Background: an optimization exercise with open tools, aiming at small area. Do not read the settings as production practice.
RTL that was checked went through simulation tests only; none was proved equivalent to the original.
The series may have gaps, and a smaller design here may also do less where the tests do not look.
No functional check of the RTL was part of run 1.
Power figures rest on the tool's default switching activity, not on a simulated workload.

### Power grid, run 1

Bar = 100 um. Pins as bars on the die edge. Tap cells in grey.
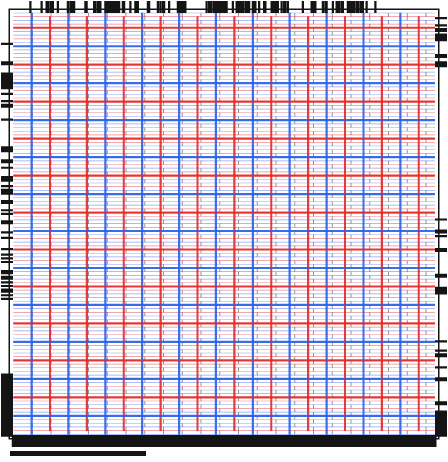
### Placement by cell class, run 1

Bar = 100 um. Fill, decap, tap and diode cells in grey.
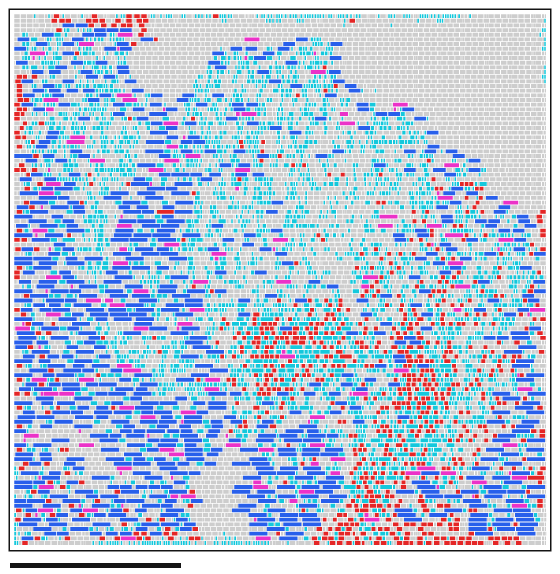
### Clock network drawn from the DEF, run 1

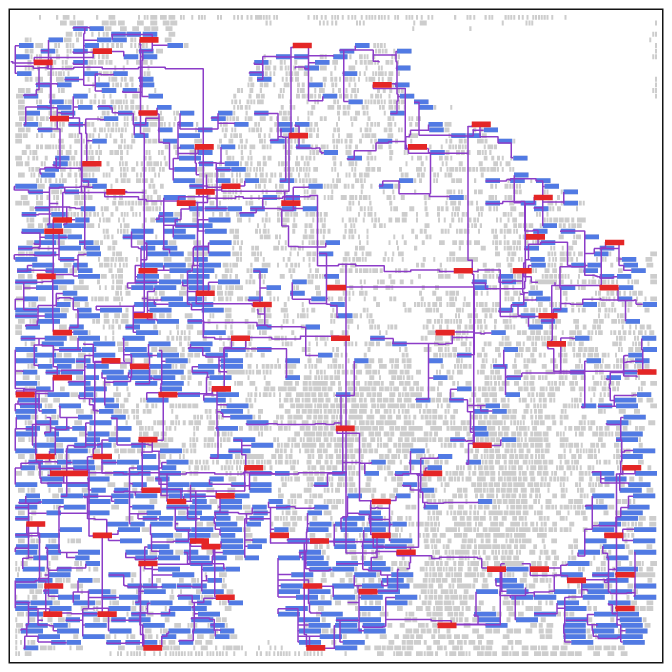
### Routed metal, one colour a layer, run 1

Bar = 100 um. Only two layers are drawn.
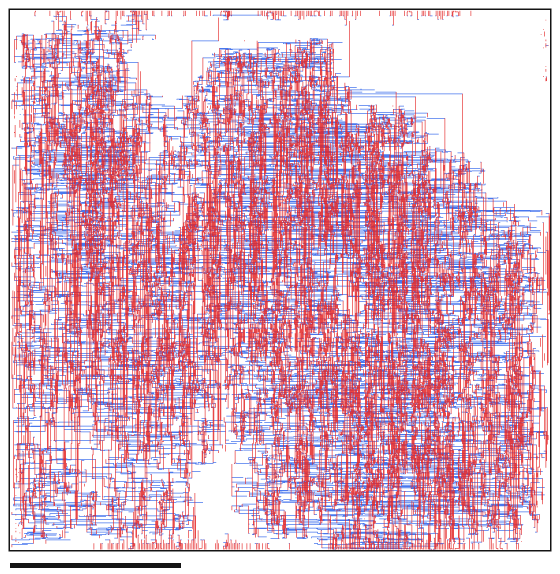
--- design/flow/flow/run.sh ---
#!/bin/bash
# Standard synthesis, then the combinational logic re-mapped for area (registers untouched),
# then the standard layout from floorplan to finish.
set -euo pipefail
W=$(pwd)
R=$W/orfs/results/sky130hd/ETH_TOP/base
YOSYS=$FLOW_HOME/../tools/install/yosys/bin/yosys
bash standard.sh synth > $W/standard_synth.log 2>&1
cp $R/1_2_yosys.v $W/std_1_2_yosys.v
RS_LIB=$FLOW_HOME/platforms/sky130hd/lib/sky130_fd_sc_hd__tt_025C_1v80.lib \
RS_DONTUSE=$W/flow/dontuse.txt RS_IN=$W/std_1_2_yosys.v RS_OUT=$W/rs_1_2_yosys.v \
RS_SCRIPT=$W/flow/rs.abc $YOSYS -c $W/flow/resynth.tcl > $W/resynth.log 2>&1
cp $W/rs_1_2_yosys.v $R/1_2_yosys.v
rm -f $R/1_synth.odb $R/1_synth.sdc
bash standard.sh > $W/standard_layout.log 2>&1
--- design/flow/flow/dontuse.txt ---
-dont_use sky130_fd_sc_hd__lpflow_bleeder_1 -dont_use sky130_fd_sc_hd__lpflow_clkbufkapwr_1 -dont_use sky130_fd_sc_hd__lpflow_clkbufkapwr_16 -dont_use sky130_fd_sc_hd__lpflow_clkbufkapwr_2 -dont_use sky130_fd_sc_hd__lpflow_clkbufkapwr_4 -dont_use sky130_fd_sc_hd__lpflow_clkbufkapwr_8 -dont_use sky130_fd_sc_hd__lpflow_clkinvkapwr_1 -dont_use sky130_fd_sc_hd__lpflow_clkinvkapwr_16 -dont_use sky130_fd_sc_hd__lpflow_clkinvkapwr_2 -dont_use sky130_fd_sc_hd__lpflow_clkinvkapwr_4 -dont_use sky130_fd_sc_hd__lpflow_clkinvkapwr_8 -dont_use sky130_fd_sc_hd__lpflow_decapkapwr_12 -dont_use sky130_fd_sc_hd__lpflow_decapkapwr_3 -dont_use sky130_fd_sc_hd__lpflow_decapkapwr_4 -dont_use sky130_fd_sc_hd__lpflow_decapkapwr_6 -dont_use sky130_fd_sc_hd__lpflow_decapkapwr_8 -dont_use sky130_fd_sc_hd__lpflow_inputiso0n_1 -dont_use sky130_fd_sc_hd__lpflow_inputiso0p_1 -dont_use sky130_fd_sc_hd__lpflow_inputiso1n_1 -dont_use sky130_fd_sc_hd__lpflow_inputiso1p_1 -dont_use sky130_fd_sc_hd__lpflow_inputisolatch_1 -dont_use sky130_fd_sc_hd__lpflow_isobufsrc_1 -dont_use sky130_fd_sc_hd__lpflow_isobufsrc_16 -dont_use sky130_fd_sc_hd__lpflow_isobufsrc_2 -dont_use sky130_fd_sc_hd__lpflow_isobufsrc_4 -dont_use sky130_fd_sc_hd__lpflow_isobufsrc_8 -dont_use sky130_fd_sc_hd__lpflow_isobufsrckapwr_16 -dont_use sky130_fd_sc_hd__lpflow_lsbuf_lh_hl_isowell_tap_1 -dont_use sky130_fd_sc_hd__lpflow_lsbuf_lh_hl_isowell_tap_2 -dont_use sky130_fd_sc_hd__lpflow_lsbuf_lh_hl_isowell_tap_4 -dont_use sky130_fd_sc_hd__lpflow_lsbuf_lh_isowell_4 -dont_use sky130_fd_sc_hd__lpflow_lsbuf_lh_isowell_tap_1 -dont_use sky130_fd_sc_hd__lpflow_lsbuf_lh_isowell_tap_2 -dont_use sky130_fd_sc_hd__lpflow_lsbuf_lh_isowell_tap_4 -dont_use sky130_fd_sc_hd__probe_p_8 -dont_use sky130_fd_sc_hd__probec_p_8 
--- design/flow/flow/resynth.tcl ---
# Re-map the combinational logic of the standard synthesis netlist with ABC.
# The flip-flops (and tie cells) are kept as they are: same instances, names and cell types.
yosys -import
set lib $::env(RS_LIB)
set dont [string trim [read [open $::env(RS_DONTUSE)]]]
read_liberty -ignore_miss_func $lib
read_verilog $::env(RS_IN)
hierarchy -top ETH_TOP
setattr -mod -set keep_hierarchy 1 sky130_fd_sc_hd__*df* sky130_fd_sc_hd__*dl* sky130_fd_sc_hd__conb_1
setattr -set keep 1 t:sky130_fd_sc_hd__*df* t:sky130_fd_sc_hd__*dl*
flatten
hierarchy -top ETH_TOP
blackbox sky130_fd_sc_hd__*df* sky130_fd_sc_hd__*dl* sky130_fd_sc_hd__conb_1
select -clear
tee -o $::env(RS_OUT).pre.stat stat -liberty $lib
eval abc -script $::env(RS_SCRIPT) -liberty $lib {*}$dont
opt_clean
insbuf -buf sky130_fd_sc_hd__buf_4 A X
opt_clean
tee -o $::env(RS_OUT).stat stat -liberty $lib
write_verilog -noattr -nohex -nodec $::env(RS_OUT)
--- design/flow/flow/rs.abc ---
strash
dc2
&get -n
&dch -f
&nf -R 1000
&put
strash
dch -f
amap
--- design/flow/standard.sh ---
#!/bin/bash
# synth_recipe.tcl (not shown) runs the flow's synth.tcl, then flattens the netlist and writes it again
# the make line also repeats each setting of config.mk as NAME=value (left out here)
make -C /OpenROAD-flow-scripts/flow DESIGN_CONFIG=/design/flow/config.mk WORK_HOME=/design/flow/orfs CLKGATE_MAP_FILE= SYNTH_SCRIPT=/design/flow/synth_recipe.tcl "${@:-finish}"
--- design/flow/config.mk ---
export PLATFORM = sky130hd
export DESIGN_NAME = ETH_TOP
export DESIGN_NICKNAME = ETH_TOP
export VERILOG_FILES = /design/flow/design.v
export SDC_FILE = /design/flow/constraint.sdc
export NUM_CORES = 4
export LEC_CHECK = 0
export CAP_MARGIN = 20
export CORE_MARGIN = 2
export CORE_UTILIZATION = 40
export PLACE_DENSITY = 0.6
export SLEW_MARGIN = 20
--- design/flow/constraint.sdc ---
create_clock -name core_clock -period 8.0 [get_ports {sys_clk}]
set_input_delay 1.6000 -clock core_clock [delete_from_list [all_inputs] [get_ports {sys_clk}]]
set_output_delay 1.6000 -clock core_clock [all_outputs]
set_load 0.01 [all_outputs]
--- design/flow/design.v ---
`timescale 1ns / 1ps
module RX_UDP#(
	parameter FPGA_MAC         = 48'h00D0_0800_0002,
	parameter FPGA_IP          = 32'hC0A8_006E,
    parameter FPGA_DP          = 16'd8080,
    parameter FPGA_SP          = 16'd8080,
    parameter C_AXI_ID_WIDTH       = 4,         
    parameter C_AXI_ADDR_WIDTH     = 32,        
    parameter C_AXI_DATA_WIDTH     = 64,        
    parameter C_AXI_NBURST_SUPPORT = 1'b0,      
    parameter C_AXI_BURST_TYPE     = 2'b00,     
    parameter WATCH_DOG_WIDTH      = 12,   		 
    parameter FLAG_MOTOR           =   32'hE1EC_0C0D,
    parameter FLAG_AD              =   32'hAD86_86DA,
    parameter FLAG_ETHLOOP         =   32'hEEBA_EEBA,
    parameter C_ADDR_SUMOFFSET     =   32'h0000_1000,
    parameter C_ADDR_MOTOR2ETH     =   32'h0000_0000,
    parameter C_ADDR_AD2ETH        =   32'h1000_0000,
    parameter C_ADDR_ETH2MOTOR     =   32'hE000_0000,
    parameter C_ADDR_ETH2AD        =   32'hF000_0000,
    parameter C_ADDR_ETHLOOP       =   32'h2000_0000          
    )
(
    input   sys_clk,
    input   sys_rst,   
   	input                               maxi_wready,  
   	output [C_AXI_ID_WIDTH-1:0]         maxi_wid,     
   	output [C_AXI_ADDR_WIDTH-1:0]       maxi_waddr,   
   	output [7:0]                        maxi_wlen,    
   	output [2:0]                        maxi_wsize,   
   	output [1:0]                        maxi_wburst,  
   	output [1:0]                        maxi_wlock,   
   	output [3:0]                        maxi_wcache,  
   	output [2:0]                        maxi_wprot,   
   	output                              maxi_wvalid,  
   	input                               maxi_wd_wready,   
   	output [C_AXI_DATA_WIDTH-1:0]       maxi_wd_wdata,     
   	output [C_AXI_DATA_WIDTH/8-1:0]     maxi_wd_wstrb,     
   	output                              maxi_wd_wlast,     
   	output                              maxi_wd_wvalid,    
   	input  [C_AXI_ID_WIDTH-1:0]         maxi_wb_bid,      
   	input  [1:0]                        maxi_wb_bresp,    
   	input                               maxi_wb_bvalid,   
   	output                              maxi_wb_bready,   
   	input                               maxi_rready,      
   	output [C_AXI_ID_WIDTH-1:0]         maxi_rid,         
   	output [C_AXI_ADDR_WIDTH-1:0]       maxi_raddr,       
   	output [7:0]                        maxi_rlen,        
   	output [2:0]                        maxi_rsize,       
   	output [1:0]                        maxi_rburst,      
   	output [1:0]                        maxi_rlock,       
   	output [3:0]                        maxi_rcache,      
   	output [2:0]                        maxi_rprot,       
   	output                              maxi_rvalid,      
   	input  [C_AXI_ID_WIDTH-1:0]         maxi_rd_bid,      
   	input  [1:0]                        maxi_rd_rresp,    
   	input                               maxi_rd_rvalid,   
   	input  [C_AXI_DATA_WIDTH-1:0]       maxi_rd_rdata,    
   	input                               maxi_rd_rlast,    
   	output                              maxi_rd_rready,    
    input   [7:0]   					rgmii_rx_data,
    input   							rgmii_rx_valid,
    input   							rgmii_rx_last,
	input								rgmii_rx_user,
	output								rgmii_rx_ready,
	output	[47:0]						pc_mac,
	output	[31:0]						pc_ip,
	output								trig_package_rst,
	output								trig_arp	
);
	reg							local_reset;
	always @(posedge sys_clk) begin
		local_reset	<=	sys_rst;
	end
	localparam	WRITE_IDLE     = 0,
				RX_ETH_HEADER  = 1,
				RX_IP_HEADER   = 2,
				RX_UDP_HEADER  = 3,
				RX_ARP         = 4,
				WRITE_ADDR     = 5,
				WRITE_DATA     = 6,
				WRITE_RESPONSE = 7;
	localparam [7:0] UDP_WORD_C = 8'd12;
	reg [7:0]	st, nx;
	reg			trig_write_start;
	reg [7:0]	udp_word_cnt;
	reg 		o_rgmii_rx_ready;
	reg [63:0]	rx_wd_wdata;
	reg			flag_eth_header_over,
				flag_ip_header_over,
				flag_udp_header_over,
				flag_arp,
				flag_arp_over,
				flag_frame_err,
				trig_package_reset;
	reg			acc_a;			 
	reg			acc_b;			 
	reg			f_ad, f_mo, f_lp;	 
	reg			len_hi_nz;
	reg [7:0]	rx_cmd_len;
	reg			d_ed, d_ea;		 
	reg [47:0]	arp_sa_mac;
	reg [31:0]	arp_sa_ip;
	reg [47:0]	o_pc_mac;
	reg [31:0]	o_pc_ip;
	reg [3:0]	wr_wid;
	reg [31:0]	wr_waddr;
	reg [7:0]	wr_wlen;
	reg			wr_wvalid;
	reg [7:0]	write_data_cnt;
	reg [63:0]	wd_wdata;
	reg			wd_wstrb1;
	reg			wd_wlast;
	reg			wd_wvalid;
	reg			wb_bready;
	wire		rx_hs = rgmii_rx_valid && o_rgmii_rx_ready;
	wire [2:0]	rx_wd_cnt = udp_word_cnt[2:0];
	assign	rgmii_rx_ready 		= 	o_rgmii_rx_ready;
	assign	trig_package_rst	=	trig_package_reset;
	assign	trig_arp			=	flag_arp_over;
	assign	pc_mac    			= 	o_pc_mac;
	assign	pc_ip     			= 	o_pc_ip;
	always @(posedge sys_clk) begin
		if (local_reset)
			trig_write_start	<=	0;
		else
			trig_write_start <= rgmii_rx_valid && !rgmii_rx_last && st[WRITE_IDLE];
	end
	always @(posedge sys_clk) begin
		if (local_reset)
			st <= 8'd1;
		else
			st <= nx;
	end
	always @(*) begin
		nx = 8'd0;
		case (1'b1)
			st[WRITE_IDLE]: begin
				if (trig_write_start)				nx[RX_ETH_HEADER] = 1'b1;
				else								nx[WRITE_IDLE] = 1'b1;
			end
			st[RX_ETH_HEADER]: begin
				if (flag_frame_err)					nx[WRITE_IDLE] = 1'b1;
				else if (flag_arp)					nx[RX_ARP] = 1'b1;
				else if (flag_eth_header_over)		nx[RX_IP_HEADER] = 1'b1;
				else								nx[RX_ETH_HEADER] = 1'b1;
			end
			st[RX_IP_HEADER]: begin
				if (flag_frame_err)					nx[WRITE_IDLE] = 1'b1;
				else if (flag_ip_header_over)		nx[RX_UDP_HEADER] = 1'b1;
				else								nx[RX_IP_HEADER] = 1'b1;
			end
			st[RX_UDP_HEADER]: begin
				if (flag_frame_err)					nx[WRITE_IDLE] = 1'b1;
				else if (flag_udp_header_over)		nx[WRITE_ADDR] = 1'b1;
				else								nx[RX_UDP_HEADER] = 1'b1;
			end
			st[RX_ARP]: begin
				if (flag_frame_err || flag_arp_over) nx[WRITE_IDLE] = 1'b1;
				else								nx[RX_ARP] = 1'b1;
			end
			st[WRITE_ADDR]: begin
				if (wr_wvalid && maxi_wready)		nx[WRITE_DATA] = 1'b1;
				else								nx[WRITE_ADDR] = 1'b1;
			end
			st[WRITE_DATA]: begin
				if (wd_wvalid && maxi_wd_wready && wd_wlast) nx[WRITE_RESPONSE] = 1'b1;
				else								nx[WRITE_DATA] = 1'b1;
			end
			st[WRITE_RESPONSE]: begin
				if (maxi_wb_bvalid && wb_bready)	nx[WRITE_IDLE] = 1'b1;
				else								nx[WRITE_RESPONSE] = 1'b1;
			end
			default:								nx[WRITE_IDLE] = 1'b1;
		endcase
	end
	reg [7:0]	eth_exp;
	always @(*) begin
		case (udp_word_cnt[3:0])
			4'd0:  eth_exp = FPGA_MAC[47:40];
			4'd1:  eth_exp = FPGA_MAC[39:32];
			4'd2:  eth_exp = FPGA_MAC[31:24];
			4'd3:  eth_exp = FPGA_MAC[23:16];
			4'd4:  eth_exp = FPGA_MAC[15:8];
			4'd5:  eth_exp = FPGA_MAC[7:0];
			4'd6:  eth_exp = o_pc_mac[47:40];
			4'd7:  eth_exp = o_pc_mac[39:32];
			4'd8:  eth_exp = o_pc_mac[31:24];
			4'd9:  eth_exp = o_pc_mac[23:16];
			4'd10: eth_exp = o_pc_mac[15:8];
			4'd11: eth_exp = o_pc_mac[7:0];
			4'd12: eth_exp = 8'h08;
			default: eth_exp = 8'h00;
		endcase
	end
	wire	eth_ok   = (rgmii_rx_data == eth_exp);
	wire	arp_t_ok = (udp_word_cnt[3:0] < 4'd12) ||
					   (rgmii_rx_data == ((udp_word_cnt[3:0] == 4'd12) ? 8'h08 : 8'h06));
	reg		ip_ok;
	always @(*) begin
		case (udp_word_cnt[4:0])
			5'd0:  ip_ok = (rgmii_rx_data == 8'h45);
			5'd9:  ip_ok = (rgmii_rx_data == 8'h11);
			5'd12: ip_ok = (rgmii_rx_data == o_pc_ip[31:24]);
			5'd13: ip_ok = (rgmii_rx_data == o_pc_ip[23:16]);
			5'd14: ip_ok = (rgmii_rx_data == o_pc_ip[15:8]);
			5'd15: ip_ok = (rgmii_rx_data == o_pc_ip[7:0]);
			5'd16: ip_ok = (rgmii_rx_data == FPGA_IP[31:24]);
			5'd17: ip_ok = (rgmii_rx_data == FPGA_IP[23:16]);
			5'd18: ip_ok = (rgmii_rx_data == FPGA_IP[15:8]);
			5'd19: ip_ok = (rgmii_rx_data == FPGA_IP[7:0]);
			default: ip_ok = 1'b1;
		endcase
	end
	reg		dp_ok;
	always @(*) begin
		case (udp_word_cnt[3:0])
			4'd2:  dp_ok = (rgmii_rx_data == FPGA_DP[15:8]);
			4'd3:  dp_ok = (rgmii_rx_data == FPGA_DP[7:0]);
			default: dp_ok = 1'b1;
		endcase
	end
	reg [7:0]	fad_e, fmo_e, flp_e;
	always @(*) begin
		case (udp_word_cnt[1:0])
			2'd0: begin fad_e = FLAG_AD[31:24]; fmo_e = FLAG_MOTOR[31:24]; flp_e = FLAG_ETHLOOP[31:24]; end
			2'd1: begin fad_e = FLAG_AD[23:16]; fmo_e = FLAG_MOTOR[23:16]; flp_e = FLAG_ETHLOOP[23:16]; end
			2'd2: begin fad_e = FLAG_AD[15:8];  fmo_e = FLAG_MOTOR[15:8];  flp_e = FLAG_ETHLOOP[15:8];  end
			default: begin fad_e = FLAG_AD[7:0]; fmo_e = FLAG_MOTOR[7:0]; flp_e = FLAG_ETHLOOP[7:0]; end
		endcase
	end
	reg		arp_ok;
	always @(*) begin
		case (udp_word_cnt[4:0])
			5'd6:  arp_ok = (rgmii_rx_data == 8'h00);
			5'd7:  arp_ok = (rgmii_rx_data == 8'h01);
			5'd24: arp_ok = (rgmii_rx_data == FPGA_IP[31:24]);
			5'd25: arp_ok = (rgmii_rx_data == FPGA_IP[23:16]);
			5'd26: arp_ok = (rgmii_rx_data == FPGA_IP[15:8]);
			5'd27: arp_ok = (rgmii_rx_data == FPGA_IP[7:0]);
			default: arp_ok = 1'b1;
		endcase
	end
	always @(posedge sys_clk) begin
		if (nx[RX_ARP] && udp_word_cnt != 8'd28) begin
			case (udp_word_cnt)
				8'd08: arp_sa_mac[47:40] <= rgmii_rx_data;
				8'd09: arp_sa_mac[39:32] <= rgmii_rx_data;
				8'd10: arp_sa_mac[31:24] <= rgmii_rx_data;
				8'd11: arp_sa_mac[23:16] <= rgmii_rx_data;
				8'd12: arp_sa_mac[15:08] <= rgmii_rx_data;
				8'd13: arp_sa_mac[07:00] <= rgmii_rx_data;
				8'd14: arp_sa_ip[31:24] <= rgmii_rx_data;
				8'd15: arp_sa_ip[23:16] <= rgmii_rx_data;
				8'd16: arp_sa_ip[15:08] <= rgmii_rx_data;
				8'd17: arp_sa_ip[07:00] <= rgmii_rx_data;
				default: ;
			endcase
		end
	end
	always @(posedge sys_clk) begin
		if (nx[WRITE_DATA] && (udp_word_cnt <= rx_cmd_len) && rx_hs)
			case (rx_wd_cnt)
				3'd0: rx_wd_wdata[63:56] <= rgmii_rx_data;
				3'd1: rx_wd_wdata[55:48] <= rgmii_rx_data;
				3'd2: rx_wd_wdata[47:40] <= rgmii_rx_data;
				3'd3: rx_wd_wdata[39:32] <= rgmii_rx_data;
				3'd4: rx_wd_wdata[31:24] <= rgmii_rx_data;
				3'd5: rx_wd_wdata[23:16] <= rgmii_rx_data;
				3'd6: rx_wd_wdata[15:8]  <= rgmii_rx_data;
				default: rx_wd_wdata[7:0] <= rgmii_rx_data;
			endcase
	end
	always @(posedge sys_clk) begin
		if (local_reset) begin
			d_ed                 <= 0;
			d_ea                 <= 0;
			flag_frame_err       <= 0;
			flag_eth_header_over <= 0;
			flag_udp_header_over <= 0;
			flag_ip_header_over  <= 0;
			flag_arp             <= 0;
			flag_arp_over        <= 0;
			trig_package_reset   <= 0;
			udp_word_cnt         <= 0;
			o_rgmii_rx_ready     <= 0;
			o_pc_mac             <= 0;
			o_pc_ip              <= 0;
			acc_a                <= 1;
			acc_b                <= 1;
			f_ad                 <= 0;
			f_mo                 <= 0;
			f_lp                 <= 0;
			len_hi_nz            <= 0;
			rx_cmd_len           <= 0;
		end else begin
		d_ed <= (rgmii_rx_data == 8'hED);
		d_ea <= (rgmii_rx_data == 8'hEA);
		case (1'b1)
			nx[WRITE_IDLE] : begin
				flag_frame_err       <= 0;
				flag_eth_header_over <= 0;
				flag_udp_header_over <= 0;
				flag_ip_header_over  <= 0;
				flag_arp             <= 0;
				flag_arp_over        <= 0;
				trig_package_reset   <= 0;
				udp_word_cnt         <= 0;
				o_rgmii_rx_ready     <= rgmii_rx_valid && rgmii_rx_last;
				acc_a                <= 1;
				acc_b                <= 1;
				len_hi_nz            <= 0;
				rx_cmd_len           <= 0;
			end
			nx[RX_ETH_HEADER] : begin
				if (udp_word_cnt == 8'd14) begin
					if (acc_a) begin
						flag_eth_header_over <= 1;
						flag_frame_err       <= 0;
					end else if (acc_b) begin
						flag_eth_header_over <= 1;
						flag_arp             <= 1;
						flag_frame_err       <= 0;
					end else begin
						flag_eth_header_over <= 0;
						flag_frame_err       <= 1;
					end
					udp_word_cnt <= 0;
					acc_a        <= 1;
				end else begin
					o_rgmii_rx_ready <= rgmii_rx_valid;
					if (rx_hs) begin
						udp_word_cnt <= udp_word_cnt + 1;
						acc_a        <= acc_a & eth_ok;
						acc_b        <= acc_b & arp_t_ok;
					end
					flag_frame_err <= rgmii_rx_last;
					if (udp_word_cnt == 8'd13)
						o_rgmii_rx_ready <= 0;
				end
			end
			nx[RX_IP_HEADER] : begin
				if (udp_word_cnt == 8'd20) begin
					if (acc_a) begin
						flag_frame_err      <= 0;
						flag_ip_header_over <= 1;
					end else begin
						flag_frame_err      <= 1;
						flag_ip_header_over <= 0;
					end
					o_rgmii_rx_ready <= 0;
					udp_word_cnt     <= 0;
					acc_a            <= 1;
				end else begin
					o_rgmii_rx_ready <= rgmii_rx_valid;
					if (rx_hs) begin
						udp_word_cnt <= udp_word_cnt + 1;
						acc_a        <= acc_a & ip_ok;
					end
					if (udp_word_cnt == 8'd19)
						o_rgmii_rx_ready <= 0;
				end
			end
			nx[RX_UDP_HEADER] : begin
				if (udp_word_cnt == 8'd12) begin
					if (acc_a && (f_ad || f_mo || f_lp)) begin
						flag_frame_err       <= 0;
						flag_udp_header_over <= 1;
					end else begin
						flag_frame_err       <= 1;
						flag_udp_header_over <= 0;
					end
					udp_word_cnt <= 0;
				end else begin
					o_rgmii_rx_ready <= rgmii_rx_valid;
					if (rx_hs) begin
						udp_word_cnt <= udp_word_cnt + 1;
						acc_a        <= acc_a & dp_ok;
						if (udp_word_cnt[3:2] == 2'd2) begin
							f_ad <= (udp_word_cnt[1:0] == 2'd0 || f_ad) && (rgmii_rx_data == fad_e);
							f_mo <= (udp_word_cnt[1:0] == 2'd0 || f_mo) && (rgmii_rx_data == fmo_e);
							f_lp <= (udp_word_cnt[1:0] == 2'd0 || f_lp) && (rgmii_rx_data == flp_e);
						end
					end
					if (udp_word_cnt == 8'd4)
						len_hi_nz <= (rgmii_rx_data != 8'd0);
					if (udp_word_cnt == 8'd5)
						rx_cmd_len <= (len_hi_nz || rgmii_rx_data != 8'd0) ? (rgmii_rx_data - UDP_WORD_C) : 8'd0;
					if (udp_word_cnt == 8'd11)
						o_rgmii_rx_ready <= 0;
				end
			end
			nx[RX_ARP] : begin
				if (udp_word_cnt == 8'd28) begin
					if (acc_a) begin
						o_pc_mac       <= arp_sa_mac;
						o_pc_ip        <= arp_sa_ip;
						flag_frame_err <= 0;
						flag_arp_over  <= 1;
					end else begin
						flag_frame_err <= 1;
						flag_arp_over  <= 0;
					end
					udp_word_cnt <= 0;
				end else begin
					o_rgmii_rx_ready <= rgmii_rx_valid;
					if (rx_hs) begin
						udp_word_cnt <= udp_word_cnt + 1;
						acc_a        <= acc_a & arp_ok;
					end
					if (udp_word_cnt == 8'd27)
						o_rgmii_rx_ready <= 0;
				end
			end
			nx[WRITE_DATA] : begin
				o_rgmii_rx_ready <= rgmii_rx_valid;
				if ((udp_word_cnt <= rx_cmd_len) && rx_hs)
					udp_word_cnt <= udp_word_cnt + 1;
				trig_package_reset <= (d_ed && rgmii_rx_data == 8'hED) || (d_ea && rgmii_rx_data == 8'hEA);
			end
			default : ;
		endcase
		end
	end
	always @(posedge sys_clk) begin
		if (local_reset) begin
			wr_waddr	<=	0;
			wr_wvalid	<=	0;
		end else if (st[WRITE_ADDR] && nx[WRITE_ADDR]) begin
			wr_waddr	<=	f_ad ? C_ADDR_ETH2AD : f_mo ? C_ADDR_ETH2MOTOR : f_lp ? C_ADDR_ETHLOOP : 32'd0;
			wr_wvalid	<=	1;
		end else begin
			wr_wvalid	<=	0;
		end
	end
	always @(posedge sys_clk) begin
		if (local_reset) begin
			wr_wid	<=	0;
			wr_wlen	<=	1;
		end else if (st[RX_UDP_HEADER] && nx[WRITE_ADDR]) begin
			wr_wid	<=	f_ad ? 4'd1 : f_mo ? 4'd2 : f_lp ? 4'd3 : 4'd0;
			wr_wlen	<=	{3'b000, rx_cmd_len[7:3]} - 8'd1;
		end
	end
	assign	maxi_wid	=	wr_wid;
	assign	maxi_waddr	=	wr_waddr;
	assign	maxi_wlen	=	wr_wlen;
	assign	maxi_wsize	=	3'd3;
	assign	maxi_wburst	=	C_AXI_BURST_TYPE;
	assign	maxi_wvalid	=	wr_wvalid;
	assign	maxi_wlock	=	2'b0;
	assign	maxi_wcache	=	4'b0;
	assign	maxi_wprot	=	3'b0;
	wire	dd	=	st[WRITE_DATA] && nx[WRITE_DATA];
	wire	word_rdy = (rx_wd_cnt == 3'd0) && (udp_word_cnt >= 8'd8);
	always @(posedge sys_clk) begin
		if (local_reset || st[WRITE_IDLE])
			write_data_cnt	<=	0;
		else if (st[WRITE_ADDR] && nx[WRITE_DATA])
			write_data_cnt	<=	wr_wlen;
		else if (wd_wvalid && maxi_wd_wready)
			write_data_cnt	<=	write_data_cnt - 1;
	end
	always @(posedge sys_clk) begin
		if (local_reset || !dd)
			wd_wdata	<=	0;
		else if (word_rdy)
			wd_wdata	<=	rx_wd_wdata;
	end
	always @(posedge sys_clk) begin
		if (local_reset || !dd) begin
			wd_wvalid	<=	0;
			wd_wlast	<=	0;
		end else if (word_rdy) begin
			wd_wvalid	<=	1;
			wd_wlast	<=	(write_data_cnt == 8'd0);
		end else if (maxi_wd_wready) begin
			wd_wvalid	<=	0;
		end
	end
	always @(posedge sys_clk) begin
		if (local_reset)
			wd_wstrb1	<=	0;
		else
			wd_wstrb1	<=	dd;
	end
	always @(posedge sys_clk) begin
		if (local_reset)
			wb_bready <= 0;
		else
			wb_bready <= st[WRITE_RESPONSE] && nx[WRITE_RESPONSE];
	end
	assign	maxi_wd_wdata	=	wd_wdata;
	assign	maxi_wd_wstrb	=	{8{wd_wstrb1}};
	assign	maxi_wd_wlast	=	wd_wlast;
	assign	maxi_wd_wvalid	=	wd_wvalid;
	assign	maxi_wb_bready	=	wb_bready;
	assign	maxi_rid	=	0;
	assign	maxi_raddr	=	0;
	assign	maxi_rlen	=	0;
	assign	maxi_rsize	=	0;
	assign	maxi_rburst	=	0;
	assign	maxi_rlock	=	0;
	assign	maxi_rcache	=	0;
	assign	maxi_rprot	=	0;
	assign	maxi_rvalid	=	0;
	assign	maxi_rd_rready	=	0;
endmodule
`timescale 1ns / 1ps
module TX_UDP#(
		parameter FPGA_MAC         = 48'h00D0_0800_0002,
		parameter FPGA_IP          = 32'hC0A8_006E,
	    parameter FPGA_DP          = 16'd8080,
	    parameter FPGA_SP          = 16'd8080,
	    parameter C_AXI_ID_WIDTH       = 4,         
	    parameter C_AXI_ADDR_WIDTH     = 32,        
	    parameter C_AXI_DATA_WIDTH     = 64,        
	    parameter C_AXI_NBURST_SUPPORT = 1'b0,      
	    parameter C_AXI_BURST_TYPE     = 2'b00,     
	    parameter WATCH_DOG_WIDTH      = 12,         
	    parameter FLAG_MOTOR           =   32'hE1EC_0C0D,
	    parameter FLAG_AD              =   32'hAD86_86DA,
	    parameter FLAG_ETHLOOP         =   32'hEEBA_EEBA,
	    parameter C_ADDR_SUMOFFSET     =   32'h0000_1000,
	    parameter C_ADDR_MOTOR2ETH     =   32'h0000_0000,
	    parameter C_ADDR_AD2ETH        =   32'h1000_0000,
	    parameter C_ADDR_ETHLOOP       =   32'h2000_0000,
	    parameter C_ADDR_ETH2MOTOR     =   32'hE000_0000,
	    parameter C_ADDR_ETH2AD        =   32'hF000_0000   
    )
	(
    input   sys_clk,
    input   sys_rst,   
   	output                            	saxi_wready,  
   	input [C_AXI_ID_WIDTH-1:0]        	saxi_wid,     
   	input [C_AXI_ADDR_WIDTH-1:0]      	saxi_waddr,   
   	input [7:0]                       	saxi_wlen,    
   	input [2:0]                       	saxi_wsize,   
   	input [1:0]                       	saxi_wburst,  
   	input [1:0]                       	saxi_wlock,   
   	input [3:0]                       	saxi_wcache,  
   	input [2:0]                       	saxi_wprot,   
   	input                             	saxi_wvalid,  
   	output                            	saxi_wd_wready,   
   	input [C_AXI_DATA_WIDTH-1:0]      	saxi_wd_wdata,     
   	input [C_AXI_DATA_WIDTH/8-1:0]    	saxi_wd_wstrb,     
   	input                             	saxi_wd_wlast,     
   	input                             	saxi_wd_wvalid,    
   	output  [C_AXI_ID_WIDTH-1:0]      	saxi_wb_bid,      
   	output  [1:0]                     	saxi_wb_bresp,    
   	output                            	saxi_wb_bvalid,   
   	input                             	saxi_wb_bready,   
   	output                            	saxi_rready,      
   	input [C_AXI_ID_WIDTH-1:0]        	saxi_rid,         
   	input [C_AXI_ADDR_WIDTH-1:0]      	saxi_raddr,       
   	input [7:0]                       	saxi_rlen,        
   	input [2:0]                       	saxi_rsize,       
   	input [1:0]                       	saxi_rburst,      
   	input [1:0]                       	saxi_rlock,       
   	input [3:0]                       	saxi_rcache,      
   	input [2:0]                       	saxi_rprot,       
   	input                             	saxi_rvalid,      
   	output  [C_AXI_ID_WIDTH-1:0]       	saxi_rd_bid,      
   	output  [1:0]                      	saxi_rd_rresp,    
   	output                             	saxi_rd_rvalid,   
   	output  [C_AXI_DATA_WIDTH-1:0]     	saxi_rd_rdata,    
   	output                             	saxi_rd_rlast,    
   	input                              	saxi_rd_rready,    
    output   [7:0]   					rgmii_tx_data,
    output   							rgmii_tx_valid,
    output   							rgmii_tx_last,
	output								rgmii_tx_user,
	input								rgmii_tx_ready, 
	input	[47:0]						pc_mac,
	input	[31:0]						pc_ip,
	input								trig_package_rst,
	input								trig_arp	
    );
	reg							local_reset;
	always @(posedge sys_clk) begin
		local_reset	<=	sys_rst;
	end
	localparam	WRITE_IDLE     = 0,
				WRITE_ADDR     = 1,
				TX_WAIT        = 2,
				TX_ETH_HEADER  = 3,
				TX_IP_HEADER   = 4,
				TX_UDP_HEADER  = 5,
				WRITE_DATA     = 6,
				WRITE_RESPONSE = 7,
				TX_ARP         = 8;
	localparam	[15:0]	IP_TYPE        = 16'h0800,
						ARP_TYPE       = 16'h0806,
						IP_FLAG_OFFSET = 16'h4000;
	localparam	[7:0]	IP_VISION      = 8'h45,
						UDP_PROTO      = 8'h11,
						IP_TTL         = 8'h80,
						IP_WORD        = 8'd20,
						UDP_WORD       = 8'd8;
	localparam	[63:0]	ARP_HEAD       = 64'h0001_0800_0604_0002;
	reg [8:0]	st, nx;
	reg			trig_udp_start,
				trig_arp_start;
	reg [3:0]	flag_data_sum;
	reg			flag_eth_header_over,
				flag_ip_header_over,
				flag_udp_header_over,
				flag_arp_over,
				flag_addr_over,
				flag_wait_over,
				flag_arp_wait_over,
				flag_data_over;
	reg			trig_udp_cks,
				trig_udp_cks_d;
	reg [47:0]	snap_mac;		 
	reg [31:0]	snap_ip;		 
	reg [31:0]	data_sum;
	reg [11:0]	tx_word_cnt;
	reg [7:0]	o_rgmii_data;
	reg			o_rgmii_valid;
	reg			o_rgmii_last;
	reg [31:0]	package_cnt;
	reg [15:0]	ip_identif;
	reg [19:0]	ipcks_sum;
	reg [19:0]	udpcks_sum;
	reg			wd_loaded;		 
	reg			ipcks_over;
	reg			udpcks_over;
	reg [127:0]	eth_loop_data;	 
	reg [7:0]	wr_wlen;
	reg			wr_wready;
	reg			wd_wready;
	reg			wb_bvalid;
	reg [2:0]	tx_wd_cnt;
	assign	rgmii_tx_data	=	o_rgmii_data;
	assign	rgmii_tx_valid	=	o_rgmii_valid;
	assign	rgmii_tx_last	=	o_rgmii_last;
	wire		wd_hs	=	saxi_wd_wvalid && wd_wready;
	wire		dd		=	st[WRITE_DATA] && nx[WRITE_DATA];
	wire	sum_br	=	(|flag_data_sum[1:0]) && !flag_wait_over;
	wire	loop_br	=	!sum_br && flag_data_sum[2] && !flag_wait_over;
	wire	tx_br	=	!sum_br && !loop_br;
	wire	admo	=	flag_data_sum[0] || !flag_data_sum[2];
	wire [17:0]	half_sum	=	(saxi_wd_wdata[15:0] + saxi_wd_wdata[31:16]) + (saxi_wd_wdata[47:32] + saxi_wd_wdata[63:48]);
	wire [12:0]	cnt_p1	=	tx_word_cnt + 1'b1;
	wire [15:0]	udp_len	=	flag_data_sum[0] ? ({5'd0, wr_wlen, 3'b000} + 16'd8) :
							flag_data_sum[1] ? ({5'd0, wr_wlen, 3'b000} + 16'd4) :
							flag_data_sum[2] ? 16'd20 : 16'd0;
	wire [31:0]	udp_flag =	flag_data_sum[0] ? FLAG_AD :
							flag_data_sum[1] ? FLAG_MOTOR :
							flag_data_sum[2] ? FLAG_ETHLOOP : 32'd0;
	wire [15:0]	ip_len	=	IP_WORD + UDP_WORD + udp_len;
	wire [15:0]	ul_len	=	UDP_WORD + udp_len;
	localparam [16:0] K_AD	=	32'd0 + FLAG_AD[31:16] + FLAG_AD[15:00];
	localparam [16:0] K_MO	=	32'd0 + FLAG_MOTOR[31:16] + FLAG_MOTOR[15:00];
	localparam [16:0] K_LP	=	32'd0 + FLAG_ETHLOOP[31:16] + FLAG_ETHLOOP[15:00];
	wire [16:0]	pk_sum		=	package_cnt[31:16] + package_cnt[15:00];
	wire [17:0]	flag_k		=	flag_data_sum[0] ? (K_AD + pk_sum) : flag_data_sum[1] ? {1'b0, K_MO} : {1'b0, K_LP};
	wire		loop_acc	=	nx[WRITE_DATA] && loop_br;
	wire [31:0]	add32		=	data_sum + (loop_acc ? half_sum : flag_k);
	wire [17:0]	usum		=	add32[31:16] + add32[15:0] + {udp_len, 1'b0} + USUM_K;
	wire [16:0]	pc_sum		=	pc_ip[31:16] + pc_ip[15:0];
	localparam [17:0] IPCKS_K	=	32'd0 + {IP_VISION,8'h0} + IP_WORD + UDP_WORD + IP_FLAG_OFFSET + {IP_TTL,UDP_PROTO} + FPGA_IP[31:16] + FPGA_IP[15:0];
	localparam [17:0] USUM_K	=	FPGA_IP[31:16] + FPGA_IP[15:0] + 16'h0011 + 2*UDP_WORD + FPGA_SP + FPGA_DP;
	always @(posedge sys_clk) begin
		if (local_reset  || o_rgmii_last) begin
			ipcks_sum  <= 0;
			ipcks_over <= 0;
		end
		else begin
			if (!trig_udp_cks_d && trig_udp_cks) begin
				ipcks_sum	<=	IPCKS_K + udp_len + ip_identif + pc_sum;
			end
			else if (trig_udp_cks && !ipcks_over) begin
				if (ipcks_sum > 20'h0_FFFF) begin
					ipcks_sum	<=	ipcks_sum[19:16] + ipcks_sum[15:0];
				end
				else begin
					ipcks_sum[15:0]	<=	~ipcks_sum[15:0];
					ipcks_over	<=	1;
				end
			end
		end
	end
	always @(posedge sys_clk) begin
		if (local_reset  || o_rgmii_last) begin
			udpcks_sum	<=	0;
			udpcks_over	<=	0;
		end
		else begin
			if (!trig_udp_cks_d && trig_udp_cks) begin
				udpcks_sum	<=	udpcks_sum + pc_sum;
			end
			else if (nx[TX_WAIT] && (|flag_data_sum[2:0]) && !trig_udp_cks) begin
				udpcks_sum	<=	{2'd0, usum};
			end
			else if (trig_udp_cks && !udpcks_over) begin
				if (udpcks_sum > 20'h0_ffff) begin
					udpcks_sum	<=	udpcks_sum[19:16] + udpcks_sum[15:0];
				end
				else begin
					udpcks_sum[15:0]	<=	~udpcks_sum[15:0];
					udpcks_over	<=	1;
				end
			end
		end
	end
	always @(posedge sys_clk) begin
		if (local_reset)
			trig_udp_start	<=	0;
		else
			trig_udp_start  <= saxi_wvalid && st[WRITE_IDLE];
	end
	always @(posedge sys_clk) begin
		if (local_reset || flag_arp_over)
			trig_arp_start	<=	0;
		else if (trig_arp)
			trig_arp_start	<=	1;
	end
	always @(posedge sys_clk) begin
		if (local_reset)
			st <= 9'd1;
		else
			st <= nx;
	end
	always @(*) begin
		nx = 9'd0;
		case (1'b1)
			st[WRITE_IDLE]: begin
				if (trig_udp_start)					nx[WRITE_ADDR] = 1'b1;
				else if (trig_arp_start)			nx[TX_WAIT] = 1'b1;
				else if (flag_data_sum[2])			nx[TX_WAIT] = 1'b1;
				else								nx[WRITE_IDLE] = 1'b1;
			end
			st[WRITE_ADDR]: begin
				if (flag_data_sum[3] && flag_addr_over)				nx[TX_WAIT] = 1'b1;
				else if ((|flag_data_sum[2:0]) && flag_addr_over)	nx[WRITE_DATA] = 1'b1;
				else												nx[WRITE_ADDR] = 1'b1;
			end
			st[TX_WAIT]: begin
				if (flag_wait_over || flag_arp_wait_over)	nx[TX_ETH_HEADER] = 1'b1;
				else										nx[TX_WAIT] = 1'b1;
			end
			st[TX_ETH_HEADER]: begin
				if (flag_eth_header_over && flag_arp_wait_over)	nx[TX_ARP] = 1'b1;
				else if (flag_eth_header_over)					nx[TX_IP_HEADER] = 1'b1;
				else											nx[TX_ETH_HEADER] = 1'b1;
			end
			st[TX_IP_HEADER]: begin
				if (flag_ip_header_over)	nx[TX_UDP_HEADER] = 1'b1;
				else						nx[TX_IP_HEADER] = 1'b1;
			end
			st[TX_UDP_HEADER]: begin
				if (flag_udp_header_over)	nx[WRITE_DATA] = 1'b1;
				else						nx[TX_UDP_HEADER] = 1'b1;
			end
			st[WRITE_DATA]: begin
				if (flag_data_over && flag_data_sum[2] && flag_wait_over)	nx[WRITE_IDLE] = 1'b1;
				else if (flag_data_over)									nx[WRITE_RESPONSE] = 1'b1;
				else														nx[WRITE_DATA] = 1'b1;
			end
			st[WRITE_RESPONSE]: begin
				if (wb_bvalid && saxi_wb_bready)	nx[WRITE_IDLE] = 1'b1;
				else								nx[WRITE_RESPONSE] = 1'b1;
			end
			st[TX_ARP]: begin
				if (flag_arp_over)	nx[WRITE_IDLE] = 1'b1;
				else				nx[TX_ARP] = 1'b1;
			end
			default:				nx[WRITE_IDLE] = 1'b1;
		endcase
	end
	always @(posedge sys_clk) begin
		if (local_reset || trig_package_rst)
			package_cnt <= 0;
		else if (st[WRITE_RESPONSE] && nx[WRITE_IDLE] && (flag_data_sum == 4'd1))
			package_cnt <= package_cnt + 1;
	end
	always @(posedge sys_clk) begin
		if (local_reset)
			ip_identif <= 0;
		else if (o_rgmii_last)
			ip_identif <= ip_identif + 1;
	end
	wire [4:0]	snap_idx	=	nx[TX_ETH_HEADER] ? tx_word_cnt[4:0] :
							nx[TX_IP_HEADER]  ? tx_word_cnt[4:0] - 5'd10 : tx_word_cnt[4:0] - 5'd18;
	reg [7:0]	snap_byte;
	always @(*) begin
		case (snap_idx[3:0])
			4'd0:  snap_byte = snap_mac[47:40];
			4'd1:  snap_byte = snap_mac[39:32];
			4'd2:  snap_byte = snap_mac[31:24];
			4'd3:  snap_byte = snap_mac[23:16];
			4'd4:  snap_byte = snap_mac[15:8];
			4'd5:  snap_byte = snap_mac[7:0];
			4'd6:  snap_byte = snap_ip[31:24];
			4'd7:  snap_byte = snap_ip[23:16];
			4'd8:  snap_byte = snap_ip[15:8];
			default: snap_byte = snap_ip[7:0];
		endcase
	end
	reg [7:0]	eth_byte;
	always @(*) begin
		case (tx_word_cnt[3:0])
			4'd0:  eth_byte = snap_byte;
			4'd1:  eth_byte = snap_byte;
			4'd2:  eth_byte = snap_byte;
			4'd3:  eth_byte = snap_byte;
			4'd4:  eth_byte = snap_byte;
			4'd5:  eth_byte = snap_byte;
			4'd6:  eth_byte = FPGA_MAC[47:40];
			4'd7:  eth_byte = FPGA_MAC[39:32];
			4'd8:  eth_byte = FPGA_MAC[31:24];
			4'd9:  eth_byte = FPGA_MAC[23:16];
			4'd10: eth_byte = FPGA_MAC[15:8];
			4'd11: eth_byte = FPGA_MAC[7:0];
			4'd12: eth_byte = IP_TYPE[15:8];
			default: eth_byte = flag_arp_wait_over ? ARP_TYPE[7:0] : IP_TYPE[7:0];
		endcase
	end
	reg [7:0]	ip_byte;
	always @(*) begin
		case (tx_word_cnt[4:0])
			5'd0:  ip_byte = IP_VISION;
			5'd1:  ip_byte = 8'h00;
			5'd2:  ip_byte = ip_len[15:8];
			5'd3:  ip_byte = ip_len[7:0];
			5'd4:  ip_byte = ip_identif[15:8];
			5'd5:  ip_byte = ip_identif[7:0];
			5'd6:  ip_byte = IP_FLAG_OFFSET[15:8];
			5'd7:  ip_byte = IP_FLAG_OFFSET[7:0];
			5'd8:  ip_byte = IP_TTL;
			5'd9:  ip_byte = UDP_PROTO;
			5'd10: ip_byte = ipcks_sum[15:8];
			5'd11: ip_byte = ipcks_sum[7:0];
			5'd12: ip_byte = FPGA_IP[31:24];
			5'd13: ip_byte = FPGA_IP[23:16];
			5'd14: ip_byte = FPGA_IP[15:8];
			5'd15: ip_byte = FPGA_IP[7:0];
			5'd16: ip_byte = snap_byte;
			5'd17: ip_byte = snap_byte;
			5'd18: ip_byte = snap_byte;
			default: ip_byte = snap_byte;
		endcase
	end
	reg [7:0]	udp_byte;
	always @(*) begin
		case (tx_word_cnt[2:0])
			3'd0:  udp_byte = FPGA_SP[15:8];
			3'd1:  udp_byte = FPGA_SP[7:0];
			3'd2:  udp_byte = FPGA_DP[15:8];
			3'd3:  udp_byte = FPGA_DP[7:0];
			3'd4:  udp_byte = ul_len[15:8];
			3'd5:  udp_byte = ul_len[7:0];
			3'd6:  udp_byte = udpcks_sum[15:8];
			default: udp_byte = udpcks_sum[7:0];
		endcase
	end
	reg [7:0]	arp_byte;
	always @(*) begin
		case (tx_word_cnt[4:0])
			5'd0:  arp_byte = ARP_HEAD[63:56];
			5'd1:  arp_byte = ARP_HEAD[55:48];
			5'd2:  arp_byte = ARP_HEAD[47:40];
			5'd3:  arp_byte = ARP_HEAD[39:32];
			5'd4:  arp_byte = ARP_HEAD[31:24];
			5'd5:  arp_byte = ARP_HEAD[23:16];
			5'd6:  arp_byte = ARP_HEAD[15:8];
			5'd7:  arp_byte = ARP_HEAD[7:0];
			5'd8:  arp_byte = FPGA_MAC[47:40];
			5'd9:  arp_byte = FPGA_MAC[39:32];
			5'd10: arp_byte = FPGA_MAC[31:24];
			5'd11: arp_byte = FPGA_MAC[23:16];
			5'd12: arp_byte = FPGA_MAC[15:8];
			5'd13: arp_byte = FPGA_MAC[7:0];
			5'd14: arp_byte = FPGA_IP[31:24];
			5'd15: arp_byte = FPGA_IP[23:16];
			5'd16: arp_byte = FPGA_IP[15:8];
			5'd17: arp_byte = FPGA_IP[7:0];
			5'd18: arp_byte = snap_byte;
			5'd19: arp_byte = snap_byte;
			5'd20: arp_byte = snap_byte;
			5'd21: arp_byte = snap_byte;
			5'd22: arp_byte = snap_byte;
			5'd23: arp_byte = snap_byte;
			5'd24: arp_byte = snap_byte;
			5'd25: arp_byte = snap_byte;
			5'd26: arp_byte = snap_byte;
			default: arp_byte = snap_byte;
		endcase
	end
	reg [7:0]	flag_byte;
	always @(*) begin
		case (tx_word_cnt[1:0])
			2'd0:  flag_byte = udp_flag[31:24];
			2'd1:  flag_byte = udp_flag[23:16];
			2'd2:  flag_byte = udp_flag[15:8];
			default: flag_byte = udp_flag[7:0];
		endcase
	end
	reg [7:0]	pkt_byte;
	always @(*) begin
		case (tx_word_cnt[1:0])
			2'd0:  pkt_byte = package_cnt[31:24];
			2'd1:  pkt_byte = package_cnt[23:16];
			2'd2:  pkt_byte = package_cnt[15:8];
			default: pkt_byte = package_cnt[7:0];
		endcase
	end
	wire [3:0]	loop_idx	=	4'd3 - tx_word_cnt[3:0];
	wire [3:0]	buf_idx		=	admo ? {1'b0, ~tx_wd_cnt} : loop_idx;
	wire		buf_zero	=	admo ? !wd_loaded : flag_data_sum[1];
	wire [7:0]	buf_byte	=	buf_zero ? 8'h00 : eth_loop_data[{buf_idx, 3'b000} +: 8];
	reg [7:0]	data_byte;
	always @(*) begin
		if (tx_word_cnt < 4)
			data_byte = flag_byte;
		else if (flag_data_sum[0])
			data_byte = (tx_word_cnt < 8) ? pkt_byte : buf_byte;
		else
			data_byte = buf_byte;
	end
	always @(posedge sys_clk) begin
		if (nx[TX_WAIT] && ((ipcks_over && udpcks_over) || (trig_arp_start && !flag_addr_over))) begin
			snap_mac	<=	pc_mac;
			snap_ip		<=	pc_ip;
		end
	end
	always @(posedge sys_clk) begin
		if (nx[WRITE_DATA] && wd_hs) begin
			if (loop_br) begin
				if (tx_word_cnt == 12'd0)
					eth_loop_data[127:64]	<=	saxi_wd_wdata;
				if (tx_word_cnt == 12'd1)
					eth_loop_data[63:0]		<=	saxi_wd_wdata;
			end
			else if (tx_br && admo && st[WRITE_DATA])
				eth_loop_data[63:0]	<=	saxi_wd_wdata;
		end
	end
	always @(posedge sys_clk) begin
		if (local_reset || !dd)
			wd_loaded	<=	0;
		else if (wd_hs)
			wd_loaded	<=	1;
	end
	always @(posedge sys_clk) begin
		if(local_reset) begin
			flag_data_sum        <= 0;
			data_sum             <= 0;
			trig_udp_cks_d       <= 0;
			flag_eth_header_over <= 0;
			flag_ip_header_over  <= 0;
			flag_udp_header_over <= 0;
			flag_arp_over        <= 0;
			flag_addr_over       <= 0;
			flag_wait_over       <= 0;
			flag_data_over       <= 0;
			flag_arp_wait_over   <= 0;
			trig_udp_cks         <= 0;
			tx_word_cnt          <= 0;
			o_rgmii_data         <= 0;
			o_rgmii_valid        <= 1'b0;
			o_rgmii_last         <= 1'b0;
		end else begin
			trig_udp_cks_d	<=	trig_udp_cks;
			case (1'b1)
				nx[WRITE_IDLE]	:	begin
					flag_data_sum        <= flag_wait_over ? 4'd0 : flag_data_sum;
					flag_eth_header_over <= 0;
					flag_ip_header_over  <= 0;
					flag_udp_header_over <= 0;
					flag_arp_over        <= 0;
					flag_addr_over       <= 0;
					flag_wait_over       <= 0;
					flag_data_over       <= 0;
					flag_arp_wait_over	 <=	0;
					trig_udp_cks		 <=	0;
					tx_word_cnt          <= 0;
					o_rgmii_data         <= 0;
					o_rgmii_valid        <= 1'b0;
					o_rgmii_last         <= 1'b0;
				end
				nx[WRITE_ADDR]	:	begin
					if (saxi_wvalid && wr_wready) begin
						flag_addr_over       <= 1;
					 	case (saxi_waddr)
					 	 	C_ADDR_AD2ETH		+ C_ADDR_SUMOFFSET:	flag_data_sum[0]	<=	1;
					 	 	C_ADDR_MOTOR2ETH	+ C_ADDR_SUMOFFSET:	flag_data_sum[1]	<=	1;
					 	 	C_ADDR_ETHLOOP		:	flag_data_sum[2]	<=	1;
					 	 	C_ADDR_AD2ETH,C_ADDR_MOTOR2ETH
					 	 						:	flag_data_sum[3]	<=	1;
					 	 	default : flag_data_sum	<=	0;
					 	endcase
					end
					else begin
						flag_addr_over <= 0;
					end
				end
				nx[TX_WAIT]	:	begin
					if (|flag_data_sum[2:0])
						trig_udp_cks	<=	1;
					if (ipcks_over && udpcks_over)
						flag_wait_over     <=  1;
					else if (trig_arp_start && !flag_addr_over)
						flag_arp_wait_over <=  1;
				end
				nx[TX_ETH_HEADER]	:	begin
					trig_udp_cks             <=  0;
					o_rgmii_valid            <=  1;
					if (tx_word_cnt == 12'd14) begin
						o_rgmii_data         <= trig_arp_start ? ARP_HEAD[63:56] : IP_VISION;
						flag_eth_header_over <= 1;
						tx_word_cnt          <= 1;
					end
					else if (!o_rgmii_valid) begin
						o_rgmii_data  <=  eth_byte;
						tx_word_cnt   <=  1;
					end
					else if (rgmii_tx_ready) begin
						o_rgmii_data  <=  eth_byte;
						tx_word_cnt   <=  cnt_p1[11:0];
					end
				end
				nx[TX_IP_HEADER]	:	begin
					o_rgmii_valid            <=  1;
					if (tx_word_cnt == 12'd20) begin
						o_rgmii_data        <= FPGA_SP[15:8];
						flag_ip_header_over <= 1;
						tx_word_cnt         <= 1;
					end
					else if (o_rgmii_valid && rgmii_tx_ready) begin
						o_rgmii_data    <=  ip_byte;
						tx_word_cnt     <=  cnt_p1[11:0];
					end
				end
				nx[TX_UDP_HEADER]	:	begin
					o_rgmii_valid            <=  1;
					if (tx_word_cnt == 12'd8) begin
						o_rgmii_data         <= udp_flag[31:24];
						flag_udp_header_over <= 1;
						tx_word_cnt          <= 1;
					end
					else if (o_rgmii_valid && rgmii_tx_ready) begin
						o_rgmii_data     <=  udp_byte;
						tx_word_cnt      <=  cnt_p1[11:0];
					end
				end
				nx[WRITE_DATA]	:	begin
					if (sum_br) begin
						if (wd_hs) begin
							data_sum		<=	saxi_wd_wdata[31:0];
							flag_data_over	<=	1;
						end
						else
							flag_data_over	<=	0;
					end
					else if (loop_br) begin
						if (wd_hs) begin
							tx_word_cnt	<=	cnt_p1[11:0];
							data_sum	<=	add32;
						end
						flag_data_over	<=	(tx_word_cnt == 12'd2);
					end
					else begin
						if (tx_word_cnt == udp_len) begin
							flag_data_over	<=	1;
							o_rgmii_valid	<=	0;
							o_rgmii_last	<=	0;
							o_rgmii_data	<=	0;
							tx_word_cnt		<=	0;
							data_sum		<=	0;
						end
						else if (o_rgmii_valid && rgmii_tx_ready) begin
							o_rgmii_valid   <=	1;
							o_rgmii_data	<=	data_byte;
							tx_word_cnt		<=	cnt_p1[11:0];
							o_rgmii_last	<=	({3'b000, cnt_p1} == udp_len);
						end
						else begin
							o_rgmii_valid	<=	1;
							o_rgmii_last	<=	0;
						end
					end
				end
				nx[TX_ARP]	:	begin
					if (tx_word_cnt == 12'd28) begin
						o_rgmii_valid       <= 0;
						flag_arp_over 		<= 1;
						tx_word_cnt         <= 0;
					end
					else if (o_rgmii_valid && rgmii_tx_ready) begin
						o_rgmii_valid   <=	1;
						o_rgmii_data	<=	arp_byte;
						tx_word_cnt		<=	cnt_p1[11:0];
						o_rgmii_last	<=	(tx_word_cnt == 12'd27);
					end
					else begin
						o_rgmii_valid	<=	1;
						o_rgmii_last	<=	0;
					end
				end
				default : ;
			endcase
		end
	end
	always @(*) begin
		if (st[WRITE_DATA])
			if (flag_data_sum[0])
				tx_wd_cnt = tx_word_cnt[2:0];
			else if (flag_data_sum[1])
				tx_wd_cnt = tx_word_cnt[2:0] - 3'd4;
			else
				tx_wd_cnt = 3'd0;
		else
			tx_wd_cnt = 3'd0;
	end
	always @(posedge sys_clk) begin
		if (local_reset)
			wr_wready	<=	0;
		else
			wr_wready	<=	st[WRITE_IDLE] && nx[WRITE_ADDR];
	end
	always @(posedge sys_clk) begin
		 if (local_reset)
		 	wr_wlen	<=	0;
		 else if (saxi_wvalid && wr_wready)
		 	wr_wlen	<=	saxi_wlen + 1;
	end
	assign	saxi_wready	=	wr_wready;
	always @(posedge sys_clk) begin
		if (local_reset)
			wd_wready	<=	0;
		else if (dd && ((tx_wd_cnt == 3'd6) || (!flag_data_sum[3] && tx_word_cnt == 12'd0) || flag_data_sum[2]))
			wd_wready	<=	saxi_wd_wvalid;
		else
			wd_wready	<=	0;
	end
	assign	saxi_wd_wready	=	wd_wready;
	always @(posedge sys_clk) begin
		if (local_reset)
			wb_bvalid <= 0;
		else
			wb_bvalid <= st[WRITE_RESPONSE] && nx[WRITE_RESPONSE];
	end
	assign	saxi_wb_bvalid	=	wb_bvalid;
	assign	saxi_wb_bid		=	0;
	assign	saxi_wb_bresp	=	0;
	assign	saxi_rready		=	0;
	assign	saxi_rd_bid		=	0;
	assign	saxi_rd_rresp	=	0;
	assign	saxi_rd_rvalid	=	0;
	assign	saxi_rd_rdata	=	0;
	assign	saxi_rd_rlast	=	0;
	assign	rgmii_tx_user	=	0;
endmodule
`timescale 1ns / 1ps
module ETH_TOP#(
		parameter FPGA_MAC         = 48'h00D0_0800_0002,
		parameter FPGA_IP          = 32'hC0A8_006E,
	    parameter FPGA_DP          = 16'd8080,
	    parameter FPGA_SP          = 16'd8080,
	    parameter C_AXI_ID_WIDTH       = 4,         
	    parameter C_AXI_ADDR_WIDTH     = 32,        
	    parameter C_AXI_DATA_WIDTH     = 64,        
	    parameter C_AXI_NBURST_SUPPORT = 1'b0,      
	    parameter C_AXI_BURST_TYPE     = 2'b00,     
	    parameter WATCH_DOG_WIDTH      = 12,   		 
	    parameter FLAG_MOTOR           =   32'hE1EC_0C0D,
	    parameter FLAG_AD              =   32'hAD86_86DA,
	    parameter FLAG_ETHLOOP         =   32'hEEBA_EEBA,
	    parameter C_ADDR_SUMOFFSET     =   32'h0000_1000,
	    parameter C_ADDR_MOTOR2ETH     =   32'h0000_0000,
	    parameter C_ADDR_AD2ETH        =   32'h1000_0000,
	    parameter C_ADDR_ETHLOOP       =   32'h2000_0000,
	    parameter C_ADDR_ETH2MOTOR     =   32'hE000_0000,
	    parameter C_ADDR_ETH2AD        =   32'hF000_0000           
    )
	(
	    input   sys_clk,
	    input   sys_rst,   
	   	input                               maxi_wready,  
	   	output [C_AXI_ID_WIDTH-1:0]         maxi_wid,     
	   	output [C_AXI_ADDR_WIDTH-1:0]       maxi_waddr,   
	   	output [7:0]                        maxi_wlen,    
	   	output [2:0]                        maxi_wsize,   
	   	output [1:0]                        maxi_wburst,  
	   	output [1:0]                        maxi_wlock,   
	   	output [3:0]                        maxi_wcache,  
	   	output [2:0]                        maxi_wprot,   
	   	output                              maxi_wvalid,  
	   	output [3:0]						maxi_wqos,
	   	input                               maxi_wd_wready,   
	   	output [C_AXI_DATA_WIDTH-1:0]       maxi_wd_wdata,     
	   	output [C_AXI_DATA_WIDTH/8-1:0]     maxi_wd_wstrb,     
	   	output                              maxi_wd_wlast,     
	   	output                              maxi_wd_wvalid,    
	   	input  [C_AXI_ID_WIDTH-1:0]         maxi_wb_bid,      
	   	input  [1:0]                        maxi_wb_bresp,    
	   	input                               maxi_wb_bvalid,   
	   	output                              maxi_wb_bready,   
	   	input                               maxi_rready,      
	   	output [C_AXI_ID_WIDTH-1:0]         maxi_rid,         
	   	output [C_AXI_ADDR_WIDTH-1:0]       maxi_raddr,       
	   	output [7:0]                        maxi_rlen,        
	   	output [2:0]                        maxi_rsize,       
	   	output [1:0]                        maxi_rburst,      
	   	output [1:0]                        maxi_rlock,       
	   	output [3:0]                        maxi_rcache,      
	   	output [2:0]                        maxi_rprot,       
	   	output                              maxi_rvalid,      
	    output [3:0]						maxi_rqos,
	   	input  [C_AXI_ID_WIDTH-1:0]         maxi_rd_bid,      
	   	input  [1:0]                        maxi_rd_rresp,    
	   	input                               maxi_rd_rvalid,   
	   	input  [C_AXI_DATA_WIDTH-1:0]       maxi_rd_rdata,    
	   	input                               maxi_rd_rlast,    
	   	output                              maxi_rd_rready,   
	   	output                            	saxi_wready,  
	   	input [C_AXI_ID_WIDTH-1:0]        	saxi_wid,     
	   	input [C_AXI_ADDR_WIDTH-1:0]      	saxi_waddr,   
	   	input [7:0]                       	saxi_wlen,    
	   	input [2:0]                       	saxi_wsize,   
	   	input [1:0]                       	saxi_wburst,  
	   	input [1:0]                       	saxi_wlock,   
	   	input [3:0]                       	saxi_wcache,  
	   	input [2:0]                       	saxi_wprot,   
	   	input                             	saxi_wvalid,  
	  	input [3:0]							saxi_wqos,
	   	output                            	saxi_wd_wready,   
	   	input [C_AXI_DATA_WIDTH-1:0]      	saxi_wd_wdata,     
	   	input [C_AXI_DATA_WIDTH/8-1:0]    	saxi_wd_wstrb,     
	   	input                             	saxi_wd_wlast,     
	   	input                             	saxi_wd_wvalid,    
	   	output  [C_AXI_ID_WIDTH-1:0]      	saxi_wb_bid,      
	   	output  [1:0]                     	saxi_wb_bresp,    
	   	output                            	saxi_wb_bvalid,   
	   	input                             	saxi_wb_bready,   
	   	output                            	saxi_rready,      
	   	input [C_AXI_ID_WIDTH-1:0]        	saxi_rid,         
	   	input [C_AXI_ADDR_WIDTH-1:0]      	saxi_raddr,       
	   	input [7:0]                       	saxi_rlen,        
	   	input [2:0]                       	saxi_rsize,       
	   	input [1:0]                       	saxi_rburst,      
	   	input [1:0]                       	saxi_rlock,       
	   	input [3:0]                       	saxi_rcache,      
	   	input [2:0]                       	saxi_rprot,       
	   	input                             	saxi_rvalid,      
	  	input [3:0]							saxi_rqos,
	   	output  [C_AXI_ID_WIDTH-1:0]       	saxi_rd_bid,      
	   	output  [1:0]                      	saxi_rd_rresp,    
	   	output                             	saxi_rd_rvalid,   
	   	output  [C_AXI_DATA_WIDTH-1:0]     	saxi_rd_rdata,    
	   	output                             	saxi_rd_rlast,    
	   	input                              	saxi_rd_rready,    
	    input   [7:0]   					rgmii_rx_data,
	    input   							rgmii_rx_valid,
	    input   							rgmii_rx_last,
		input								rgmii_rx_user,
		output								rgmii_rx_ready,
	    output   [7:0]   					rgmii_tx_data,
	    output   							rgmii_tx_valid,
	    output   							rgmii_tx_last,
		output								rgmii_tx_user,
		input								rgmii_tx_ready	
    );
	wire [47:0]	pc_mac;
	wire [31:0] pc_ip;
	wire		trig_package_rst;
	wire		trig_arp;
	   	wire                              taxi_wready;  
	   	wire [C_AXI_ID_WIDTH-1:0]         taxi_wid;     
	   	wire [C_AXI_ADDR_WIDTH-1:0]       taxi_waddr;   
	   	wire [7:0]                        taxi_wlen;    
	   	wire [2:0]                        taxi_wsize;   
	   	wire [1:0]                        taxi_wburst;  
	   	wire [1:0]                        taxi_wlock;   
	   	wire [3:0]                        taxi_wcache;  
	   	wire [2:0]                        taxi_wprot;   
	   	wire                              taxi_wvalid;  
	   	wire [3:0]						  taxi_wqos;
	   	wire                              taxi_wd_wready;   
	   	wire [C_AXI_DATA_WIDTH-1:0]       taxi_wd_wdata;     
	   	wire [C_AXI_DATA_WIDTH/8-1:0]     taxi_wd_wstrb;     
	   	wire                              taxi_wd_wlast;     
	   	wire                              taxi_wd_wvalid;    
	   	wire  [C_AXI_ID_WIDTH-1:0]         taxi_wb_bid;      
	   	wire  [1:0]                        taxi_wb_bresp;    
	   	wire                               taxi_wb_bvalid;   
	   	wire                               taxi_wb_bready;   
	   	wire                               taxi_rready;      
	   	wire [C_AXI_ID_WIDTH-1:0]          taxi_rid;         
	   	wire [C_AXI_ADDR_WIDTH-1:0]        taxi_raddr;       
	   	wire [7:0]                         taxi_rlen;        
	   	wire [2:0]                         taxi_rsize;       
	   	wire [1:0]                         taxi_rburst;      
	   	wire [1:0]                         taxi_rlock;       
	   	wire [3:0]                         taxi_rcache;      
	   	wire [2:0]                         taxi_rprot;       
	   	wire                               taxi_rvalid;      
	    wire [3:0]						   taxi_rqos;
	   	wire  [C_AXI_ID_WIDTH-1:0]         taxi_rd_bid;      
	   	wire  [1:0]                        taxi_rd_rresp;    
	   	wire                               taxi_rd_rvalid;   
	   	wire  [C_AXI_DATA_WIDTH-1:0]       taxi_rd_rdata;    
	   	wire                               taxi_rd_rlast;    
	   	wire                               taxi_rd_rready;   
	assign	maxi_wqos	=	0;
	assign	maxi_rqos	=	0;
	RX_UDP #(
			.FPGA_MAC(FPGA_MAC),
			.FPGA_IP(FPGA_IP),
			.FPGA_DP(FPGA_DP),
			.FPGA_SP(FPGA_SP),
			.C_AXI_ID_WIDTH(C_AXI_ID_WIDTH),
			.C_AXI_ADDR_WIDTH(C_AXI_ADDR_WIDTH),
			.C_AXI_DATA_WIDTH(C_AXI_DATA_WIDTH),
			.C_AXI_NBURST_SUPPORT(C_AXI_NBURST_SUPPORT),
			.C_AXI_BURST_TYPE(C_AXI_BURST_TYPE),
			.WATCH_DOG_WIDTH(WATCH_DOG_WIDTH),
			.FLAG_MOTOR(FLAG_MOTOR),
			.FLAG_AD(FLAG_AD),
			.FLAG_ETHLOOP(FLAG_ETHLOOP),
			.C_ADDR_SUMOFFSET(C_ADDR_SUMOFFSET),
			.C_ADDR_MOTOR2ETH(C_ADDR_MOTOR2ETH),
			.C_ADDR_AD2ETH(C_ADDR_AD2ETH),
			.C_ADDR_ETH2MOTOR(C_ADDR_ETH2MOTOR),
			.C_ADDR_ETH2AD(C_ADDR_ETH2AD),
			.C_ADDR_ETHLOOP(C_ADDR_ETHLOOP)
		) inst_RX_UDP (
			.sys_clk          (sys_clk),
			.sys_rst          (sys_rst),
			.maxi_wready      (maxi_wready),
			.maxi_wid         (maxi_wid),
			.maxi_waddr       (maxi_waddr),
			.maxi_wlen        (maxi_wlen),
			.maxi_wsize       (maxi_wsize),
			.maxi_wburst      (maxi_wburst),
			.maxi_wlock       (maxi_wlock),
			.maxi_wcache      (maxi_wcache),
			.maxi_wprot       (maxi_wprot),
			.maxi_wvalid      (maxi_wvalid),
			.maxi_wd_wready   (maxi_wd_wready),
			.maxi_wd_wdata    (maxi_wd_wdata),
			.maxi_wd_wstrb    (maxi_wd_wstrb),
			.maxi_wd_wlast    (maxi_wd_wlast),
			.maxi_wd_wvalid   (maxi_wd_wvalid),
			.maxi_wb_bid      (maxi_wb_bid),
			.maxi_wb_bresp    (maxi_wb_bresp),
			.maxi_wb_bvalid   (maxi_wb_bvalid),
			.maxi_wb_bready   (maxi_wb_bready),
			.maxi_rready      (maxi_rready),
			.maxi_rid         (maxi_rid),
			.maxi_raddr       (maxi_raddr),
			.maxi_rlen        (maxi_rlen),
			.maxi_rsize       (maxi_rsize),
			.maxi_rburst      (maxi_rburst),
			.maxi_rlock       (maxi_rlock),
			.maxi_rcache      (maxi_rcache),
			.maxi_rprot       (maxi_rprot),
			.maxi_rvalid      (maxi_rvalid),
			.maxi_rd_bid      (maxi_rd_bid),
			.maxi_rd_rresp    (maxi_rd_rresp),
			.maxi_rd_rvalid   (maxi_rd_rvalid),
			.maxi_rd_rdata    (maxi_rd_rdata),
			.maxi_rd_rlast    (maxi_rd_rlast),
			.maxi_rd_rready   (maxi_rd_rready),
			.rgmii_rx_data    (rgmii_rx_data),
			.rgmii_rx_valid   (rgmii_rx_valid),
			.rgmii_rx_last    (rgmii_rx_last),
			.rgmii_rx_user    (rgmii_rx_user),
			.rgmii_rx_ready   (rgmii_rx_ready),
			.pc_mac           (pc_mac),
			.pc_ip            (pc_ip),
			.trig_package_rst (trig_package_rst),
			.trig_arp         (trig_arp)
		);
	TX_UDP #(
			.FPGA_MAC(FPGA_MAC),
			.FPGA_IP(FPGA_IP),
			.FPGA_DP(FPGA_DP),
			.FPGA_SP(FPGA_SP),
			.C_AXI_ID_WIDTH(C_AXI_ID_WIDTH),
			.C_AXI_ADDR_WIDTH(C_AXI_ADDR_WIDTH),
			.C_AXI_DATA_WIDTH(C_AXI_DATA_WIDTH),
			.C_AXI_NBURST_SUPPORT(C_AXI_NBURST_SUPPORT),
			.C_AXI_BURST_TYPE(C_AXI_BURST_TYPE),
			.WATCH_DOG_WIDTH(WATCH_DOG_WIDTH),
			.FLAG_MOTOR(FLAG_MOTOR),
			.FLAG_AD(FLAG_AD),
			.FLAG_ETHLOOP(FLAG_ETHLOOP),
			.C_ADDR_SUMOFFSET(C_ADDR_SUMOFFSET),
			.C_ADDR_MOTOR2ETH(C_ADDR_MOTOR2ETH),
			.C_ADDR_AD2ETH(C_ADDR_AD2ETH),
			.C_ADDR_ETHLOOP(C_ADDR_ETHLOOP),
			.C_ADDR_ETH2MOTOR(C_ADDR_ETH2MOTOR),
			.C_ADDR_ETH2AD(C_ADDR_ETH2AD)
		) inst_TX_UDP (
			.sys_clk          (sys_clk),
			.sys_rst          (sys_rst),
			.saxi_wready      (saxi_wready),
			.saxi_wid         (saxi_wid),
			.saxi_waddr       (saxi_waddr),
			.saxi_wlen        (saxi_wlen),
			.saxi_wsize       (saxi_wsize),
			.saxi_wburst      (saxi_wburst),
			.saxi_wlock       (saxi_wlock),
			.saxi_wcache      (saxi_wcache),
			.saxi_wprot       (saxi_wprot),
			.saxi_wvalid      (saxi_wvalid),
			.saxi_wd_wready   (saxi_wd_wready),
			.saxi_wd_wdata    (saxi_wd_wdata),
			.saxi_wd_wstrb    (saxi_wd_wstrb),
			.saxi_wd_wlast    (saxi_wd_wlast),
			.saxi_wd_wvalid   (saxi_wd_wvalid),
			.saxi_wb_bid      (saxi_wb_bid),
			.saxi_wb_bresp    (saxi_wb_bresp),
			.saxi_wb_bvalid   (saxi_wb_bvalid),
			.saxi_wb_bready   (saxi_wb_bready),
			.saxi_rready      (saxi_rready),
			.saxi_rid         (saxi_rid),
			.saxi_raddr       (saxi_raddr),
			.saxi_rlen        (saxi_rlen),
			.saxi_rsize       (saxi_rsize),
			.saxi_rburst      (saxi_rburst),
			.saxi_rlock       (saxi_rlock),
			.saxi_rcache      (saxi_rcache),
			.saxi_rprot       (saxi_rprot),
			.saxi_rvalid      (saxi_rvalid),
			.saxi_rd_bid      (saxi_rd_bid),
			.saxi_rd_rresp    (saxi_rd_rresp),
			.saxi_rd_rvalid   (saxi_rd_rvalid),
			.saxi_rd_rdata    (saxi_rd_rdata),
			.saxi_rd_rlast    (saxi_rd_rlast),
			.saxi_rd_rready   (saxi_rd_rready),
			.rgmii_tx_data    (rgmii_tx_data),
			.rgmii_tx_valid   (rgmii_tx_valid),
			.rgmii_tx_last    (rgmii_tx_last),
			.rgmii_tx_user    (rgmii_tx_user),
			.rgmii_tx_ready   (rgmii_tx_ready),
			.pc_mac           (pc_mac),
			.pc_ip            (pc_ip),
			.trig_package_rst (trig_package_rst),
			.trig_arp         (trig_arp)
		);
endmodule
==> results.txt, run 1 <==
Initial antenna violation count - 2
Crit Path Class - in2reg
Achievable frequency - 101 MHz
Cell Count, Final, Fillers Out - 6675
Fraction of final layout cells with drive strength greater than 1 - 17.8%
Pwr Density - 169 nW/um^2
Detailed route wirelength on metal2 - 72200 um
Total Neg Setup Slack - -18.31 ns
Wirelength, routed - 158000 um
Vias in the first global route - 35700
Number of ports placed on the die boundary - 594
Post-synthesis instance area - 38700 um^2
Final-report setup violation count - 13
Number of pins with negative max-slew slack in the final report - 0
Endpoints failing hold - 0
Sum of met3 wire segment lengths after detailed routing - 13200 um
Die Outline Area - 99200 um^2
Reg area - 18400 um^2
Startpoint kind of the worst setup timing path - primary input
CTS root buffer - clkbuf_16
Crit path max fanout - 3
Setup repair after global routing missed its margin - true
IO Port Bufs - 226
Relative area change from synthesis to final layout - 28.2%
Global placement routability congestion - 1.03
Status - failed layout checks
Ratio of final minimum period to clock period - 124%
Highest routing layer actually used - met4
Number of antenna-violating nets in the routed design - 0
Switching power as a share of total power - 24.1%
Reg power frac - 47.4%
Buf+Inv Stages, Crit Path - 33
Maximum Capacitance Violations - 0
Initial standard-cell utilization of the core - 40.2%
Category of the worst setup path capture point - register
Clock insertion delay at the later pin of the skew report - 0.69 ns
Post-route DRC - 0
Number of hold buffers added after cts - 0
Final HPWL from detailed placement - 116000 um
Clock buffer depth - 3
WP data arrival - 10.53 ns
Number of nets in the layout - 5629
Internal power - 0.00636 W
Vias per std cell - 5.76
Setup WS post-layout - -1.92 ns
Max-slew headroom - 26.7%
Time the worst path needs with I/O delays and setup - 9.92 ns
Number of detailed-routing iterations run before antenna repair - 6
Yosys warnings - 2
Critical Path RT - 8.61 ns
Slew @ Worst Pin - 1.09 ns
Overflow left after global routing - 0
Reg clk slew, reported paths - 0.07 ns
Number of cells in the design after placement - 6376
Average detailed-routed wire length per instance - 23.6 um
Maximum number of pins on one net before global-route repair - 81
Failing layout criteria - setup timing
Synthesized instance count - 4520
Initial DRC Count - 4450
Number of clock buffers inserted by TritonCTS - 82
Hold WC Path Type - reg2reg
Global-route wire length before repair - 229000 um
Static leakage - 17.4 nW
Cell class contributing the biggest share of worst-path delay - buffers and inverters
Gate power share - 7.2%
Worst slack at placement - -2.92 ns
Wl on met1 - 63100 um
Most common cell type on the critical path - buf_4
Switching power summed over all nets - 0.00202 W
Area used by multi-input combinational logic - 18500 um^2
Cell type of the slowest stage on the worst timing path - or2_1
Sinks on the clock net - 742
Maximum level of the CTS H-tree - 3
Delay contributed by the slowest stage of the critical path - 0.24 ns
TritonCTS clock tree - done
Post-Syn Area per Cell - 8.56 um^2
Fill cells - 8985
## Picture notes: 'Power grid'
Blue shows VSS. Red shows VDD.
22 straps on met4. 1276 tap cells.
height of the chip: 315 um
Die W: 315 um
worst vdd ir: 0.192 mV
area inside the core boundary: 96300 um^2

## Picture notes: 'Placement by cell class'
Red shows other buffers and delay cells, cells 823, share of their area 14%. Magenta shows clock drivers and dummy loads, cells 150, share of their area 5.6%. Cyan shows combinational and other logic, cells 3682, share of their area 42%. Blue shows flops, cells 742, share of their area 38%.
cell area after layout: 49600 um^2
final cell utilization of the core: 51.5%
cell row count: 114

## Picture notes: 'Clock network drawn from the DEF'
Purple shows clock wires, length 10200 um. Blue shows flip-flops, count 742. Red shows clock drivers, count 82.
There are 83 routed clock nets. Position of the flops: widely spread.
Power Clock: 0.00380 W
clock network power share: 45.4%
Layout Skew: 0.0369 ns

## Picture notes: 'Routed metal, one colour a layer'
Red shows metal 2, wire length 72.2 mm. Blue shows metal 1, wire length 63.1 mm.
Global Route Usage Sum: 30.8%
overall via count from detail_route: 38500

run 1: worst paths after layout:
| kind | start | to | slack, ns | depth (start not counted) |
|---|---|---|---|---|
| worst max-delay path | saxi_wd_wdata[1] | inst_TX_UDP.udpcks_sum[17] | -1.92 | 72 |
| worst min-delay path | inst_RX_UDP.st[7] | inst_RX_UDP.wb_bready | 0.42 | 2 |
| worst max register to register | inst_TX_UDP.flag_data_sum[1] | inst_TX_UDP.udpcks_sum[17] | -1.72 | 71 |
| worst min register to register | inst_RX_UDP.st[7] | inst_RX_UDP.wb_bready | 0.42 | 2 |
run 1: timing repair:
action | CTS | global route
resized for setup | 210 | 150
endpoints found under the setup margin | 18 | 24
buffers inserted | 133 | 36
pin swaps | 111 | 89
endpoints found under the hold margin | 0 | 0
run 1: power by group through the flow:
| stage | Sequential (W) | Clock, W | Combinational (W) |
|---|---|---|---|
| 6_report | 0.00397 | 0.00380 | 0.000606 |
| 5_1_grt | 0.00397 | 0.00400 | 0.000649 |
| 4_1_cts | 0.00397 | 0.00385 | 0.000569 |
| 3_5_place_dp | 0.00405 | 0 | 0.000515 |
| 3_3_place_gp | 0.00405 | 0 | 0.000512 |
| 2_1_floorplan | 0.00405 | 0 | 0.000299 |
run 1: stage by stage:
stage	total power [W]	instance area, um^2	hold slack, ns
after detailed placement	0.00457	44700	0.413
after floorplan	0.00435	39600	0.404
after global placement	0.00456	44700	0.408
after CTS	0.00839	48900	0.422
after global routing	0.00862	49600	0.440
final	0.00838	49600	0.421
run 1: per-layer routing:
metal	vias to the layer above	track usage, %
li1	17800	-
met1	18400	39.6
met2	1829	49.5
met3	452	5.45
met4	0	15.7
met5	-	0
run 1: worst register-to-register path, delay by kind of cell, from the launching register on:
| kind | cells | cell delay [ns] |
|---|---|---|
| and+or+nand+nor | 27 | 3.32 |
| DFF | 1 | 0.36 |
| buffers and inverters | 29 | 3.78 |
| AOI/OAI and AO/OA | 15 | 2.19 |
run 1: state kept, by name (all words and copies together), names as in the netlist, 9 cells and up:
signal                     cells
inst_RX_UDP.arp_sa_ip         32
inst_RX_UDP.arp_sa_mac        48
inst_RX_UDP.o_pc_ip           32
inst_RX_UDP.o_pc_mac          48
inst_RX_UDP.rx_wd_wdata       64
inst_RX_UDP.wd_wdata          64
inst_TX_UDP.data_sum          32
inst_TX_UDP.eth_loop_data    128
inst_TX_UDP.ip_identif        16
inst_TX_UDP.ipcks_sum         19
inst_TX_UDP.package_cnt       32
inst_TX_UDP.snap_ip           32
inst_TX_UDP.snap_mac          48
inst_TX_UDP.st                 9
inst_TX_UDP.tx_word_cnt       12
inst_TX_UDP.udpcks_sum        20
run 1: cell type report:
type | instances | share of cell area (%)
antenna | 2 | 0.0101
multi-input combinational | 3269 | 37.2
clock buffer | 117 | 4.78
inverter | 413 | 3.19
clock inverter | 33 | 0.643
sequential | 742 | 37.1
tap | 1276 | 3.22
timing repair buffer | 823 | 13.9
run 1: cells in the final DEF, fill, tap and decap left out, drive strengths merged, types with 48 or more instances in the layout:
cell type	instances
dfxtp	390
a21oi	306
conb	192
nand2	360
a31oi	48
a22oi	94
buf	605
o22ai	151
nor3	126
clkbuf	117
clkdlybuf4s50	209
a211oi	73
o221a	92
nor2	888
edfxtp	352
o21ai	341
clkinv	428
### Top view of the die, run 1

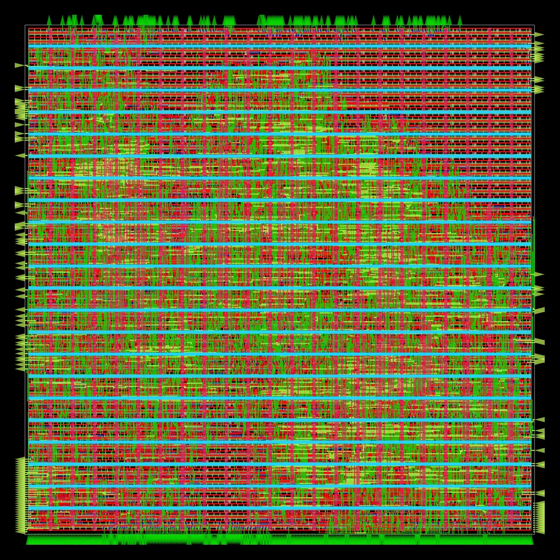

==> inputs of run 2 (changes only) <==
--- a/design/flow/design.v
+++ b/design/flow/design.v
@@ -81,7 +81,9 @@
 				WRITE_DATA     = 6,
 				WRITE_RESPONSE = 7;
 	localparam [7:0] UDP_WORD_C = 8'd12;
-	reg [7:0]	st, nx;
+	reg [2:0]	st_b;
+	wire [7:0]	st = 8'd1 << st_b;
+	reg [7:0]	nx;
 	reg			trig_write_start;
 	reg [7:0]	udp_word_cnt;
 	reg 		o_rgmii_rx_ready;
@@ -128,9 +130,9 @@
 	end
 	always @(posedge sys_clk) begin
 		if (local_reset)
-			st <= 8'd1;
+			st_b <= 3'd0;
 		else
-			st <= nx;
+			st_b <= {nx[4] | nx[5] | nx[6] | nx[7], nx[2] | nx[3] | nx[6] | nx[7], nx[1] | nx[3] | nx[5] | nx[7]};
 	end
 	always @(*) begin
 		nx = 8'd0;
@@ -598,7 +600,9 @@
 						IP_WORD        = 8'd20,
 						UDP_WORD       = 8'd8;
 	localparam	[63:0]	ARP_HEAD       = 64'h0001_0800_0604_0002;
-	reg [8:0]	st, nx;
+	reg [3:0]	st_b;
+	wire [8:0]	st = 9'd1 << st_b;
+	reg [8:0]	nx;
 	reg			trig_udp_start,
 				trig_arp_start;
 	reg [3:0]	flag_data_sum;
@@ -621,8 +625,8 @@
 	reg			o_rgmii_last;
 	reg [31:0]	package_cnt;
 	reg [15:0]	ip_identif;
-	reg [19:0]	ipcks_sum;
-	reg [19:0]	udpcks_sum;
+	reg [18:0]	ipcks_sum;		 
+	reg [18:0]	udpcks_sum;		 
 	reg			wd_loaded;		 
 	reg			ipcks_over;
 	reg			udpcks_over;
@@ -654,11 +658,19 @@
 	localparam [16:0] K_AD	=	32'd0 + FLAG_AD[31:16] + FLAG_AD[15:00];
 	localparam [16:0] K_MO	=	32'd0 + FLAG_MOTOR[31:16] + FLAG_MOTOR[15:00];
 	localparam [16:0] K_LP	=	32'd0 + FLAG_ETHLOOP[31:16] + FLAG_ETHLOOP[15:00];
-	wire [16:0]	pk_sum		=	package_cnt[31:16] + package_cnt[15:00];
-	wire [17:0]	flag_k		=	flag_data_sum[0] ? (K_AD + pk_sum) : flag_data_sum[1] ? {1'b0, K_MO} : {1'b0, K_LP};
+	reg [17:0]	pk_k;
+	wire [17:0]	flag_k		=	flag_data_sum[0] ? pk_k : flag_data_sum[1] ? {1'b0, K_MO} : {1'b0, K_LP};
 	wire		loop_acc	=	nx[WRITE_DATA] && loop_br;
-	wire [31:0]	add32		=	data_sum + (loop_acc ? half_sum : flag_k);
-	wire [17:0]	usum		=	add32[31:16] + add32[15:0] + {udp_len, 1'b0} + USUM_K;
+	wire [31:0]	add32		=	data_sum + flag_k;
+	reg [17:0]	hsum_r;
+	reg			hsum_v;
+	wire [31:0]	loop_sum	=	data_sum + hsum_r;
+	always @(posedge sys_clk) begin
+		hsum_r	<=	half_sum;
+		hsum_v	<=	!local_reset && loop_acc && wd_hs;
+	end
+	wire [16:0]	usum		=	add32[31:16] + add32[15:0];
+	wire [17:0]	ucks_k		=	{udp_len, 1'b0} + USUM_K;
 	wire [16:0]	pc_sum		=	pc_ip[31:16] + pc_ip[15:0];
 	localparam [17:0] IPCKS_K	=	32'd0 + {IP_VISION,8'h0} + IP_WORD + UDP_WORD + IP_FLAG_OFFSET + {IP_TTL,UDP_PROTO} + FPGA_IP[31:16] + FPGA_IP[15:0];
 	localparam [17:0] USUM_K	=	FPGA_IP[31:16] + FPGA_IP[15:0] + 16'h0011 + 2*UDP_WORD + FPGA_SP + FPGA_DP;
@@ -669,11 +681,14 @@
 		end
 		else begin
 			if (!trig_udp_cks_d && trig_udp_cks) begin
-				ipcks_sum	<=	IPCKS_K + udp_len + ip_identif + pc_sum;
+				ipcks_sum	<=	ipcks_sum + pc_sum;
+			end
+			else if (nx[TX_WAIT] && (|flag_data_sum[2:0]) && !trig_udp_cks) begin
+				ipcks_sum	<=	IPCKS_K + udp_len + ip_identif;
 			end
 			else if (trig_udp_cks && !ipcks_over) begin
-				if (ipcks_sum > 20'h0_FFFF) begin
-					ipcks_sum	<=	ipcks_sum[19:16] + ipcks_sum[15:0];
+				if (ipcks_sum > 19'h0_FFFF) begin
+					ipcks_sum	<=	ipcks_sum[18:16] + ipcks_sum[15:0];
 				end
 				else begin
 					ipcks_sum[15:0]	<=	~ipcks_sum[15:0];
@@ -689,14 +704,14 @@
 		end
 		else begin
 			if (!trig_udp_cks_d && trig_udp_cks) begin
-				udpcks_sum	<=	udpcks_sum + pc_sum;
+				udpcks_sum	<=	udpcks_sum + (pc_sum + ucks_k);
 			end
 			else if (nx[TX_WAIT] && (|flag_data_sum[2:0]) && !trig_udp_cks) begin
 				udpcks_sum	<=	{2'd0, usum};
 			end
 			else if (trig_udp_cks && !udpcks_over) begin
-				if (udpcks_sum > 20'h0_ffff) begin
-					udpcks_sum	<=	udpcks_sum[19:16] + udpcks_sum[15:0];
+				if (udpcks_sum > 19'h0_ffff) begin
+					udpcks_sum	<=	udpcks_sum[18:16] + udpcks_sum[15:0];
 				end
 				else begin
 					udpcks_sum[15:0]	<=	~udpcks_sum[15:0];
@@ -719,9 +734,9 @@
 	end
 	always @(posedge sys_clk) begin
 		if (local_reset)
-			st <= 9'd1;
+			st_b <= 4'd0;
 		else
-			st <= nx;
+			st_b <= {nx[8], nx[4] | nx[5] | nx[6] | nx[7], nx[2] | nx[3] | nx[6] | nx[7], nx[1] | nx[3] | nx[5] | nx[7]};
 	end
 	always @(*) begin
 		nx = 9'd0;
@@ -770,11 +785,11 @@
 			default:				nx[WRITE_IDLE] = 1'b1;
 		endcase
 	end
+	wire [31:0]	package_cnt_n	=	(local_reset || trig_package_rst) ? 32'd0 :
+									(st[WRITE_RESPONSE] && nx[WRITE_IDLE] && (flag_data_sum == 4'd1)) ? package_cnt + 1 : package_cnt;
 	always @(posedge sys_clk) begin
-		if (local_reset || trig_package_rst)
-			package_cnt <= 0;
-		else if (st[WRITE_RESPONSE] && nx[WRITE_IDLE] && (flag_data_sum == 4'd1))
-			package_cnt <= package_cnt + 1;
+		package_cnt	<=	package_cnt_n;
+		pk_k		<=	(local_reset || trig_package_rst) ? {1'b0, K_AD} : K_AD + (package_cnt[31:16] + package_cnt[15:0]);
 	end
 	always @(posedge sys_clk) begin
 		if (local_reset)
@@ -964,6 +979,8 @@
 			o_rgmii_last         <= 1'b0;
 		end else begin
 			trig_udp_cks_d	<=	trig_udp_cks;
+			if (hsum_v)
+				data_sum	<=	loop_sum;
 			case (1'b1)
 				nx[WRITE_IDLE]	:	begin
 					flag_data_sum        <= flag_wait_over ? 4'd0 : flag_data_sum;
@@ -1056,10 +1073,8 @@
 							flag_data_over	<=	0;
 					end
 					else if (loop_br) begin
-						if (wd_hs) begin
+						if (wd_hs)
 							tx_word_cnt	<=	cnt_p1[11:0];
-							data_sum	<=	add32;
-						end
 						flag_data_over	<=	(tx_word_cnt == 12'd2);
 					end
 					else begin
--- a/design/flow/flow/run.sh
+++ b/design/flow/flow/run.sh
@@ -12,4 +12,5 @@
 RS_SCRIPT=$W/flow/rs.abc $YOSYS -c $W/flow/resynth.tcl > $W/resynth.log 2>&1
 cp $W/rs_1_2_yosys.v $R/1_2_yosys.v
 rm -f $R/1_synth.odb $R/1_synth.sdc
-bash standard.sh > $W/standard_layout.log 2>&1
+# clock tree: small clock buffers and no dummy loads
+bash standard.sh "CTS_ARGS=-sink_clustering_enable -repair_clock_nets -buf_list sky130_fd_sc_hd__clkbuf_4 -dont_use_dummy_load" finish > $W/standard_layout.log 2>&1
--- a/design/flow/flow/resynth.tcl
+++ b/design/flow/flow/resynth.tcl
@@ -14,8 +14,8 @@
 select -clear
 tee -o $::env(RS_OUT).pre.stat stat -liberty $lib
 eval abc -script $::env(RS_SCRIPT) -liberty $lib {*}$dont
-opt_clean
+opt_clean -purge
 insbuf -buf sky130_fd_sc_hd__buf_4 A X
-opt_clean
+opt_clean -purge
 tee -o $::env(RS_OUT).stat stat -liberty $lib
 write_verilog -noattr -nohex -nodec $::env(RS_OUT)
==> design/flow/flow/rs.abc (replaced) <==
strash
dc2
&get -n
&dch -f
&nf -R 1000
&put
strash
dch -f
amap
strash
dch -f
amap
==> design/flow/config.mk (replaced) <==
export PLATFORM = sky130hd
export DESIGN_NAME = ETH_TOP
export DESIGN_NICKNAME = ETH_TOP
export VERILOG_FILES = /design/flow/design.v
export SDC_FILE = /design/flow/constraint.sdc
export NUM_CORES = 4
export LEC_CHECK = 0
export ABC_CLOCK_PERIOD_IN_PS = 1000000
export CAP_MARGIN = 20
export CORE_MARGIN = 2
export CORE_UTILIZATION = 65
export CTS_BUF_LIST = sky130_fd_sc_hd__clkbuf_4
export PLACE_DENSITY = 0.75
export SLEW_MARGIN = 20
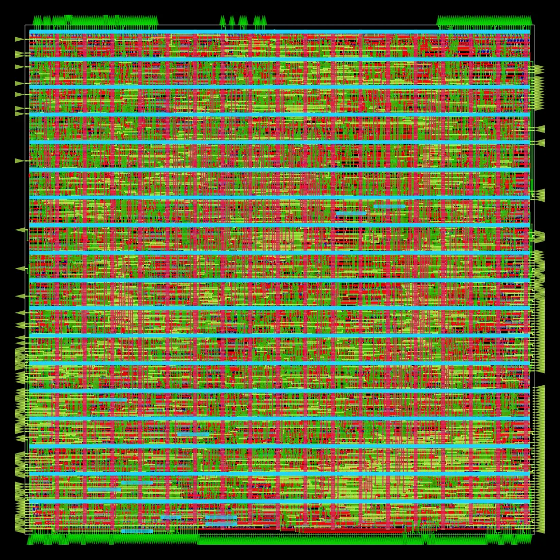
*Top view of the die, run 2*
final cell utilization of the core: 72.7%
Die Outline Area: 62900 um^2
height of the chip: 251 um
cell row count: 90

==> results.txt, run 2 <==
Sinks on the clock net - 768 (was 742)
Status - complete, no violations (was failed layout checks)
Maximum level of the CTS H-tree - 4 (was 3)
Layout Skew - 0.145 ns (was 0.0369 ns)
Max-slew headroom - 15.2% (was 26.7%)
Final-report setup violation count - 0 (was 13)
Post-synthesis instance area - 39600 um^2 (was 38700 um^2)
Vias in the first global route - 35300 (was 35700)
Slew @ Worst Pin - 1.26 ns (was 1.09 ns)
Worst vdd ir - 0.202 mV (was 0.192 mV)
Placed Instance Area - 42100 um^2 (was 44700 um^2)
Cell area after layout - 43800 um^2 (was 49600 um^2)
Achievable frequency - 133 MHz (was 101 MHz)
Endpoint of the worst hold-timing path - inst_TX_UDP.snap_ip[9] (was inst_RX_UDP.wb_bready)
Number of pins with negative max-slew slack in the final report - 0 (unchanged)
Area used by multi-input combinational logic - 17900 um^2 (was 18500 um^2)
Post-Syn Area per Cell - 8.35 um^2 (was 8.56 um^2)
Vias per std cell - 6.53 (was 5.76)
Startpoint kind of the worst setup timing path - register (was primary input)
Switching power as a share of total power - 25.2% (was 24.1%)
Initial antenna violation count - 18 (was 2)
Flop-to-flop setup slack - 0.49 ns (was -1.72 ns)
Final HPWL from detailed placement - 99200 um (was 116000 um)
Initial standard-cell utilization of the core - 65.7% (was 40.2%)
CP Launch Point - inst_TX_UDP.flag_data_sum[0] (was saxi_wd_wdata[1])
Top library cells by usage in the layout, fill and taps aside - nor2_1, dfxtp_1, clkinv_1 (was nor2_1, buf_4, clkinv_1)
Number of ports placed on the die boundary - 594 (unchanged)
Initial DRC Count - 5209 (was 4450)
Total Neg Setup Slack - 0 ns (was -18.31 ns)
Crit path max fanout - 4 (was 3)
Maximum Capacitance Violations - 0 (unchanged)
Switching power summed over all nets - 0.00181 W (was 0.00202 W)
Gate power share - 7.3% (was 7.2%)
Critical Path RT - 8.88 ns (was 8.61 ns)
Hold WC Path Type - reg2reg (unchanged)
Number of clock buffers inserted by TritonCTS - 193 (was 82)
Reg clk slew, reported paths - 0.06 ns (was 0.07 ns)
Global-route wire length before repair - 202000 um (was 229000 um)
Setup repair after global routing missed its margin - true (unchanged)
Area inside the core boundary - 60200 um^2 (was 96300 um^2)
Synthesized instance count - 4743 (was 4520)
Number of detailed-routing iterations run before antenna repair - 6 (unchanged)
Number of antenna-violating nets in the routed design - 0 (unchanged)
Category of the worst setup path capture point - register (unchanged)
Number of hold buffers added after cts - 0 (unchanged)
Fill cells - 4671 (was 8985)
Die W - 251 um (was 315 um)
Wirelength, routed - 137000 um (was 158000 um)
Overflow left after global routing - 0 (unchanged)
Most common cell after layout, fill and taps aside - nor2_1 (unchanged)
Maximum number of pins on one net before global-route repair - 98 (was 81)
Relative area change from synthesis to final layout - 10.5% (was 28.2%)
Cell type of the slowest stage on the worst timing path - dfxtp_4 (was or2_1)
Reg power frac - 57.9% (was 47.4%)
IO Port Bufs - 226 (unchanged)
Biggest register - inst_TX_UDP.eth_loop_data (unchanged)
Number of flip-flops under the largest register name - 128 (unchanged)
Post-route DRC - 0 (unchanged)
Internal power - 0.00539 W (was 0.00636 W)
Reg area - 18900 um^2 (was 18400 um^2)
Number of nets in the layout - 5455 (was 5629)
Clock network power share - 34.9% (was 45.4%)
Yosys warnings - 2 (unchanged)
Hold Path Stages - 0 (was 2)
Clock insertion delay at the later pin of the skew report - 1.10 ns (was 0.69 ns)
Endpoints failing hold - 0 (unchanged)
Registers with the highest flip-flop counts - inst_TX_UDP.eth_loop_data x128, inst_RX_UDP.rx_wd_wdata x64, inst_RX_UDP.wd_wdata x64 (unchanged)
Fraction of final layout cells with drive strength greater than 1 - 6.30% (was 17.8%)
Most common cell type on the critical path - nor2_1 (was buf_4)
Average detailed-routed wire length per instance - 23.0 um (was 23.6 um)
Reg2Reg Launch Point - inst_TX_UDP.flag_data_sum[0] (was inst_TX_UDP.flag_data_sum[1])
WP data arrival - 8.39 ns (was 10.53 ns)
Pwr Density - 165 nW/um^2 (was 169 nW/um^2)
Worst hold start - inst_RX_UDP.o_pc_ip[9] (was inst_RX_UDP.st[7])
CTS root buffer - clkbuf_4 (was clkbuf_16)
Ratio of final minimum period to clock period - 93.9% (was 124%)
End of the worst register-to-register path - inst_TX_UDP.udpcks_sum[14] (was inst_TX_UDP.udpcks_sum[17])
Global placement routability congestion - 1.06 (was 1.03)
TritonCTS clock tree - done (unchanged)
Crit Path Class - reg2reg (was in2reg)
Static leakage - 14.6 nW (was 17.4 nW)
Worst r2r path cells - 56 (was 71)
Clock buffer depth - 3 (unchanged)
Delay contributed by the slowest stage of the critical path - 0.37 ns (was 0.24 ns)
Time the worst path needs with I/O delays and setup - 7.51 ns (was 9.92 ns)
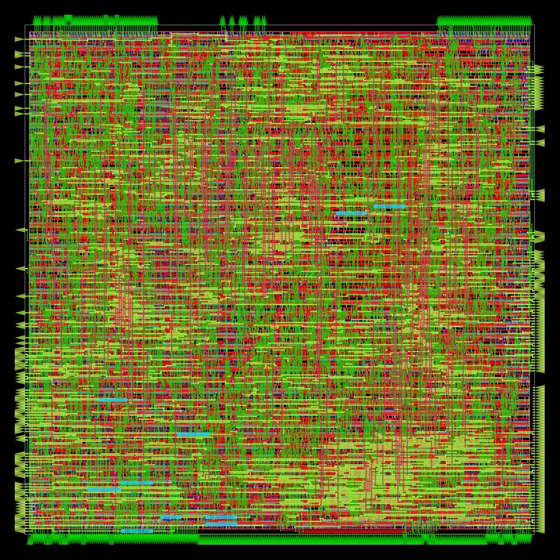
*Routing view, run 2*
wl on met1: 50500 um
overall via count from detail_route: 38800
Global Route Usage Sum: 41.9%
detailed route wirelength on metal2: 60500 um

-- run 2: per-stage QoR --
| stage | power (W) | hold slack (ns) | setup WS [ns] | cells |
|---|---|---|---|---|
| after global placement | 0.00474 | 0.422 | 0.0954 | 5739 |
| after floorplan | 0.00461 | 0.415 | 0.0417 | 4933 |
| final | 0.00720 | 0.441 | 0.491 | 5953 |
| after global routing | 0.00741 | 0.450 | -0.0760 | 5943 |
| after detailed placement | 0.00475 | 0.425 | -0.250 | 5739 |
| after CTS | 0.00718 | 0.434 | 0.00486 | 5933 |
-- run 2: what timing repair did --
action / CTS / global route
endpoints found under the setup margin: 2 / 10
buffers inserted: 1 / 4
pin swaps: 2 / 15
gates resized for setup: 5 / 37
-- run 2: worst max path at each step --
stage / slack [ns] / end / depth (start not counted)
floorplan: 0.04 / inst_TX_UDP.udpcks_sum[14] / 55
global placement: 0.1 / inst_TX_UDP.udpcks_sum[14] / 54
detailed placement: -0.25 / inst_TX_UDP.udpcks_sum[14] / 54
CTS: 0.005 / inst_TX_UDP.udpcks_sum[14] / 56
global route: -0.08 / inst_TX_UDP.udpcks_sum[14] / 55
finish: 0.49 / inst_TX_UDP.udpcks_sum[14] / 56
-- run 2: per-layer routing --
metal | global-route usage, % | vias up | wire (um)
li1 | - | 17800 | -
met1 | 53.2 | 17800 | 50500
met2 | 65.3 | 2659 | 60500
met3 | 11.7 | 546 | 17500
met4 | 22.7 | 20 | 7970
met5 | 0 | - | 130
-- run 2: worst max-delay path, delay by kind of cell, from the launching register on --
kind	cells	cell delay, ns
and+or+nand+nor	28	3.15
AOI/OAI and AO/OA	26	3.67
DFF	1	0.37
buffers and inverters	2	0.21
-- run 2: area by class of cell --
class,count,area share [%]
sequential,768,43.2
multi-input combinational,3463,40.9
timing repair buffer,314,6.68
inverter,417,3.59
clock buffer,193,3.31
tap,782,2.24
antenna,16,0.0915
-- run 2: power groups by stage --
stage                     registers [W]  clock network, W  logic (W)
after floorplan                 0.00424                 0   0.000369
after global placement          0.00425                 0   0.000489
after detailed placement        0.00425                 0   0.000502
after CTS                       0.00417           0.00251   0.000506
after global routing            0.00417           0.00268   0.000570
final                           0.00417           0.00251   0.000524
### Power grid, run 2

Bar = 100 um. Pins as bars on the die edge. Tap cells in grey.
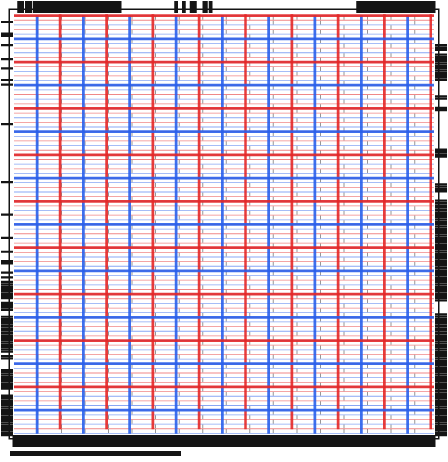

==> inputs of run 3 (changes only) <==
--- a/design/flow/design.v
+++ b/design/flow/design.v
@@ -640,6 +640,8 @@
 	assign	rgmii_tx_valid	=	o_rgmii_valid;
 	assign	rgmii_tx_last	=	o_rgmii_last;
 	wire		wd_hs	=	saxi_wd_wvalid && wd_wready;
+	reg [17:0]	hsum_r;
+	reg			hsum_v;
 	wire		dd		=	st[WRITE_DATA] && nx[WRITE_DATA];
 	wire	sum_br	=	(|flag_data_sum[1:0]) && !flag_wait_over;
 	wire	loop_br	=	!sum_br && flag_data_sum[2] && !flag_wait_over;
@@ -661,10 +663,8 @@
 	reg [17:0]	pk_k;
 	wire [17:0]	flag_k		=	flag_data_sum[0] ? pk_k : flag_data_sum[1] ? {1'b0, K_MO} : {1'b0, K_LP};
 	wire		loop_acc	=	nx[WRITE_DATA] && loop_br;
-	wire [31:0]	add32		=	data_sum + flag_k;
-	reg [17:0]	hsum_r;
-	reg			hsum_v;
-	wire [31:0]	loop_sum	=	data_sum + hsum_r;
+	wire [31:0]	add32		=	data_sum + (hsum_v ? hsum_r : flag_k);
+	wire [31:0]	loop_sum	=	add32;
 	always @(posedge sys_clk) begin
 		hsum_r	<=	half_sum;
 		hsum_v	<=	!local_reset && loop_acc && wd_hs;
@@ -674,21 +674,23 @@
 	wire [16:0]	pc_sum		=	pc_ip[31:16] + pc_ip[15:0];
 	localparam [17:0] IPCKS_K	=	32'd0 + {IP_VISION,8'h0} + IP_WORD + UDP_WORD + IP_FLAG_OFFSET + {IP_TTL,UDP_PROTO} + FPGA_IP[31:16] + FPGA_IP[15:0];
 	localparam [17:0] USUM_K	=	FPGA_IP[31:16] + FPGA_IP[15:0] + 16'h0011 + 2*UDP_WORD + FPGA_SP + FPGA_DP;
+	wire		ip_init	=	!trig_udp_cks_d && trig_udp_cks;
+	wire		ip_pre	=	nx[TX_WAIT] && (|flag_data_sum[2:0]) && !trig_udp_cks;
+	wire [18:0]	ip_a	=	ip_init ? ipcks_sum : ip_pre ? {3'd0, ip_identif} : {3'd0, ipcks_sum[15:0]};
+	wire [18:0]	ip_b	=	ip_init ? {2'd0, pc_sum} : ip_pre ? (IPCKS_K + udp_len) : {16'd0, ipcks_sum[18:16]};
+	wire [18:0]	ip_s	=	ip_a + ip_b;
 	always @(posedge sys_clk) begin
 		if (local_reset  || o_rgmii_last) begin
 			ipcks_sum  <= 0;
 			ipcks_over <= 0;
 		end
 		else begin
-			if (!trig_udp_cks_d && trig_udp_cks) begin
-				ipcks_sum	<=	ipcks_sum + pc_sum;
-			end
-			else if (nx[TX_WAIT] && (|flag_data_sum[2:0]) && !trig_udp_cks) begin
-				ipcks_sum	<=	IPCKS_K + udp_len + ip_identif;
+			if (ip_init || ip_pre) begin
+				ipcks_sum	<=	ip_s;
 			end
 			else if (trig_udp_cks && !ipcks_over) begin
 				if (ipcks_sum > 19'h0_FFFF) begin
-					ipcks_sum	<=	ipcks_sum[18:16] + ipcks_sum[15:0];
+					ipcks_sum	<=	ip_s;
 				end
 				else begin
 					ipcks_sum[15:0]	<=	~ipcks_sum[15:0];
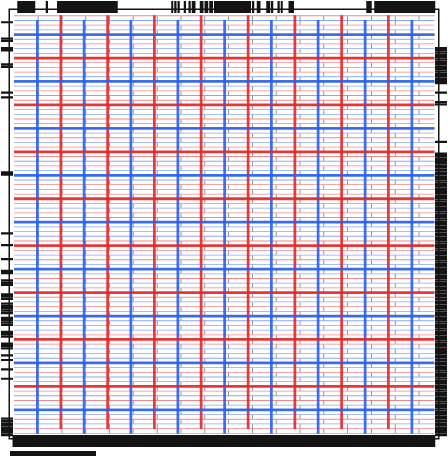
*Power grid, run 3*
Bar = 50 um. Pins as bars on the die edge. Tap cells in grey.
Blue shows VSS. Red shows VDD.
90 met1 rails follow the rows. 594 signal pins sit on the boundary. The core has 89 rows. 17 straps on met4. 773 tap cells.
worst vdd ir: 0.196 mV
height of the chip: 248 um
area inside the core boundary: 59000 um^2
Die W: 248 um

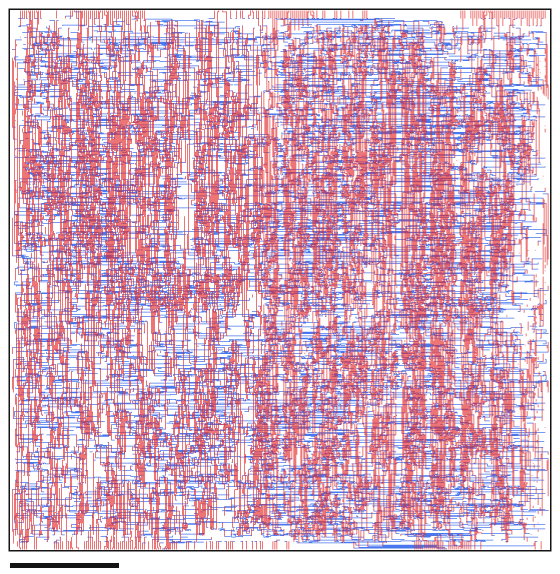
*Routed metal, one colour a layer, run 3*
Bar = 50 um. Only two layers are drawn.
Red shows metal 2, wire length 57.9 mm. Blue shows metal 1, wire length 47.7 mm.
overall via count from detail_route: 36700
wirelength, routed: 130000 um
Global Route Usage Sum: 41.1%
average detailed-routed wire length per instance: 23.0 um

==> results.txt, run 3 <==
Final cell utilization of the core - 73.0% (was 72.7%)
Number of detailed-routing iterations run before antenna repair - 7 (was 6)
Most common cell type on the critical path - nor2_1 (unchanged)
Maximum number of pins on one net before global-route repair - 81 (was 98)
Post-synthesis instance area - 38700 um^2 (was 39600 um^2)
TritonCTS clock tree - done (unchanged)
Most common cell after layout, fill and taps aside - nor2_1 (unchanged)
Number of nets in the layout - 5196 (was 5455)
Number of antenna-violating nets in the routed design - 0 (unchanged)
Placed Instance Area - 41500 um^2 (was 42100 um^2)
Post-route DRC - 0 (unchanged)
Registers with the highest flip-flop counts - inst_TX_UDP.eth_loop_data x128, inst_RX_UDP.rx_wd_wdata x64, inst_RX_UDP.wd_wdata x64 (unchanged)
Layout Skew - 0.158 ns (was 0.145 ns)
Initial antenna violation count - 5 (was 18)
Pwr Density - 173 nW/um^2 (was 165 nW/um^2)
Post-Syn Area per Cell - 8.70 um^2 (was 8.35 um^2)
Worst r2r path cells - 42 (was 56)
Achievable frequency - 133 MHz (about the same)
Time the worst path needs with I/O delays and setup - 7.50 ns (was 7.51 ns)
Final-report setup violation count - 0 (unchanged)
Synthesized instance count - 4453 (was 4743)
Maximum Capacitance Violations - 0 (unchanged)
Global placement routability congestion - 1.03 (was 1.06)
Worst hold start - inst_RX_UDP.arp_sa_ip[12] (was inst_RX_UDP.o_pc_ip[9])
Clock insertion delay at the later pin of the skew report - 1.10 ns (about the same)
Slew @ Worst Pin - 1.14 ns (was 1.26 ns)
Vias in the first global route - 33300 (was 35300)
Clock buffer depth - 3 (unchanged)
Number of clock buffers inserted by TritonCTS - 191 (was 193)
Maximum level of the CTS H-tree - 4 (unchanged)
Delay contributed by the slowest stage of the critical path - 0.48 ns (was 0.37 ns)
Critical Path RT - 8.88 ns (about the same)
Endpoints failing hold - 0 (unchanged)
Cell type of the slowest stage on the worst timing path - or4_1 (was dfxtp_4)
Worst slack at placement - 0.208 ns (was -0.250 ns)
Cell row count - 89 (was 90)
Number of hold buffers added after cts - 0 (unchanged)
CTS root buffer - clkbuf_4 (unchanged)
Status - complete, no violations (unchanged)
Global-route wire length before repair - 191000 um (was 202000 um)
Vias per std cell - 6.47 (was 6.53)
Static leakage - 14.2 nW (was 14.6 nW)
Post-CTS Repair Setup Buffers - 0 (was 1)
Cell area after layout - 43100 um^2 (was 43800 um^2)
CP Launch Point - inst_RX_UDP.o_pc_ip[16] (was inst_TX_UDP.flag_data_sum[0])
Initial standard-cell utilization of the core - 65.7% (about the same)
Setup repair after global routing missed its margin - true (unchanged)
Crit path max fanout - 4 (unchanged)
Die Outline Area - 61600 um^2 (was 62900 um^2)
Number of flip-flops under the largest register name - 128 (unchanged)
Yosys warnings - 2 (unchanged)
Initial DRC Count - 4756 (was 5209)
Crit Path Class - reg2reg (unchanged)
Final HPWL from detailed placement - 94000 um (was 99200 um)
Final Total Pwr - 0.00746 W (was 0.00720 W)
Setup WS post-layout - 0.502 ns (was 0.491 ns)
Hold WC Path Type - reg2reg (unchanged)
Reg clk slew, reported paths - 0.07 ns (was 0.06 ns)
Hold Path Stages - 1 (was 0)
Ratio of final minimum period to clock period - 93.7% (was 93.9%)
Overflow left after global routing - 0 (unchanged)
Top library cells by usage in the layout, fill and taps aside - nor2_1, dfxtp_1, clkinv_1 (unchanged)
CTS-repair resized insts - 0 (was 5)
Number of ports placed on the die boundary - 594 (unchanged)
Sinks on the clock net - 768 (unchanged)
Fill cells - 4604 (was 4671)
WP data arrival - 8.38 ns (was 8.39 ns)
Relative area change from synthesis to final layout - 11.2% (was 10.5%)
Startpoint kind of the worst setup timing path - register (unchanged)
Max-slew headroom - 22.3% (was 15.2%)
Fraction of final layout cells with drive strength greater than 1 - 7.21% (was 6.30%)
Category of the worst setup path capture point - register (unchanged)
Reg2Reg Launch Point - inst_RX_UDP.o_pc_ip[16] (was inst_TX_UDP.flag_data_sum[0])
Number of pins with negative max-slew slack in the final report - 0 (unchanged)
Biggest register - inst_TX_UDP.eth_loop_data (unchanged)
IO Port Bufs - 226 (unchanged)
Total Neg Setup Slack - 0 ns (unchanged)
==> run 3: worst paths after layout <==
path	end	slack (ns)
worst max-delay path	inst_TX_UDP.udpcks_sum[18]	0.50
worst min-delay path	inst_RX_UDP.o_pc_ip[12]	0.45
worst max register to register	inst_TX_UDP.udpcks_sum[18]	0.50
worst min register to register	inst_RX_UDP.o_pc_ip[12]	0.45
==> run 3: critical path, delay by kind of cell (launching register included) <==
family	cells	cell delay, ns
AO/OA/AOI/OAI	21	4.01
flip-flops	1	0.33
AND/OR/NAND/NOR	18	2.56
buffers and inverters	3	0.39
==> run 3: where the power goes <==
| part | total (W) | switching [W] | internal (W) |
|---|---|---|---|
| clock | 0.00248 | 0.00141 | 0.00108 |
| combinational | 0.000795 | 0.000546 | 0.000248 |
| sequential | 0.00418 | 0.0000361 | 0.00414 |
| total | 0.00746 | 0.00199 | 0.00547 |
==> run 3: metrics by stage <==
stage	hold WS [ns]	cells
after floorplan	0.417	4643
after global placement	0.429	5477
after detailed placement	0.436	5477
after CTS	0.440	5668
after global routing	0.440	5671
final	0.450	5671
==> run 3: cell type report <==
class	instances	area, um^2	area share (%)
diodes	2	5.00	0.0116
inverters	380	1430	3.32
clock buffers	191	1430	3.33
multi-input cells	3210	17100	39.8
well taps	773	967	2.25
flip-flops and latches	768	18900	43.9
repair buffers	347	3190	7.41
==> run 3: metal layers <==
layer | global-route usage (%) | up-vias | routed length, um
met2 | 63.5 | 2491 | 57900
met1 | 53.5 | 16800 | 47700
met3 | 9.87 | 486 | 17100
li1 | - | 16900 | -
met4 | 23.0 | 0 | 7770
met5 | 0 | - | 0
### Top view of the die, run 3

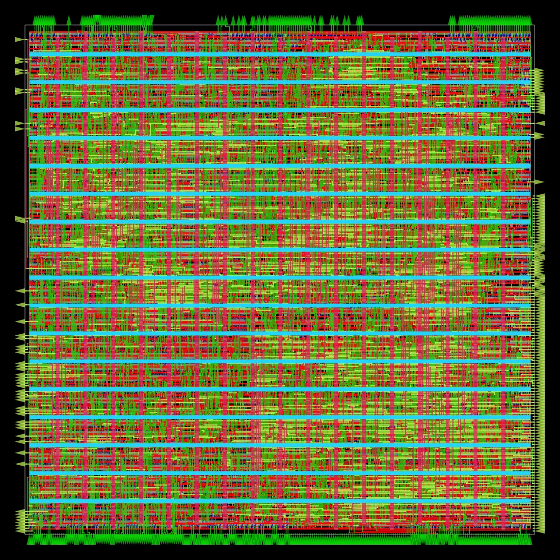

==> inputs of run 4 (changes only) <==
--- a/design/flow/flow/run.sh
+++ b/design/flow/flow/run.sh
@@ -12,5 +12,5 @@
 RS_SCRIPT=$W/flow/rs.abc $YOSYS -c $W/flow/resynth.tcl > $W/resynth.log 2>&1
 cp $W/rs_1_2_yosys.v $R/1_2_yosys.v
 rm -f $R/1_synth.odb $R/1_synth.sdc
-# clock tree: small clock buffers and no dummy loads
-bash standard.sh "CTS_ARGS=-sink_clustering_enable -repair_clock_nets -buf_list sky130_fd_sc_hd__clkbuf_4 -dont_use_dummy_load" finish > $W/standard_layout.log 2>&1
+# clock tree: small clock buffers and no dummy loads; ports get the smallest buffer cell
+bash standard.sh "CTS_ARGS=-sink_clustering_enable -repair_clock_nets -buf_list sky130_fd_sc_hd__clkbuf_4 -dont_use_dummy_load" "BUFFER_PORTS_ARGS=-buffer_cell sky130_fd_sc_hd__buf_1" finish > $W/standard_layout.log 2>&1
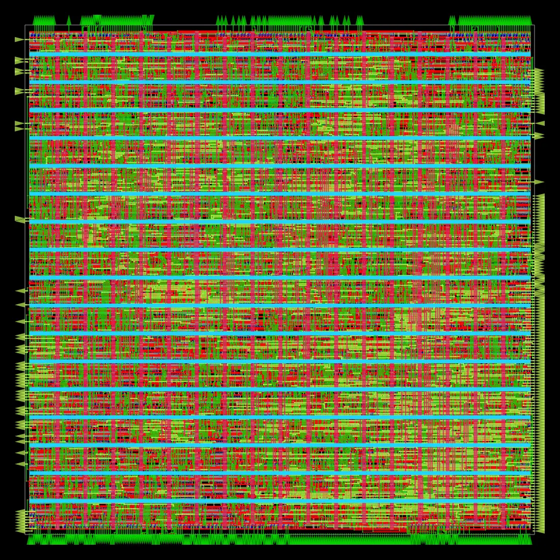
*Top view of the die, run 4*
cell area after layout: 41600 um^2
number of ports placed on the die boundary: 594

==> results.txt, run 4 <==
Endpoints failing hold - 0 (unchanged)
WP data arrival - 8.13 ns (was 8.38 ns)
Global-route wire length before repair - 192000 um (was 191000 um)
Maximum level of the CTS H-tree - 4 (unchanged)
Synthesized instance count - 4453 (unchanged)
Final-report setup violation count - 0 (unchanged)
Number of cells in the design after placement - 5453 (was 5477)
Most Crowded Layer GR - met2 (unchanged)
Time the worst path needs with I/O delays and setup - 7.19 ns (was 7.50 ns)
Total Neg Setup Slack - 0 ns (unchanged)
Final Total Pwr - 0.00743 W (was 0.00746 W)
Max-slew headroom - 15.3% (was 22.3%)
Post-route DRC - 0 (unchanged)
Critical Path RT - 8.93 ns (was 8.88 ns)
IO Port Bufs - 226 (unchanged)
Cell Count, Final, Fillers Out - 5661 (was 5671)
Crit Path Class - reg2reg (unchanged)
Final cell utilization of the core - 70.5% (was 73.0%)
Sinks on the clock net - 768 (unchanged)
Global placement routability congestion - 1.03 (about the same)
Cell type of the slowest stage on the worst timing path - dfxtp_2 (was or4_1)
Area inside the core boundary - 59000 um^2 (unchanged)
Post-Syn Area per Cell - 8.70 um^2 (unchanged)
GRT met3 Usage - 11.3% (was 9.87%)
Vias in the first global route - 33300 (about the same)
Number of flip-flops under the largest register name - 128 (unchanged)
Reg clk slew, reported paths - 0.07 ns (about the same)
Height of the chip - 248 um (unchanged)
Die Outline Area - 61600 um^2 (unchanged)
Met1 demand-to-capacity share in global routing - 53.5% (about the same)
Yosys warnings - 2 (unchanged)
Initial standard-cell utilization of the core - 65.7% (unchanged)
Overflow left after global routing - 0 (unchanged)
Category of the worst setup path capture point - register (unchanged)
Pwr Density - 179 nW/um^2 (was 173 nW/um^2)
Die W - 248 um (unchanged)
CTS root buffer - clkbuf_4 (unchanged)
Cell class contributing the biggest share of worst-path delay - simple AND/OR/NAND/NOR gates (was compound AO/OA/AOI/OAI gates)
Top library cells by usage in the layout, fill and taps aside - nor2_1, dfxtp_1, clkinv_1 (unchanged)
Vias per std cell - 6.47 (about the same)
Number of pins with negative max-slew slack in the final report - 0 (unchanged)
Initial DRC Count - 4450 (was 4756)
Slew @ Worst Pin - 1.27 ns (was 1.14 ns)
Initial antenna violation count - 3 (was 5)
TritonCTS clock tree - done (unchanged)
Fraction of final layout cells with drive strength greater than 1 - 7.18% (was 7.21%)
Worst vdd ir - 0.264 mV (was 0.196 mV)
Relative area change from synthesis to final layout - 7.39% (was 11.2%)
Buf+Inv Stages, Crit Path - 5 (was 3)
Startpoint kind of the worst setup timing path - register (unchanged)
Number of clock buffers inserted by TritonCTS - 192 (was 191)
Post-synthesis instance area - 38700 um^2 (unchanged)
Maximum Capacitance Violations - 0 (unchanged)
Biggest register - inst_TX_UDP.eth_loop_data (unchanged)
Static leakage - 13.6 nW (was 14.2 nW)
Hold WC Path Type - reg2reg (unchanged)
GR Layer Usage met2 - 62.9% (was 63.5%)
Number of nets in the layout - 5178 (was 5196)
Maximum number of pins on one net before global-route repair - 82 (was 81)
Clock insertion delay at the later pin of the skew report - 1.12 ns (was 1.10 ns)
Clock buffer depth - 3 (unchanged)
Cell row count - 89 (unchanged)
Layout Skew - 0.116 ns (was 0.158 ns)
Delay contributed by the slowest stage of the critical path - 0.36 ns (was 0.48 ns)
Crit path max fanout - 5 (was 4)
Status - complete, no violations (unchanged)
Most common cell type on the critical path - nand2_1 (was nor2_1)
Registers with the highest flip-flop counts - inst_TX_UDP.eth_loop_data x128, inst_RX_UDP.rx_wd_wdata x64, inst_RX_UDP.wd_wdata x64 (unchanged)
Final HPWL from detailed placement - 93700 um (was 94000 um)
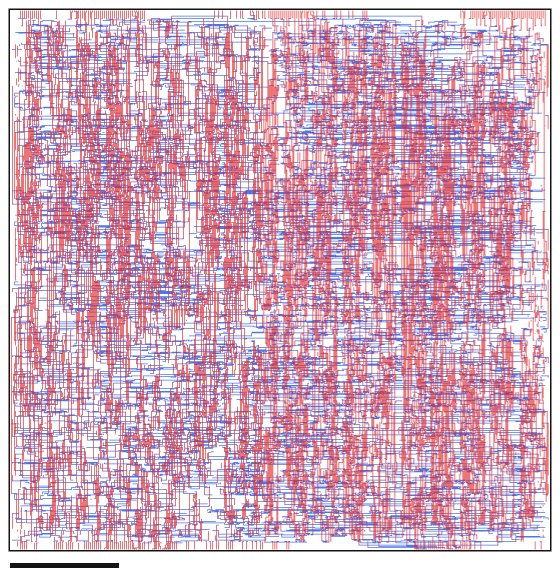
*Routed metal, one colour a layer, run 4*
Bar = 50 um. Only two layers are drawn.
Blue shows metal 1, wire length 48.8 mm. Red shows metal 2, wire length 57.0 mm.
overall via count from detail_route: 36600
average detailed-routed wire length per instance: 23.0 um
wirelength, routed: 130000 um
Global Route Usage Sum: 41.4%

==> run 4: metal layers <==
metal / share of wire [%] / vias up
met3: 13 / 519
met1: 37 / 16800
met4: 6.2 / 0
met5: 0 / -
met2: 44 / 2417
li1: - / 16900
==> run 4: path summary, 6_finish.rpt <==
kind              cells after the start  slack (ns)                          from                         end
setup / recovery                     54        0.81  inst_TX_UDP.flag_data_sum[1]  inst_TX_UDP.udpcks_sum[16]
hold / removal                        2        0.45         inst_TX_UDP.wd_loaded       inst_TX_UDP.wd_loaded
setup reg to reg                     54        0.81  inst_TX_UDP.flag_data_sum[1]  inst_TX_UDP.udpcks_sum[16]
hold reg to reg                       2        0.45         inst_TX_UDP.wd_loaded       inst_TX_UDP.wd_loaded
==> run 4: report_power, final <==
| part | internal [W] | total, W | switching, W |
|---|---|---|---|
| logic | 0.000205 | 0.000747 | 0.000543 |
| clock network | 0.00108 | 0.00250 | 0.00142 |
| registers | 0.00414 | 0.00418 | 0.0000366 |
==> run 4: metrics by stage <==
stage / hold WS (ns) / instance area, um^2 / worst slack [ns]
floorplan: 0.417 / 39500 / 0.343
global placement: 0.443 / 39900 / 0.346
detailed placement: 0.446 / 39900 / 0.118
CTS: 0.440 / 41300 / 0.0641
global route: 0.459 / 41600 / -0.0983
finish: 0.455 / 41600 / 0.806
==> run 4: cell type report <==
cell class,count,area (um^2)
antenna,10,25.0
clock buffer,192,1440
fill,4820,17400
inverter,380,1430
multi-input combinational,3210,17200
sequential,768,18900
tap,773,967
timing repair buffer,327,1630
timing repair inverter,1,5.00
==> run 4: what timing repair did <==
item,CTS,global route
setup buffers,0,4
setup endpoints to repair,0,19
resized for setup,0,58
==> run 4: worst min-delay path: stages, from the launching register on <==
cell and delay [ns]:
dfxtp_1 0.30, clkinv_1 0.05, a211oi_1 0.06
### Placement by cell class, run 4

Bar = 50 um. Fill, decap, tap and diode cells in grey.
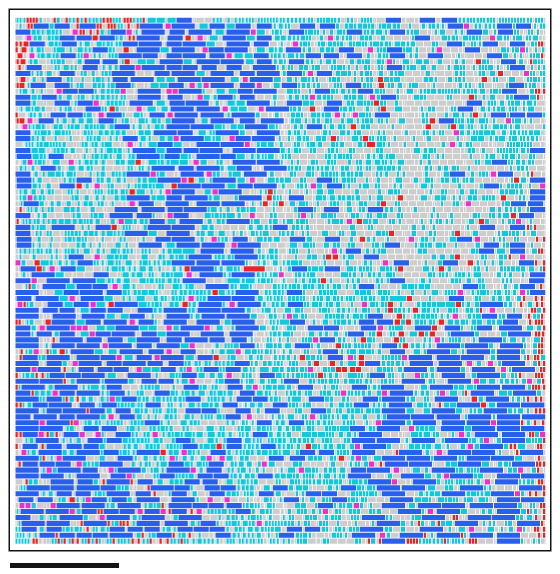

==> inputs of run 5 (changes only) <==
--- a/design/flow/flow/resynth.tcl
+++ b/design/flow/flow/resynth.tcl
@@ -13,7 +13,7 @@
 blackbox sky130_fd_sc_hd__*df* sky130_fd_sc_hd__*dl* sky130_fd_sc_hd__conb_1
 select -clear
 tee -o $::env(RS_OUT).pre.stat stat -liberty $lib
-eval abc -script $::env(RS_SCRIPT) -liberty $lib {*}$dont
+eval abc -script $::env(RS_SCRIPT) -liberty $lib {*}$dont -D 5000
 opt_clean -purge
 insbuf -buf sky130_fd_sc_hd__buf_4 A X
 opt_clean -purge
==> design/flow/flow/rs.abc (replaced) <==
strash
dc2
&get -n
&deepsyn -T 60
&put
strash
&get -n
&dch -f
&nf {D} -R 1000
&put
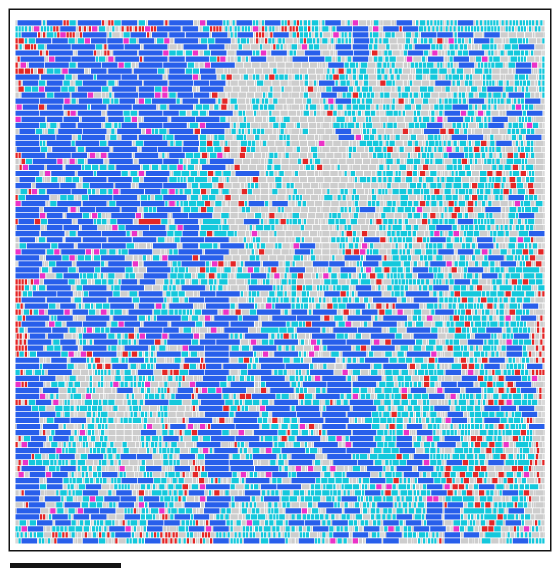
*Placement by cell class, run 5*
Bar = 50 um. Fill, decap, tap and diode cells in grey.
Cyan shows combinational and other logic, cells 2902, share of their area 43%. Red shows other buffers and delay cells, cells 440, share of their area 6.1%. Magenta shows clock drivers, cells 194, share of their area 3.6%. Blue shows flops, cells 768, share of their area 47%.
area inside the core boundary: 56600 um^2
final cell utilization of the core: 72.9%
flip-flop and latch share of the layout cell area: 45.8%

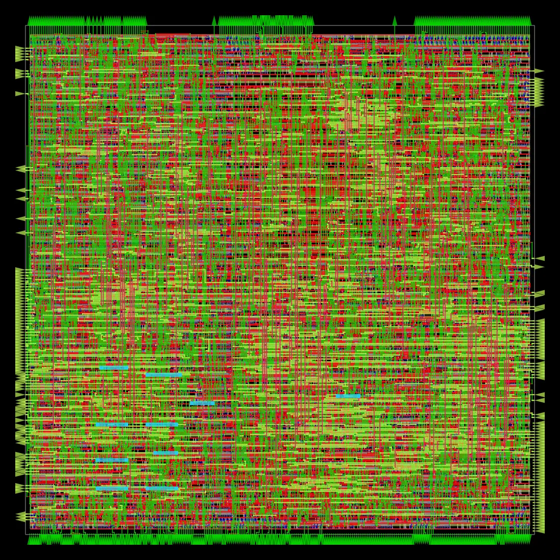
*Routing view, run 5*
overall via count from detail_route: 33400
wl on met1: 45200 um
highest routing layer actually used: met5

==> results.txt, run 5 <==
Most common cell type on the critical path - a21oi_2 (was nand2_1)
Cell type of the slowest stage on the worst timing path - or3_4 (was dfxtp_2)
Critical Path RT - 8.88 ns (was 8.93 ns)
TritonCTS clock tree - done (unchanged)
Vias per std cell - 6.57 (was 6.47)
Final Total Pwr - 0.00762 W (was 0.00743 W)
Post-route DRC - 0 (unchanged)
Cell row count - 87 (was 89)
Post-synthesis instance area - 37400 um^2 (was 38700 um^2)
Initial standard-cell utilization of the core - 66.0% (was 65.7%)
Reg area - 18900 um^2 (about the same)
Delay contributed by the slowest stage of the critical path - 0.39 ns (was 0.36 ns)
Crit path max fanout - 7 (was 5)
Global Route Usage Sum - 41.6% (was 41.4%)
Number of ports placed on the die boundary - 594 (unchanged)
Synthesized instance count - 3765 (was 4453)
Clock network power share - 33.2% (was 33.7%)
Clock buffer depth - 3 (unchanged)
Reg power frac - 55.9% (was 56.2%)
Crit Path Class - reg2reg (unchanged)
Die W - 244 um (was 248 um)
Final-report setup violation count - 3 (was 0)
Height of the chip - 244 um (was 248 um)
Startpoint kind of the worst setup timing path - register (unchanged)
Biggest register - inst_TX_UDP.eth_loop_data (unchanged)
Die Outline Area - 59400 um^2 (was 61600 um^2)
Ratio of final minimum period to clock period - 104% (was 89.9%)
Area used by multi-input combinational logic - 17200 um^2 (about the same)
Setup repair after global routing missed its margin - true
Number of clock buffers inserted by TritonCTS - 194 (was 192)
Placed Instance Area - 39300 um^2 (was 39900 um^2)
Registers with the highest flip-flop counts - inst_TX_UDP.eth_loop_data x128, inst_RX_UDP.rx_wd_wdata x64, inst_RX_UDP.wd_wdata x64 (unchanged)
Maximum level of the CTS H-tree - 4 (unchanged)
Post-Syn Area per Cell - 9.93 um^2 (was 8.70 um^2)
Number of detailed-routing iterations run before antenna repair - 9 (was 7)
Pwr Density - 185 nW/um^2 (was 179 nW/um^2)
Layout Skew - 0.139 ns (was 0.116 ns)
Clock insertion delay at the later pin of the skew report - 1.06 ns (was 1.12 ns)
Slew @ Worst Pin - 1.26 ns (was 1.27 ns)
Cell Count, Final, Fillers Out - 5079 (was 5661)
Initial antenna violation count - 23 (was 3)
Cell area after layout - 41300 um^2 (was 41600 um^2)
Switching power summed over all nets - 0.00205 W (was 0.00200 W)
Static leakage - 15.1 nW (was 13.6 nW)
Global placement routability congestion - 1.06 (was 1.03)
Max-slew headroom - 15.8% (was 15.3%)
Category of the worst setup path capture point - register (unchanged)
Wirelength, routed - 127000 um (was 130000 um)
Fill cells - 4167 (was 4820)
Number of nets in the layout - 4604 (was 5178)
Reg clk slew, reported paths - 0.07 ns (about the same)
IO Port Bufs - 226 (unchanged)
Setup WS post-layout - -0.341 ns (was 0.806 ns)
Hold WC Path Type - reg2reg (unchanged)
Worst vdd ir - 0.181 mV (was 0.264 mV)
Status - failed layout checks (was complete, no violations)
Number of cells in the design after placement - 4844 (was 5453)
Failing layout criteria - setup timing
Switching power as a share of total power - 26.9% (about the same)
Overflow left after global routing - 0 (unchanged)
Top library cells by usage in the layout, fill and taps aside - dfxtp_1, nand2_1, edfxtp_1 (was nor2_1, dfxtp_1, clkinv_1)
Relative area change from synthesis to final layout - 10.4% (was 7.39%)
Vias in the first global route - 31900 (was 33300)
CTS root buffer - clkbuf_4 (unchanged)
Time the worst path needs with I/O delays and setup - 8.34 ns (was 7.19 ns)
Achievable frequency - 120 MHz (was 139 MHz)
Most common cell after layout, fill and taps aside - dfxtp_1 (was nor2_1)
Sinks on the clock net - 768 (unchanged)
WP data arrival - 9.22 ns (was 8.13 ns)
Fraction of final layout cells with drive strength greater than 1 - 11.3% (was 7.18%)
Initial DRC Count - 4558 (was 4450)
Yosys warnings - 2 (unchanged)
Gate power share - 11.0% (was 10.1%)
Number of antenna-violating nets in the routed design - 0 (unchanged)
Global-route wire length before repair - 187000 um (was 192000 um)
Maximum number of pins on one net before global-route repair - 81 (was 82)
Number of pins with negative max-slew slack in the final report - 0 (unchanged)
Internal power - 0.00557 W (was 0.00543 W)
Final HPWL from detailed placement - 91000 um (was 93700 um)
Maximum Capacitance Violations - 0 (unchanged)
Endpoints failing hold - 0 (unchanged)
Number of flip-flops under the largest register name - 128 (unchanged)
Average detailed-routed wire length per instance - 25.0 um (was 23.0 um)
## run 5: layout make-up
type,count,share of cell area [%]
Sequential cell,768,45.8
Multi-Input combinational cell,2844,41.7
Timing Repair Buffer,440,6.00
Clock buffer,194,3.53
Tap cell,756,2.29
Inverter,58,0.527
Antenna cell,19,0.115
## run 5: worst paths after layout
path,startpoint,to,slack (ns),cells after the start
worst max-delay path,inst_TX_UDP.hsum_v,inst_TX_UDP.udpcks_sum[16],-0.34,38
worst min-delay path,inst_RX_UDP.o_pc_mac[19],inst_TX_UDP.snap_mac[19],0.42,0
worst max register to register,inst_TX_UDP.hsum_v,inst_TX_UDP.udpcks_sum[16],-0.34,38
worst min register to register,inst_RX_UDP.o_pc_mac[19],inst_TX_UDP.snap_mac[19],0.42,0
## run 5: repair_timing
item / CTS / global route
gates cloned: 0 / 0
pin swaps: 23 / 36
buffers inserted: 6 / 15
endpoints found under the setup margin: 4 / 7
hold buffers: 0 / 0
resized for setup: 17 / 42
## run 5: metrics by stage
| step | hold WS (ns) | setup slack, ns | setup TNS [ns] |
|---|---|---|---|
| after floorplan | 0.423 | 0.0281 | 0 |
| after global placement | 0.437 | -0.445 | -1.21 |
| after detailed placement | 0.440 | -0.638 | -2.46 |
| after CTS | 0.416 | -0.0723 | -0.0723 |
| after global routing | 0.440 | -0.706 | -1.68 |
| final | 0.422 | -0.341 | -0.610 |
## run 5: power groups by stage
| stage | Combinational (W) | Clock [W] | Sequential [W] |
|---|---|---|---|
| CTS | 0.000807 | 0.00254 | 0.00425 |
| global route | 0.000897 | 0.00271 | 0.00426 |
| global placement | 0.000778 | 0 | 0.00433 |
| floorplan | 0.000588 | 0 | 0.00430 |
| finish | 0.000835 | 0.00253 | 0.00426 |
| detailed placement | 0.000800 | 0 | 0.00434 |
## run 5: worst max-delay path: cells and delay by family (launching register included)
family	cells	cell delay, ns
compound gates	28	5.63
simple gates	5	1.08
fa+ha+maj	2	0.62
flops	1	0.37
xor+xnor	2	0.31
buf+inv	1	0.17
## run 5: per-layer routing
| layer | up-vias | wire, um | global-route usage (%) |
|---|---|---|---|
| met5 | - | 126 | 0 |
| met4 | 20 | 6800 | 22.2 |
| met3 | 500 | 16600 | 11.4 |
| met2 | 2351 | 58400 | 65.9 |
| met1 | 15700 | 45200 | 51.9 |
| li1 | 14700 | - | - |
### Top view of the die, run 5

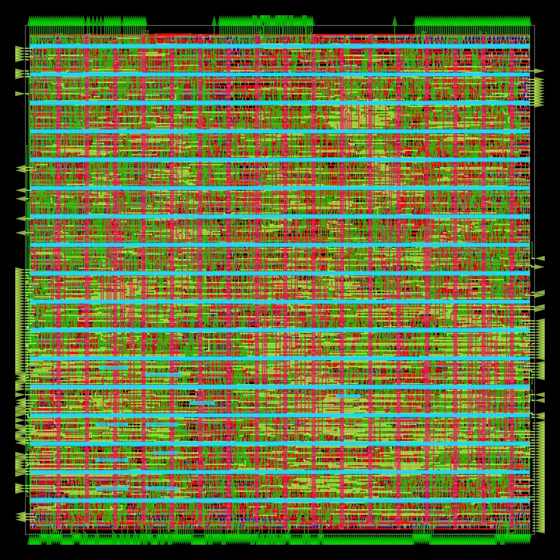

==> inputs of run 6 (changes only) <==
--- a/design/flow/flow/run.sh
+++ b/design/flow/flow/run.sh
@@ -12,5 +12,5 @@
 RS_SCRIPT=$W/flow/rs.abc $YOSYS -c $W/flow/resynth.tcl > $W/resynth.log 2>&1
 cp $W/rs_1_2_yosys.v $R/1_2_yosys.v
 rm -f $R/1_synth.odb $R/1_synth.sdc
-# clock tree: small clock buffers and no dummy loads; ports get the smallest buffer cell
-bash standard.sh "CTS_ARGS=-sink_clustering_enable -repair_clock_nets -buf_list sky130_fd_sc_hd__clkbuf_4 -dont_use_dummy_load" "BUFFER_PORTS_ARGS=-buffer_cell sky130_fd_sc_hd__buf_1" finish > $W/standard_layout.log 2>&1
+# clock tree: small clock buffers and no dummy loads
+bash standard.sh "CTS_ARGS=-sink_clustering_enable -repair_clock_nets -buf_list sky130_fd_sc_hd__clkbuf_4 -dont_use_dummy_load -sink_clustering_size 8 -sink_clustering_max_diameter 40" finish > $W/standard_layout.log 2>&1
--- a/design/flow/flow/resynth.tcl
+++ b/design/flow/flow/resynth.tcl
@@ -13,7 +13,7 @@
 blackbox sky130_fd_sc_hd__*df* sky130_fd_sc_hd__*dl* sky130_fd_sc_hd__conb_1
 select -clear
 tee -o $::env(RS_OUT).pre.stat stat -liberty $lib
-eval abc -script $::env(RS_SCRIPT) -liberty $lib {*}$dont -D 5000
+eval abc -script $::env(RS_SCRIPT) -liberty $lib {*}$dont
 opt_clean -purge
 insbuf -buf sky130_fd_sc_hd__buf_4 A X
 opt_clean -purge
==> design/flow/flow/rs.abc (replaced) <==
strash
dc2
&get -n
&dch -f
&nf -R 1000
&put
strash
dch -f
amap
strash
dch -f
amap
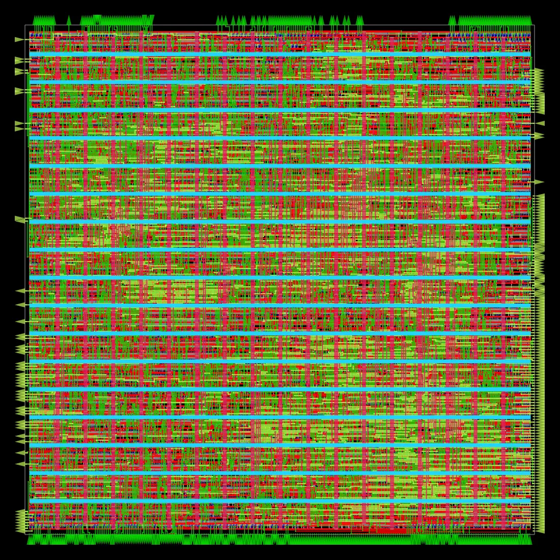
*Top view of the die, run 6*
Die Outline Area: 61600 um^2
wirelength, routed: 130000 um
Cell Count, Final, Fillers Out: 5606
final cell utilization of the core: 72.2%

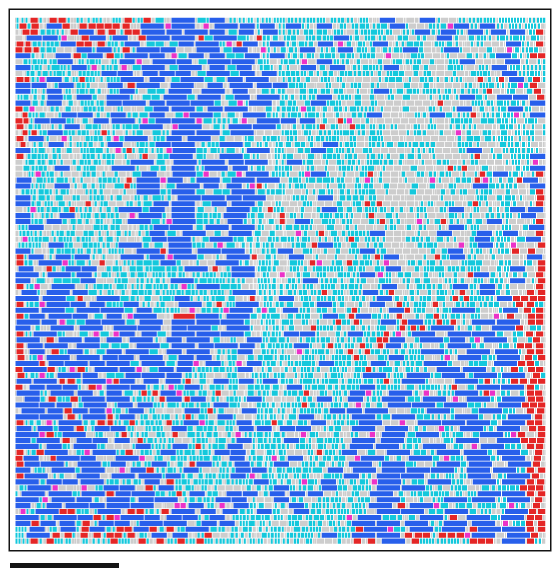
*Placement by cell class, run 6*
Bar = 50 um. Fill, decap, tap and diode cells in grey.
Cyan shows combinational and other logic, cells 3590, share of their area 45%. Magenta shows clock drivers, cells 120, share of their area 2.2%. Red shows other buffers and delay cells, cells 348, share of their area 7.7%. Blue shows flops, cells 768, share of their area 45%.
cell area after layout: 42600 um^2
cell row count: 89
flip-flop and latch share of the layout cell area: 44.4%

==> results.txt, run 6 <==
Status - complete, no violations (was failed layout checks)
Fill cells - 4674 (was 4167)
Final-report setup violation count - 0 (was 3)
Top library cells by usage in the layout, fill and taps aside - nor2_1, dfxtp_1, clkinv_1 (was dfxtp_1, nand2_1, edfxtp_1)
Achievable frequency - 135 MHz (was 120 MHz)
Time the worst path needs with I/O delays and setup - 7.38 ns (was 8.34 ns)
Relative area change from synthesis to final layout - 9.91% (was 10.4%)
Height of the chip - 248 um (was 244 um)
Overall via count from detail_route - 36500 (was 33400)
Switching power as a share of total power - 27.0% (was 26.9%)
Crit Path Class - reg2reg (unchanged)
Most common cell type on the critical path - nor2_1 (was a21oi_2)
Number of nets in the layout - 5126 (was 4604)
Post-synthesis instance area - 38700 um^2 (was 37400 um^2)
Worst r2r path cells - 40 (was 38)
Endpoints failing hold - 0 (unchanged)
Crit path max fanout - 6 (was 7)
Reg clk slew, reported paths - 0.09 ns (was 0.07 ns)
Fraction of final layout cells with drive strength greater than 1 - 6.01% (was 11.3%)
Category of the worst setup path capture point - register (unchanged)
Registers with the highest flip-flop counts - inst_TX_UDP.eth_loop_data x128, inst_RX_UDP.rx_wd_wdata x64, inst_RX_UDP.wd_wdata x64 (unchanged)
Delay contributed by the slowest stage of the critical path - 0.49 ns (was 0.39 ns)
Critical Path RT - 8.80 ns (was 8.88 ns)
Gate power share - 11.5% (was 11.0%)
Most common cell after layout, fill and taps aside - nor2_1 (was dfxtp_1)
Initial standard-cell utilization of the core - 65.7% (was 66.0%)
Slew @ Worst Pin - 1.06 ns (was 1.26 ns)
Number of clock buffers inserted by TritonCTS - 120 (was 194)
Cell type of the slowest stage on the worst timing path - or4_1 (was or3_4)
Number of flip-flops under the largest register name - 128 (unchanged)
Overflow left after global routing - 0 (unchanged)
Global-route wire length before repair - 190000 um (was 187000 um)
Startpoint kind of the worst setup timing path - register (unchanged)
Hold WC Path Type - reg2reg (unchanged)
Area inside the core boundary - 59000 um^2 (was 56600 um^2)
Global placement routability congestion - 1.03 (was 1.06)
Clock network power share - 28.4% (was 33.2%)
Hold Path Stages - 2 (was 0)
Layout Skew - 0.132 ns (was 0.139 ns)
Pwr Density - 163 nW/um^2 (was 185 nW/um^2)
Static leakage - 13.9 nW (was 15.1 nW)
Biggest register - inst_TX_UDP.eth_loop_data (unchanged)
Number of antenna-violating nets in the routed design - 0 (unchanged)
Number of detailed-routing iterations run before antenna repair - 10 (was 9)
Number of pins with negative max-slew slack in the final report - 0 (unchanged)
Maximum level of the CTS H-tree - 3 (was 4)
CTS root buffer - clkbuf_4 (unchanged)
Yosys warnings - 2 (unchanged)
Clock buffer depth - 3 (unchanged)
WP data arrival - 8.18 ns (was 9.22 ns)
Die W - 248 um (was 244 um)
Global Route Usage Sum - 40.6% (was 41.6%)
Internal power - 0.00506 W (was 0.00557 W)
Switching power summed over all nets - 0.00187 W (was 0.00205 W)
Worst vdd ir - 0.206 mV (was 0.181 mV)
Synthesized instance count - 4453 (was 3765)
Initial antenna violation count - 3 (was 23)
Setup repair after global routing missed its margin - true (unchanged)
IO Port Bufs - 226 (unchanged)
Total Neg Setup Slack - 0 ns (was -0.610 ns)
Average detailed-routed wire length per instance - 23.1 um (was 25.0 um)
Maximum number of pins on one net before global-route repair - 81 (unchanged)
Ratio of final minimum period to clock period - 92.3% (was 104%)
Post-route DRC - 0 (unchanged)
Max-slew headroom - 27.4% (was 15.8%)
Initial DRC Count - 4780 (was 4558)
Reg power frac - 60.1% (was 55.9%)
Vias in the first global route - 32600 (was 31900)
Sinks on the clock net - 768 (unchanged)
Final HPWL from detailed placement - 94000 um (was 91000 um)
Post-Syn Area per Cell - 8.70 um^2 (was 9.93 um^2)
Number of ports placed on the die boundary - 594 (unchanged)
Vias per std cell - 6.51 (was 6.57)
Clock insertion delay at the later pin of the skew report - 0.99 ns (was 1.06 ns)
Maximum Capacitance Violations - 0 (unchanged)
TritonCTS clock tree - done (unchanged)
[run 6: layout make-up]
cell class	count	area [um^2]	share of cell area, %
diodes	7	17.5	0.0411
repair buffers	348	3200	7.51
well taps	773	967	2.27
inverters	380	1430	3.36
multi-input cells	3210	17200	40.3
clock buffers	120	901	2.12
flip-flops and latches	768	18900	44.4
[run 6: worst paths after layout]
check / from / to / slack, ns
worst min register to register: inst_RX_UDP.d_ea / inst_RX_UDP.trig_package_reset / 0.45
worst min-delay path: inst_RX_UDP.d_ea / inst_RX_UDP.trig_package_reset / 0.45
worst max-delay path: inst_RX_UDP.o_pc_ip[1] / inst_TX_UDP.udpcks_sum[18] / 0.62
worst max register to register: inst_RX_UDP.o_pc_ip[1] / inst_TX_UDP.udpcks_sum[18] / 0.62
[run 6: worst max-delay path: cells and delay by family, from the launching register on]
kind,cells,cell delay [ns]
compound gates,21,3.99
simple gates,17,2.49
flops,1,0.42
buf+inv,2,0.28
[run 6: power by group through the flow]
| stage | sequential, W | combinational (W) | clock [W] |
|---|---|---|---|
| global placement | 0.00426 | 0.000749 | 0 |
| global route | 0.00418 | 0.000865 | 0.00212 |
| finish | 0.00417 | 0.000795 | 0.00197 |
| CTS | 0.00417 | 0.000769 | 0.00198 |
| detailed placement | 0.00426 | 0.000765 | 0 |
| floorplan | 0.00425 | 0.000554 | 0 |
[run 6: through the flow]
| stage | setup WS, ns | hold slack [ns] | cell area [um^2] | total power [W] | std cells |
|---|---|---|---|---|---|
| after floorplan | 0.343 | 0.417 | 39500 | 0.00481 | 4643 |
| after global routing | -0.135 | 0.455 | 42600 | 0.00717 | 5605 |
| after CTS | 0.0916 | 0.435 | 42400 | 0.00692 | 5597 |
| after global placement | 0.424 | 0.429 | 41500 | 0.00501 | 5477 |
| after detailed placement | 0.208 | 0.436 | 41500 | 0.00503 | 5477 |
| final | 0.617 | 0.454 | 42600 | 0.00694 | 5606 |
[run 6: timing repair]
item	in CTS	in global routing
hold buffers	0	0
setup endpoints to repair	0	13
buffers inserted	0	1
resized for setup	0	46
[run 6: per-layer routing]
layer,global-route usage (%),routed length [um]
met5,0,0
met4,20.3,7540
met3,9.25,16600
met2,63.4,57400
met1,53.5,48000
### Routed metal, one colour a layer, run 6

Bar = 50 um. Only two layers are drawn.
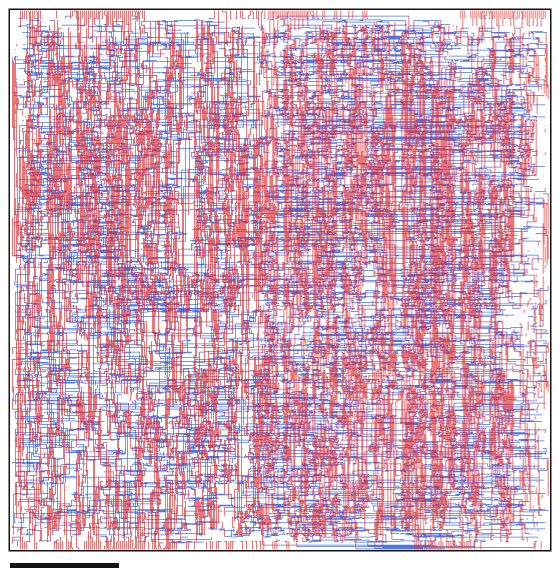

==> inputs of run 7 (changes only) <==
--- a/design/flow/flow/run.sh
+++ b/design/flow/flow/run.sh
@@ -12,5 +12,5 @@
 RS_SCRIPT=$W/flow/rs.abc $YOSYS -c $W/flow/resynth.tcl > $W/resynth.log 2>&1
 cp $W/rs_1_2_yosys.v $R/1_2_yosys.v
 rm -f $R/1_synth.odb $R/1_synth.sdc
-# clock tree: small clock buffers and no dummy loads
-bash standard.sh "CTS_ARGS=-sink_clustering_enable -repair_clock_nets -buf_list sky130_fd_sc_hd__clkbuf_4 -dont_use_dummy_load -sink_clustering_size 8 -sink_clustering_max_diameter 40" finish > $W/standard_layout.log 2>&1
+# clock tree: small clock buffers and no dummy loads; ports get the smallest buffer cell
+bash standard.sh "CTS_ARGS=-sink_clustering_enable -repair_clock_nets -buf_list sky130_fd_sc_hd__clkbuf_4 -dont_use_dummy_load -sink_clustering_size 8 -sink_clustering_max_diameter 40" "BUFFER_PORTS_ARGS=-buffer_cell sky130_fd_sc_hd__buf_1" finish > $W/standard_layout.log 2>&1
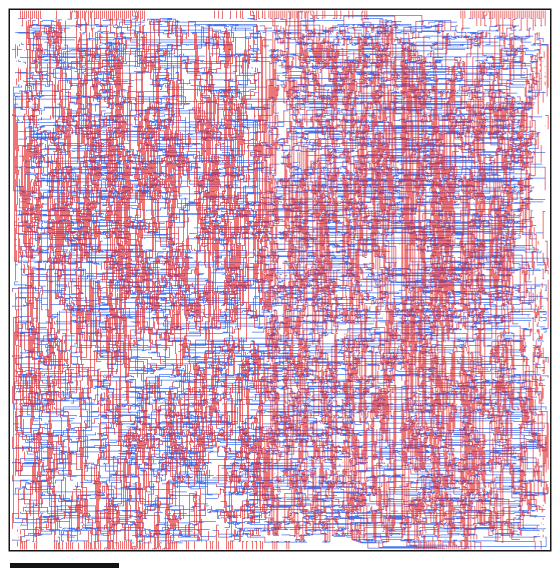
*Routed metal, one colour a layer, run 7*
Bar = 50 um. Only two layers are drawn.
Blue shows metal 1, wire length 49.5 mm. Red shows metal 2, wire length 56.7 mm.
Global Route Usage Sum: 41.2%
wirelength, routed: 129000 um
average detailed-routed wire length per instance: 23.1 um
overall via count from detail_route: 36400

==> results.txt, run 7 <==
Vias per std cell - 6.50 (was 6.51)
Initial antenna violation count - 3 (unchanged)
Fill cells - 4868 (was 4674)
Number of detailed-routing iterations run before antenna repair - 7 (was 10)
Reg clk slew, reported paths - 0.09 ns (about the same)
Post-Syn Area per Cell - 8.70 um^2 (unchanged)
Switching power summed over all nets - 0.00189 W (was 0.00187 W)
Hold WC Path Type - reg2reg (unchanged)
Time the worst path needs with I/O delays and setup - 7.27 ns (was 7.38 ns)
Critical Path RT - 8.86 ns (was 8.80 ns)
Clock network power share - 29.5% (was 28.4%)
Status - complete, no violations (unchanged)
Registers with the highest flip-flop counts - inst_TX_UDP.eth_loop_data x128, inst_RX_UDP.rx_wd_wdata x64, inst_RX_UDP.wd_wdata x64 (unchanged)
WP data arrival - 8.13 ns (was 8.18 ns)
Placed Instance Area - 39900 um^2 (was 41500 um^2)
Maximum Capacitance Violations - 0 (unchanged)
IO Port Bufs - 226 (unchanged)
Reg2Reg Launch Point - inst_RX_UDP.o_pc_ip[16] (was inst_RX_UDP.o_pc_ip[1])
Pwr Density - 170 nW/um^2 (was 163 nW/um^2)
Area inside the core boundary - 59000 um^2 (unchanged)
Biggest register - inst_TX_UDP.eth_loop_data (unchanged)
Final Total Pwr - 0.00698 W (was 0.00694 W)
Achievable frequency - 137 MHz (was 135 MHz)
Endpoints failing hold - 0 (unchanged)
Crit path max fanout - 4 (was 6)
Overflow left after global routing - 0 (unchanged)
Synthesized instance count - 4453 (unchanged)
Number of antenna-violating nets in the routed design - 0 (unchanged)
Max-slew headroom - 16.1% (was 27.4%)
Flop-to-flop setup slack - 0.73 ns (was 0.62 ns)
Number of pins with negative max-slew slack in the final report - 0 (unchanged)
Number of nets in the layout - 5116 (was 5126)
Die W - 248 um (unchanged)
Number of clock buffers inserted by TritonCTS - 130 (was 120)
Buf+Inv Stages, Crit Path - 4 (was 2)
Most common cell after layout, fill and taps aside - nor2_1 (unchanged)
Ratio of final minimum period to clock period - 90.9% (was 92.3%)
Number of flip-flops under the largest register name - 128 (unchanged)
Fraction of final layout cells with drive strength greater than 1 - 5.88% (was 6.01%)
Gate power share - 10.7% (was 11.5%)
End of the worst register-to-register path - inst_TX_UDP.udpcks_sum[18] (unchanged)
Height of the chip - 248 um (unchanged)
Internal power - 0.00509 W (was 0.00506 W)
Clock buffer depth - 3 (unchanged)
Switching power as a share of total power - 27.1% (was 27.0%)
Initial standard-cell utilization of the core - 65.7% (unchanged)
Clock insertion delay at the later pin of the skew report - 1.03 ns (was 0.99 ns)
Maximum level of the CTS H-tree - 4 (was 3)
Number of ports placed on the die boundary - 594 (unchanged)
Delay contributed by the slowest stage of the critical path - 0.47 ns (was 0.49 ns)
Final-report setup violation count - 0 (unchanged)
Fin Hold WS - 0.452 ns (was 0.454 ns)
Sinks on the clock net - 768 (unchanged)
Yosys warnings - 2 (unchanged)
Hold Path Stages - 0 (was 2)
Crit Path Class - reg2reg (unchanged)
Worst slack at placement - 0.118 ns (was 0.208 ns)
Initial DRC Count - 4370 (was 4780)
Layout Skew - 0.109 ns (was 0.132 ns)
Maximum number of pins on one net before global-route repair - 82 (was 81)
Slew @ Worst Pin - 1.25 ns (was 1.06 ns)
Setup WS post-layout - 0.725 ns (was 0.617 ns)
Cell class contributing the biggest share of worst-path delay - compound AO/OA/AOI/OAI gates (unchanged)
Top library cells by usage in the layout, fill and taps aside - nor2_1, dfxtp_1, clkinv_1 (unchanged)
Worst vdd ir - 0.224 mV (was 0.206 mV)
Worst r2r path cells - 43 (was 40)
TritonCTS clock tree - done (unchanged)
Global placement routability congestion - 1.03 (about the same)
Static leakage - 13.3 nW (was 13.9 nW)
Reg power frac - 59.8% (was 60.1%)
Endpoint of the worst hold-timing path - inst_TX_UDP.snap_mac[34] (was inst_RX_UDP.trig_package_reset)
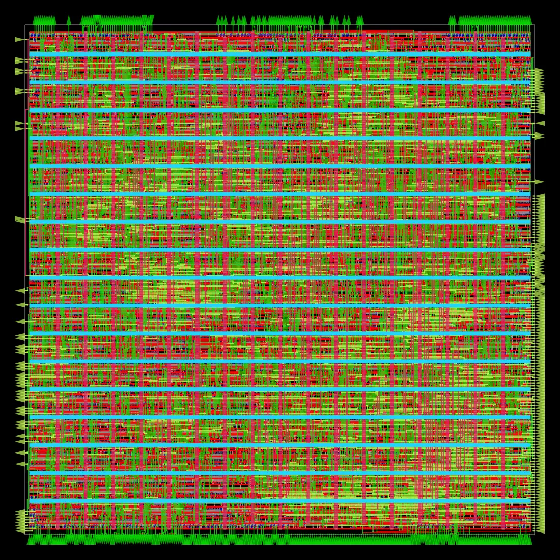
*Top view of the die, run 7*
cell area after layout: 41100 um^2
final cell utilization of the core: 69.7%
Cell Count, Final, Fillers Out: 5594

run 7: power by group through the flow:
stage          Combinational (W)  Sequential (W)  Clock, W
5_1_grt                 0.000830         0.00418   0.00222
3_3_place_gp            0.000708         0.00426         0
3_5_place_dp            0.000719         0.00426         0
6_report                0.000746         0.00417   0.00206
2_1_floorplan           0.000554         0.00425         0
4_1_cts                 0.000724         0.00417   0.00207
run 7: metal layers:
layer | part of all wire (%) | GRT usage (%) | up-vias
li1 | - | - | 16700
met1 | 38 | 53.7 | 16900
met2 | 44 | 62.9 | 2260
met3 | 12 | 10.1 | 487
met4 | 6.1 | 23.6 | 0
met5 | 0 | 0 | -
run 7: final cells by class:
cell class,count,area (um^2),share of cell area [%]
sequential,768,18900,46.0
multi-input combinational,3210,17200,41.8
timing repair buffer,327,1630,3.96
inverter,380,1430,3.48
clock buffer,130,976,2.37
tap,773,967,2.35
antenna,5,12.5,0.0304
timing repair inverter,1,5.00,0.0122
run 7: repair_timing:
item	in CTS	in global routing
setup buffers	0	4
setup endpoints to repair	0	19
hold buffers	0	0
gates resized for setup	0	49
run 7: worst max-delay path by stage:
| stage | startpoint | to | slack [ns] | cells after the start |
|---|---|---|---|---|
| floorplan | inst_TX_UDP.hsum_v | inst_TX_UDP.udpcks_sum[16] | 0.34 | 51 |
| global placement | saxi_wb_bready | inst_TX_UDP.package_cnt[31] | 0.35 | 40 |
| detailed placement | saxi_wb_bready | inst_TX_UDP.package_cnt[31] | 0.12 | 40 |
| CTS | inst_TX_UDP.flag_data_sum[1] | inst_TX_UDP.udpcks_sum[12] | 0.11 | 51 |
| global route | inst_TX_UDP.flag_data_sum[0] | inst_TX_UDP.udpcks_sum[13] | -0.07 | 53 |
| finish | inst_RX_UDP.o_pc_ip[16] | inst_TX_UDP.udpcks_sum[18] | 0.73 | 43 |
run 7: through the flow:
stage	setup TNS, ns	std cells	util (%)
final	0	5594	69.7
after global routing	-0.307	5590	69.6
after CTS	0	5583	69.3
after detailed placement	0	5453	67.6
after global placement	0	5453	67.6
after floorplan	0	4643	-
### Routing view, run 7

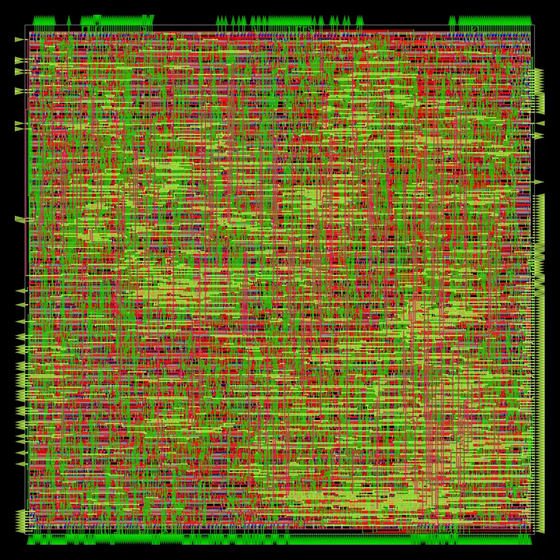

==> inputs of run 8 (changes only) <==
==> design/flow/flow/run.sh (replaced) <==
#!/bin/bash
# Standard synthesis, then the combinational logic re-mapped for area (registers untouched),
# then the standard layout, with: tie cells shared by up to 24 constant loads, a clock tree
# of small buffers without dummy loads, and the smallest buffer cell on the ports.
set -euo pipefail
W=$(pwd)
R=$W/orfs/results/sky130hd/ETH_TOP/base
YOSYS=$FLOW_HOME/../tools/install/yosys/bin/yosys
KNOBS=("SKIP_REPAIR_TIE_FANOUT=1"
       "CTS_ARGS=-sink_clustering_enable -repair_clock_nets -buf_list sky130_fd_sc_hd__clkbuf_4 -dont_use_dummy_load -sink_clustering_size 8 -sink_clustering_max_diameter 40"
       "BUFFER_PORTS_ARGS=-buffer_cell sky130_fd_sc_hd__buf_1")
bash standard.sh synth > $W/standard_synth.log 2>&1
cp $R/1_2_yosys.v $W/std_1_2_yosys.v
RS_LIB=$FLOW_HOME/platforms/sky130hd/lib/sky130_fd_sc_hd__tt_025C_1v80.lib \
RS_DONTUSE=$W/flow/dontuse.txt RS_IN=$W/std_1_2_yosys.v RS_OUT=$W/rs_1_2_yosys.v \
RS_SCRIPT=$W/flow/rs.abc $YOSYS -c $W/flow/resynth.tcl > $W/resynth.log 2>&1
cp $W/rs_1_2_yosys.v $R/1_2_yosys.v
rm -f $R/1_synth.odb $R/1_synth.sdc
bash standard.sh "${KNOBS[@]}" floorplan > $W/standard_floorplan.log 2>&1
cp $R/2_floorplan.odb $W/2_floorplan_single_ties.odb
TIE_IN=$W/2_floorplan_single_ties.odb TIE_OUT=$R/2_floorplan.odb TIE_GROUP=24 \
  openroad -no_init -exit $W/flow/ties.tcl > $W/ties.log 2>&1
touch $R/2_floorplan.odb
bash standard.sh "${KNOBS[@]}" finish > $W/standard_layout.log 2>&1
==> design/flow/flow/ties.tcl (new file) <==
# Split each tie cell's loads into groups of at most TIE_GROUP, one conb_1 per group.
read_db $::env(TIE_IN)
set G $::env(TIE_GROUP)
set db [ord::get_db]
set block [ord::get_db_block]
set master [$db findMaster sky130_fd_sc_hd__conb_1]
set ties {}
foreach inst [$block getInsts] {
  if {[[$inst getMaster] getName] == "sky130_fd_sc_hd__conb_1"} { lappend ties $inst }
}
set k 0
foreach tie $ties {
  foreach port {LO HI} {
    set it [$tie findITerm $port]
    set net [$it getNet]
    if {$net == "NULL" || $net == ""} { continue }
    set loads {}
    foreach b [$net getBTerms] { lappend loads $b }
    foreach i [$net getITerms] { if {$i != $it} { lappend loads $i } }
    set n [llength $loads]
    puts "tie [$tie getName] $port: $n loads"
    # the first group stays on the existing tie
    for {set s $G} {$s < $n} {incr s $G} {
      incr k
      set ni [odb::dbInst_create $block $master "tie_split_$k"]
      set nn [odb::dbNet_create $block "tie_split_net_$k"]
      [$ni findITerm $port] connect $nn
      foreach l [lrange $loads $s [expr {$s + $G - 1}]] {
        $l disconnect
        $l connect $nn
      }
    }
  }
}
global_connect
puts "ties now: [expr {[llength $ties] + $k}]"
write_db $::env(TIE_OUT)
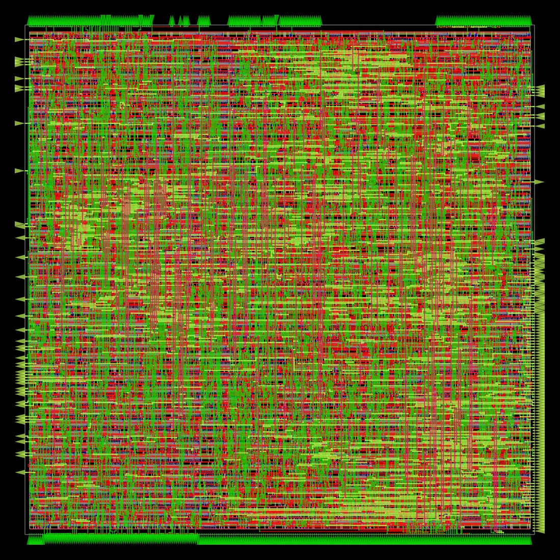
*Routing view, run 8*
wirelength, routed: 129000 um
wl on met1: 48100 um

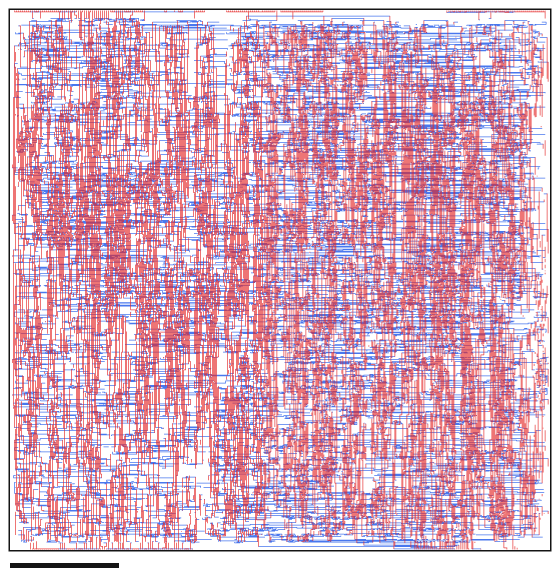
*Routed metal, one colour a layer, run 8*
Bar = 50 um. Only two layers are drawn.
Red shows metal 2, wire length 58.0 mm. Blue shows metal 1, wire length 48.1 mm.
Global Route Usage Sum: 41.1%
overall via count from detail_route: 35700

==> results.txt, run 8 <==
Biggest register - inst_TX_UDP.eth_loop_data (unchanged)
Clock insertion delay at the later pin of the skew report - 1.05 ns (was 1.03 ns)
Number of clock buffers inserted by TritonCTS - 130 (unchanged)
Initial DRC Count - 4121 (was 4370)
Time the worst path needs with I/O delays and setup - 7.31 ns (was 7.27 ns)
Number of nets in the layout - 4940 (was 5116)
Final Total Pwr - 0.00698 W (about the same)
Most common cell after layout, fill and taps aside - nor2_1 (unchanged)
Overflow left after global routing - 0 (unchanged)
Status - complete, no violations (unchanged)
Clock buffer depth - 3 (unchanged)
Initial antenna violation count - 7 (was 3)
WP data arrival - 8.18 ns (was 8.13 ns)
Ratio of final minimum period to clock period - 91.4% (was 90.9%)
Cell type of the slowest stage on the worst timing path - or4_1 (unchanged)
Final HPWL from detailed placement - 93100 um (was 93700 um)
Die Outline Area - 61600 um^2 (unchanged)
Number of pins with negative max-slew slack in the final report - 0 (unchanged)
Buf+Inv Stages, Crit Path - 3 (was 4)
Delay contributed by the slowest stage of the critical path - 0.47 ns (about the same)
CTS root buffer - clkbuf_4 (unchanged)
Average detailed-routed wire length per instance - 23.8 um (was 23.1 um)
Static leakage - 12.8 nW (was 13.3 nW)
Hold WC Path Type - reg2reg (unchanged)
Worst vdd ir - 0.265 mV (was 0.224 mV)
IO Port Bufs - 226 (unchanged)
Final-report setup violation count - 0 (unchanged)
Crit Path Class - reg2reg (unchanged)
Category of the worst setup path capture point - register (unchanged)
Number of flip-flops under the largest register name - 128 (unchanged)
Fin Hold WS - 0.468 ns (was 0.452 ns)
Fraction of final layout cells with drive strength greater than 1 - 6.38% (was 5.88%)
Post-Syn Area per Cell - 8.70 um^2 (unchanged)
Final cell utilization of the core - 68.6% (was 69.7%)
Sinks on the clock net - 768 (unchanged)
Vias per std cell - 6.59 (was 6.50)
Die W - 248 um (unchanged)
Reg clk slew, reported paths - 0.08 ns (was 0.09 ns)
Relative area change from synthesis to final layout - 4.51% (was 6.09%)
Max-slew headroom - 25.9% (was 16.1%)
Maximum level of the CTS H-tree - 4 (unchanged)
Area inside the core boundary - 59000 um^2 (unchanged)
Number of detailed-routing iterations run before antenna repair - 9 (was 7)
Synthesized instance count - 4453 (unchanged)
Number of ports placed on the die boundary - 594 (unchanged)
Global placement routability congestion - 1.01 (was 1.03)
Post-synthesis instance area - 38700 um^2 (unchanged)
Endpoints failing hold - 0 (unchanged)
Post-route DRC - 0 (unchanged)
Fill cells - 4929 (was 4868)
Startpoint kind of the worst setup timing path - register (unchanged)
Yosys warnings - 2 (unchanged)
Slew @ Worst Pin - 1.11 ns (was 1.25 ns)
Cell row count - 89 (unchanged)
Crit path max fanout - 4 (unchanged)
Cell class contributing the biggest share of worst-path delay - compound AO/OA/AOI/OAI gates (unchanged)
Maximum number of pins on one net before global-route repair - 82 (unchanged)
Most common cell type on the critical path - nor2_1 (unchanged)
Maximum Capacitance Violations - 0 (unchanged)
Pwr Density - 172 nW/um^2 (was 170 nW/um^2)
Registers with the highest flip-flop counts - inst_TX_UDP.eth_loop_data x128, inst_RX_UDP.rx_wd_wdata x64, inst_RX_UDP.wd_wdata x64 (unchanged)
Post-CTS Repair Setup Buffers - 0 (unchanged)
Layout Skew - 0.124 ns (was 0.109 ns)
Number of antenna-violating nets in the routed design - 0 (unchanged)
Achievable frequency - 137 MHz (about the same)
TritonCTS clock tree - done (unchanged)
Top library cells by usage in the layout, fill and taps aside - nor2_1, dfxtp_1, clkinv_1 (unchanged)
Critical Path RT - 8.87 ns (was 8.86 ns)
Global-route wire length before repair - 190000 um (was 191000 um)
Initial standard-cell utilization of the core - 65.7% (unchanged)
Height of the chip - 248 um (unchanged)
Vias in the first global route - 32500 (was 32800)
[run 8: cell count changes in the layout (fill, tap and decap cells not counted), sizes merged]
cell | previous run | this run
buf | 327 | 335
conb | 192 | 9
diode | 5 | 9
clkinv | 375 | 374
clkinvlp | 2 | 1
inv | 4 | 5
[run 8: area by class of cell]
class	count	area [um^2]	share of cell area, %
tap	773	967	2.39
clock buffer	130	976	2.41
sequential	768	18900	46.7
antenna	9	22.5	0.0556
inverter	380	1430	3.54
timing repair buffer	335	1680	4.15
multi-input combinational	3027	16500	40.8
[run 8: what timing repair did]
action                                  4_1_cts  5_1_grt
hold buffers                                  0        0
hold endpoints to repair                      0        0
endpoints found under the setup margin        1       15
gates resized for setup                       1       54
pin swaps                                     0        5
[run 8: worst paths after layout]
| check | start | end | slack [ns] | cells past startpoint |
|---|---|---|---|---|
| hold / removal | inst_TX_UDP.o_rgmii_data[6] | inst_TX_UDP.o_rgmii_data[6] | 0.47 | 1 |
| hold reg to reg | inst_TX_UDP.o_rgmii_data[6] | inst_TX_UDP.o_rgmii_data[6] | 0.47 | 1 |
| setup / recovery | inst_RX_UDP.o_pc_ip[0] | inst_TX_UDP.udpcks_sum[18] | 0.69 | 42 |
| setup reg to reg | inst_RX_UDP.o_pc_ip[0] | inst_TX_UDP.udpcks_sum[18] | 0.69 | 42 |
[run 8: through the flow]
stage | area (um^2) | TNS [ns] | cells | setup slack [ns]
floorplan | 38700 | 0 | 4453 | 0.343
global placement | 39300 | 0 | 5282 | 0.159
detailed placement | 39300 | -0.00665 | 5282 | -0.00665
CTS | 40300 | 0 | 5412 | 0.00598
global route | 40500 | -0.286 | 5420 | -0.112
finish | 40500 | 0 | 5422 | 0.689
[run 8: layer usage]
layer  vias to the layer above  share of wire, %  track usage (%)
met1                     16500                37             51.9
met3                       497                11             9.70
li1                      16600                 -                -
met5                         -                 0                0
met4                         0               6.3             23.9
met2                      2193                45             65.0
[run 8: power by group]
part | leakage (nW) | internal [W] | switching, W | total, W
Clock | 0.598 | 0.000746 | 0.00132 | 0.00206
Sequential | 6.39 | 0.00414 | 0.0000410 | 0.00418
Combinational | 5.77 | 0.000203 | 0.000540 | 0.000743
[run 8: worst reg2reg max path, delay by kind of cell (launching register included)]
family | cells | cell delay, ns
AOI/OAI and AO/OA | 21 | 3.87
and+or+nand+nor | 18 | 2.55
buffers and inverters | 3 | 0.36
DFF | 1 | 0.35
### Placement by cell class, run 8

Bar = 50 um. Fill, decap, tap and diode cells in grey.
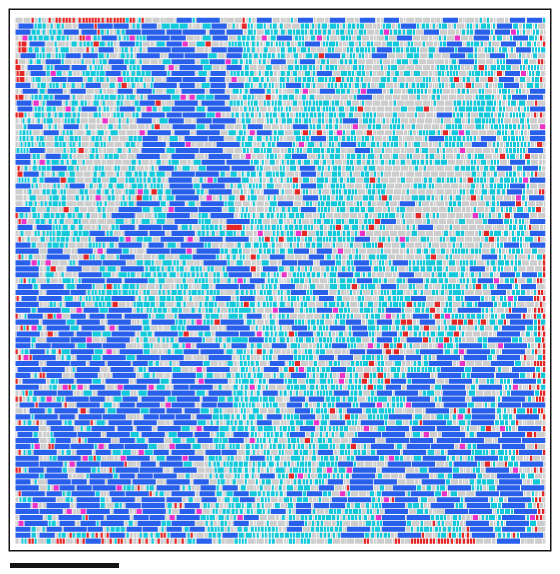

==> inputs of run 9 (changes only) <==
--- a/design/flow/flow/resynth.tcl
+++ b/design/flow/flow/resynth.tcl
@@ -15,7 +15,7 @@
 tee -o $::env(RS_OUT).pre.stat stat -liberty $lib
 eval abc -script $::env(RS_SCRIPT) -liberty $lib {*}$dont
 opt_clean -purge
-insbuf -buf sky130_fd_sc_hd__buf_4 A X
+insbuf -buf sky130_fd_sc_hd__buf_1 A X
 opt_clean -purge
 tee -o $::env(RS_OUT).stat stat -liberty $lib
 write_verilog -noattr -nohex -nodec $::env(RS_OUT)
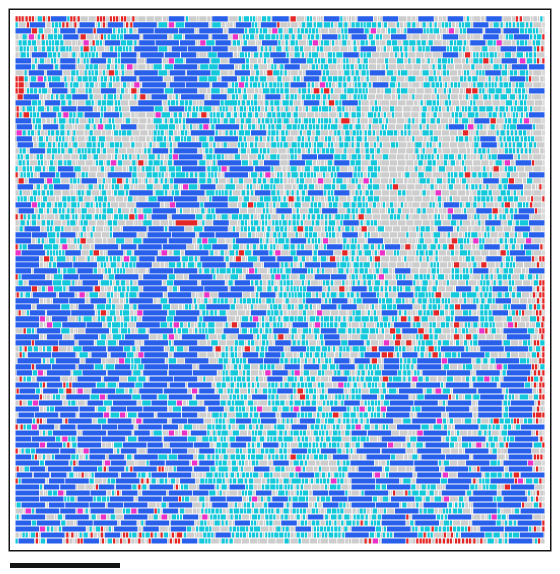
*Placement by cell class, run 9*
Bar = 50 um. Fill, decap, tap and diode cells in grey.
Magenta shows clock drivers, cells 119, share of their area 2.3%. Red shows other buffers and delay cells, cells 320, share of their area 4.0%. Cyan shows combinational and other logic, cells 3407, share of their area 46%. Blue shows flops, cells 768, share of their area 48%.
cell area after layout: 40300 um^2
flip-flop and latch share of the layout cell area: 46.9%

==> results.txt, run 9 <==
Max-slew headroom - 24.9% (was 25.9%)
Number of nets in the layout - 4914 (was 4940)
Ratio of final minimum period to clock period - 91.3% (was 91.4%)
Final Total Pwr - 0.00688 W (was 0.00698 W)
Number of clock buffers inserted by TritonCTS - 119 (was 130)
Total Neg Setup Slack - 0 ns (unchanged)
Crit path max fanout - 8 (was 4)
Slew @ Worst Pin - 1.12 ns (was 1.11 ns)
Most common cell type on the critical path - nor2_1 (unchanged)
Placed Instance Area - 39200 um^2 (was 39300 um^2)
Maximum level of the CTS H-tree - 3 (was 4)
IO Port Bufs - 226 (unchanged)
Most common cell after layout, fill and taps aside - nor2_1 (unchanged)
Initial DRC Count - 4242 (was 4121)
Fraction of final layout cells with drive strength greater than 1 - 5.70% (was 6.38%)
Layout Skew - 0.140 ns (was 0.124 ns)
Startpoint kind of the worst setup timing path - register (unchanged)
Fin Hold WS - 0.459 ns (was 0.468 ns)
Relative area change from synthesis to final layout - 6.86% (was 4.51%)
Initial standard-cell utilization of the core - 65.6% (was 65.7%)
Critical Path RT - 8.72 ns (was 8.87 ns)
Post-synthesis instance area - 37700 um^2 (was 38700 um^2)
Global placement routability congestion - 1.03 (was 1.01)
Hold WC Path Type - reg2reg (unchanged)
Final HPWL from detailed placement - 90500 um (was 93100 um)
Global Route Usage Sum - 40.6% (was 41.1%)
Number of pins with negative max-slew slack in the final report - 0 (unchanged)
Maximum number of pins on one net before global-route repair - 82 (unchanged)
Sinks on the clock net - 768 (unchanged)
Final-report setup violation count - 0 (unchanged)
Status - complete, no violations (unchanged)
Vias per std cell - 6.62 (was 6.59)
Sum of met3 wire segment lengths after detailed routing - 14700 um (was 14600 um)
Number of detailed-routing iterations run before antenna repair - 6 (was 9)
Cell type of the slowest stage on the worst timing path - dfxtp_1 (was or4_1)
Maximum Capacitance Violations - 0 (unchanged)
Area inside the core boundary - 57500 um^2 (was 59000 um^2)
Number of hold buffers added after cts - 0 (unchanged)
Clock insertion delay at the later pin of the skew report - 0.96 ns (was 1.05 ns)
Number of ports placed on the die boundary - 594 (unchanged)
Number of antenna-violating nets in the routed design - 0 (unchanged)
Post-route DRC - 0 (unchanged)
Detailed route wirelength on metal2 - 56400 um (was 58000 um)
Top library cells by usage in the layout, fill and taps aside - nor2_1, dfxtp_1, clkinv_1 (unchanged)
Static leakage - 12.6 nW (was 12.8 nW)
Wl on met1 - 46900 um (was 48100 um)
Number of flip-flops under the largest register name - 128 (unchanged)
Crit Path Class - reg2reg (unchanged)
Yosys warnings - 2 (unchanged)
WP data arrival - 8.02 ns (was 8.18 ns)
Synthesized instance count - 4453 (unchanged)
Pwr Density - 171 nW/um^2 (was 172 nW/um^2)
Category of the worst setup path capture point - register (unchanged)
CTS root buffer - clkbuf_4 (unchanged)
Initial antenna violation count - 7 (unchanged)
Endpoints failing hold - 0 (unchanged)
Achievable frequency - 137 MHz (about the same)
Highest routing layer actually used - met5 (was met4)
Overflow left after global routing - 0 (unchanged)
TritonCTS clock tree - done (unchanged)
Registers with the highest flip-flop counts - inst_TX_UDP.eth_loop_data x128, inst_RX_UDP.rx_wd_wdata x64, inst_RX_UDP.wd_wdata x64 (unchanged)
Biggest register - inst_TX_UDP.eth_loop_data (unchanged)
Cell row count - 88 (was 89)
Reg clk slew, reported paths - 0.08 ns (about the same)
Cell class contributing the biggest share of worst-path delay - simple AND/OR/NAND/NOR gates (was compound AO/OA/AOI/OAI gates)
Post-Syn Area per Cell - 8.46 um^2 (was 8.70 um^2)
Delay contributed by the slowest stage of the critical path - 0.38 ns (was 0.47 ns)
Time the worst path needs with I/O delays and setup - 7.30 ns (was 7.31 ns)
Buf+Inv Stages, Crit Path - 2 (was 3)
Fill cells - 4657 (was 4929)
Vias in the first global route - 32500 (unchanged)
Global-route wire length before repair - 186000 um (was 190000 um)
Worst vdd ir - 0.263 mV (was 0.265 mV)
Overall via count from detail_route - 35700 (about the same)
Average detailed-routed wire length per instance - 23.2 um (was 23.8 um)
Clock buffer depth - 3 (unchanged)
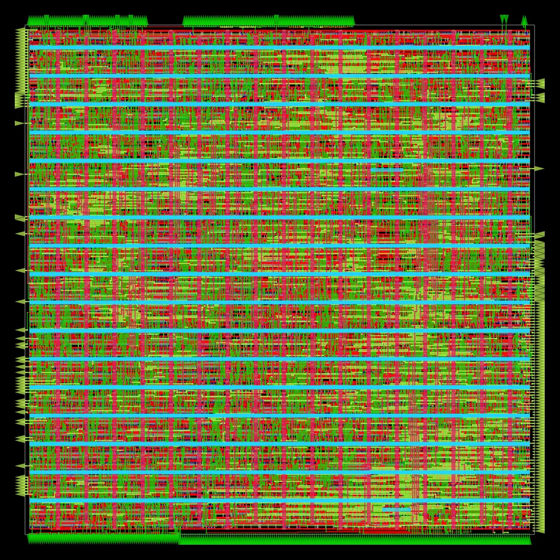
*Top view of the die, run 9*
Die Outline Area: 59900 um^2
Cell Count, Final, Fillers Out: 5386
Die W: 245 um
height of the chip: 245 um
wirelength, routed: 125000 um

==> run 9: worst min-delay path, cell delays in order, from the launching register on <==
cell	delay, ns
dfxtp_1	0.29
clkinv_1	0.06
a21oi_1	0.05
==> run 9: power breakdown <==
group	switching, W	internal, W
combinational	0.000550	0.000203
sequential	0.0000357	0.00414
clock	0.00128	0.000674
==> run 9: path summary, 6_finish.rpt <==
path / from / to / slack (ns) / depth (start not counted)
min: inst_TX_UDP.flag_eth_header_over / inst_TX_UDP.flag_eth_header_over / 0.46 / 2
min reg2reg: inst_TX_UDP.flag_eth_header_over / inst_TX_UDP.flag_eth_header_over / 0.46 / 2
max reg2reg: inst_TX_UDP.st_b[2] / inst_TX_UDP.ipcks_sum[18] / 0.70 / 41
max: inst_TX_UDP.st_b[2] / inst_TX_UDP.ipcks_sum[18] / 0.70 / 41
==> run 9: area by class of cell <==
type | instances | area (um^2) | share of cell area (%)
antenna | 7 | 17.5 | 0.0435
clock buffer | 119 | 893 | 2.22
inverter | 380 | 1440 | 3.57
multi-input combinational | 3027 | 16500 | 40.9
sequential | 768 | 18900 | 46.9
tap | 765 | 957 | 2.38
timing repair buffer | 320 | 1580 | 3.92
==> run 9: repair_timing <==
action,in CTS,in global routing
endpoints found under the setup margin,0,13
setup buffers,0,1
resized for setup,0,52
==> run 9: metal layers <==
layer  global-route usage [%]  up-vias
met5                        0        -
met1                     52.1    16500
met3                     9.77      437
li1                         -    16500
met2                     64.7     2218
met4                     19.9        4
==> run 9: per-stage QoR <==
step	utilization (%)	instances	worst slack (ns)
after floorplan	-	4453	0.343
after global placement	68.1	5258	0.164
after detailed placement	68.1	5258	0.0740
after CTS	69.7	5377	0.0871
after global routing	70.0	5383	-0.0553
final	70.1	5386	0.698
### Routed metal, one colour a layer, run 9

Bar = 50 um. Only two layers are drawn.
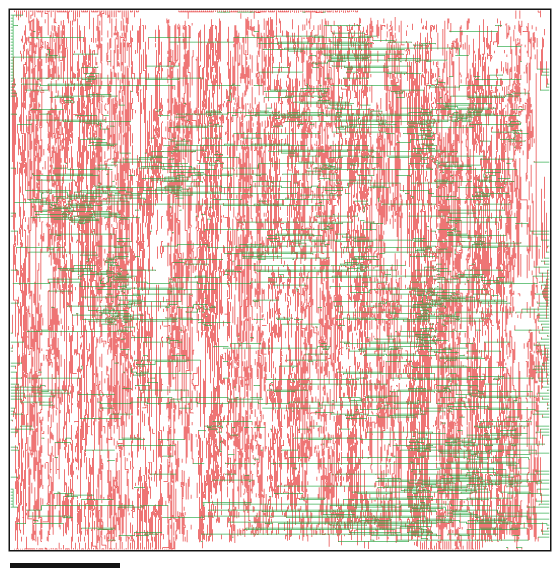

==> inputs of run 10 (changes only) <==
--- a/design/flow/flow/run.sh
+++ b/design/flow/flow/run.sh
@@ -1,14 +1,13 @@
 #!/bin/bash
 # Standard synthesis, then the combinational logic re-mapped for area (registers untouched),
 # then the standard layout, with: tie cells shared by up to 24 constant loads, a clock tree
-# of small buffers without dummy loads, and the smallest buffer cell on the ports.
+# of small buffers without dummy loads.
 set -euo pipefail
 W=$(pwd)
 R=$W/orfs/results/sky130hd/ETH_TOP/base
 YOSYS=$FLOW_HOME/../tools/install/yosys/bin/yosys
 KNOBS=("SKIP_REPAIR_TIE_FANOUT=1"
-       "CTS_ARGS=-sink_clustering_enable -repair_clock_nets -buf_list sky130_fd_sc_hd__clkbuf_4 -dont_use_dummy_load -sink_clustering_size 8 -sink_clustering_max_diameter 40"
-       "BUFFER_PORTS_ARGS=-buffer_cell sky130_fd_sc_hd__buf_1")
+       "CTS_ARGS=-sink_clustering_enable -repair_clock_nets -buf_list sky130_fd_sc_hd__clkbuf_4 -dont_use_dummy_load -sink_clustering_size 8 -sink_clustering_max_diameter 40")
 bash standard.sh synth > $W/standard_synth.log 2>&1
 cp $R/1_2_yosys.v $W/std_1_2_yosys.v
 RS_LIB=$FLOW_HOME/platforms/sky130hd/lib/sky130_fd_sc_hd__tt_025C_1v80.lib \
--- a/design/flow/flow/resynth.tcl
+++ b/design/flow/flow/resynth.tcl
@@ -15,7 +15,7 @@
 tee -o $::env(RS_OUT).pre.stat stat -liberty $lib
 eval abc -script $::env(RS_SCRIPT) -liberty $lib {*}$dont
 opt_clean -purge
-insbuf -buf sky130_fd_sc_hd__buf_1 A X
+insbuf -buf sky130_fd_sc_hd__buf_4 A X
 opt_clean -purge
 tee -o $::env(RS_OUT).stat stat -liberty $lib
 write_verilog -noattr -nohex -nodec $::env(RS_OUT)
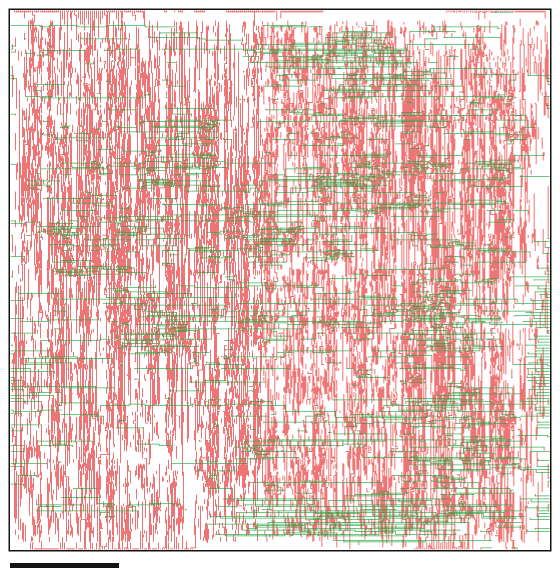
*Routed metal, one colour a layer, run 10*
Bar = 50 um. Only two layers are drawn.
Red shows metal 2, wire length 57.4 mm. Green shows metal 3, wire length 14800 um.
wirelength, routed: 129000 um
Global Route Usage Sum: 41.0%
overall via count from detail_route: 35700
average detailed-routed wire length per instance: 23.7 um

==> results.txt, run 10 <==
Number of nets in the layout - 4943 (was 4914)
Flop-to-flop setup slack - 0.65 ns (was 0.70 ns)
Critical Path RT - 8.86 ns (was 8.72 ns)
Final HPWL from detailed placement - 94100 um (was 90500 um)
Pwr Density - 166 nW/um^2 (was 171 nW/um^2)
Number of antenna-violating nets in the routed design - 0 (unchanged)
Reg clk slew, reported paths - 0.09 ns (was 0.08 ns)
Achievable frequency - 136 MHz (was 137 MHz)
Biggest register - inst_TX_UDP.eth_loop_data (unchanged)
Delay contributed by the slowest stage of the critical path - 0.73 ns (was 0.38 ns)
Fill cells - 4768 (was 4657)
Crit Path Class - reg2reg (unchanged)
Hold WC Path Type - reg2reg (unchanged)
Relative area change from synthesis to final layout - 8.02% (was 6.86%)
Worst r2r path cells - 39 (was 41)
Overflow left after global routing - 0 (unchanged)
Number of hold buffers added after cts - 0 (unchanged)
WP data arrival - 8.22 ns (was 8.02 ns)
Most common cell type on the critical path - nor2_1 (unchanged)
Fin Hold WS - 0.459 ns (about the same)
Global placement routability congestion - 1.02 (was 1.03)
Maximum Capacitance Violations - 0 (unchanged)
Time the worst path needs with I/O delays and setup - 7.35 ns (was 7.30 ns)
Final-report setup violation count - 0 (unchanged)
Maximum number of pins on one net before global-route repair - 81 (was 82)
Synthesized instance count - 4453 (unchanged)
End of the worst register-to-register path - inst_TX_UDP.udpcks_sum[18] (was inst_TX_UDP.ipcks_sum[18])
Max-slew headroom - 25.9% (was 24.9%)
Fraction of final layout cells with drive strength greater than 1 - 6.16% (was 5.70%)
Category of the worst setup path capture point - register (unchanged)
Cell type of the slowest stage on the worst timing path - a22oi_1 (was dfxtp_1)
Reg2Reg Launch Point - inst_RX_UDP.o_pc_ip[0] (was inst_TX_UDP.st_b[2])
Number of pins with negative max-slew slack in the final report - 0 (unchanged)
Post-route DRC - 0 (unchanged)
Number of clock buffers inserted by TritonCTS - 120 (was 119)
Initial standard-cell utilization of the core - 65.7% (was 65.6%)
Layout Skew - 0.109 ns (was 0.140 ns)
Endpoints failing hold - 0 (unchanged)
TritonCTS clock tree - done (unchanged)
Sinks on the clock net - 768 (unchanged)
Top library cells by usage in the layout, fill and taps aside - nor2_1, dfxtp_1, clkinv_1 (unchanged)
Total Neg Setup Slack - 0 ns (unchanged)
Startpoint kind of the worst setup timing path - register (unchanged)
Maximum level of the CTS H-tree - 3 (unchanged)
Crit path max fanout - 4 (was 8)
Vias per std cell - 6.58 (was 6.62)
Setup WS post-layout - 0.647 ns (was 0.698 ns)
Capture point of the critical path - inst_TX_UDP.udpcks_sum[18] (was inst_TX_UDP.ipcks_sum[18])
Yosys warnings - 2 (unchanged)
Vias in the first global route - 33000 (was 32500)
Cell row count - 89 (was 88)
Initial DRC Count - 4374 (was 4242)
Clock buffer depth - 3 (unchanged)
Initial antenna violation count - 7 (unchanged)
Die Outline Area - 61600 um^2 (was 59900 um^2)
IO Port Bufs - 226 (unchanged)
Clock insertion delay at the later pin of the skew report - 0.97 ns (was 0.96 ns)
Static leakage - 13.3 nW (was 12.6 nW)
Number of flip-flops under the largest register name - 128 (unchanged)
Ratio of final minimum period to clock period - 91.9% (was 91.3%)
Global-route wire length before repair - 191000 um (was 186000 um)
Slew @ Worst Pin - 1.11 ns (was 1.12 ns)
Post-synthesis instance area - 38700 um^2 (was 37700 um^2)
Number of detailed-routing iterations run before antenna repair - 9 (was 6)
Registers with the highest flip-flop counts - inst_TX_UDP.eth_loop_data x128, inst_RX_UDP.rx_wd_wdata x64, inst_RX_UDP.wd_wdata x64 (unchanged)
Number of ports placed on the die boundary - 594 (unchanged)
Most common cell after layout, fill and taps aside - nor2_1 (unchanged)
Post-Syn Area per Cell - 8.70 um^2 (was 8.46 um^2)
CP Launch Point - inst_RX_UDP.o_pc_ip[0] (was inst_TX_UDP.st_b[2])
CTS root buffer - clkbuf_4 (unchanged)
Status - complete, no violations (unchanged)
Final cell utilization of the core - 70.9% (was 70.1%)
Worst slack at placement - 0.0931 ns (was 0.0740 ns)
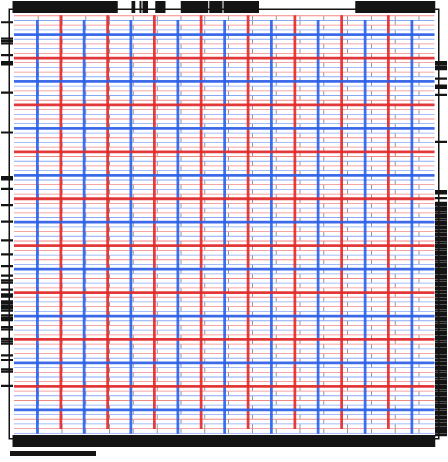
*Power grid, run 10*
Bar = 50 um. Pins as bars on the die edge. Tap cells in grey.
Blue shows VSS. Red shows VDD.
The core has 89 rows. 90 met1 rails follow the rows. 773 tap cells.
height of the chip: 248 um
worst vdd ir: 0.183 mV
Die W: 248 um
area inside the core boundary: 59000 um^2

run 10: cell count changes in the layout (fill, tap and decap cells not counted), sizes merged:
cell,change
diode,-2
clkdlybuf4s50,+226
buf,-198
clkbuf,+1
run 10: critical path: cells and delay by family (launching register included):
family          cells  cell delay (ns)
compound gates     17             3.48
simple gates       21             3.20
flops               1             0.43
buf+inv             1             0.20
run 10: per-stage QoR:
step / cells / total power [W] / area, um^2
after floorplan: 4453 / 0.00481 / 38700
after global placement: 5292 / 0.00502 / 40800
after detailed placement: 5292 / 0.00503 / 40800
after CTS: 5412 / 0.00691 / 41700
after global routing: 5421 / 0.00717 / 41900
final: 5421 / 0.00693 / 41900
run 10: repair_timing:
item	in CTS	in global routing
gates resized for setup	0	47
setup endpoints to repair	0	15
setup buffers	0	4
endpoints found under the hold margin	0	0
run 10: layout make-up:
cell class,instances,area [um^2],area share [%]
Antenna cell,5,12.5,0.0299
Clock buffer,120,901,2.15
Inverter,380,1440,3.43
Multi-Input combinational cell,3027,16500,39.3
Sequential cell,768,18900,45.2
Tap cell,773,967,2.31
Timing Repair Buffer,348,3180,7.60
run 10: per-layer routing:
metal / track usage, % / part of all wire, % / up-vias
li1: - / - / 16600
met1: 51.3 / 37 / 16300
met2: 64.4 / 45 / 2231
met3: 9.67 / 12 / 518
met4: 25.3 / 6.9 / 4
met5: 0 / 0.022 / -
run 10: worst min-delay path by stage:
stage | startpoint | end | slack, ns | cells after the start
6_report | inst_RX_UDP.o_pc_mac[24] | inst_TX_UDP.snap_mac[24] | 0.46 | 0
5_1_grt | inst_RX_UDP.o_pc_mac[24] | inst_TX_UDP.snap_mac[24] | 0.46 | 0
3_5_place_dp | inst_RX_UDP.o_pc_mac[33] | inst_TX_UDP.snap_mac[33] | 0.45 | 0
3_3_place_gp | inst_TX_UDP.wd_loaded | inst_TX_UDP.wd_loaded | 0.44 | 2
4_1_cts | inst_RX_UDP.o_pc_mac[24] | inst_TX_UDP.snap_mac[24] | 0.43 | 0
2_1_floorplan | inst_TX_UDP.flag_arp_over | inst_TX_UDP.trig_arp_start | 0.42 | 1
run 10: report_power, final:
| group | total [W] | leakage [nW] | switching, W | internal (W) |
|---|---|---|---|---|
| Sequential | 0.00417 | 6.39 | 0.0000372 | 0.00414 |
| Clock | 0.00197 | 0.552 | 0.00129 | 0.000679 |
| Combinational | 0.000789 | 6.36 | 0.000541 | 0.000248 |
### Clock network drawn from the DEF, run 10

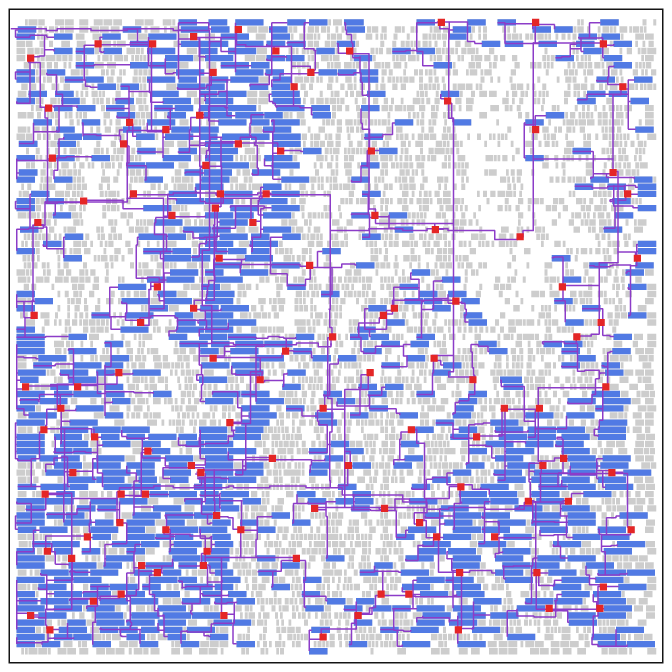

==> inputs of run 11 (changes only) <==
--- a/design/flow/flow/resynth.tcl
+++ b/design/flow/flow/resynth.tcl
@@ -15,7 +15,7 @@
 tee -o $::env(RS_OUT).pre.stat stat -liberty $lib
 eval abc -script $::env(RS_SCRIPT) -liberty $lib {*}$dont
 opt_clean -purge
-insbuf -buf sky130_fd_sc_hd__buf_4 A X
+insbuf -buf sky130_fd_sc_hd__buf_1 A X
 opt_clean -purge
 tee -o $::env(RS_OUT).stat stat -liberty $lib
 write_verilog -noattr -nohex -nodec $::env(RS_OUT)
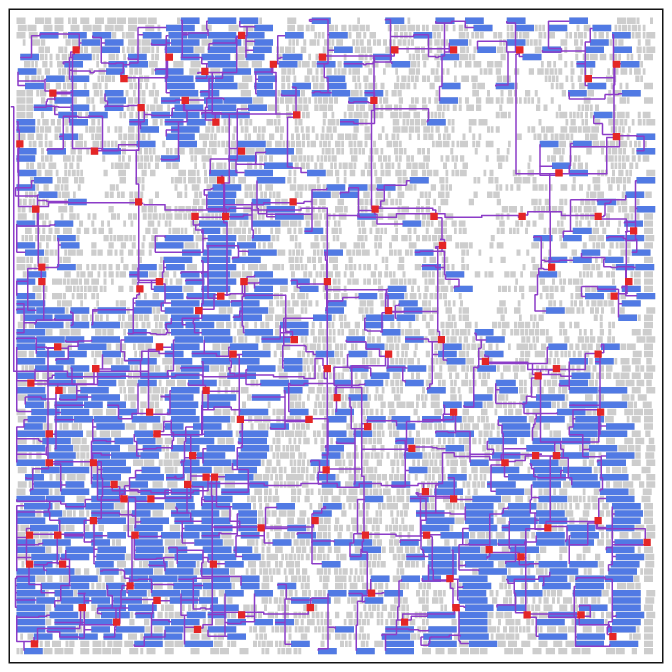
*Clock network drawn from the DEF, run 11*
Purple shows clock wires, length 8900 um. Red shows clock drivers, count 118. Blue shows flip-flops, count 768.
Position of the flops: widely spread.
Power Clock: 0.00196 W
clock network power share: 28.3%
clock insertion delay at the later pin of the skew report: 1.00 ns

==> results.txt, run 11 <==
Worst hold start - inst_RX_UDP.o_pc_mac[43] (was inst_RX_UDP.o_pc_mac[24])
Worst vdd ir - 0.162 mV (was 0.183 mV)
Cell type of the slowest stage on the worst timing path - or4_1 (was a22oi_1)
Crit Path Class - reg2reg (unchanged)
Overflow left after global routing - 0 (unchanged)
Area used by multi-input combinational logic - 16500 um^2 (about the same)
TritonCTS clock tree - done (unchanged)
Setup WS post-layout - 0.682 ns (was 0.647 ns)
Time the worst path needs with I/O delays and setup - 7.32 ns (was 7.35 ns)
Number of antenna-violating nets in the routed design - 0 (unchanged)
Die Outline Area - 59900 um^2 (was 61600 um^2)
Achievable frequency - 137 MHz (was 136 MHz)
IO Port Bufs - 226 (unchanged)
Category of the worst setup path capture point - register (unchanged)
Wl on met1 - 47200 um (was 47500 um)
Delay contributed by the slowest stage of the critical path - 0.47 ns (was 0.73 ns)
CP Launch Point - inst_RX_UDP.o_pc_ip[16] (was inst_RX_UDP.o_pc_ip[0])
Initial standard-cell utilization of the core - 65.6% (was 65.7%)
Synthesized instance count - 4453 (unchanged)
Layout Skew - 0.149 ns (was 0.109 ns)
Global Route Usage Sum - 40.8% (was 41.0%)
Initial DRC Count - 4771 (was 4374)
Endpoints failing hold - 0 (unchanged)
WP data arrival - 8.11 ns (was 8.22 ns)
Number of ports placed on the die boundary - 594 (unchanged)
Reg area - 18900 um^2 (about the same)
Static leakage - 13.2 nW (was 13.3 nW)
Switching power summed over all nets - 0.00187 W (was 0.00186 W)
Final HPWL from detailed placement - 90300 um (was 94100 um)
Post-synthesis instance area - 37700 um^2 (was 38700 um^2)
Area inside the core boundary - 57500 um^2 (was 59000 um^2)
CTS root buffer - clkbuf_4 (unchanged)
Startpoint kind of the worst setup timing path - register (unchanged)
Registers with the highest flip-flop counts - inst_TX_UDP.eth_loop_data x128, inst_RX_UDP.rx_wd_wdata x64, inst_RX_UDP.wd_wdata x64 (unchanged)
Sum of met3 wire segment lengths after detailed routing - 14800 um (about the same)
Overall via count from detail_route - 35600 (was 35700)
Global-route wire length before repair - 187000 um (was 191000 um)
Max-slew headroom - 24.6% (was 25.9%)
Reg2Reg Launch Point - inst_RX_UDP.o_pc_ip[16] (was inst_RX_UDP.o_pc_ip[0])
Number of flip-flops under the largest register name - 128 (unchanged)
Final-report setup violation count - 0 (unchanged)
Cell row count - 88 (was 89)
Hold WC Path Type - reg2reg (unchanged)
Placed Instance Area - 40600 um^2 (was 40800 um^2)
Global placement routability congestion - 1.02 (about the same)
Average detailed-routed wire length per instance - 23.3 um (was 23.7 um)
Biggest register - inst_TX_UDP.eth_loop_data (unchanged)
Yosys warnings - 2 (unchanged)
Pwr Density - 166 nW/um^2 (about the same)
Post-route DRC - 0 (unchanged)
Number of clock buffers inserted by TritonCTS - 118 (was 120)
Relative area change from synthesis to final layout - 10.7% (was 8.02%)
Post-Syn Area per Cell - 8.46 um^2 (was 8.70 um^2)
Status - complete, no violations (unchanged)
Detailed route wirelength on metal2 - 55300 um (was 57400 um)
Fraction of final layout cells with drive strength greater than 1 - 5.86% (was 6.16%)
Initial antenna violation count - 3 (was 7)
Number of detailed-routing iterations run before antenna repair - 8 (was 9)
Most common cell type on the critical path - nor2_1 (unchanged)
Maximum number of pins on one net before global-route repair - 82 (was 81)
Most common cell after layout, fill and taps aside - nor2_1 (unchanged)
Vias in the first global route - 32900 (was 33000)
Reg power frac - 60.2% (about the same)
Reg clk slew, reported paths - 0.10 ns (was 0.09 ns)
Maximum level of the CTS H-tree - 3 (unchanged)
Vias per std cell - 6.61 (was 6.58)
Internal power - 0.00505 W (was 0.00506 W)
Worst slack at placement - 0.178 ns (was 0.0931 ns)
Crit path max fanout - 4 (unchanged)
Maximum Capacitance Violations - 0 (unchanged)
Gate power share - 11.4% (about the same)
Critical Path RT - 8.79 ns (was 8.86 ns)
Clock buffer depth - 3 (unchanged)
Top library cells by usage in the layout, fill and taps aside - nor2_1, dfxtp_1, clkinv_1 (unchanged)
Switching power as a share of total power - 27.1% (was 26.9%)
Ratio of final minimum period to clock period - 91.5% (was 91.9%)
Wirelength, routed - 126000 um (was 129000 um)
Fill cells - 4461 (was 4768)
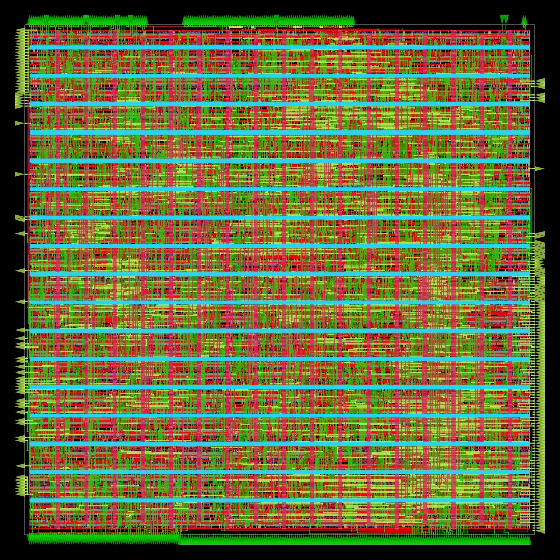
*Top view of the die, run 11*
Die W: 245 um
height of the chip: 245 um
final cell utilization of the core: 72.6%
cell area after layout: 41700 um^2
Cell Count, Final, Fillers Out: 5390

[run 11: worst paths after layout]
| kind | depth (start not counted) | slack, ns | end |
|---|---|---|---|
| setup / recovery | 40 | 0.68 | inst_TX_UDP.udpcks_sum[18] |
| setup reg to reg | 40 | 0.68 | inst_TX_UDP.udpcks_sum[18] |
| hold reg to reg | 0 | 0.40 | inst_TX_UDP.snap_mac[43] |
| hold / removal | 0 | 0.40 | inst_TX_UDP.snap_mac[43] |
[run 11: what timing repair did]
action | 4_1_cts | 5_1_grt
setup buffers | 0 | 1
gates resized for setup | 0 | 51
endpoints found under the setup margin | 0 | 15
hold buffers | 0 | 0
[run 11: layer usage]
metal / vias up / track usage [%]
li1: 16500 / -
met1: 16300 / 53.0
met2: 2319 / 63.6
met3: 494 / 8.38
met4: 0 / 23.7
met5: - / 0
[run 11: per-stage QoR]
stage	cells	hold slack [ns]	total power (W)	setup TNS (ns)
after floorplan	4453	0.417	0.00476	0
after global placement	5266	0.438	0.00502	0
after detailed placement	5266	0.446	0.00503	0
after CTS	5384	0.387	0.00690	0
after global routing	5387	0.424	0.00716	-0.0745
final	5390	0.395	0.00692	0
[run 11: power groups by stage]
stage	clock network (W)	logic [W]	registers, W
final	0.00196	0.000792	0.00417
after global routing	0.00212	0.000863	0.00418
after CTS	0.00196	0.000768	0.00417
after detailed placement	0	0.000764	0.00426
after global placement	0	0.000756	0.00426
after floorplan	0	0.000512	0.00425
[run 11: final cells by class]
class	count	area share (%)
Sequential cell	768	45.3
Multi-Input combinational cell	3027	39.5
Timing Repair Buffer	328	7.31
Inverter	380	3.43
Tap cell	765	2.29
Clock buffer	118	2.12
Antenna cell	4	0.0240
[run 11: critical path, delay by kind of cell, from the launching register on]
kind	cells	cell delay, ns
compound gates	21	4.17
buf+inv	3	0.38
flops	1	0.35
simple gates	16	2.29

==> screenshots <==
Clock network drawn from the DEF.
image #1
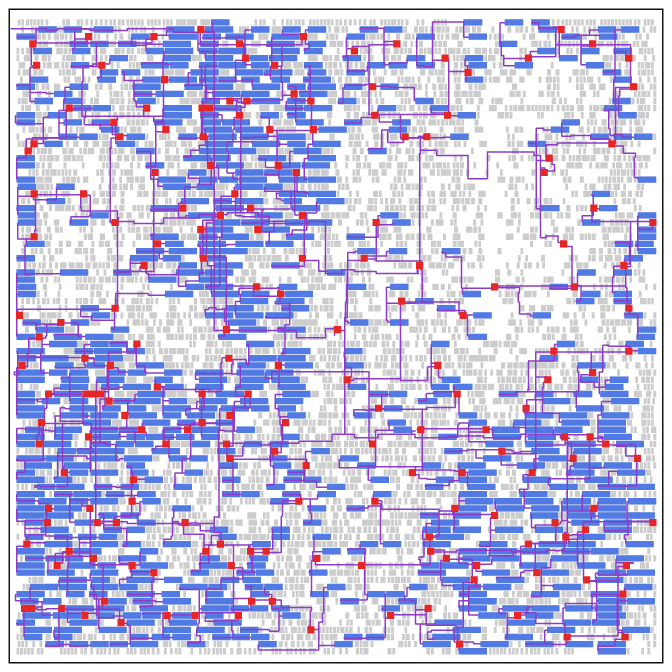
image #2
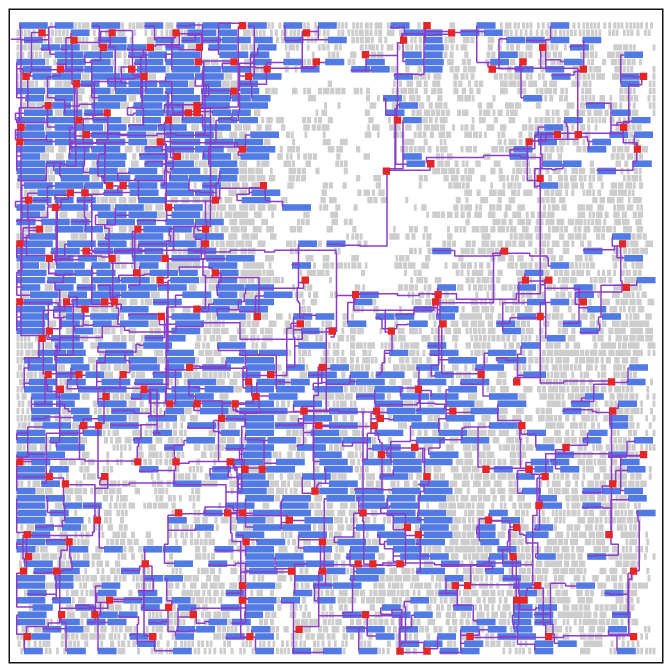
image #3
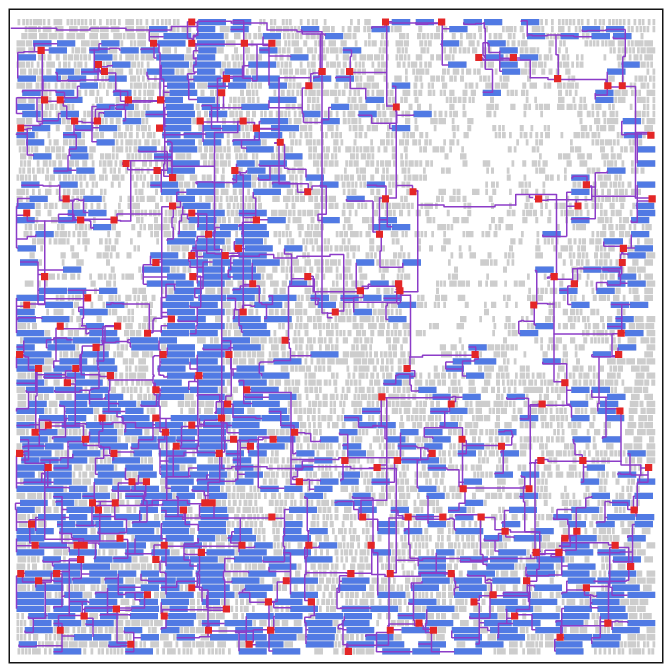
Image #2 comes from run 5.
Image #1 comes from run 4.
Image #3 comes from run 2.


==> screenshots <==
Routed metal, one colour a layer.
(a)
Bar = 50 um. Only two layers are drawn.
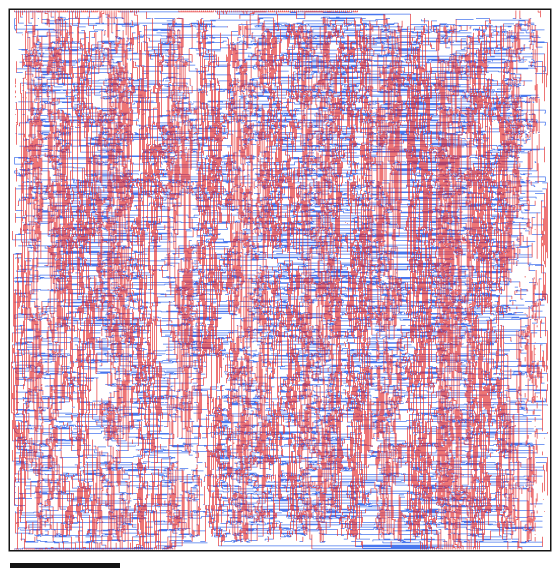
(b)
Bar = 100 um. Only two layers are drawn.
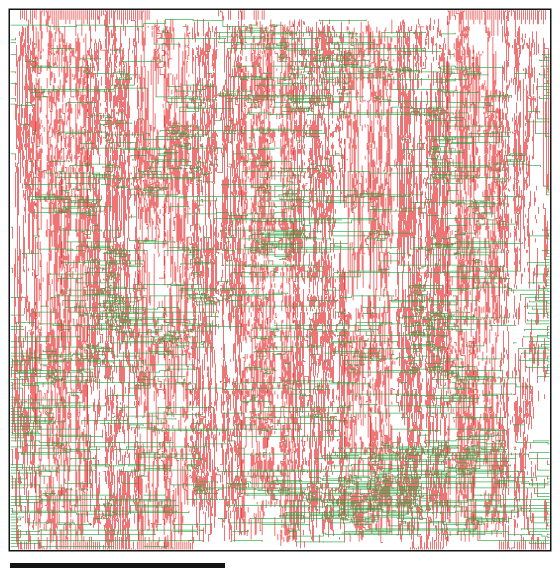
(c)
Bar = 50 um. Only two layers are drawn.
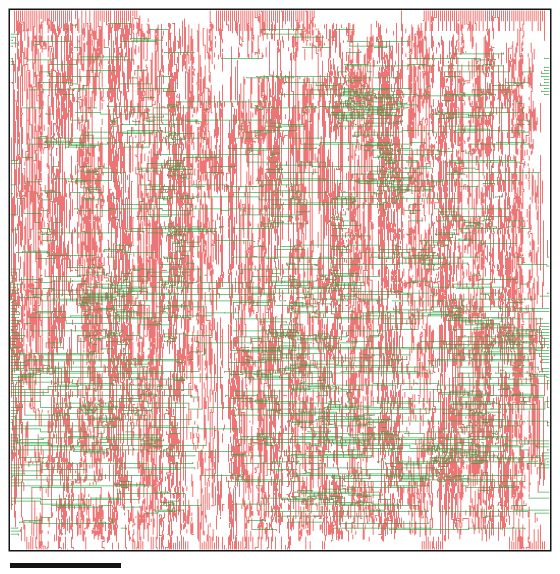
(a): run 11
(c): run 5
(b): run 2

Key to (a):
Blue shows metal 1, wire length 47.2 mm. Red shows metal 2, wire length 55.3 mm.

==> port drivers added, routing unchanged <==
The results above use ideal ports. As a check the final layouts listed here were re-extracted and re-timed, cells and wires unchanged.
Step 1, drivers: a clkbuf_16 drives sys_clk and a buf_2 each remaining input, both assumed.
Step 2 also shifts input and output timing later by t, the mid clock arrival at the registers, as if the neighbouring blocks saw the same clock.
Slacks: ideal / step 1 / step 2; pairs: ideal / step 1.
| run | t (ns) | setup WS [ns] | hold WS [ns] | worst setup path at the end | latest minus earliest clock arrival (ns) |
|---|---|---|---|---|---|
| run 1 | 0.747 | -1.918 / -1.897 / -2.644 | 0.421 / 0.421 / 0.421 | input to register | 0.043 / 0.044 |
| run 2 | 1.103 | 0.491 / 0.491 / 0.127 | 0.441 / 0.441 / 0.441 | input to register | 0.180 / 0.180 |
| run 3 | 1.084 | 0.502 / 0.502 / 0.502 | 0.450 / 0.450 / 0.450 | register to register | 0.158 / 0.158 |
| run 4 | 1.120 | 0.806 / 0.806 / 0.370 | 0.455 / 0.455 / 0.455 | input to register | 0.126 / 0.126 |
| run 5 | 1.073 | -0.341 / -0.341 / -0.870 | 0.422 / 0.422 / 0.422 | input to register | 0.155 / 0.155 |
| run 6 | 0.987 | 0.617 / 0.617 / 0.593 | 0.454 / 0.454 / 0.454 | input to register | 0.135 / 0.136 |
| run 7 | 1.042 | 0.725 / 0.725 / 0.405 | 0.452 / 0.452 / 0.452 | input to register | 0.109 / 0.109 |
| run 8 | 1.058 | 0.689 / 0.689 / 0.343 | 0.468 / 0.468 / 0.468 | input to register | 0.126 / 0.125 |
| run 9 | 0.952 | 0.698 / 0.698 / 0.340 | 0.459 / 0.459 / 0.459 | input to register | 0.148 / 0.149 |
| run 10 | 0.974 | 0.647 / 0.647 / 0.046 | 0.459 / 0.459 / 0.459 | input to register | 0.121 / 0.121 |
| run 11 | 0.974 | 0.682 / 0.682 / 0.199 | 0.395 / 0.395 / 0.395 | input to register | 0.163 / 0.162 |
The setup slack of run 1, which loses most, moves by +0.021 ns with the drivers and by -0.726 ns with both steps.
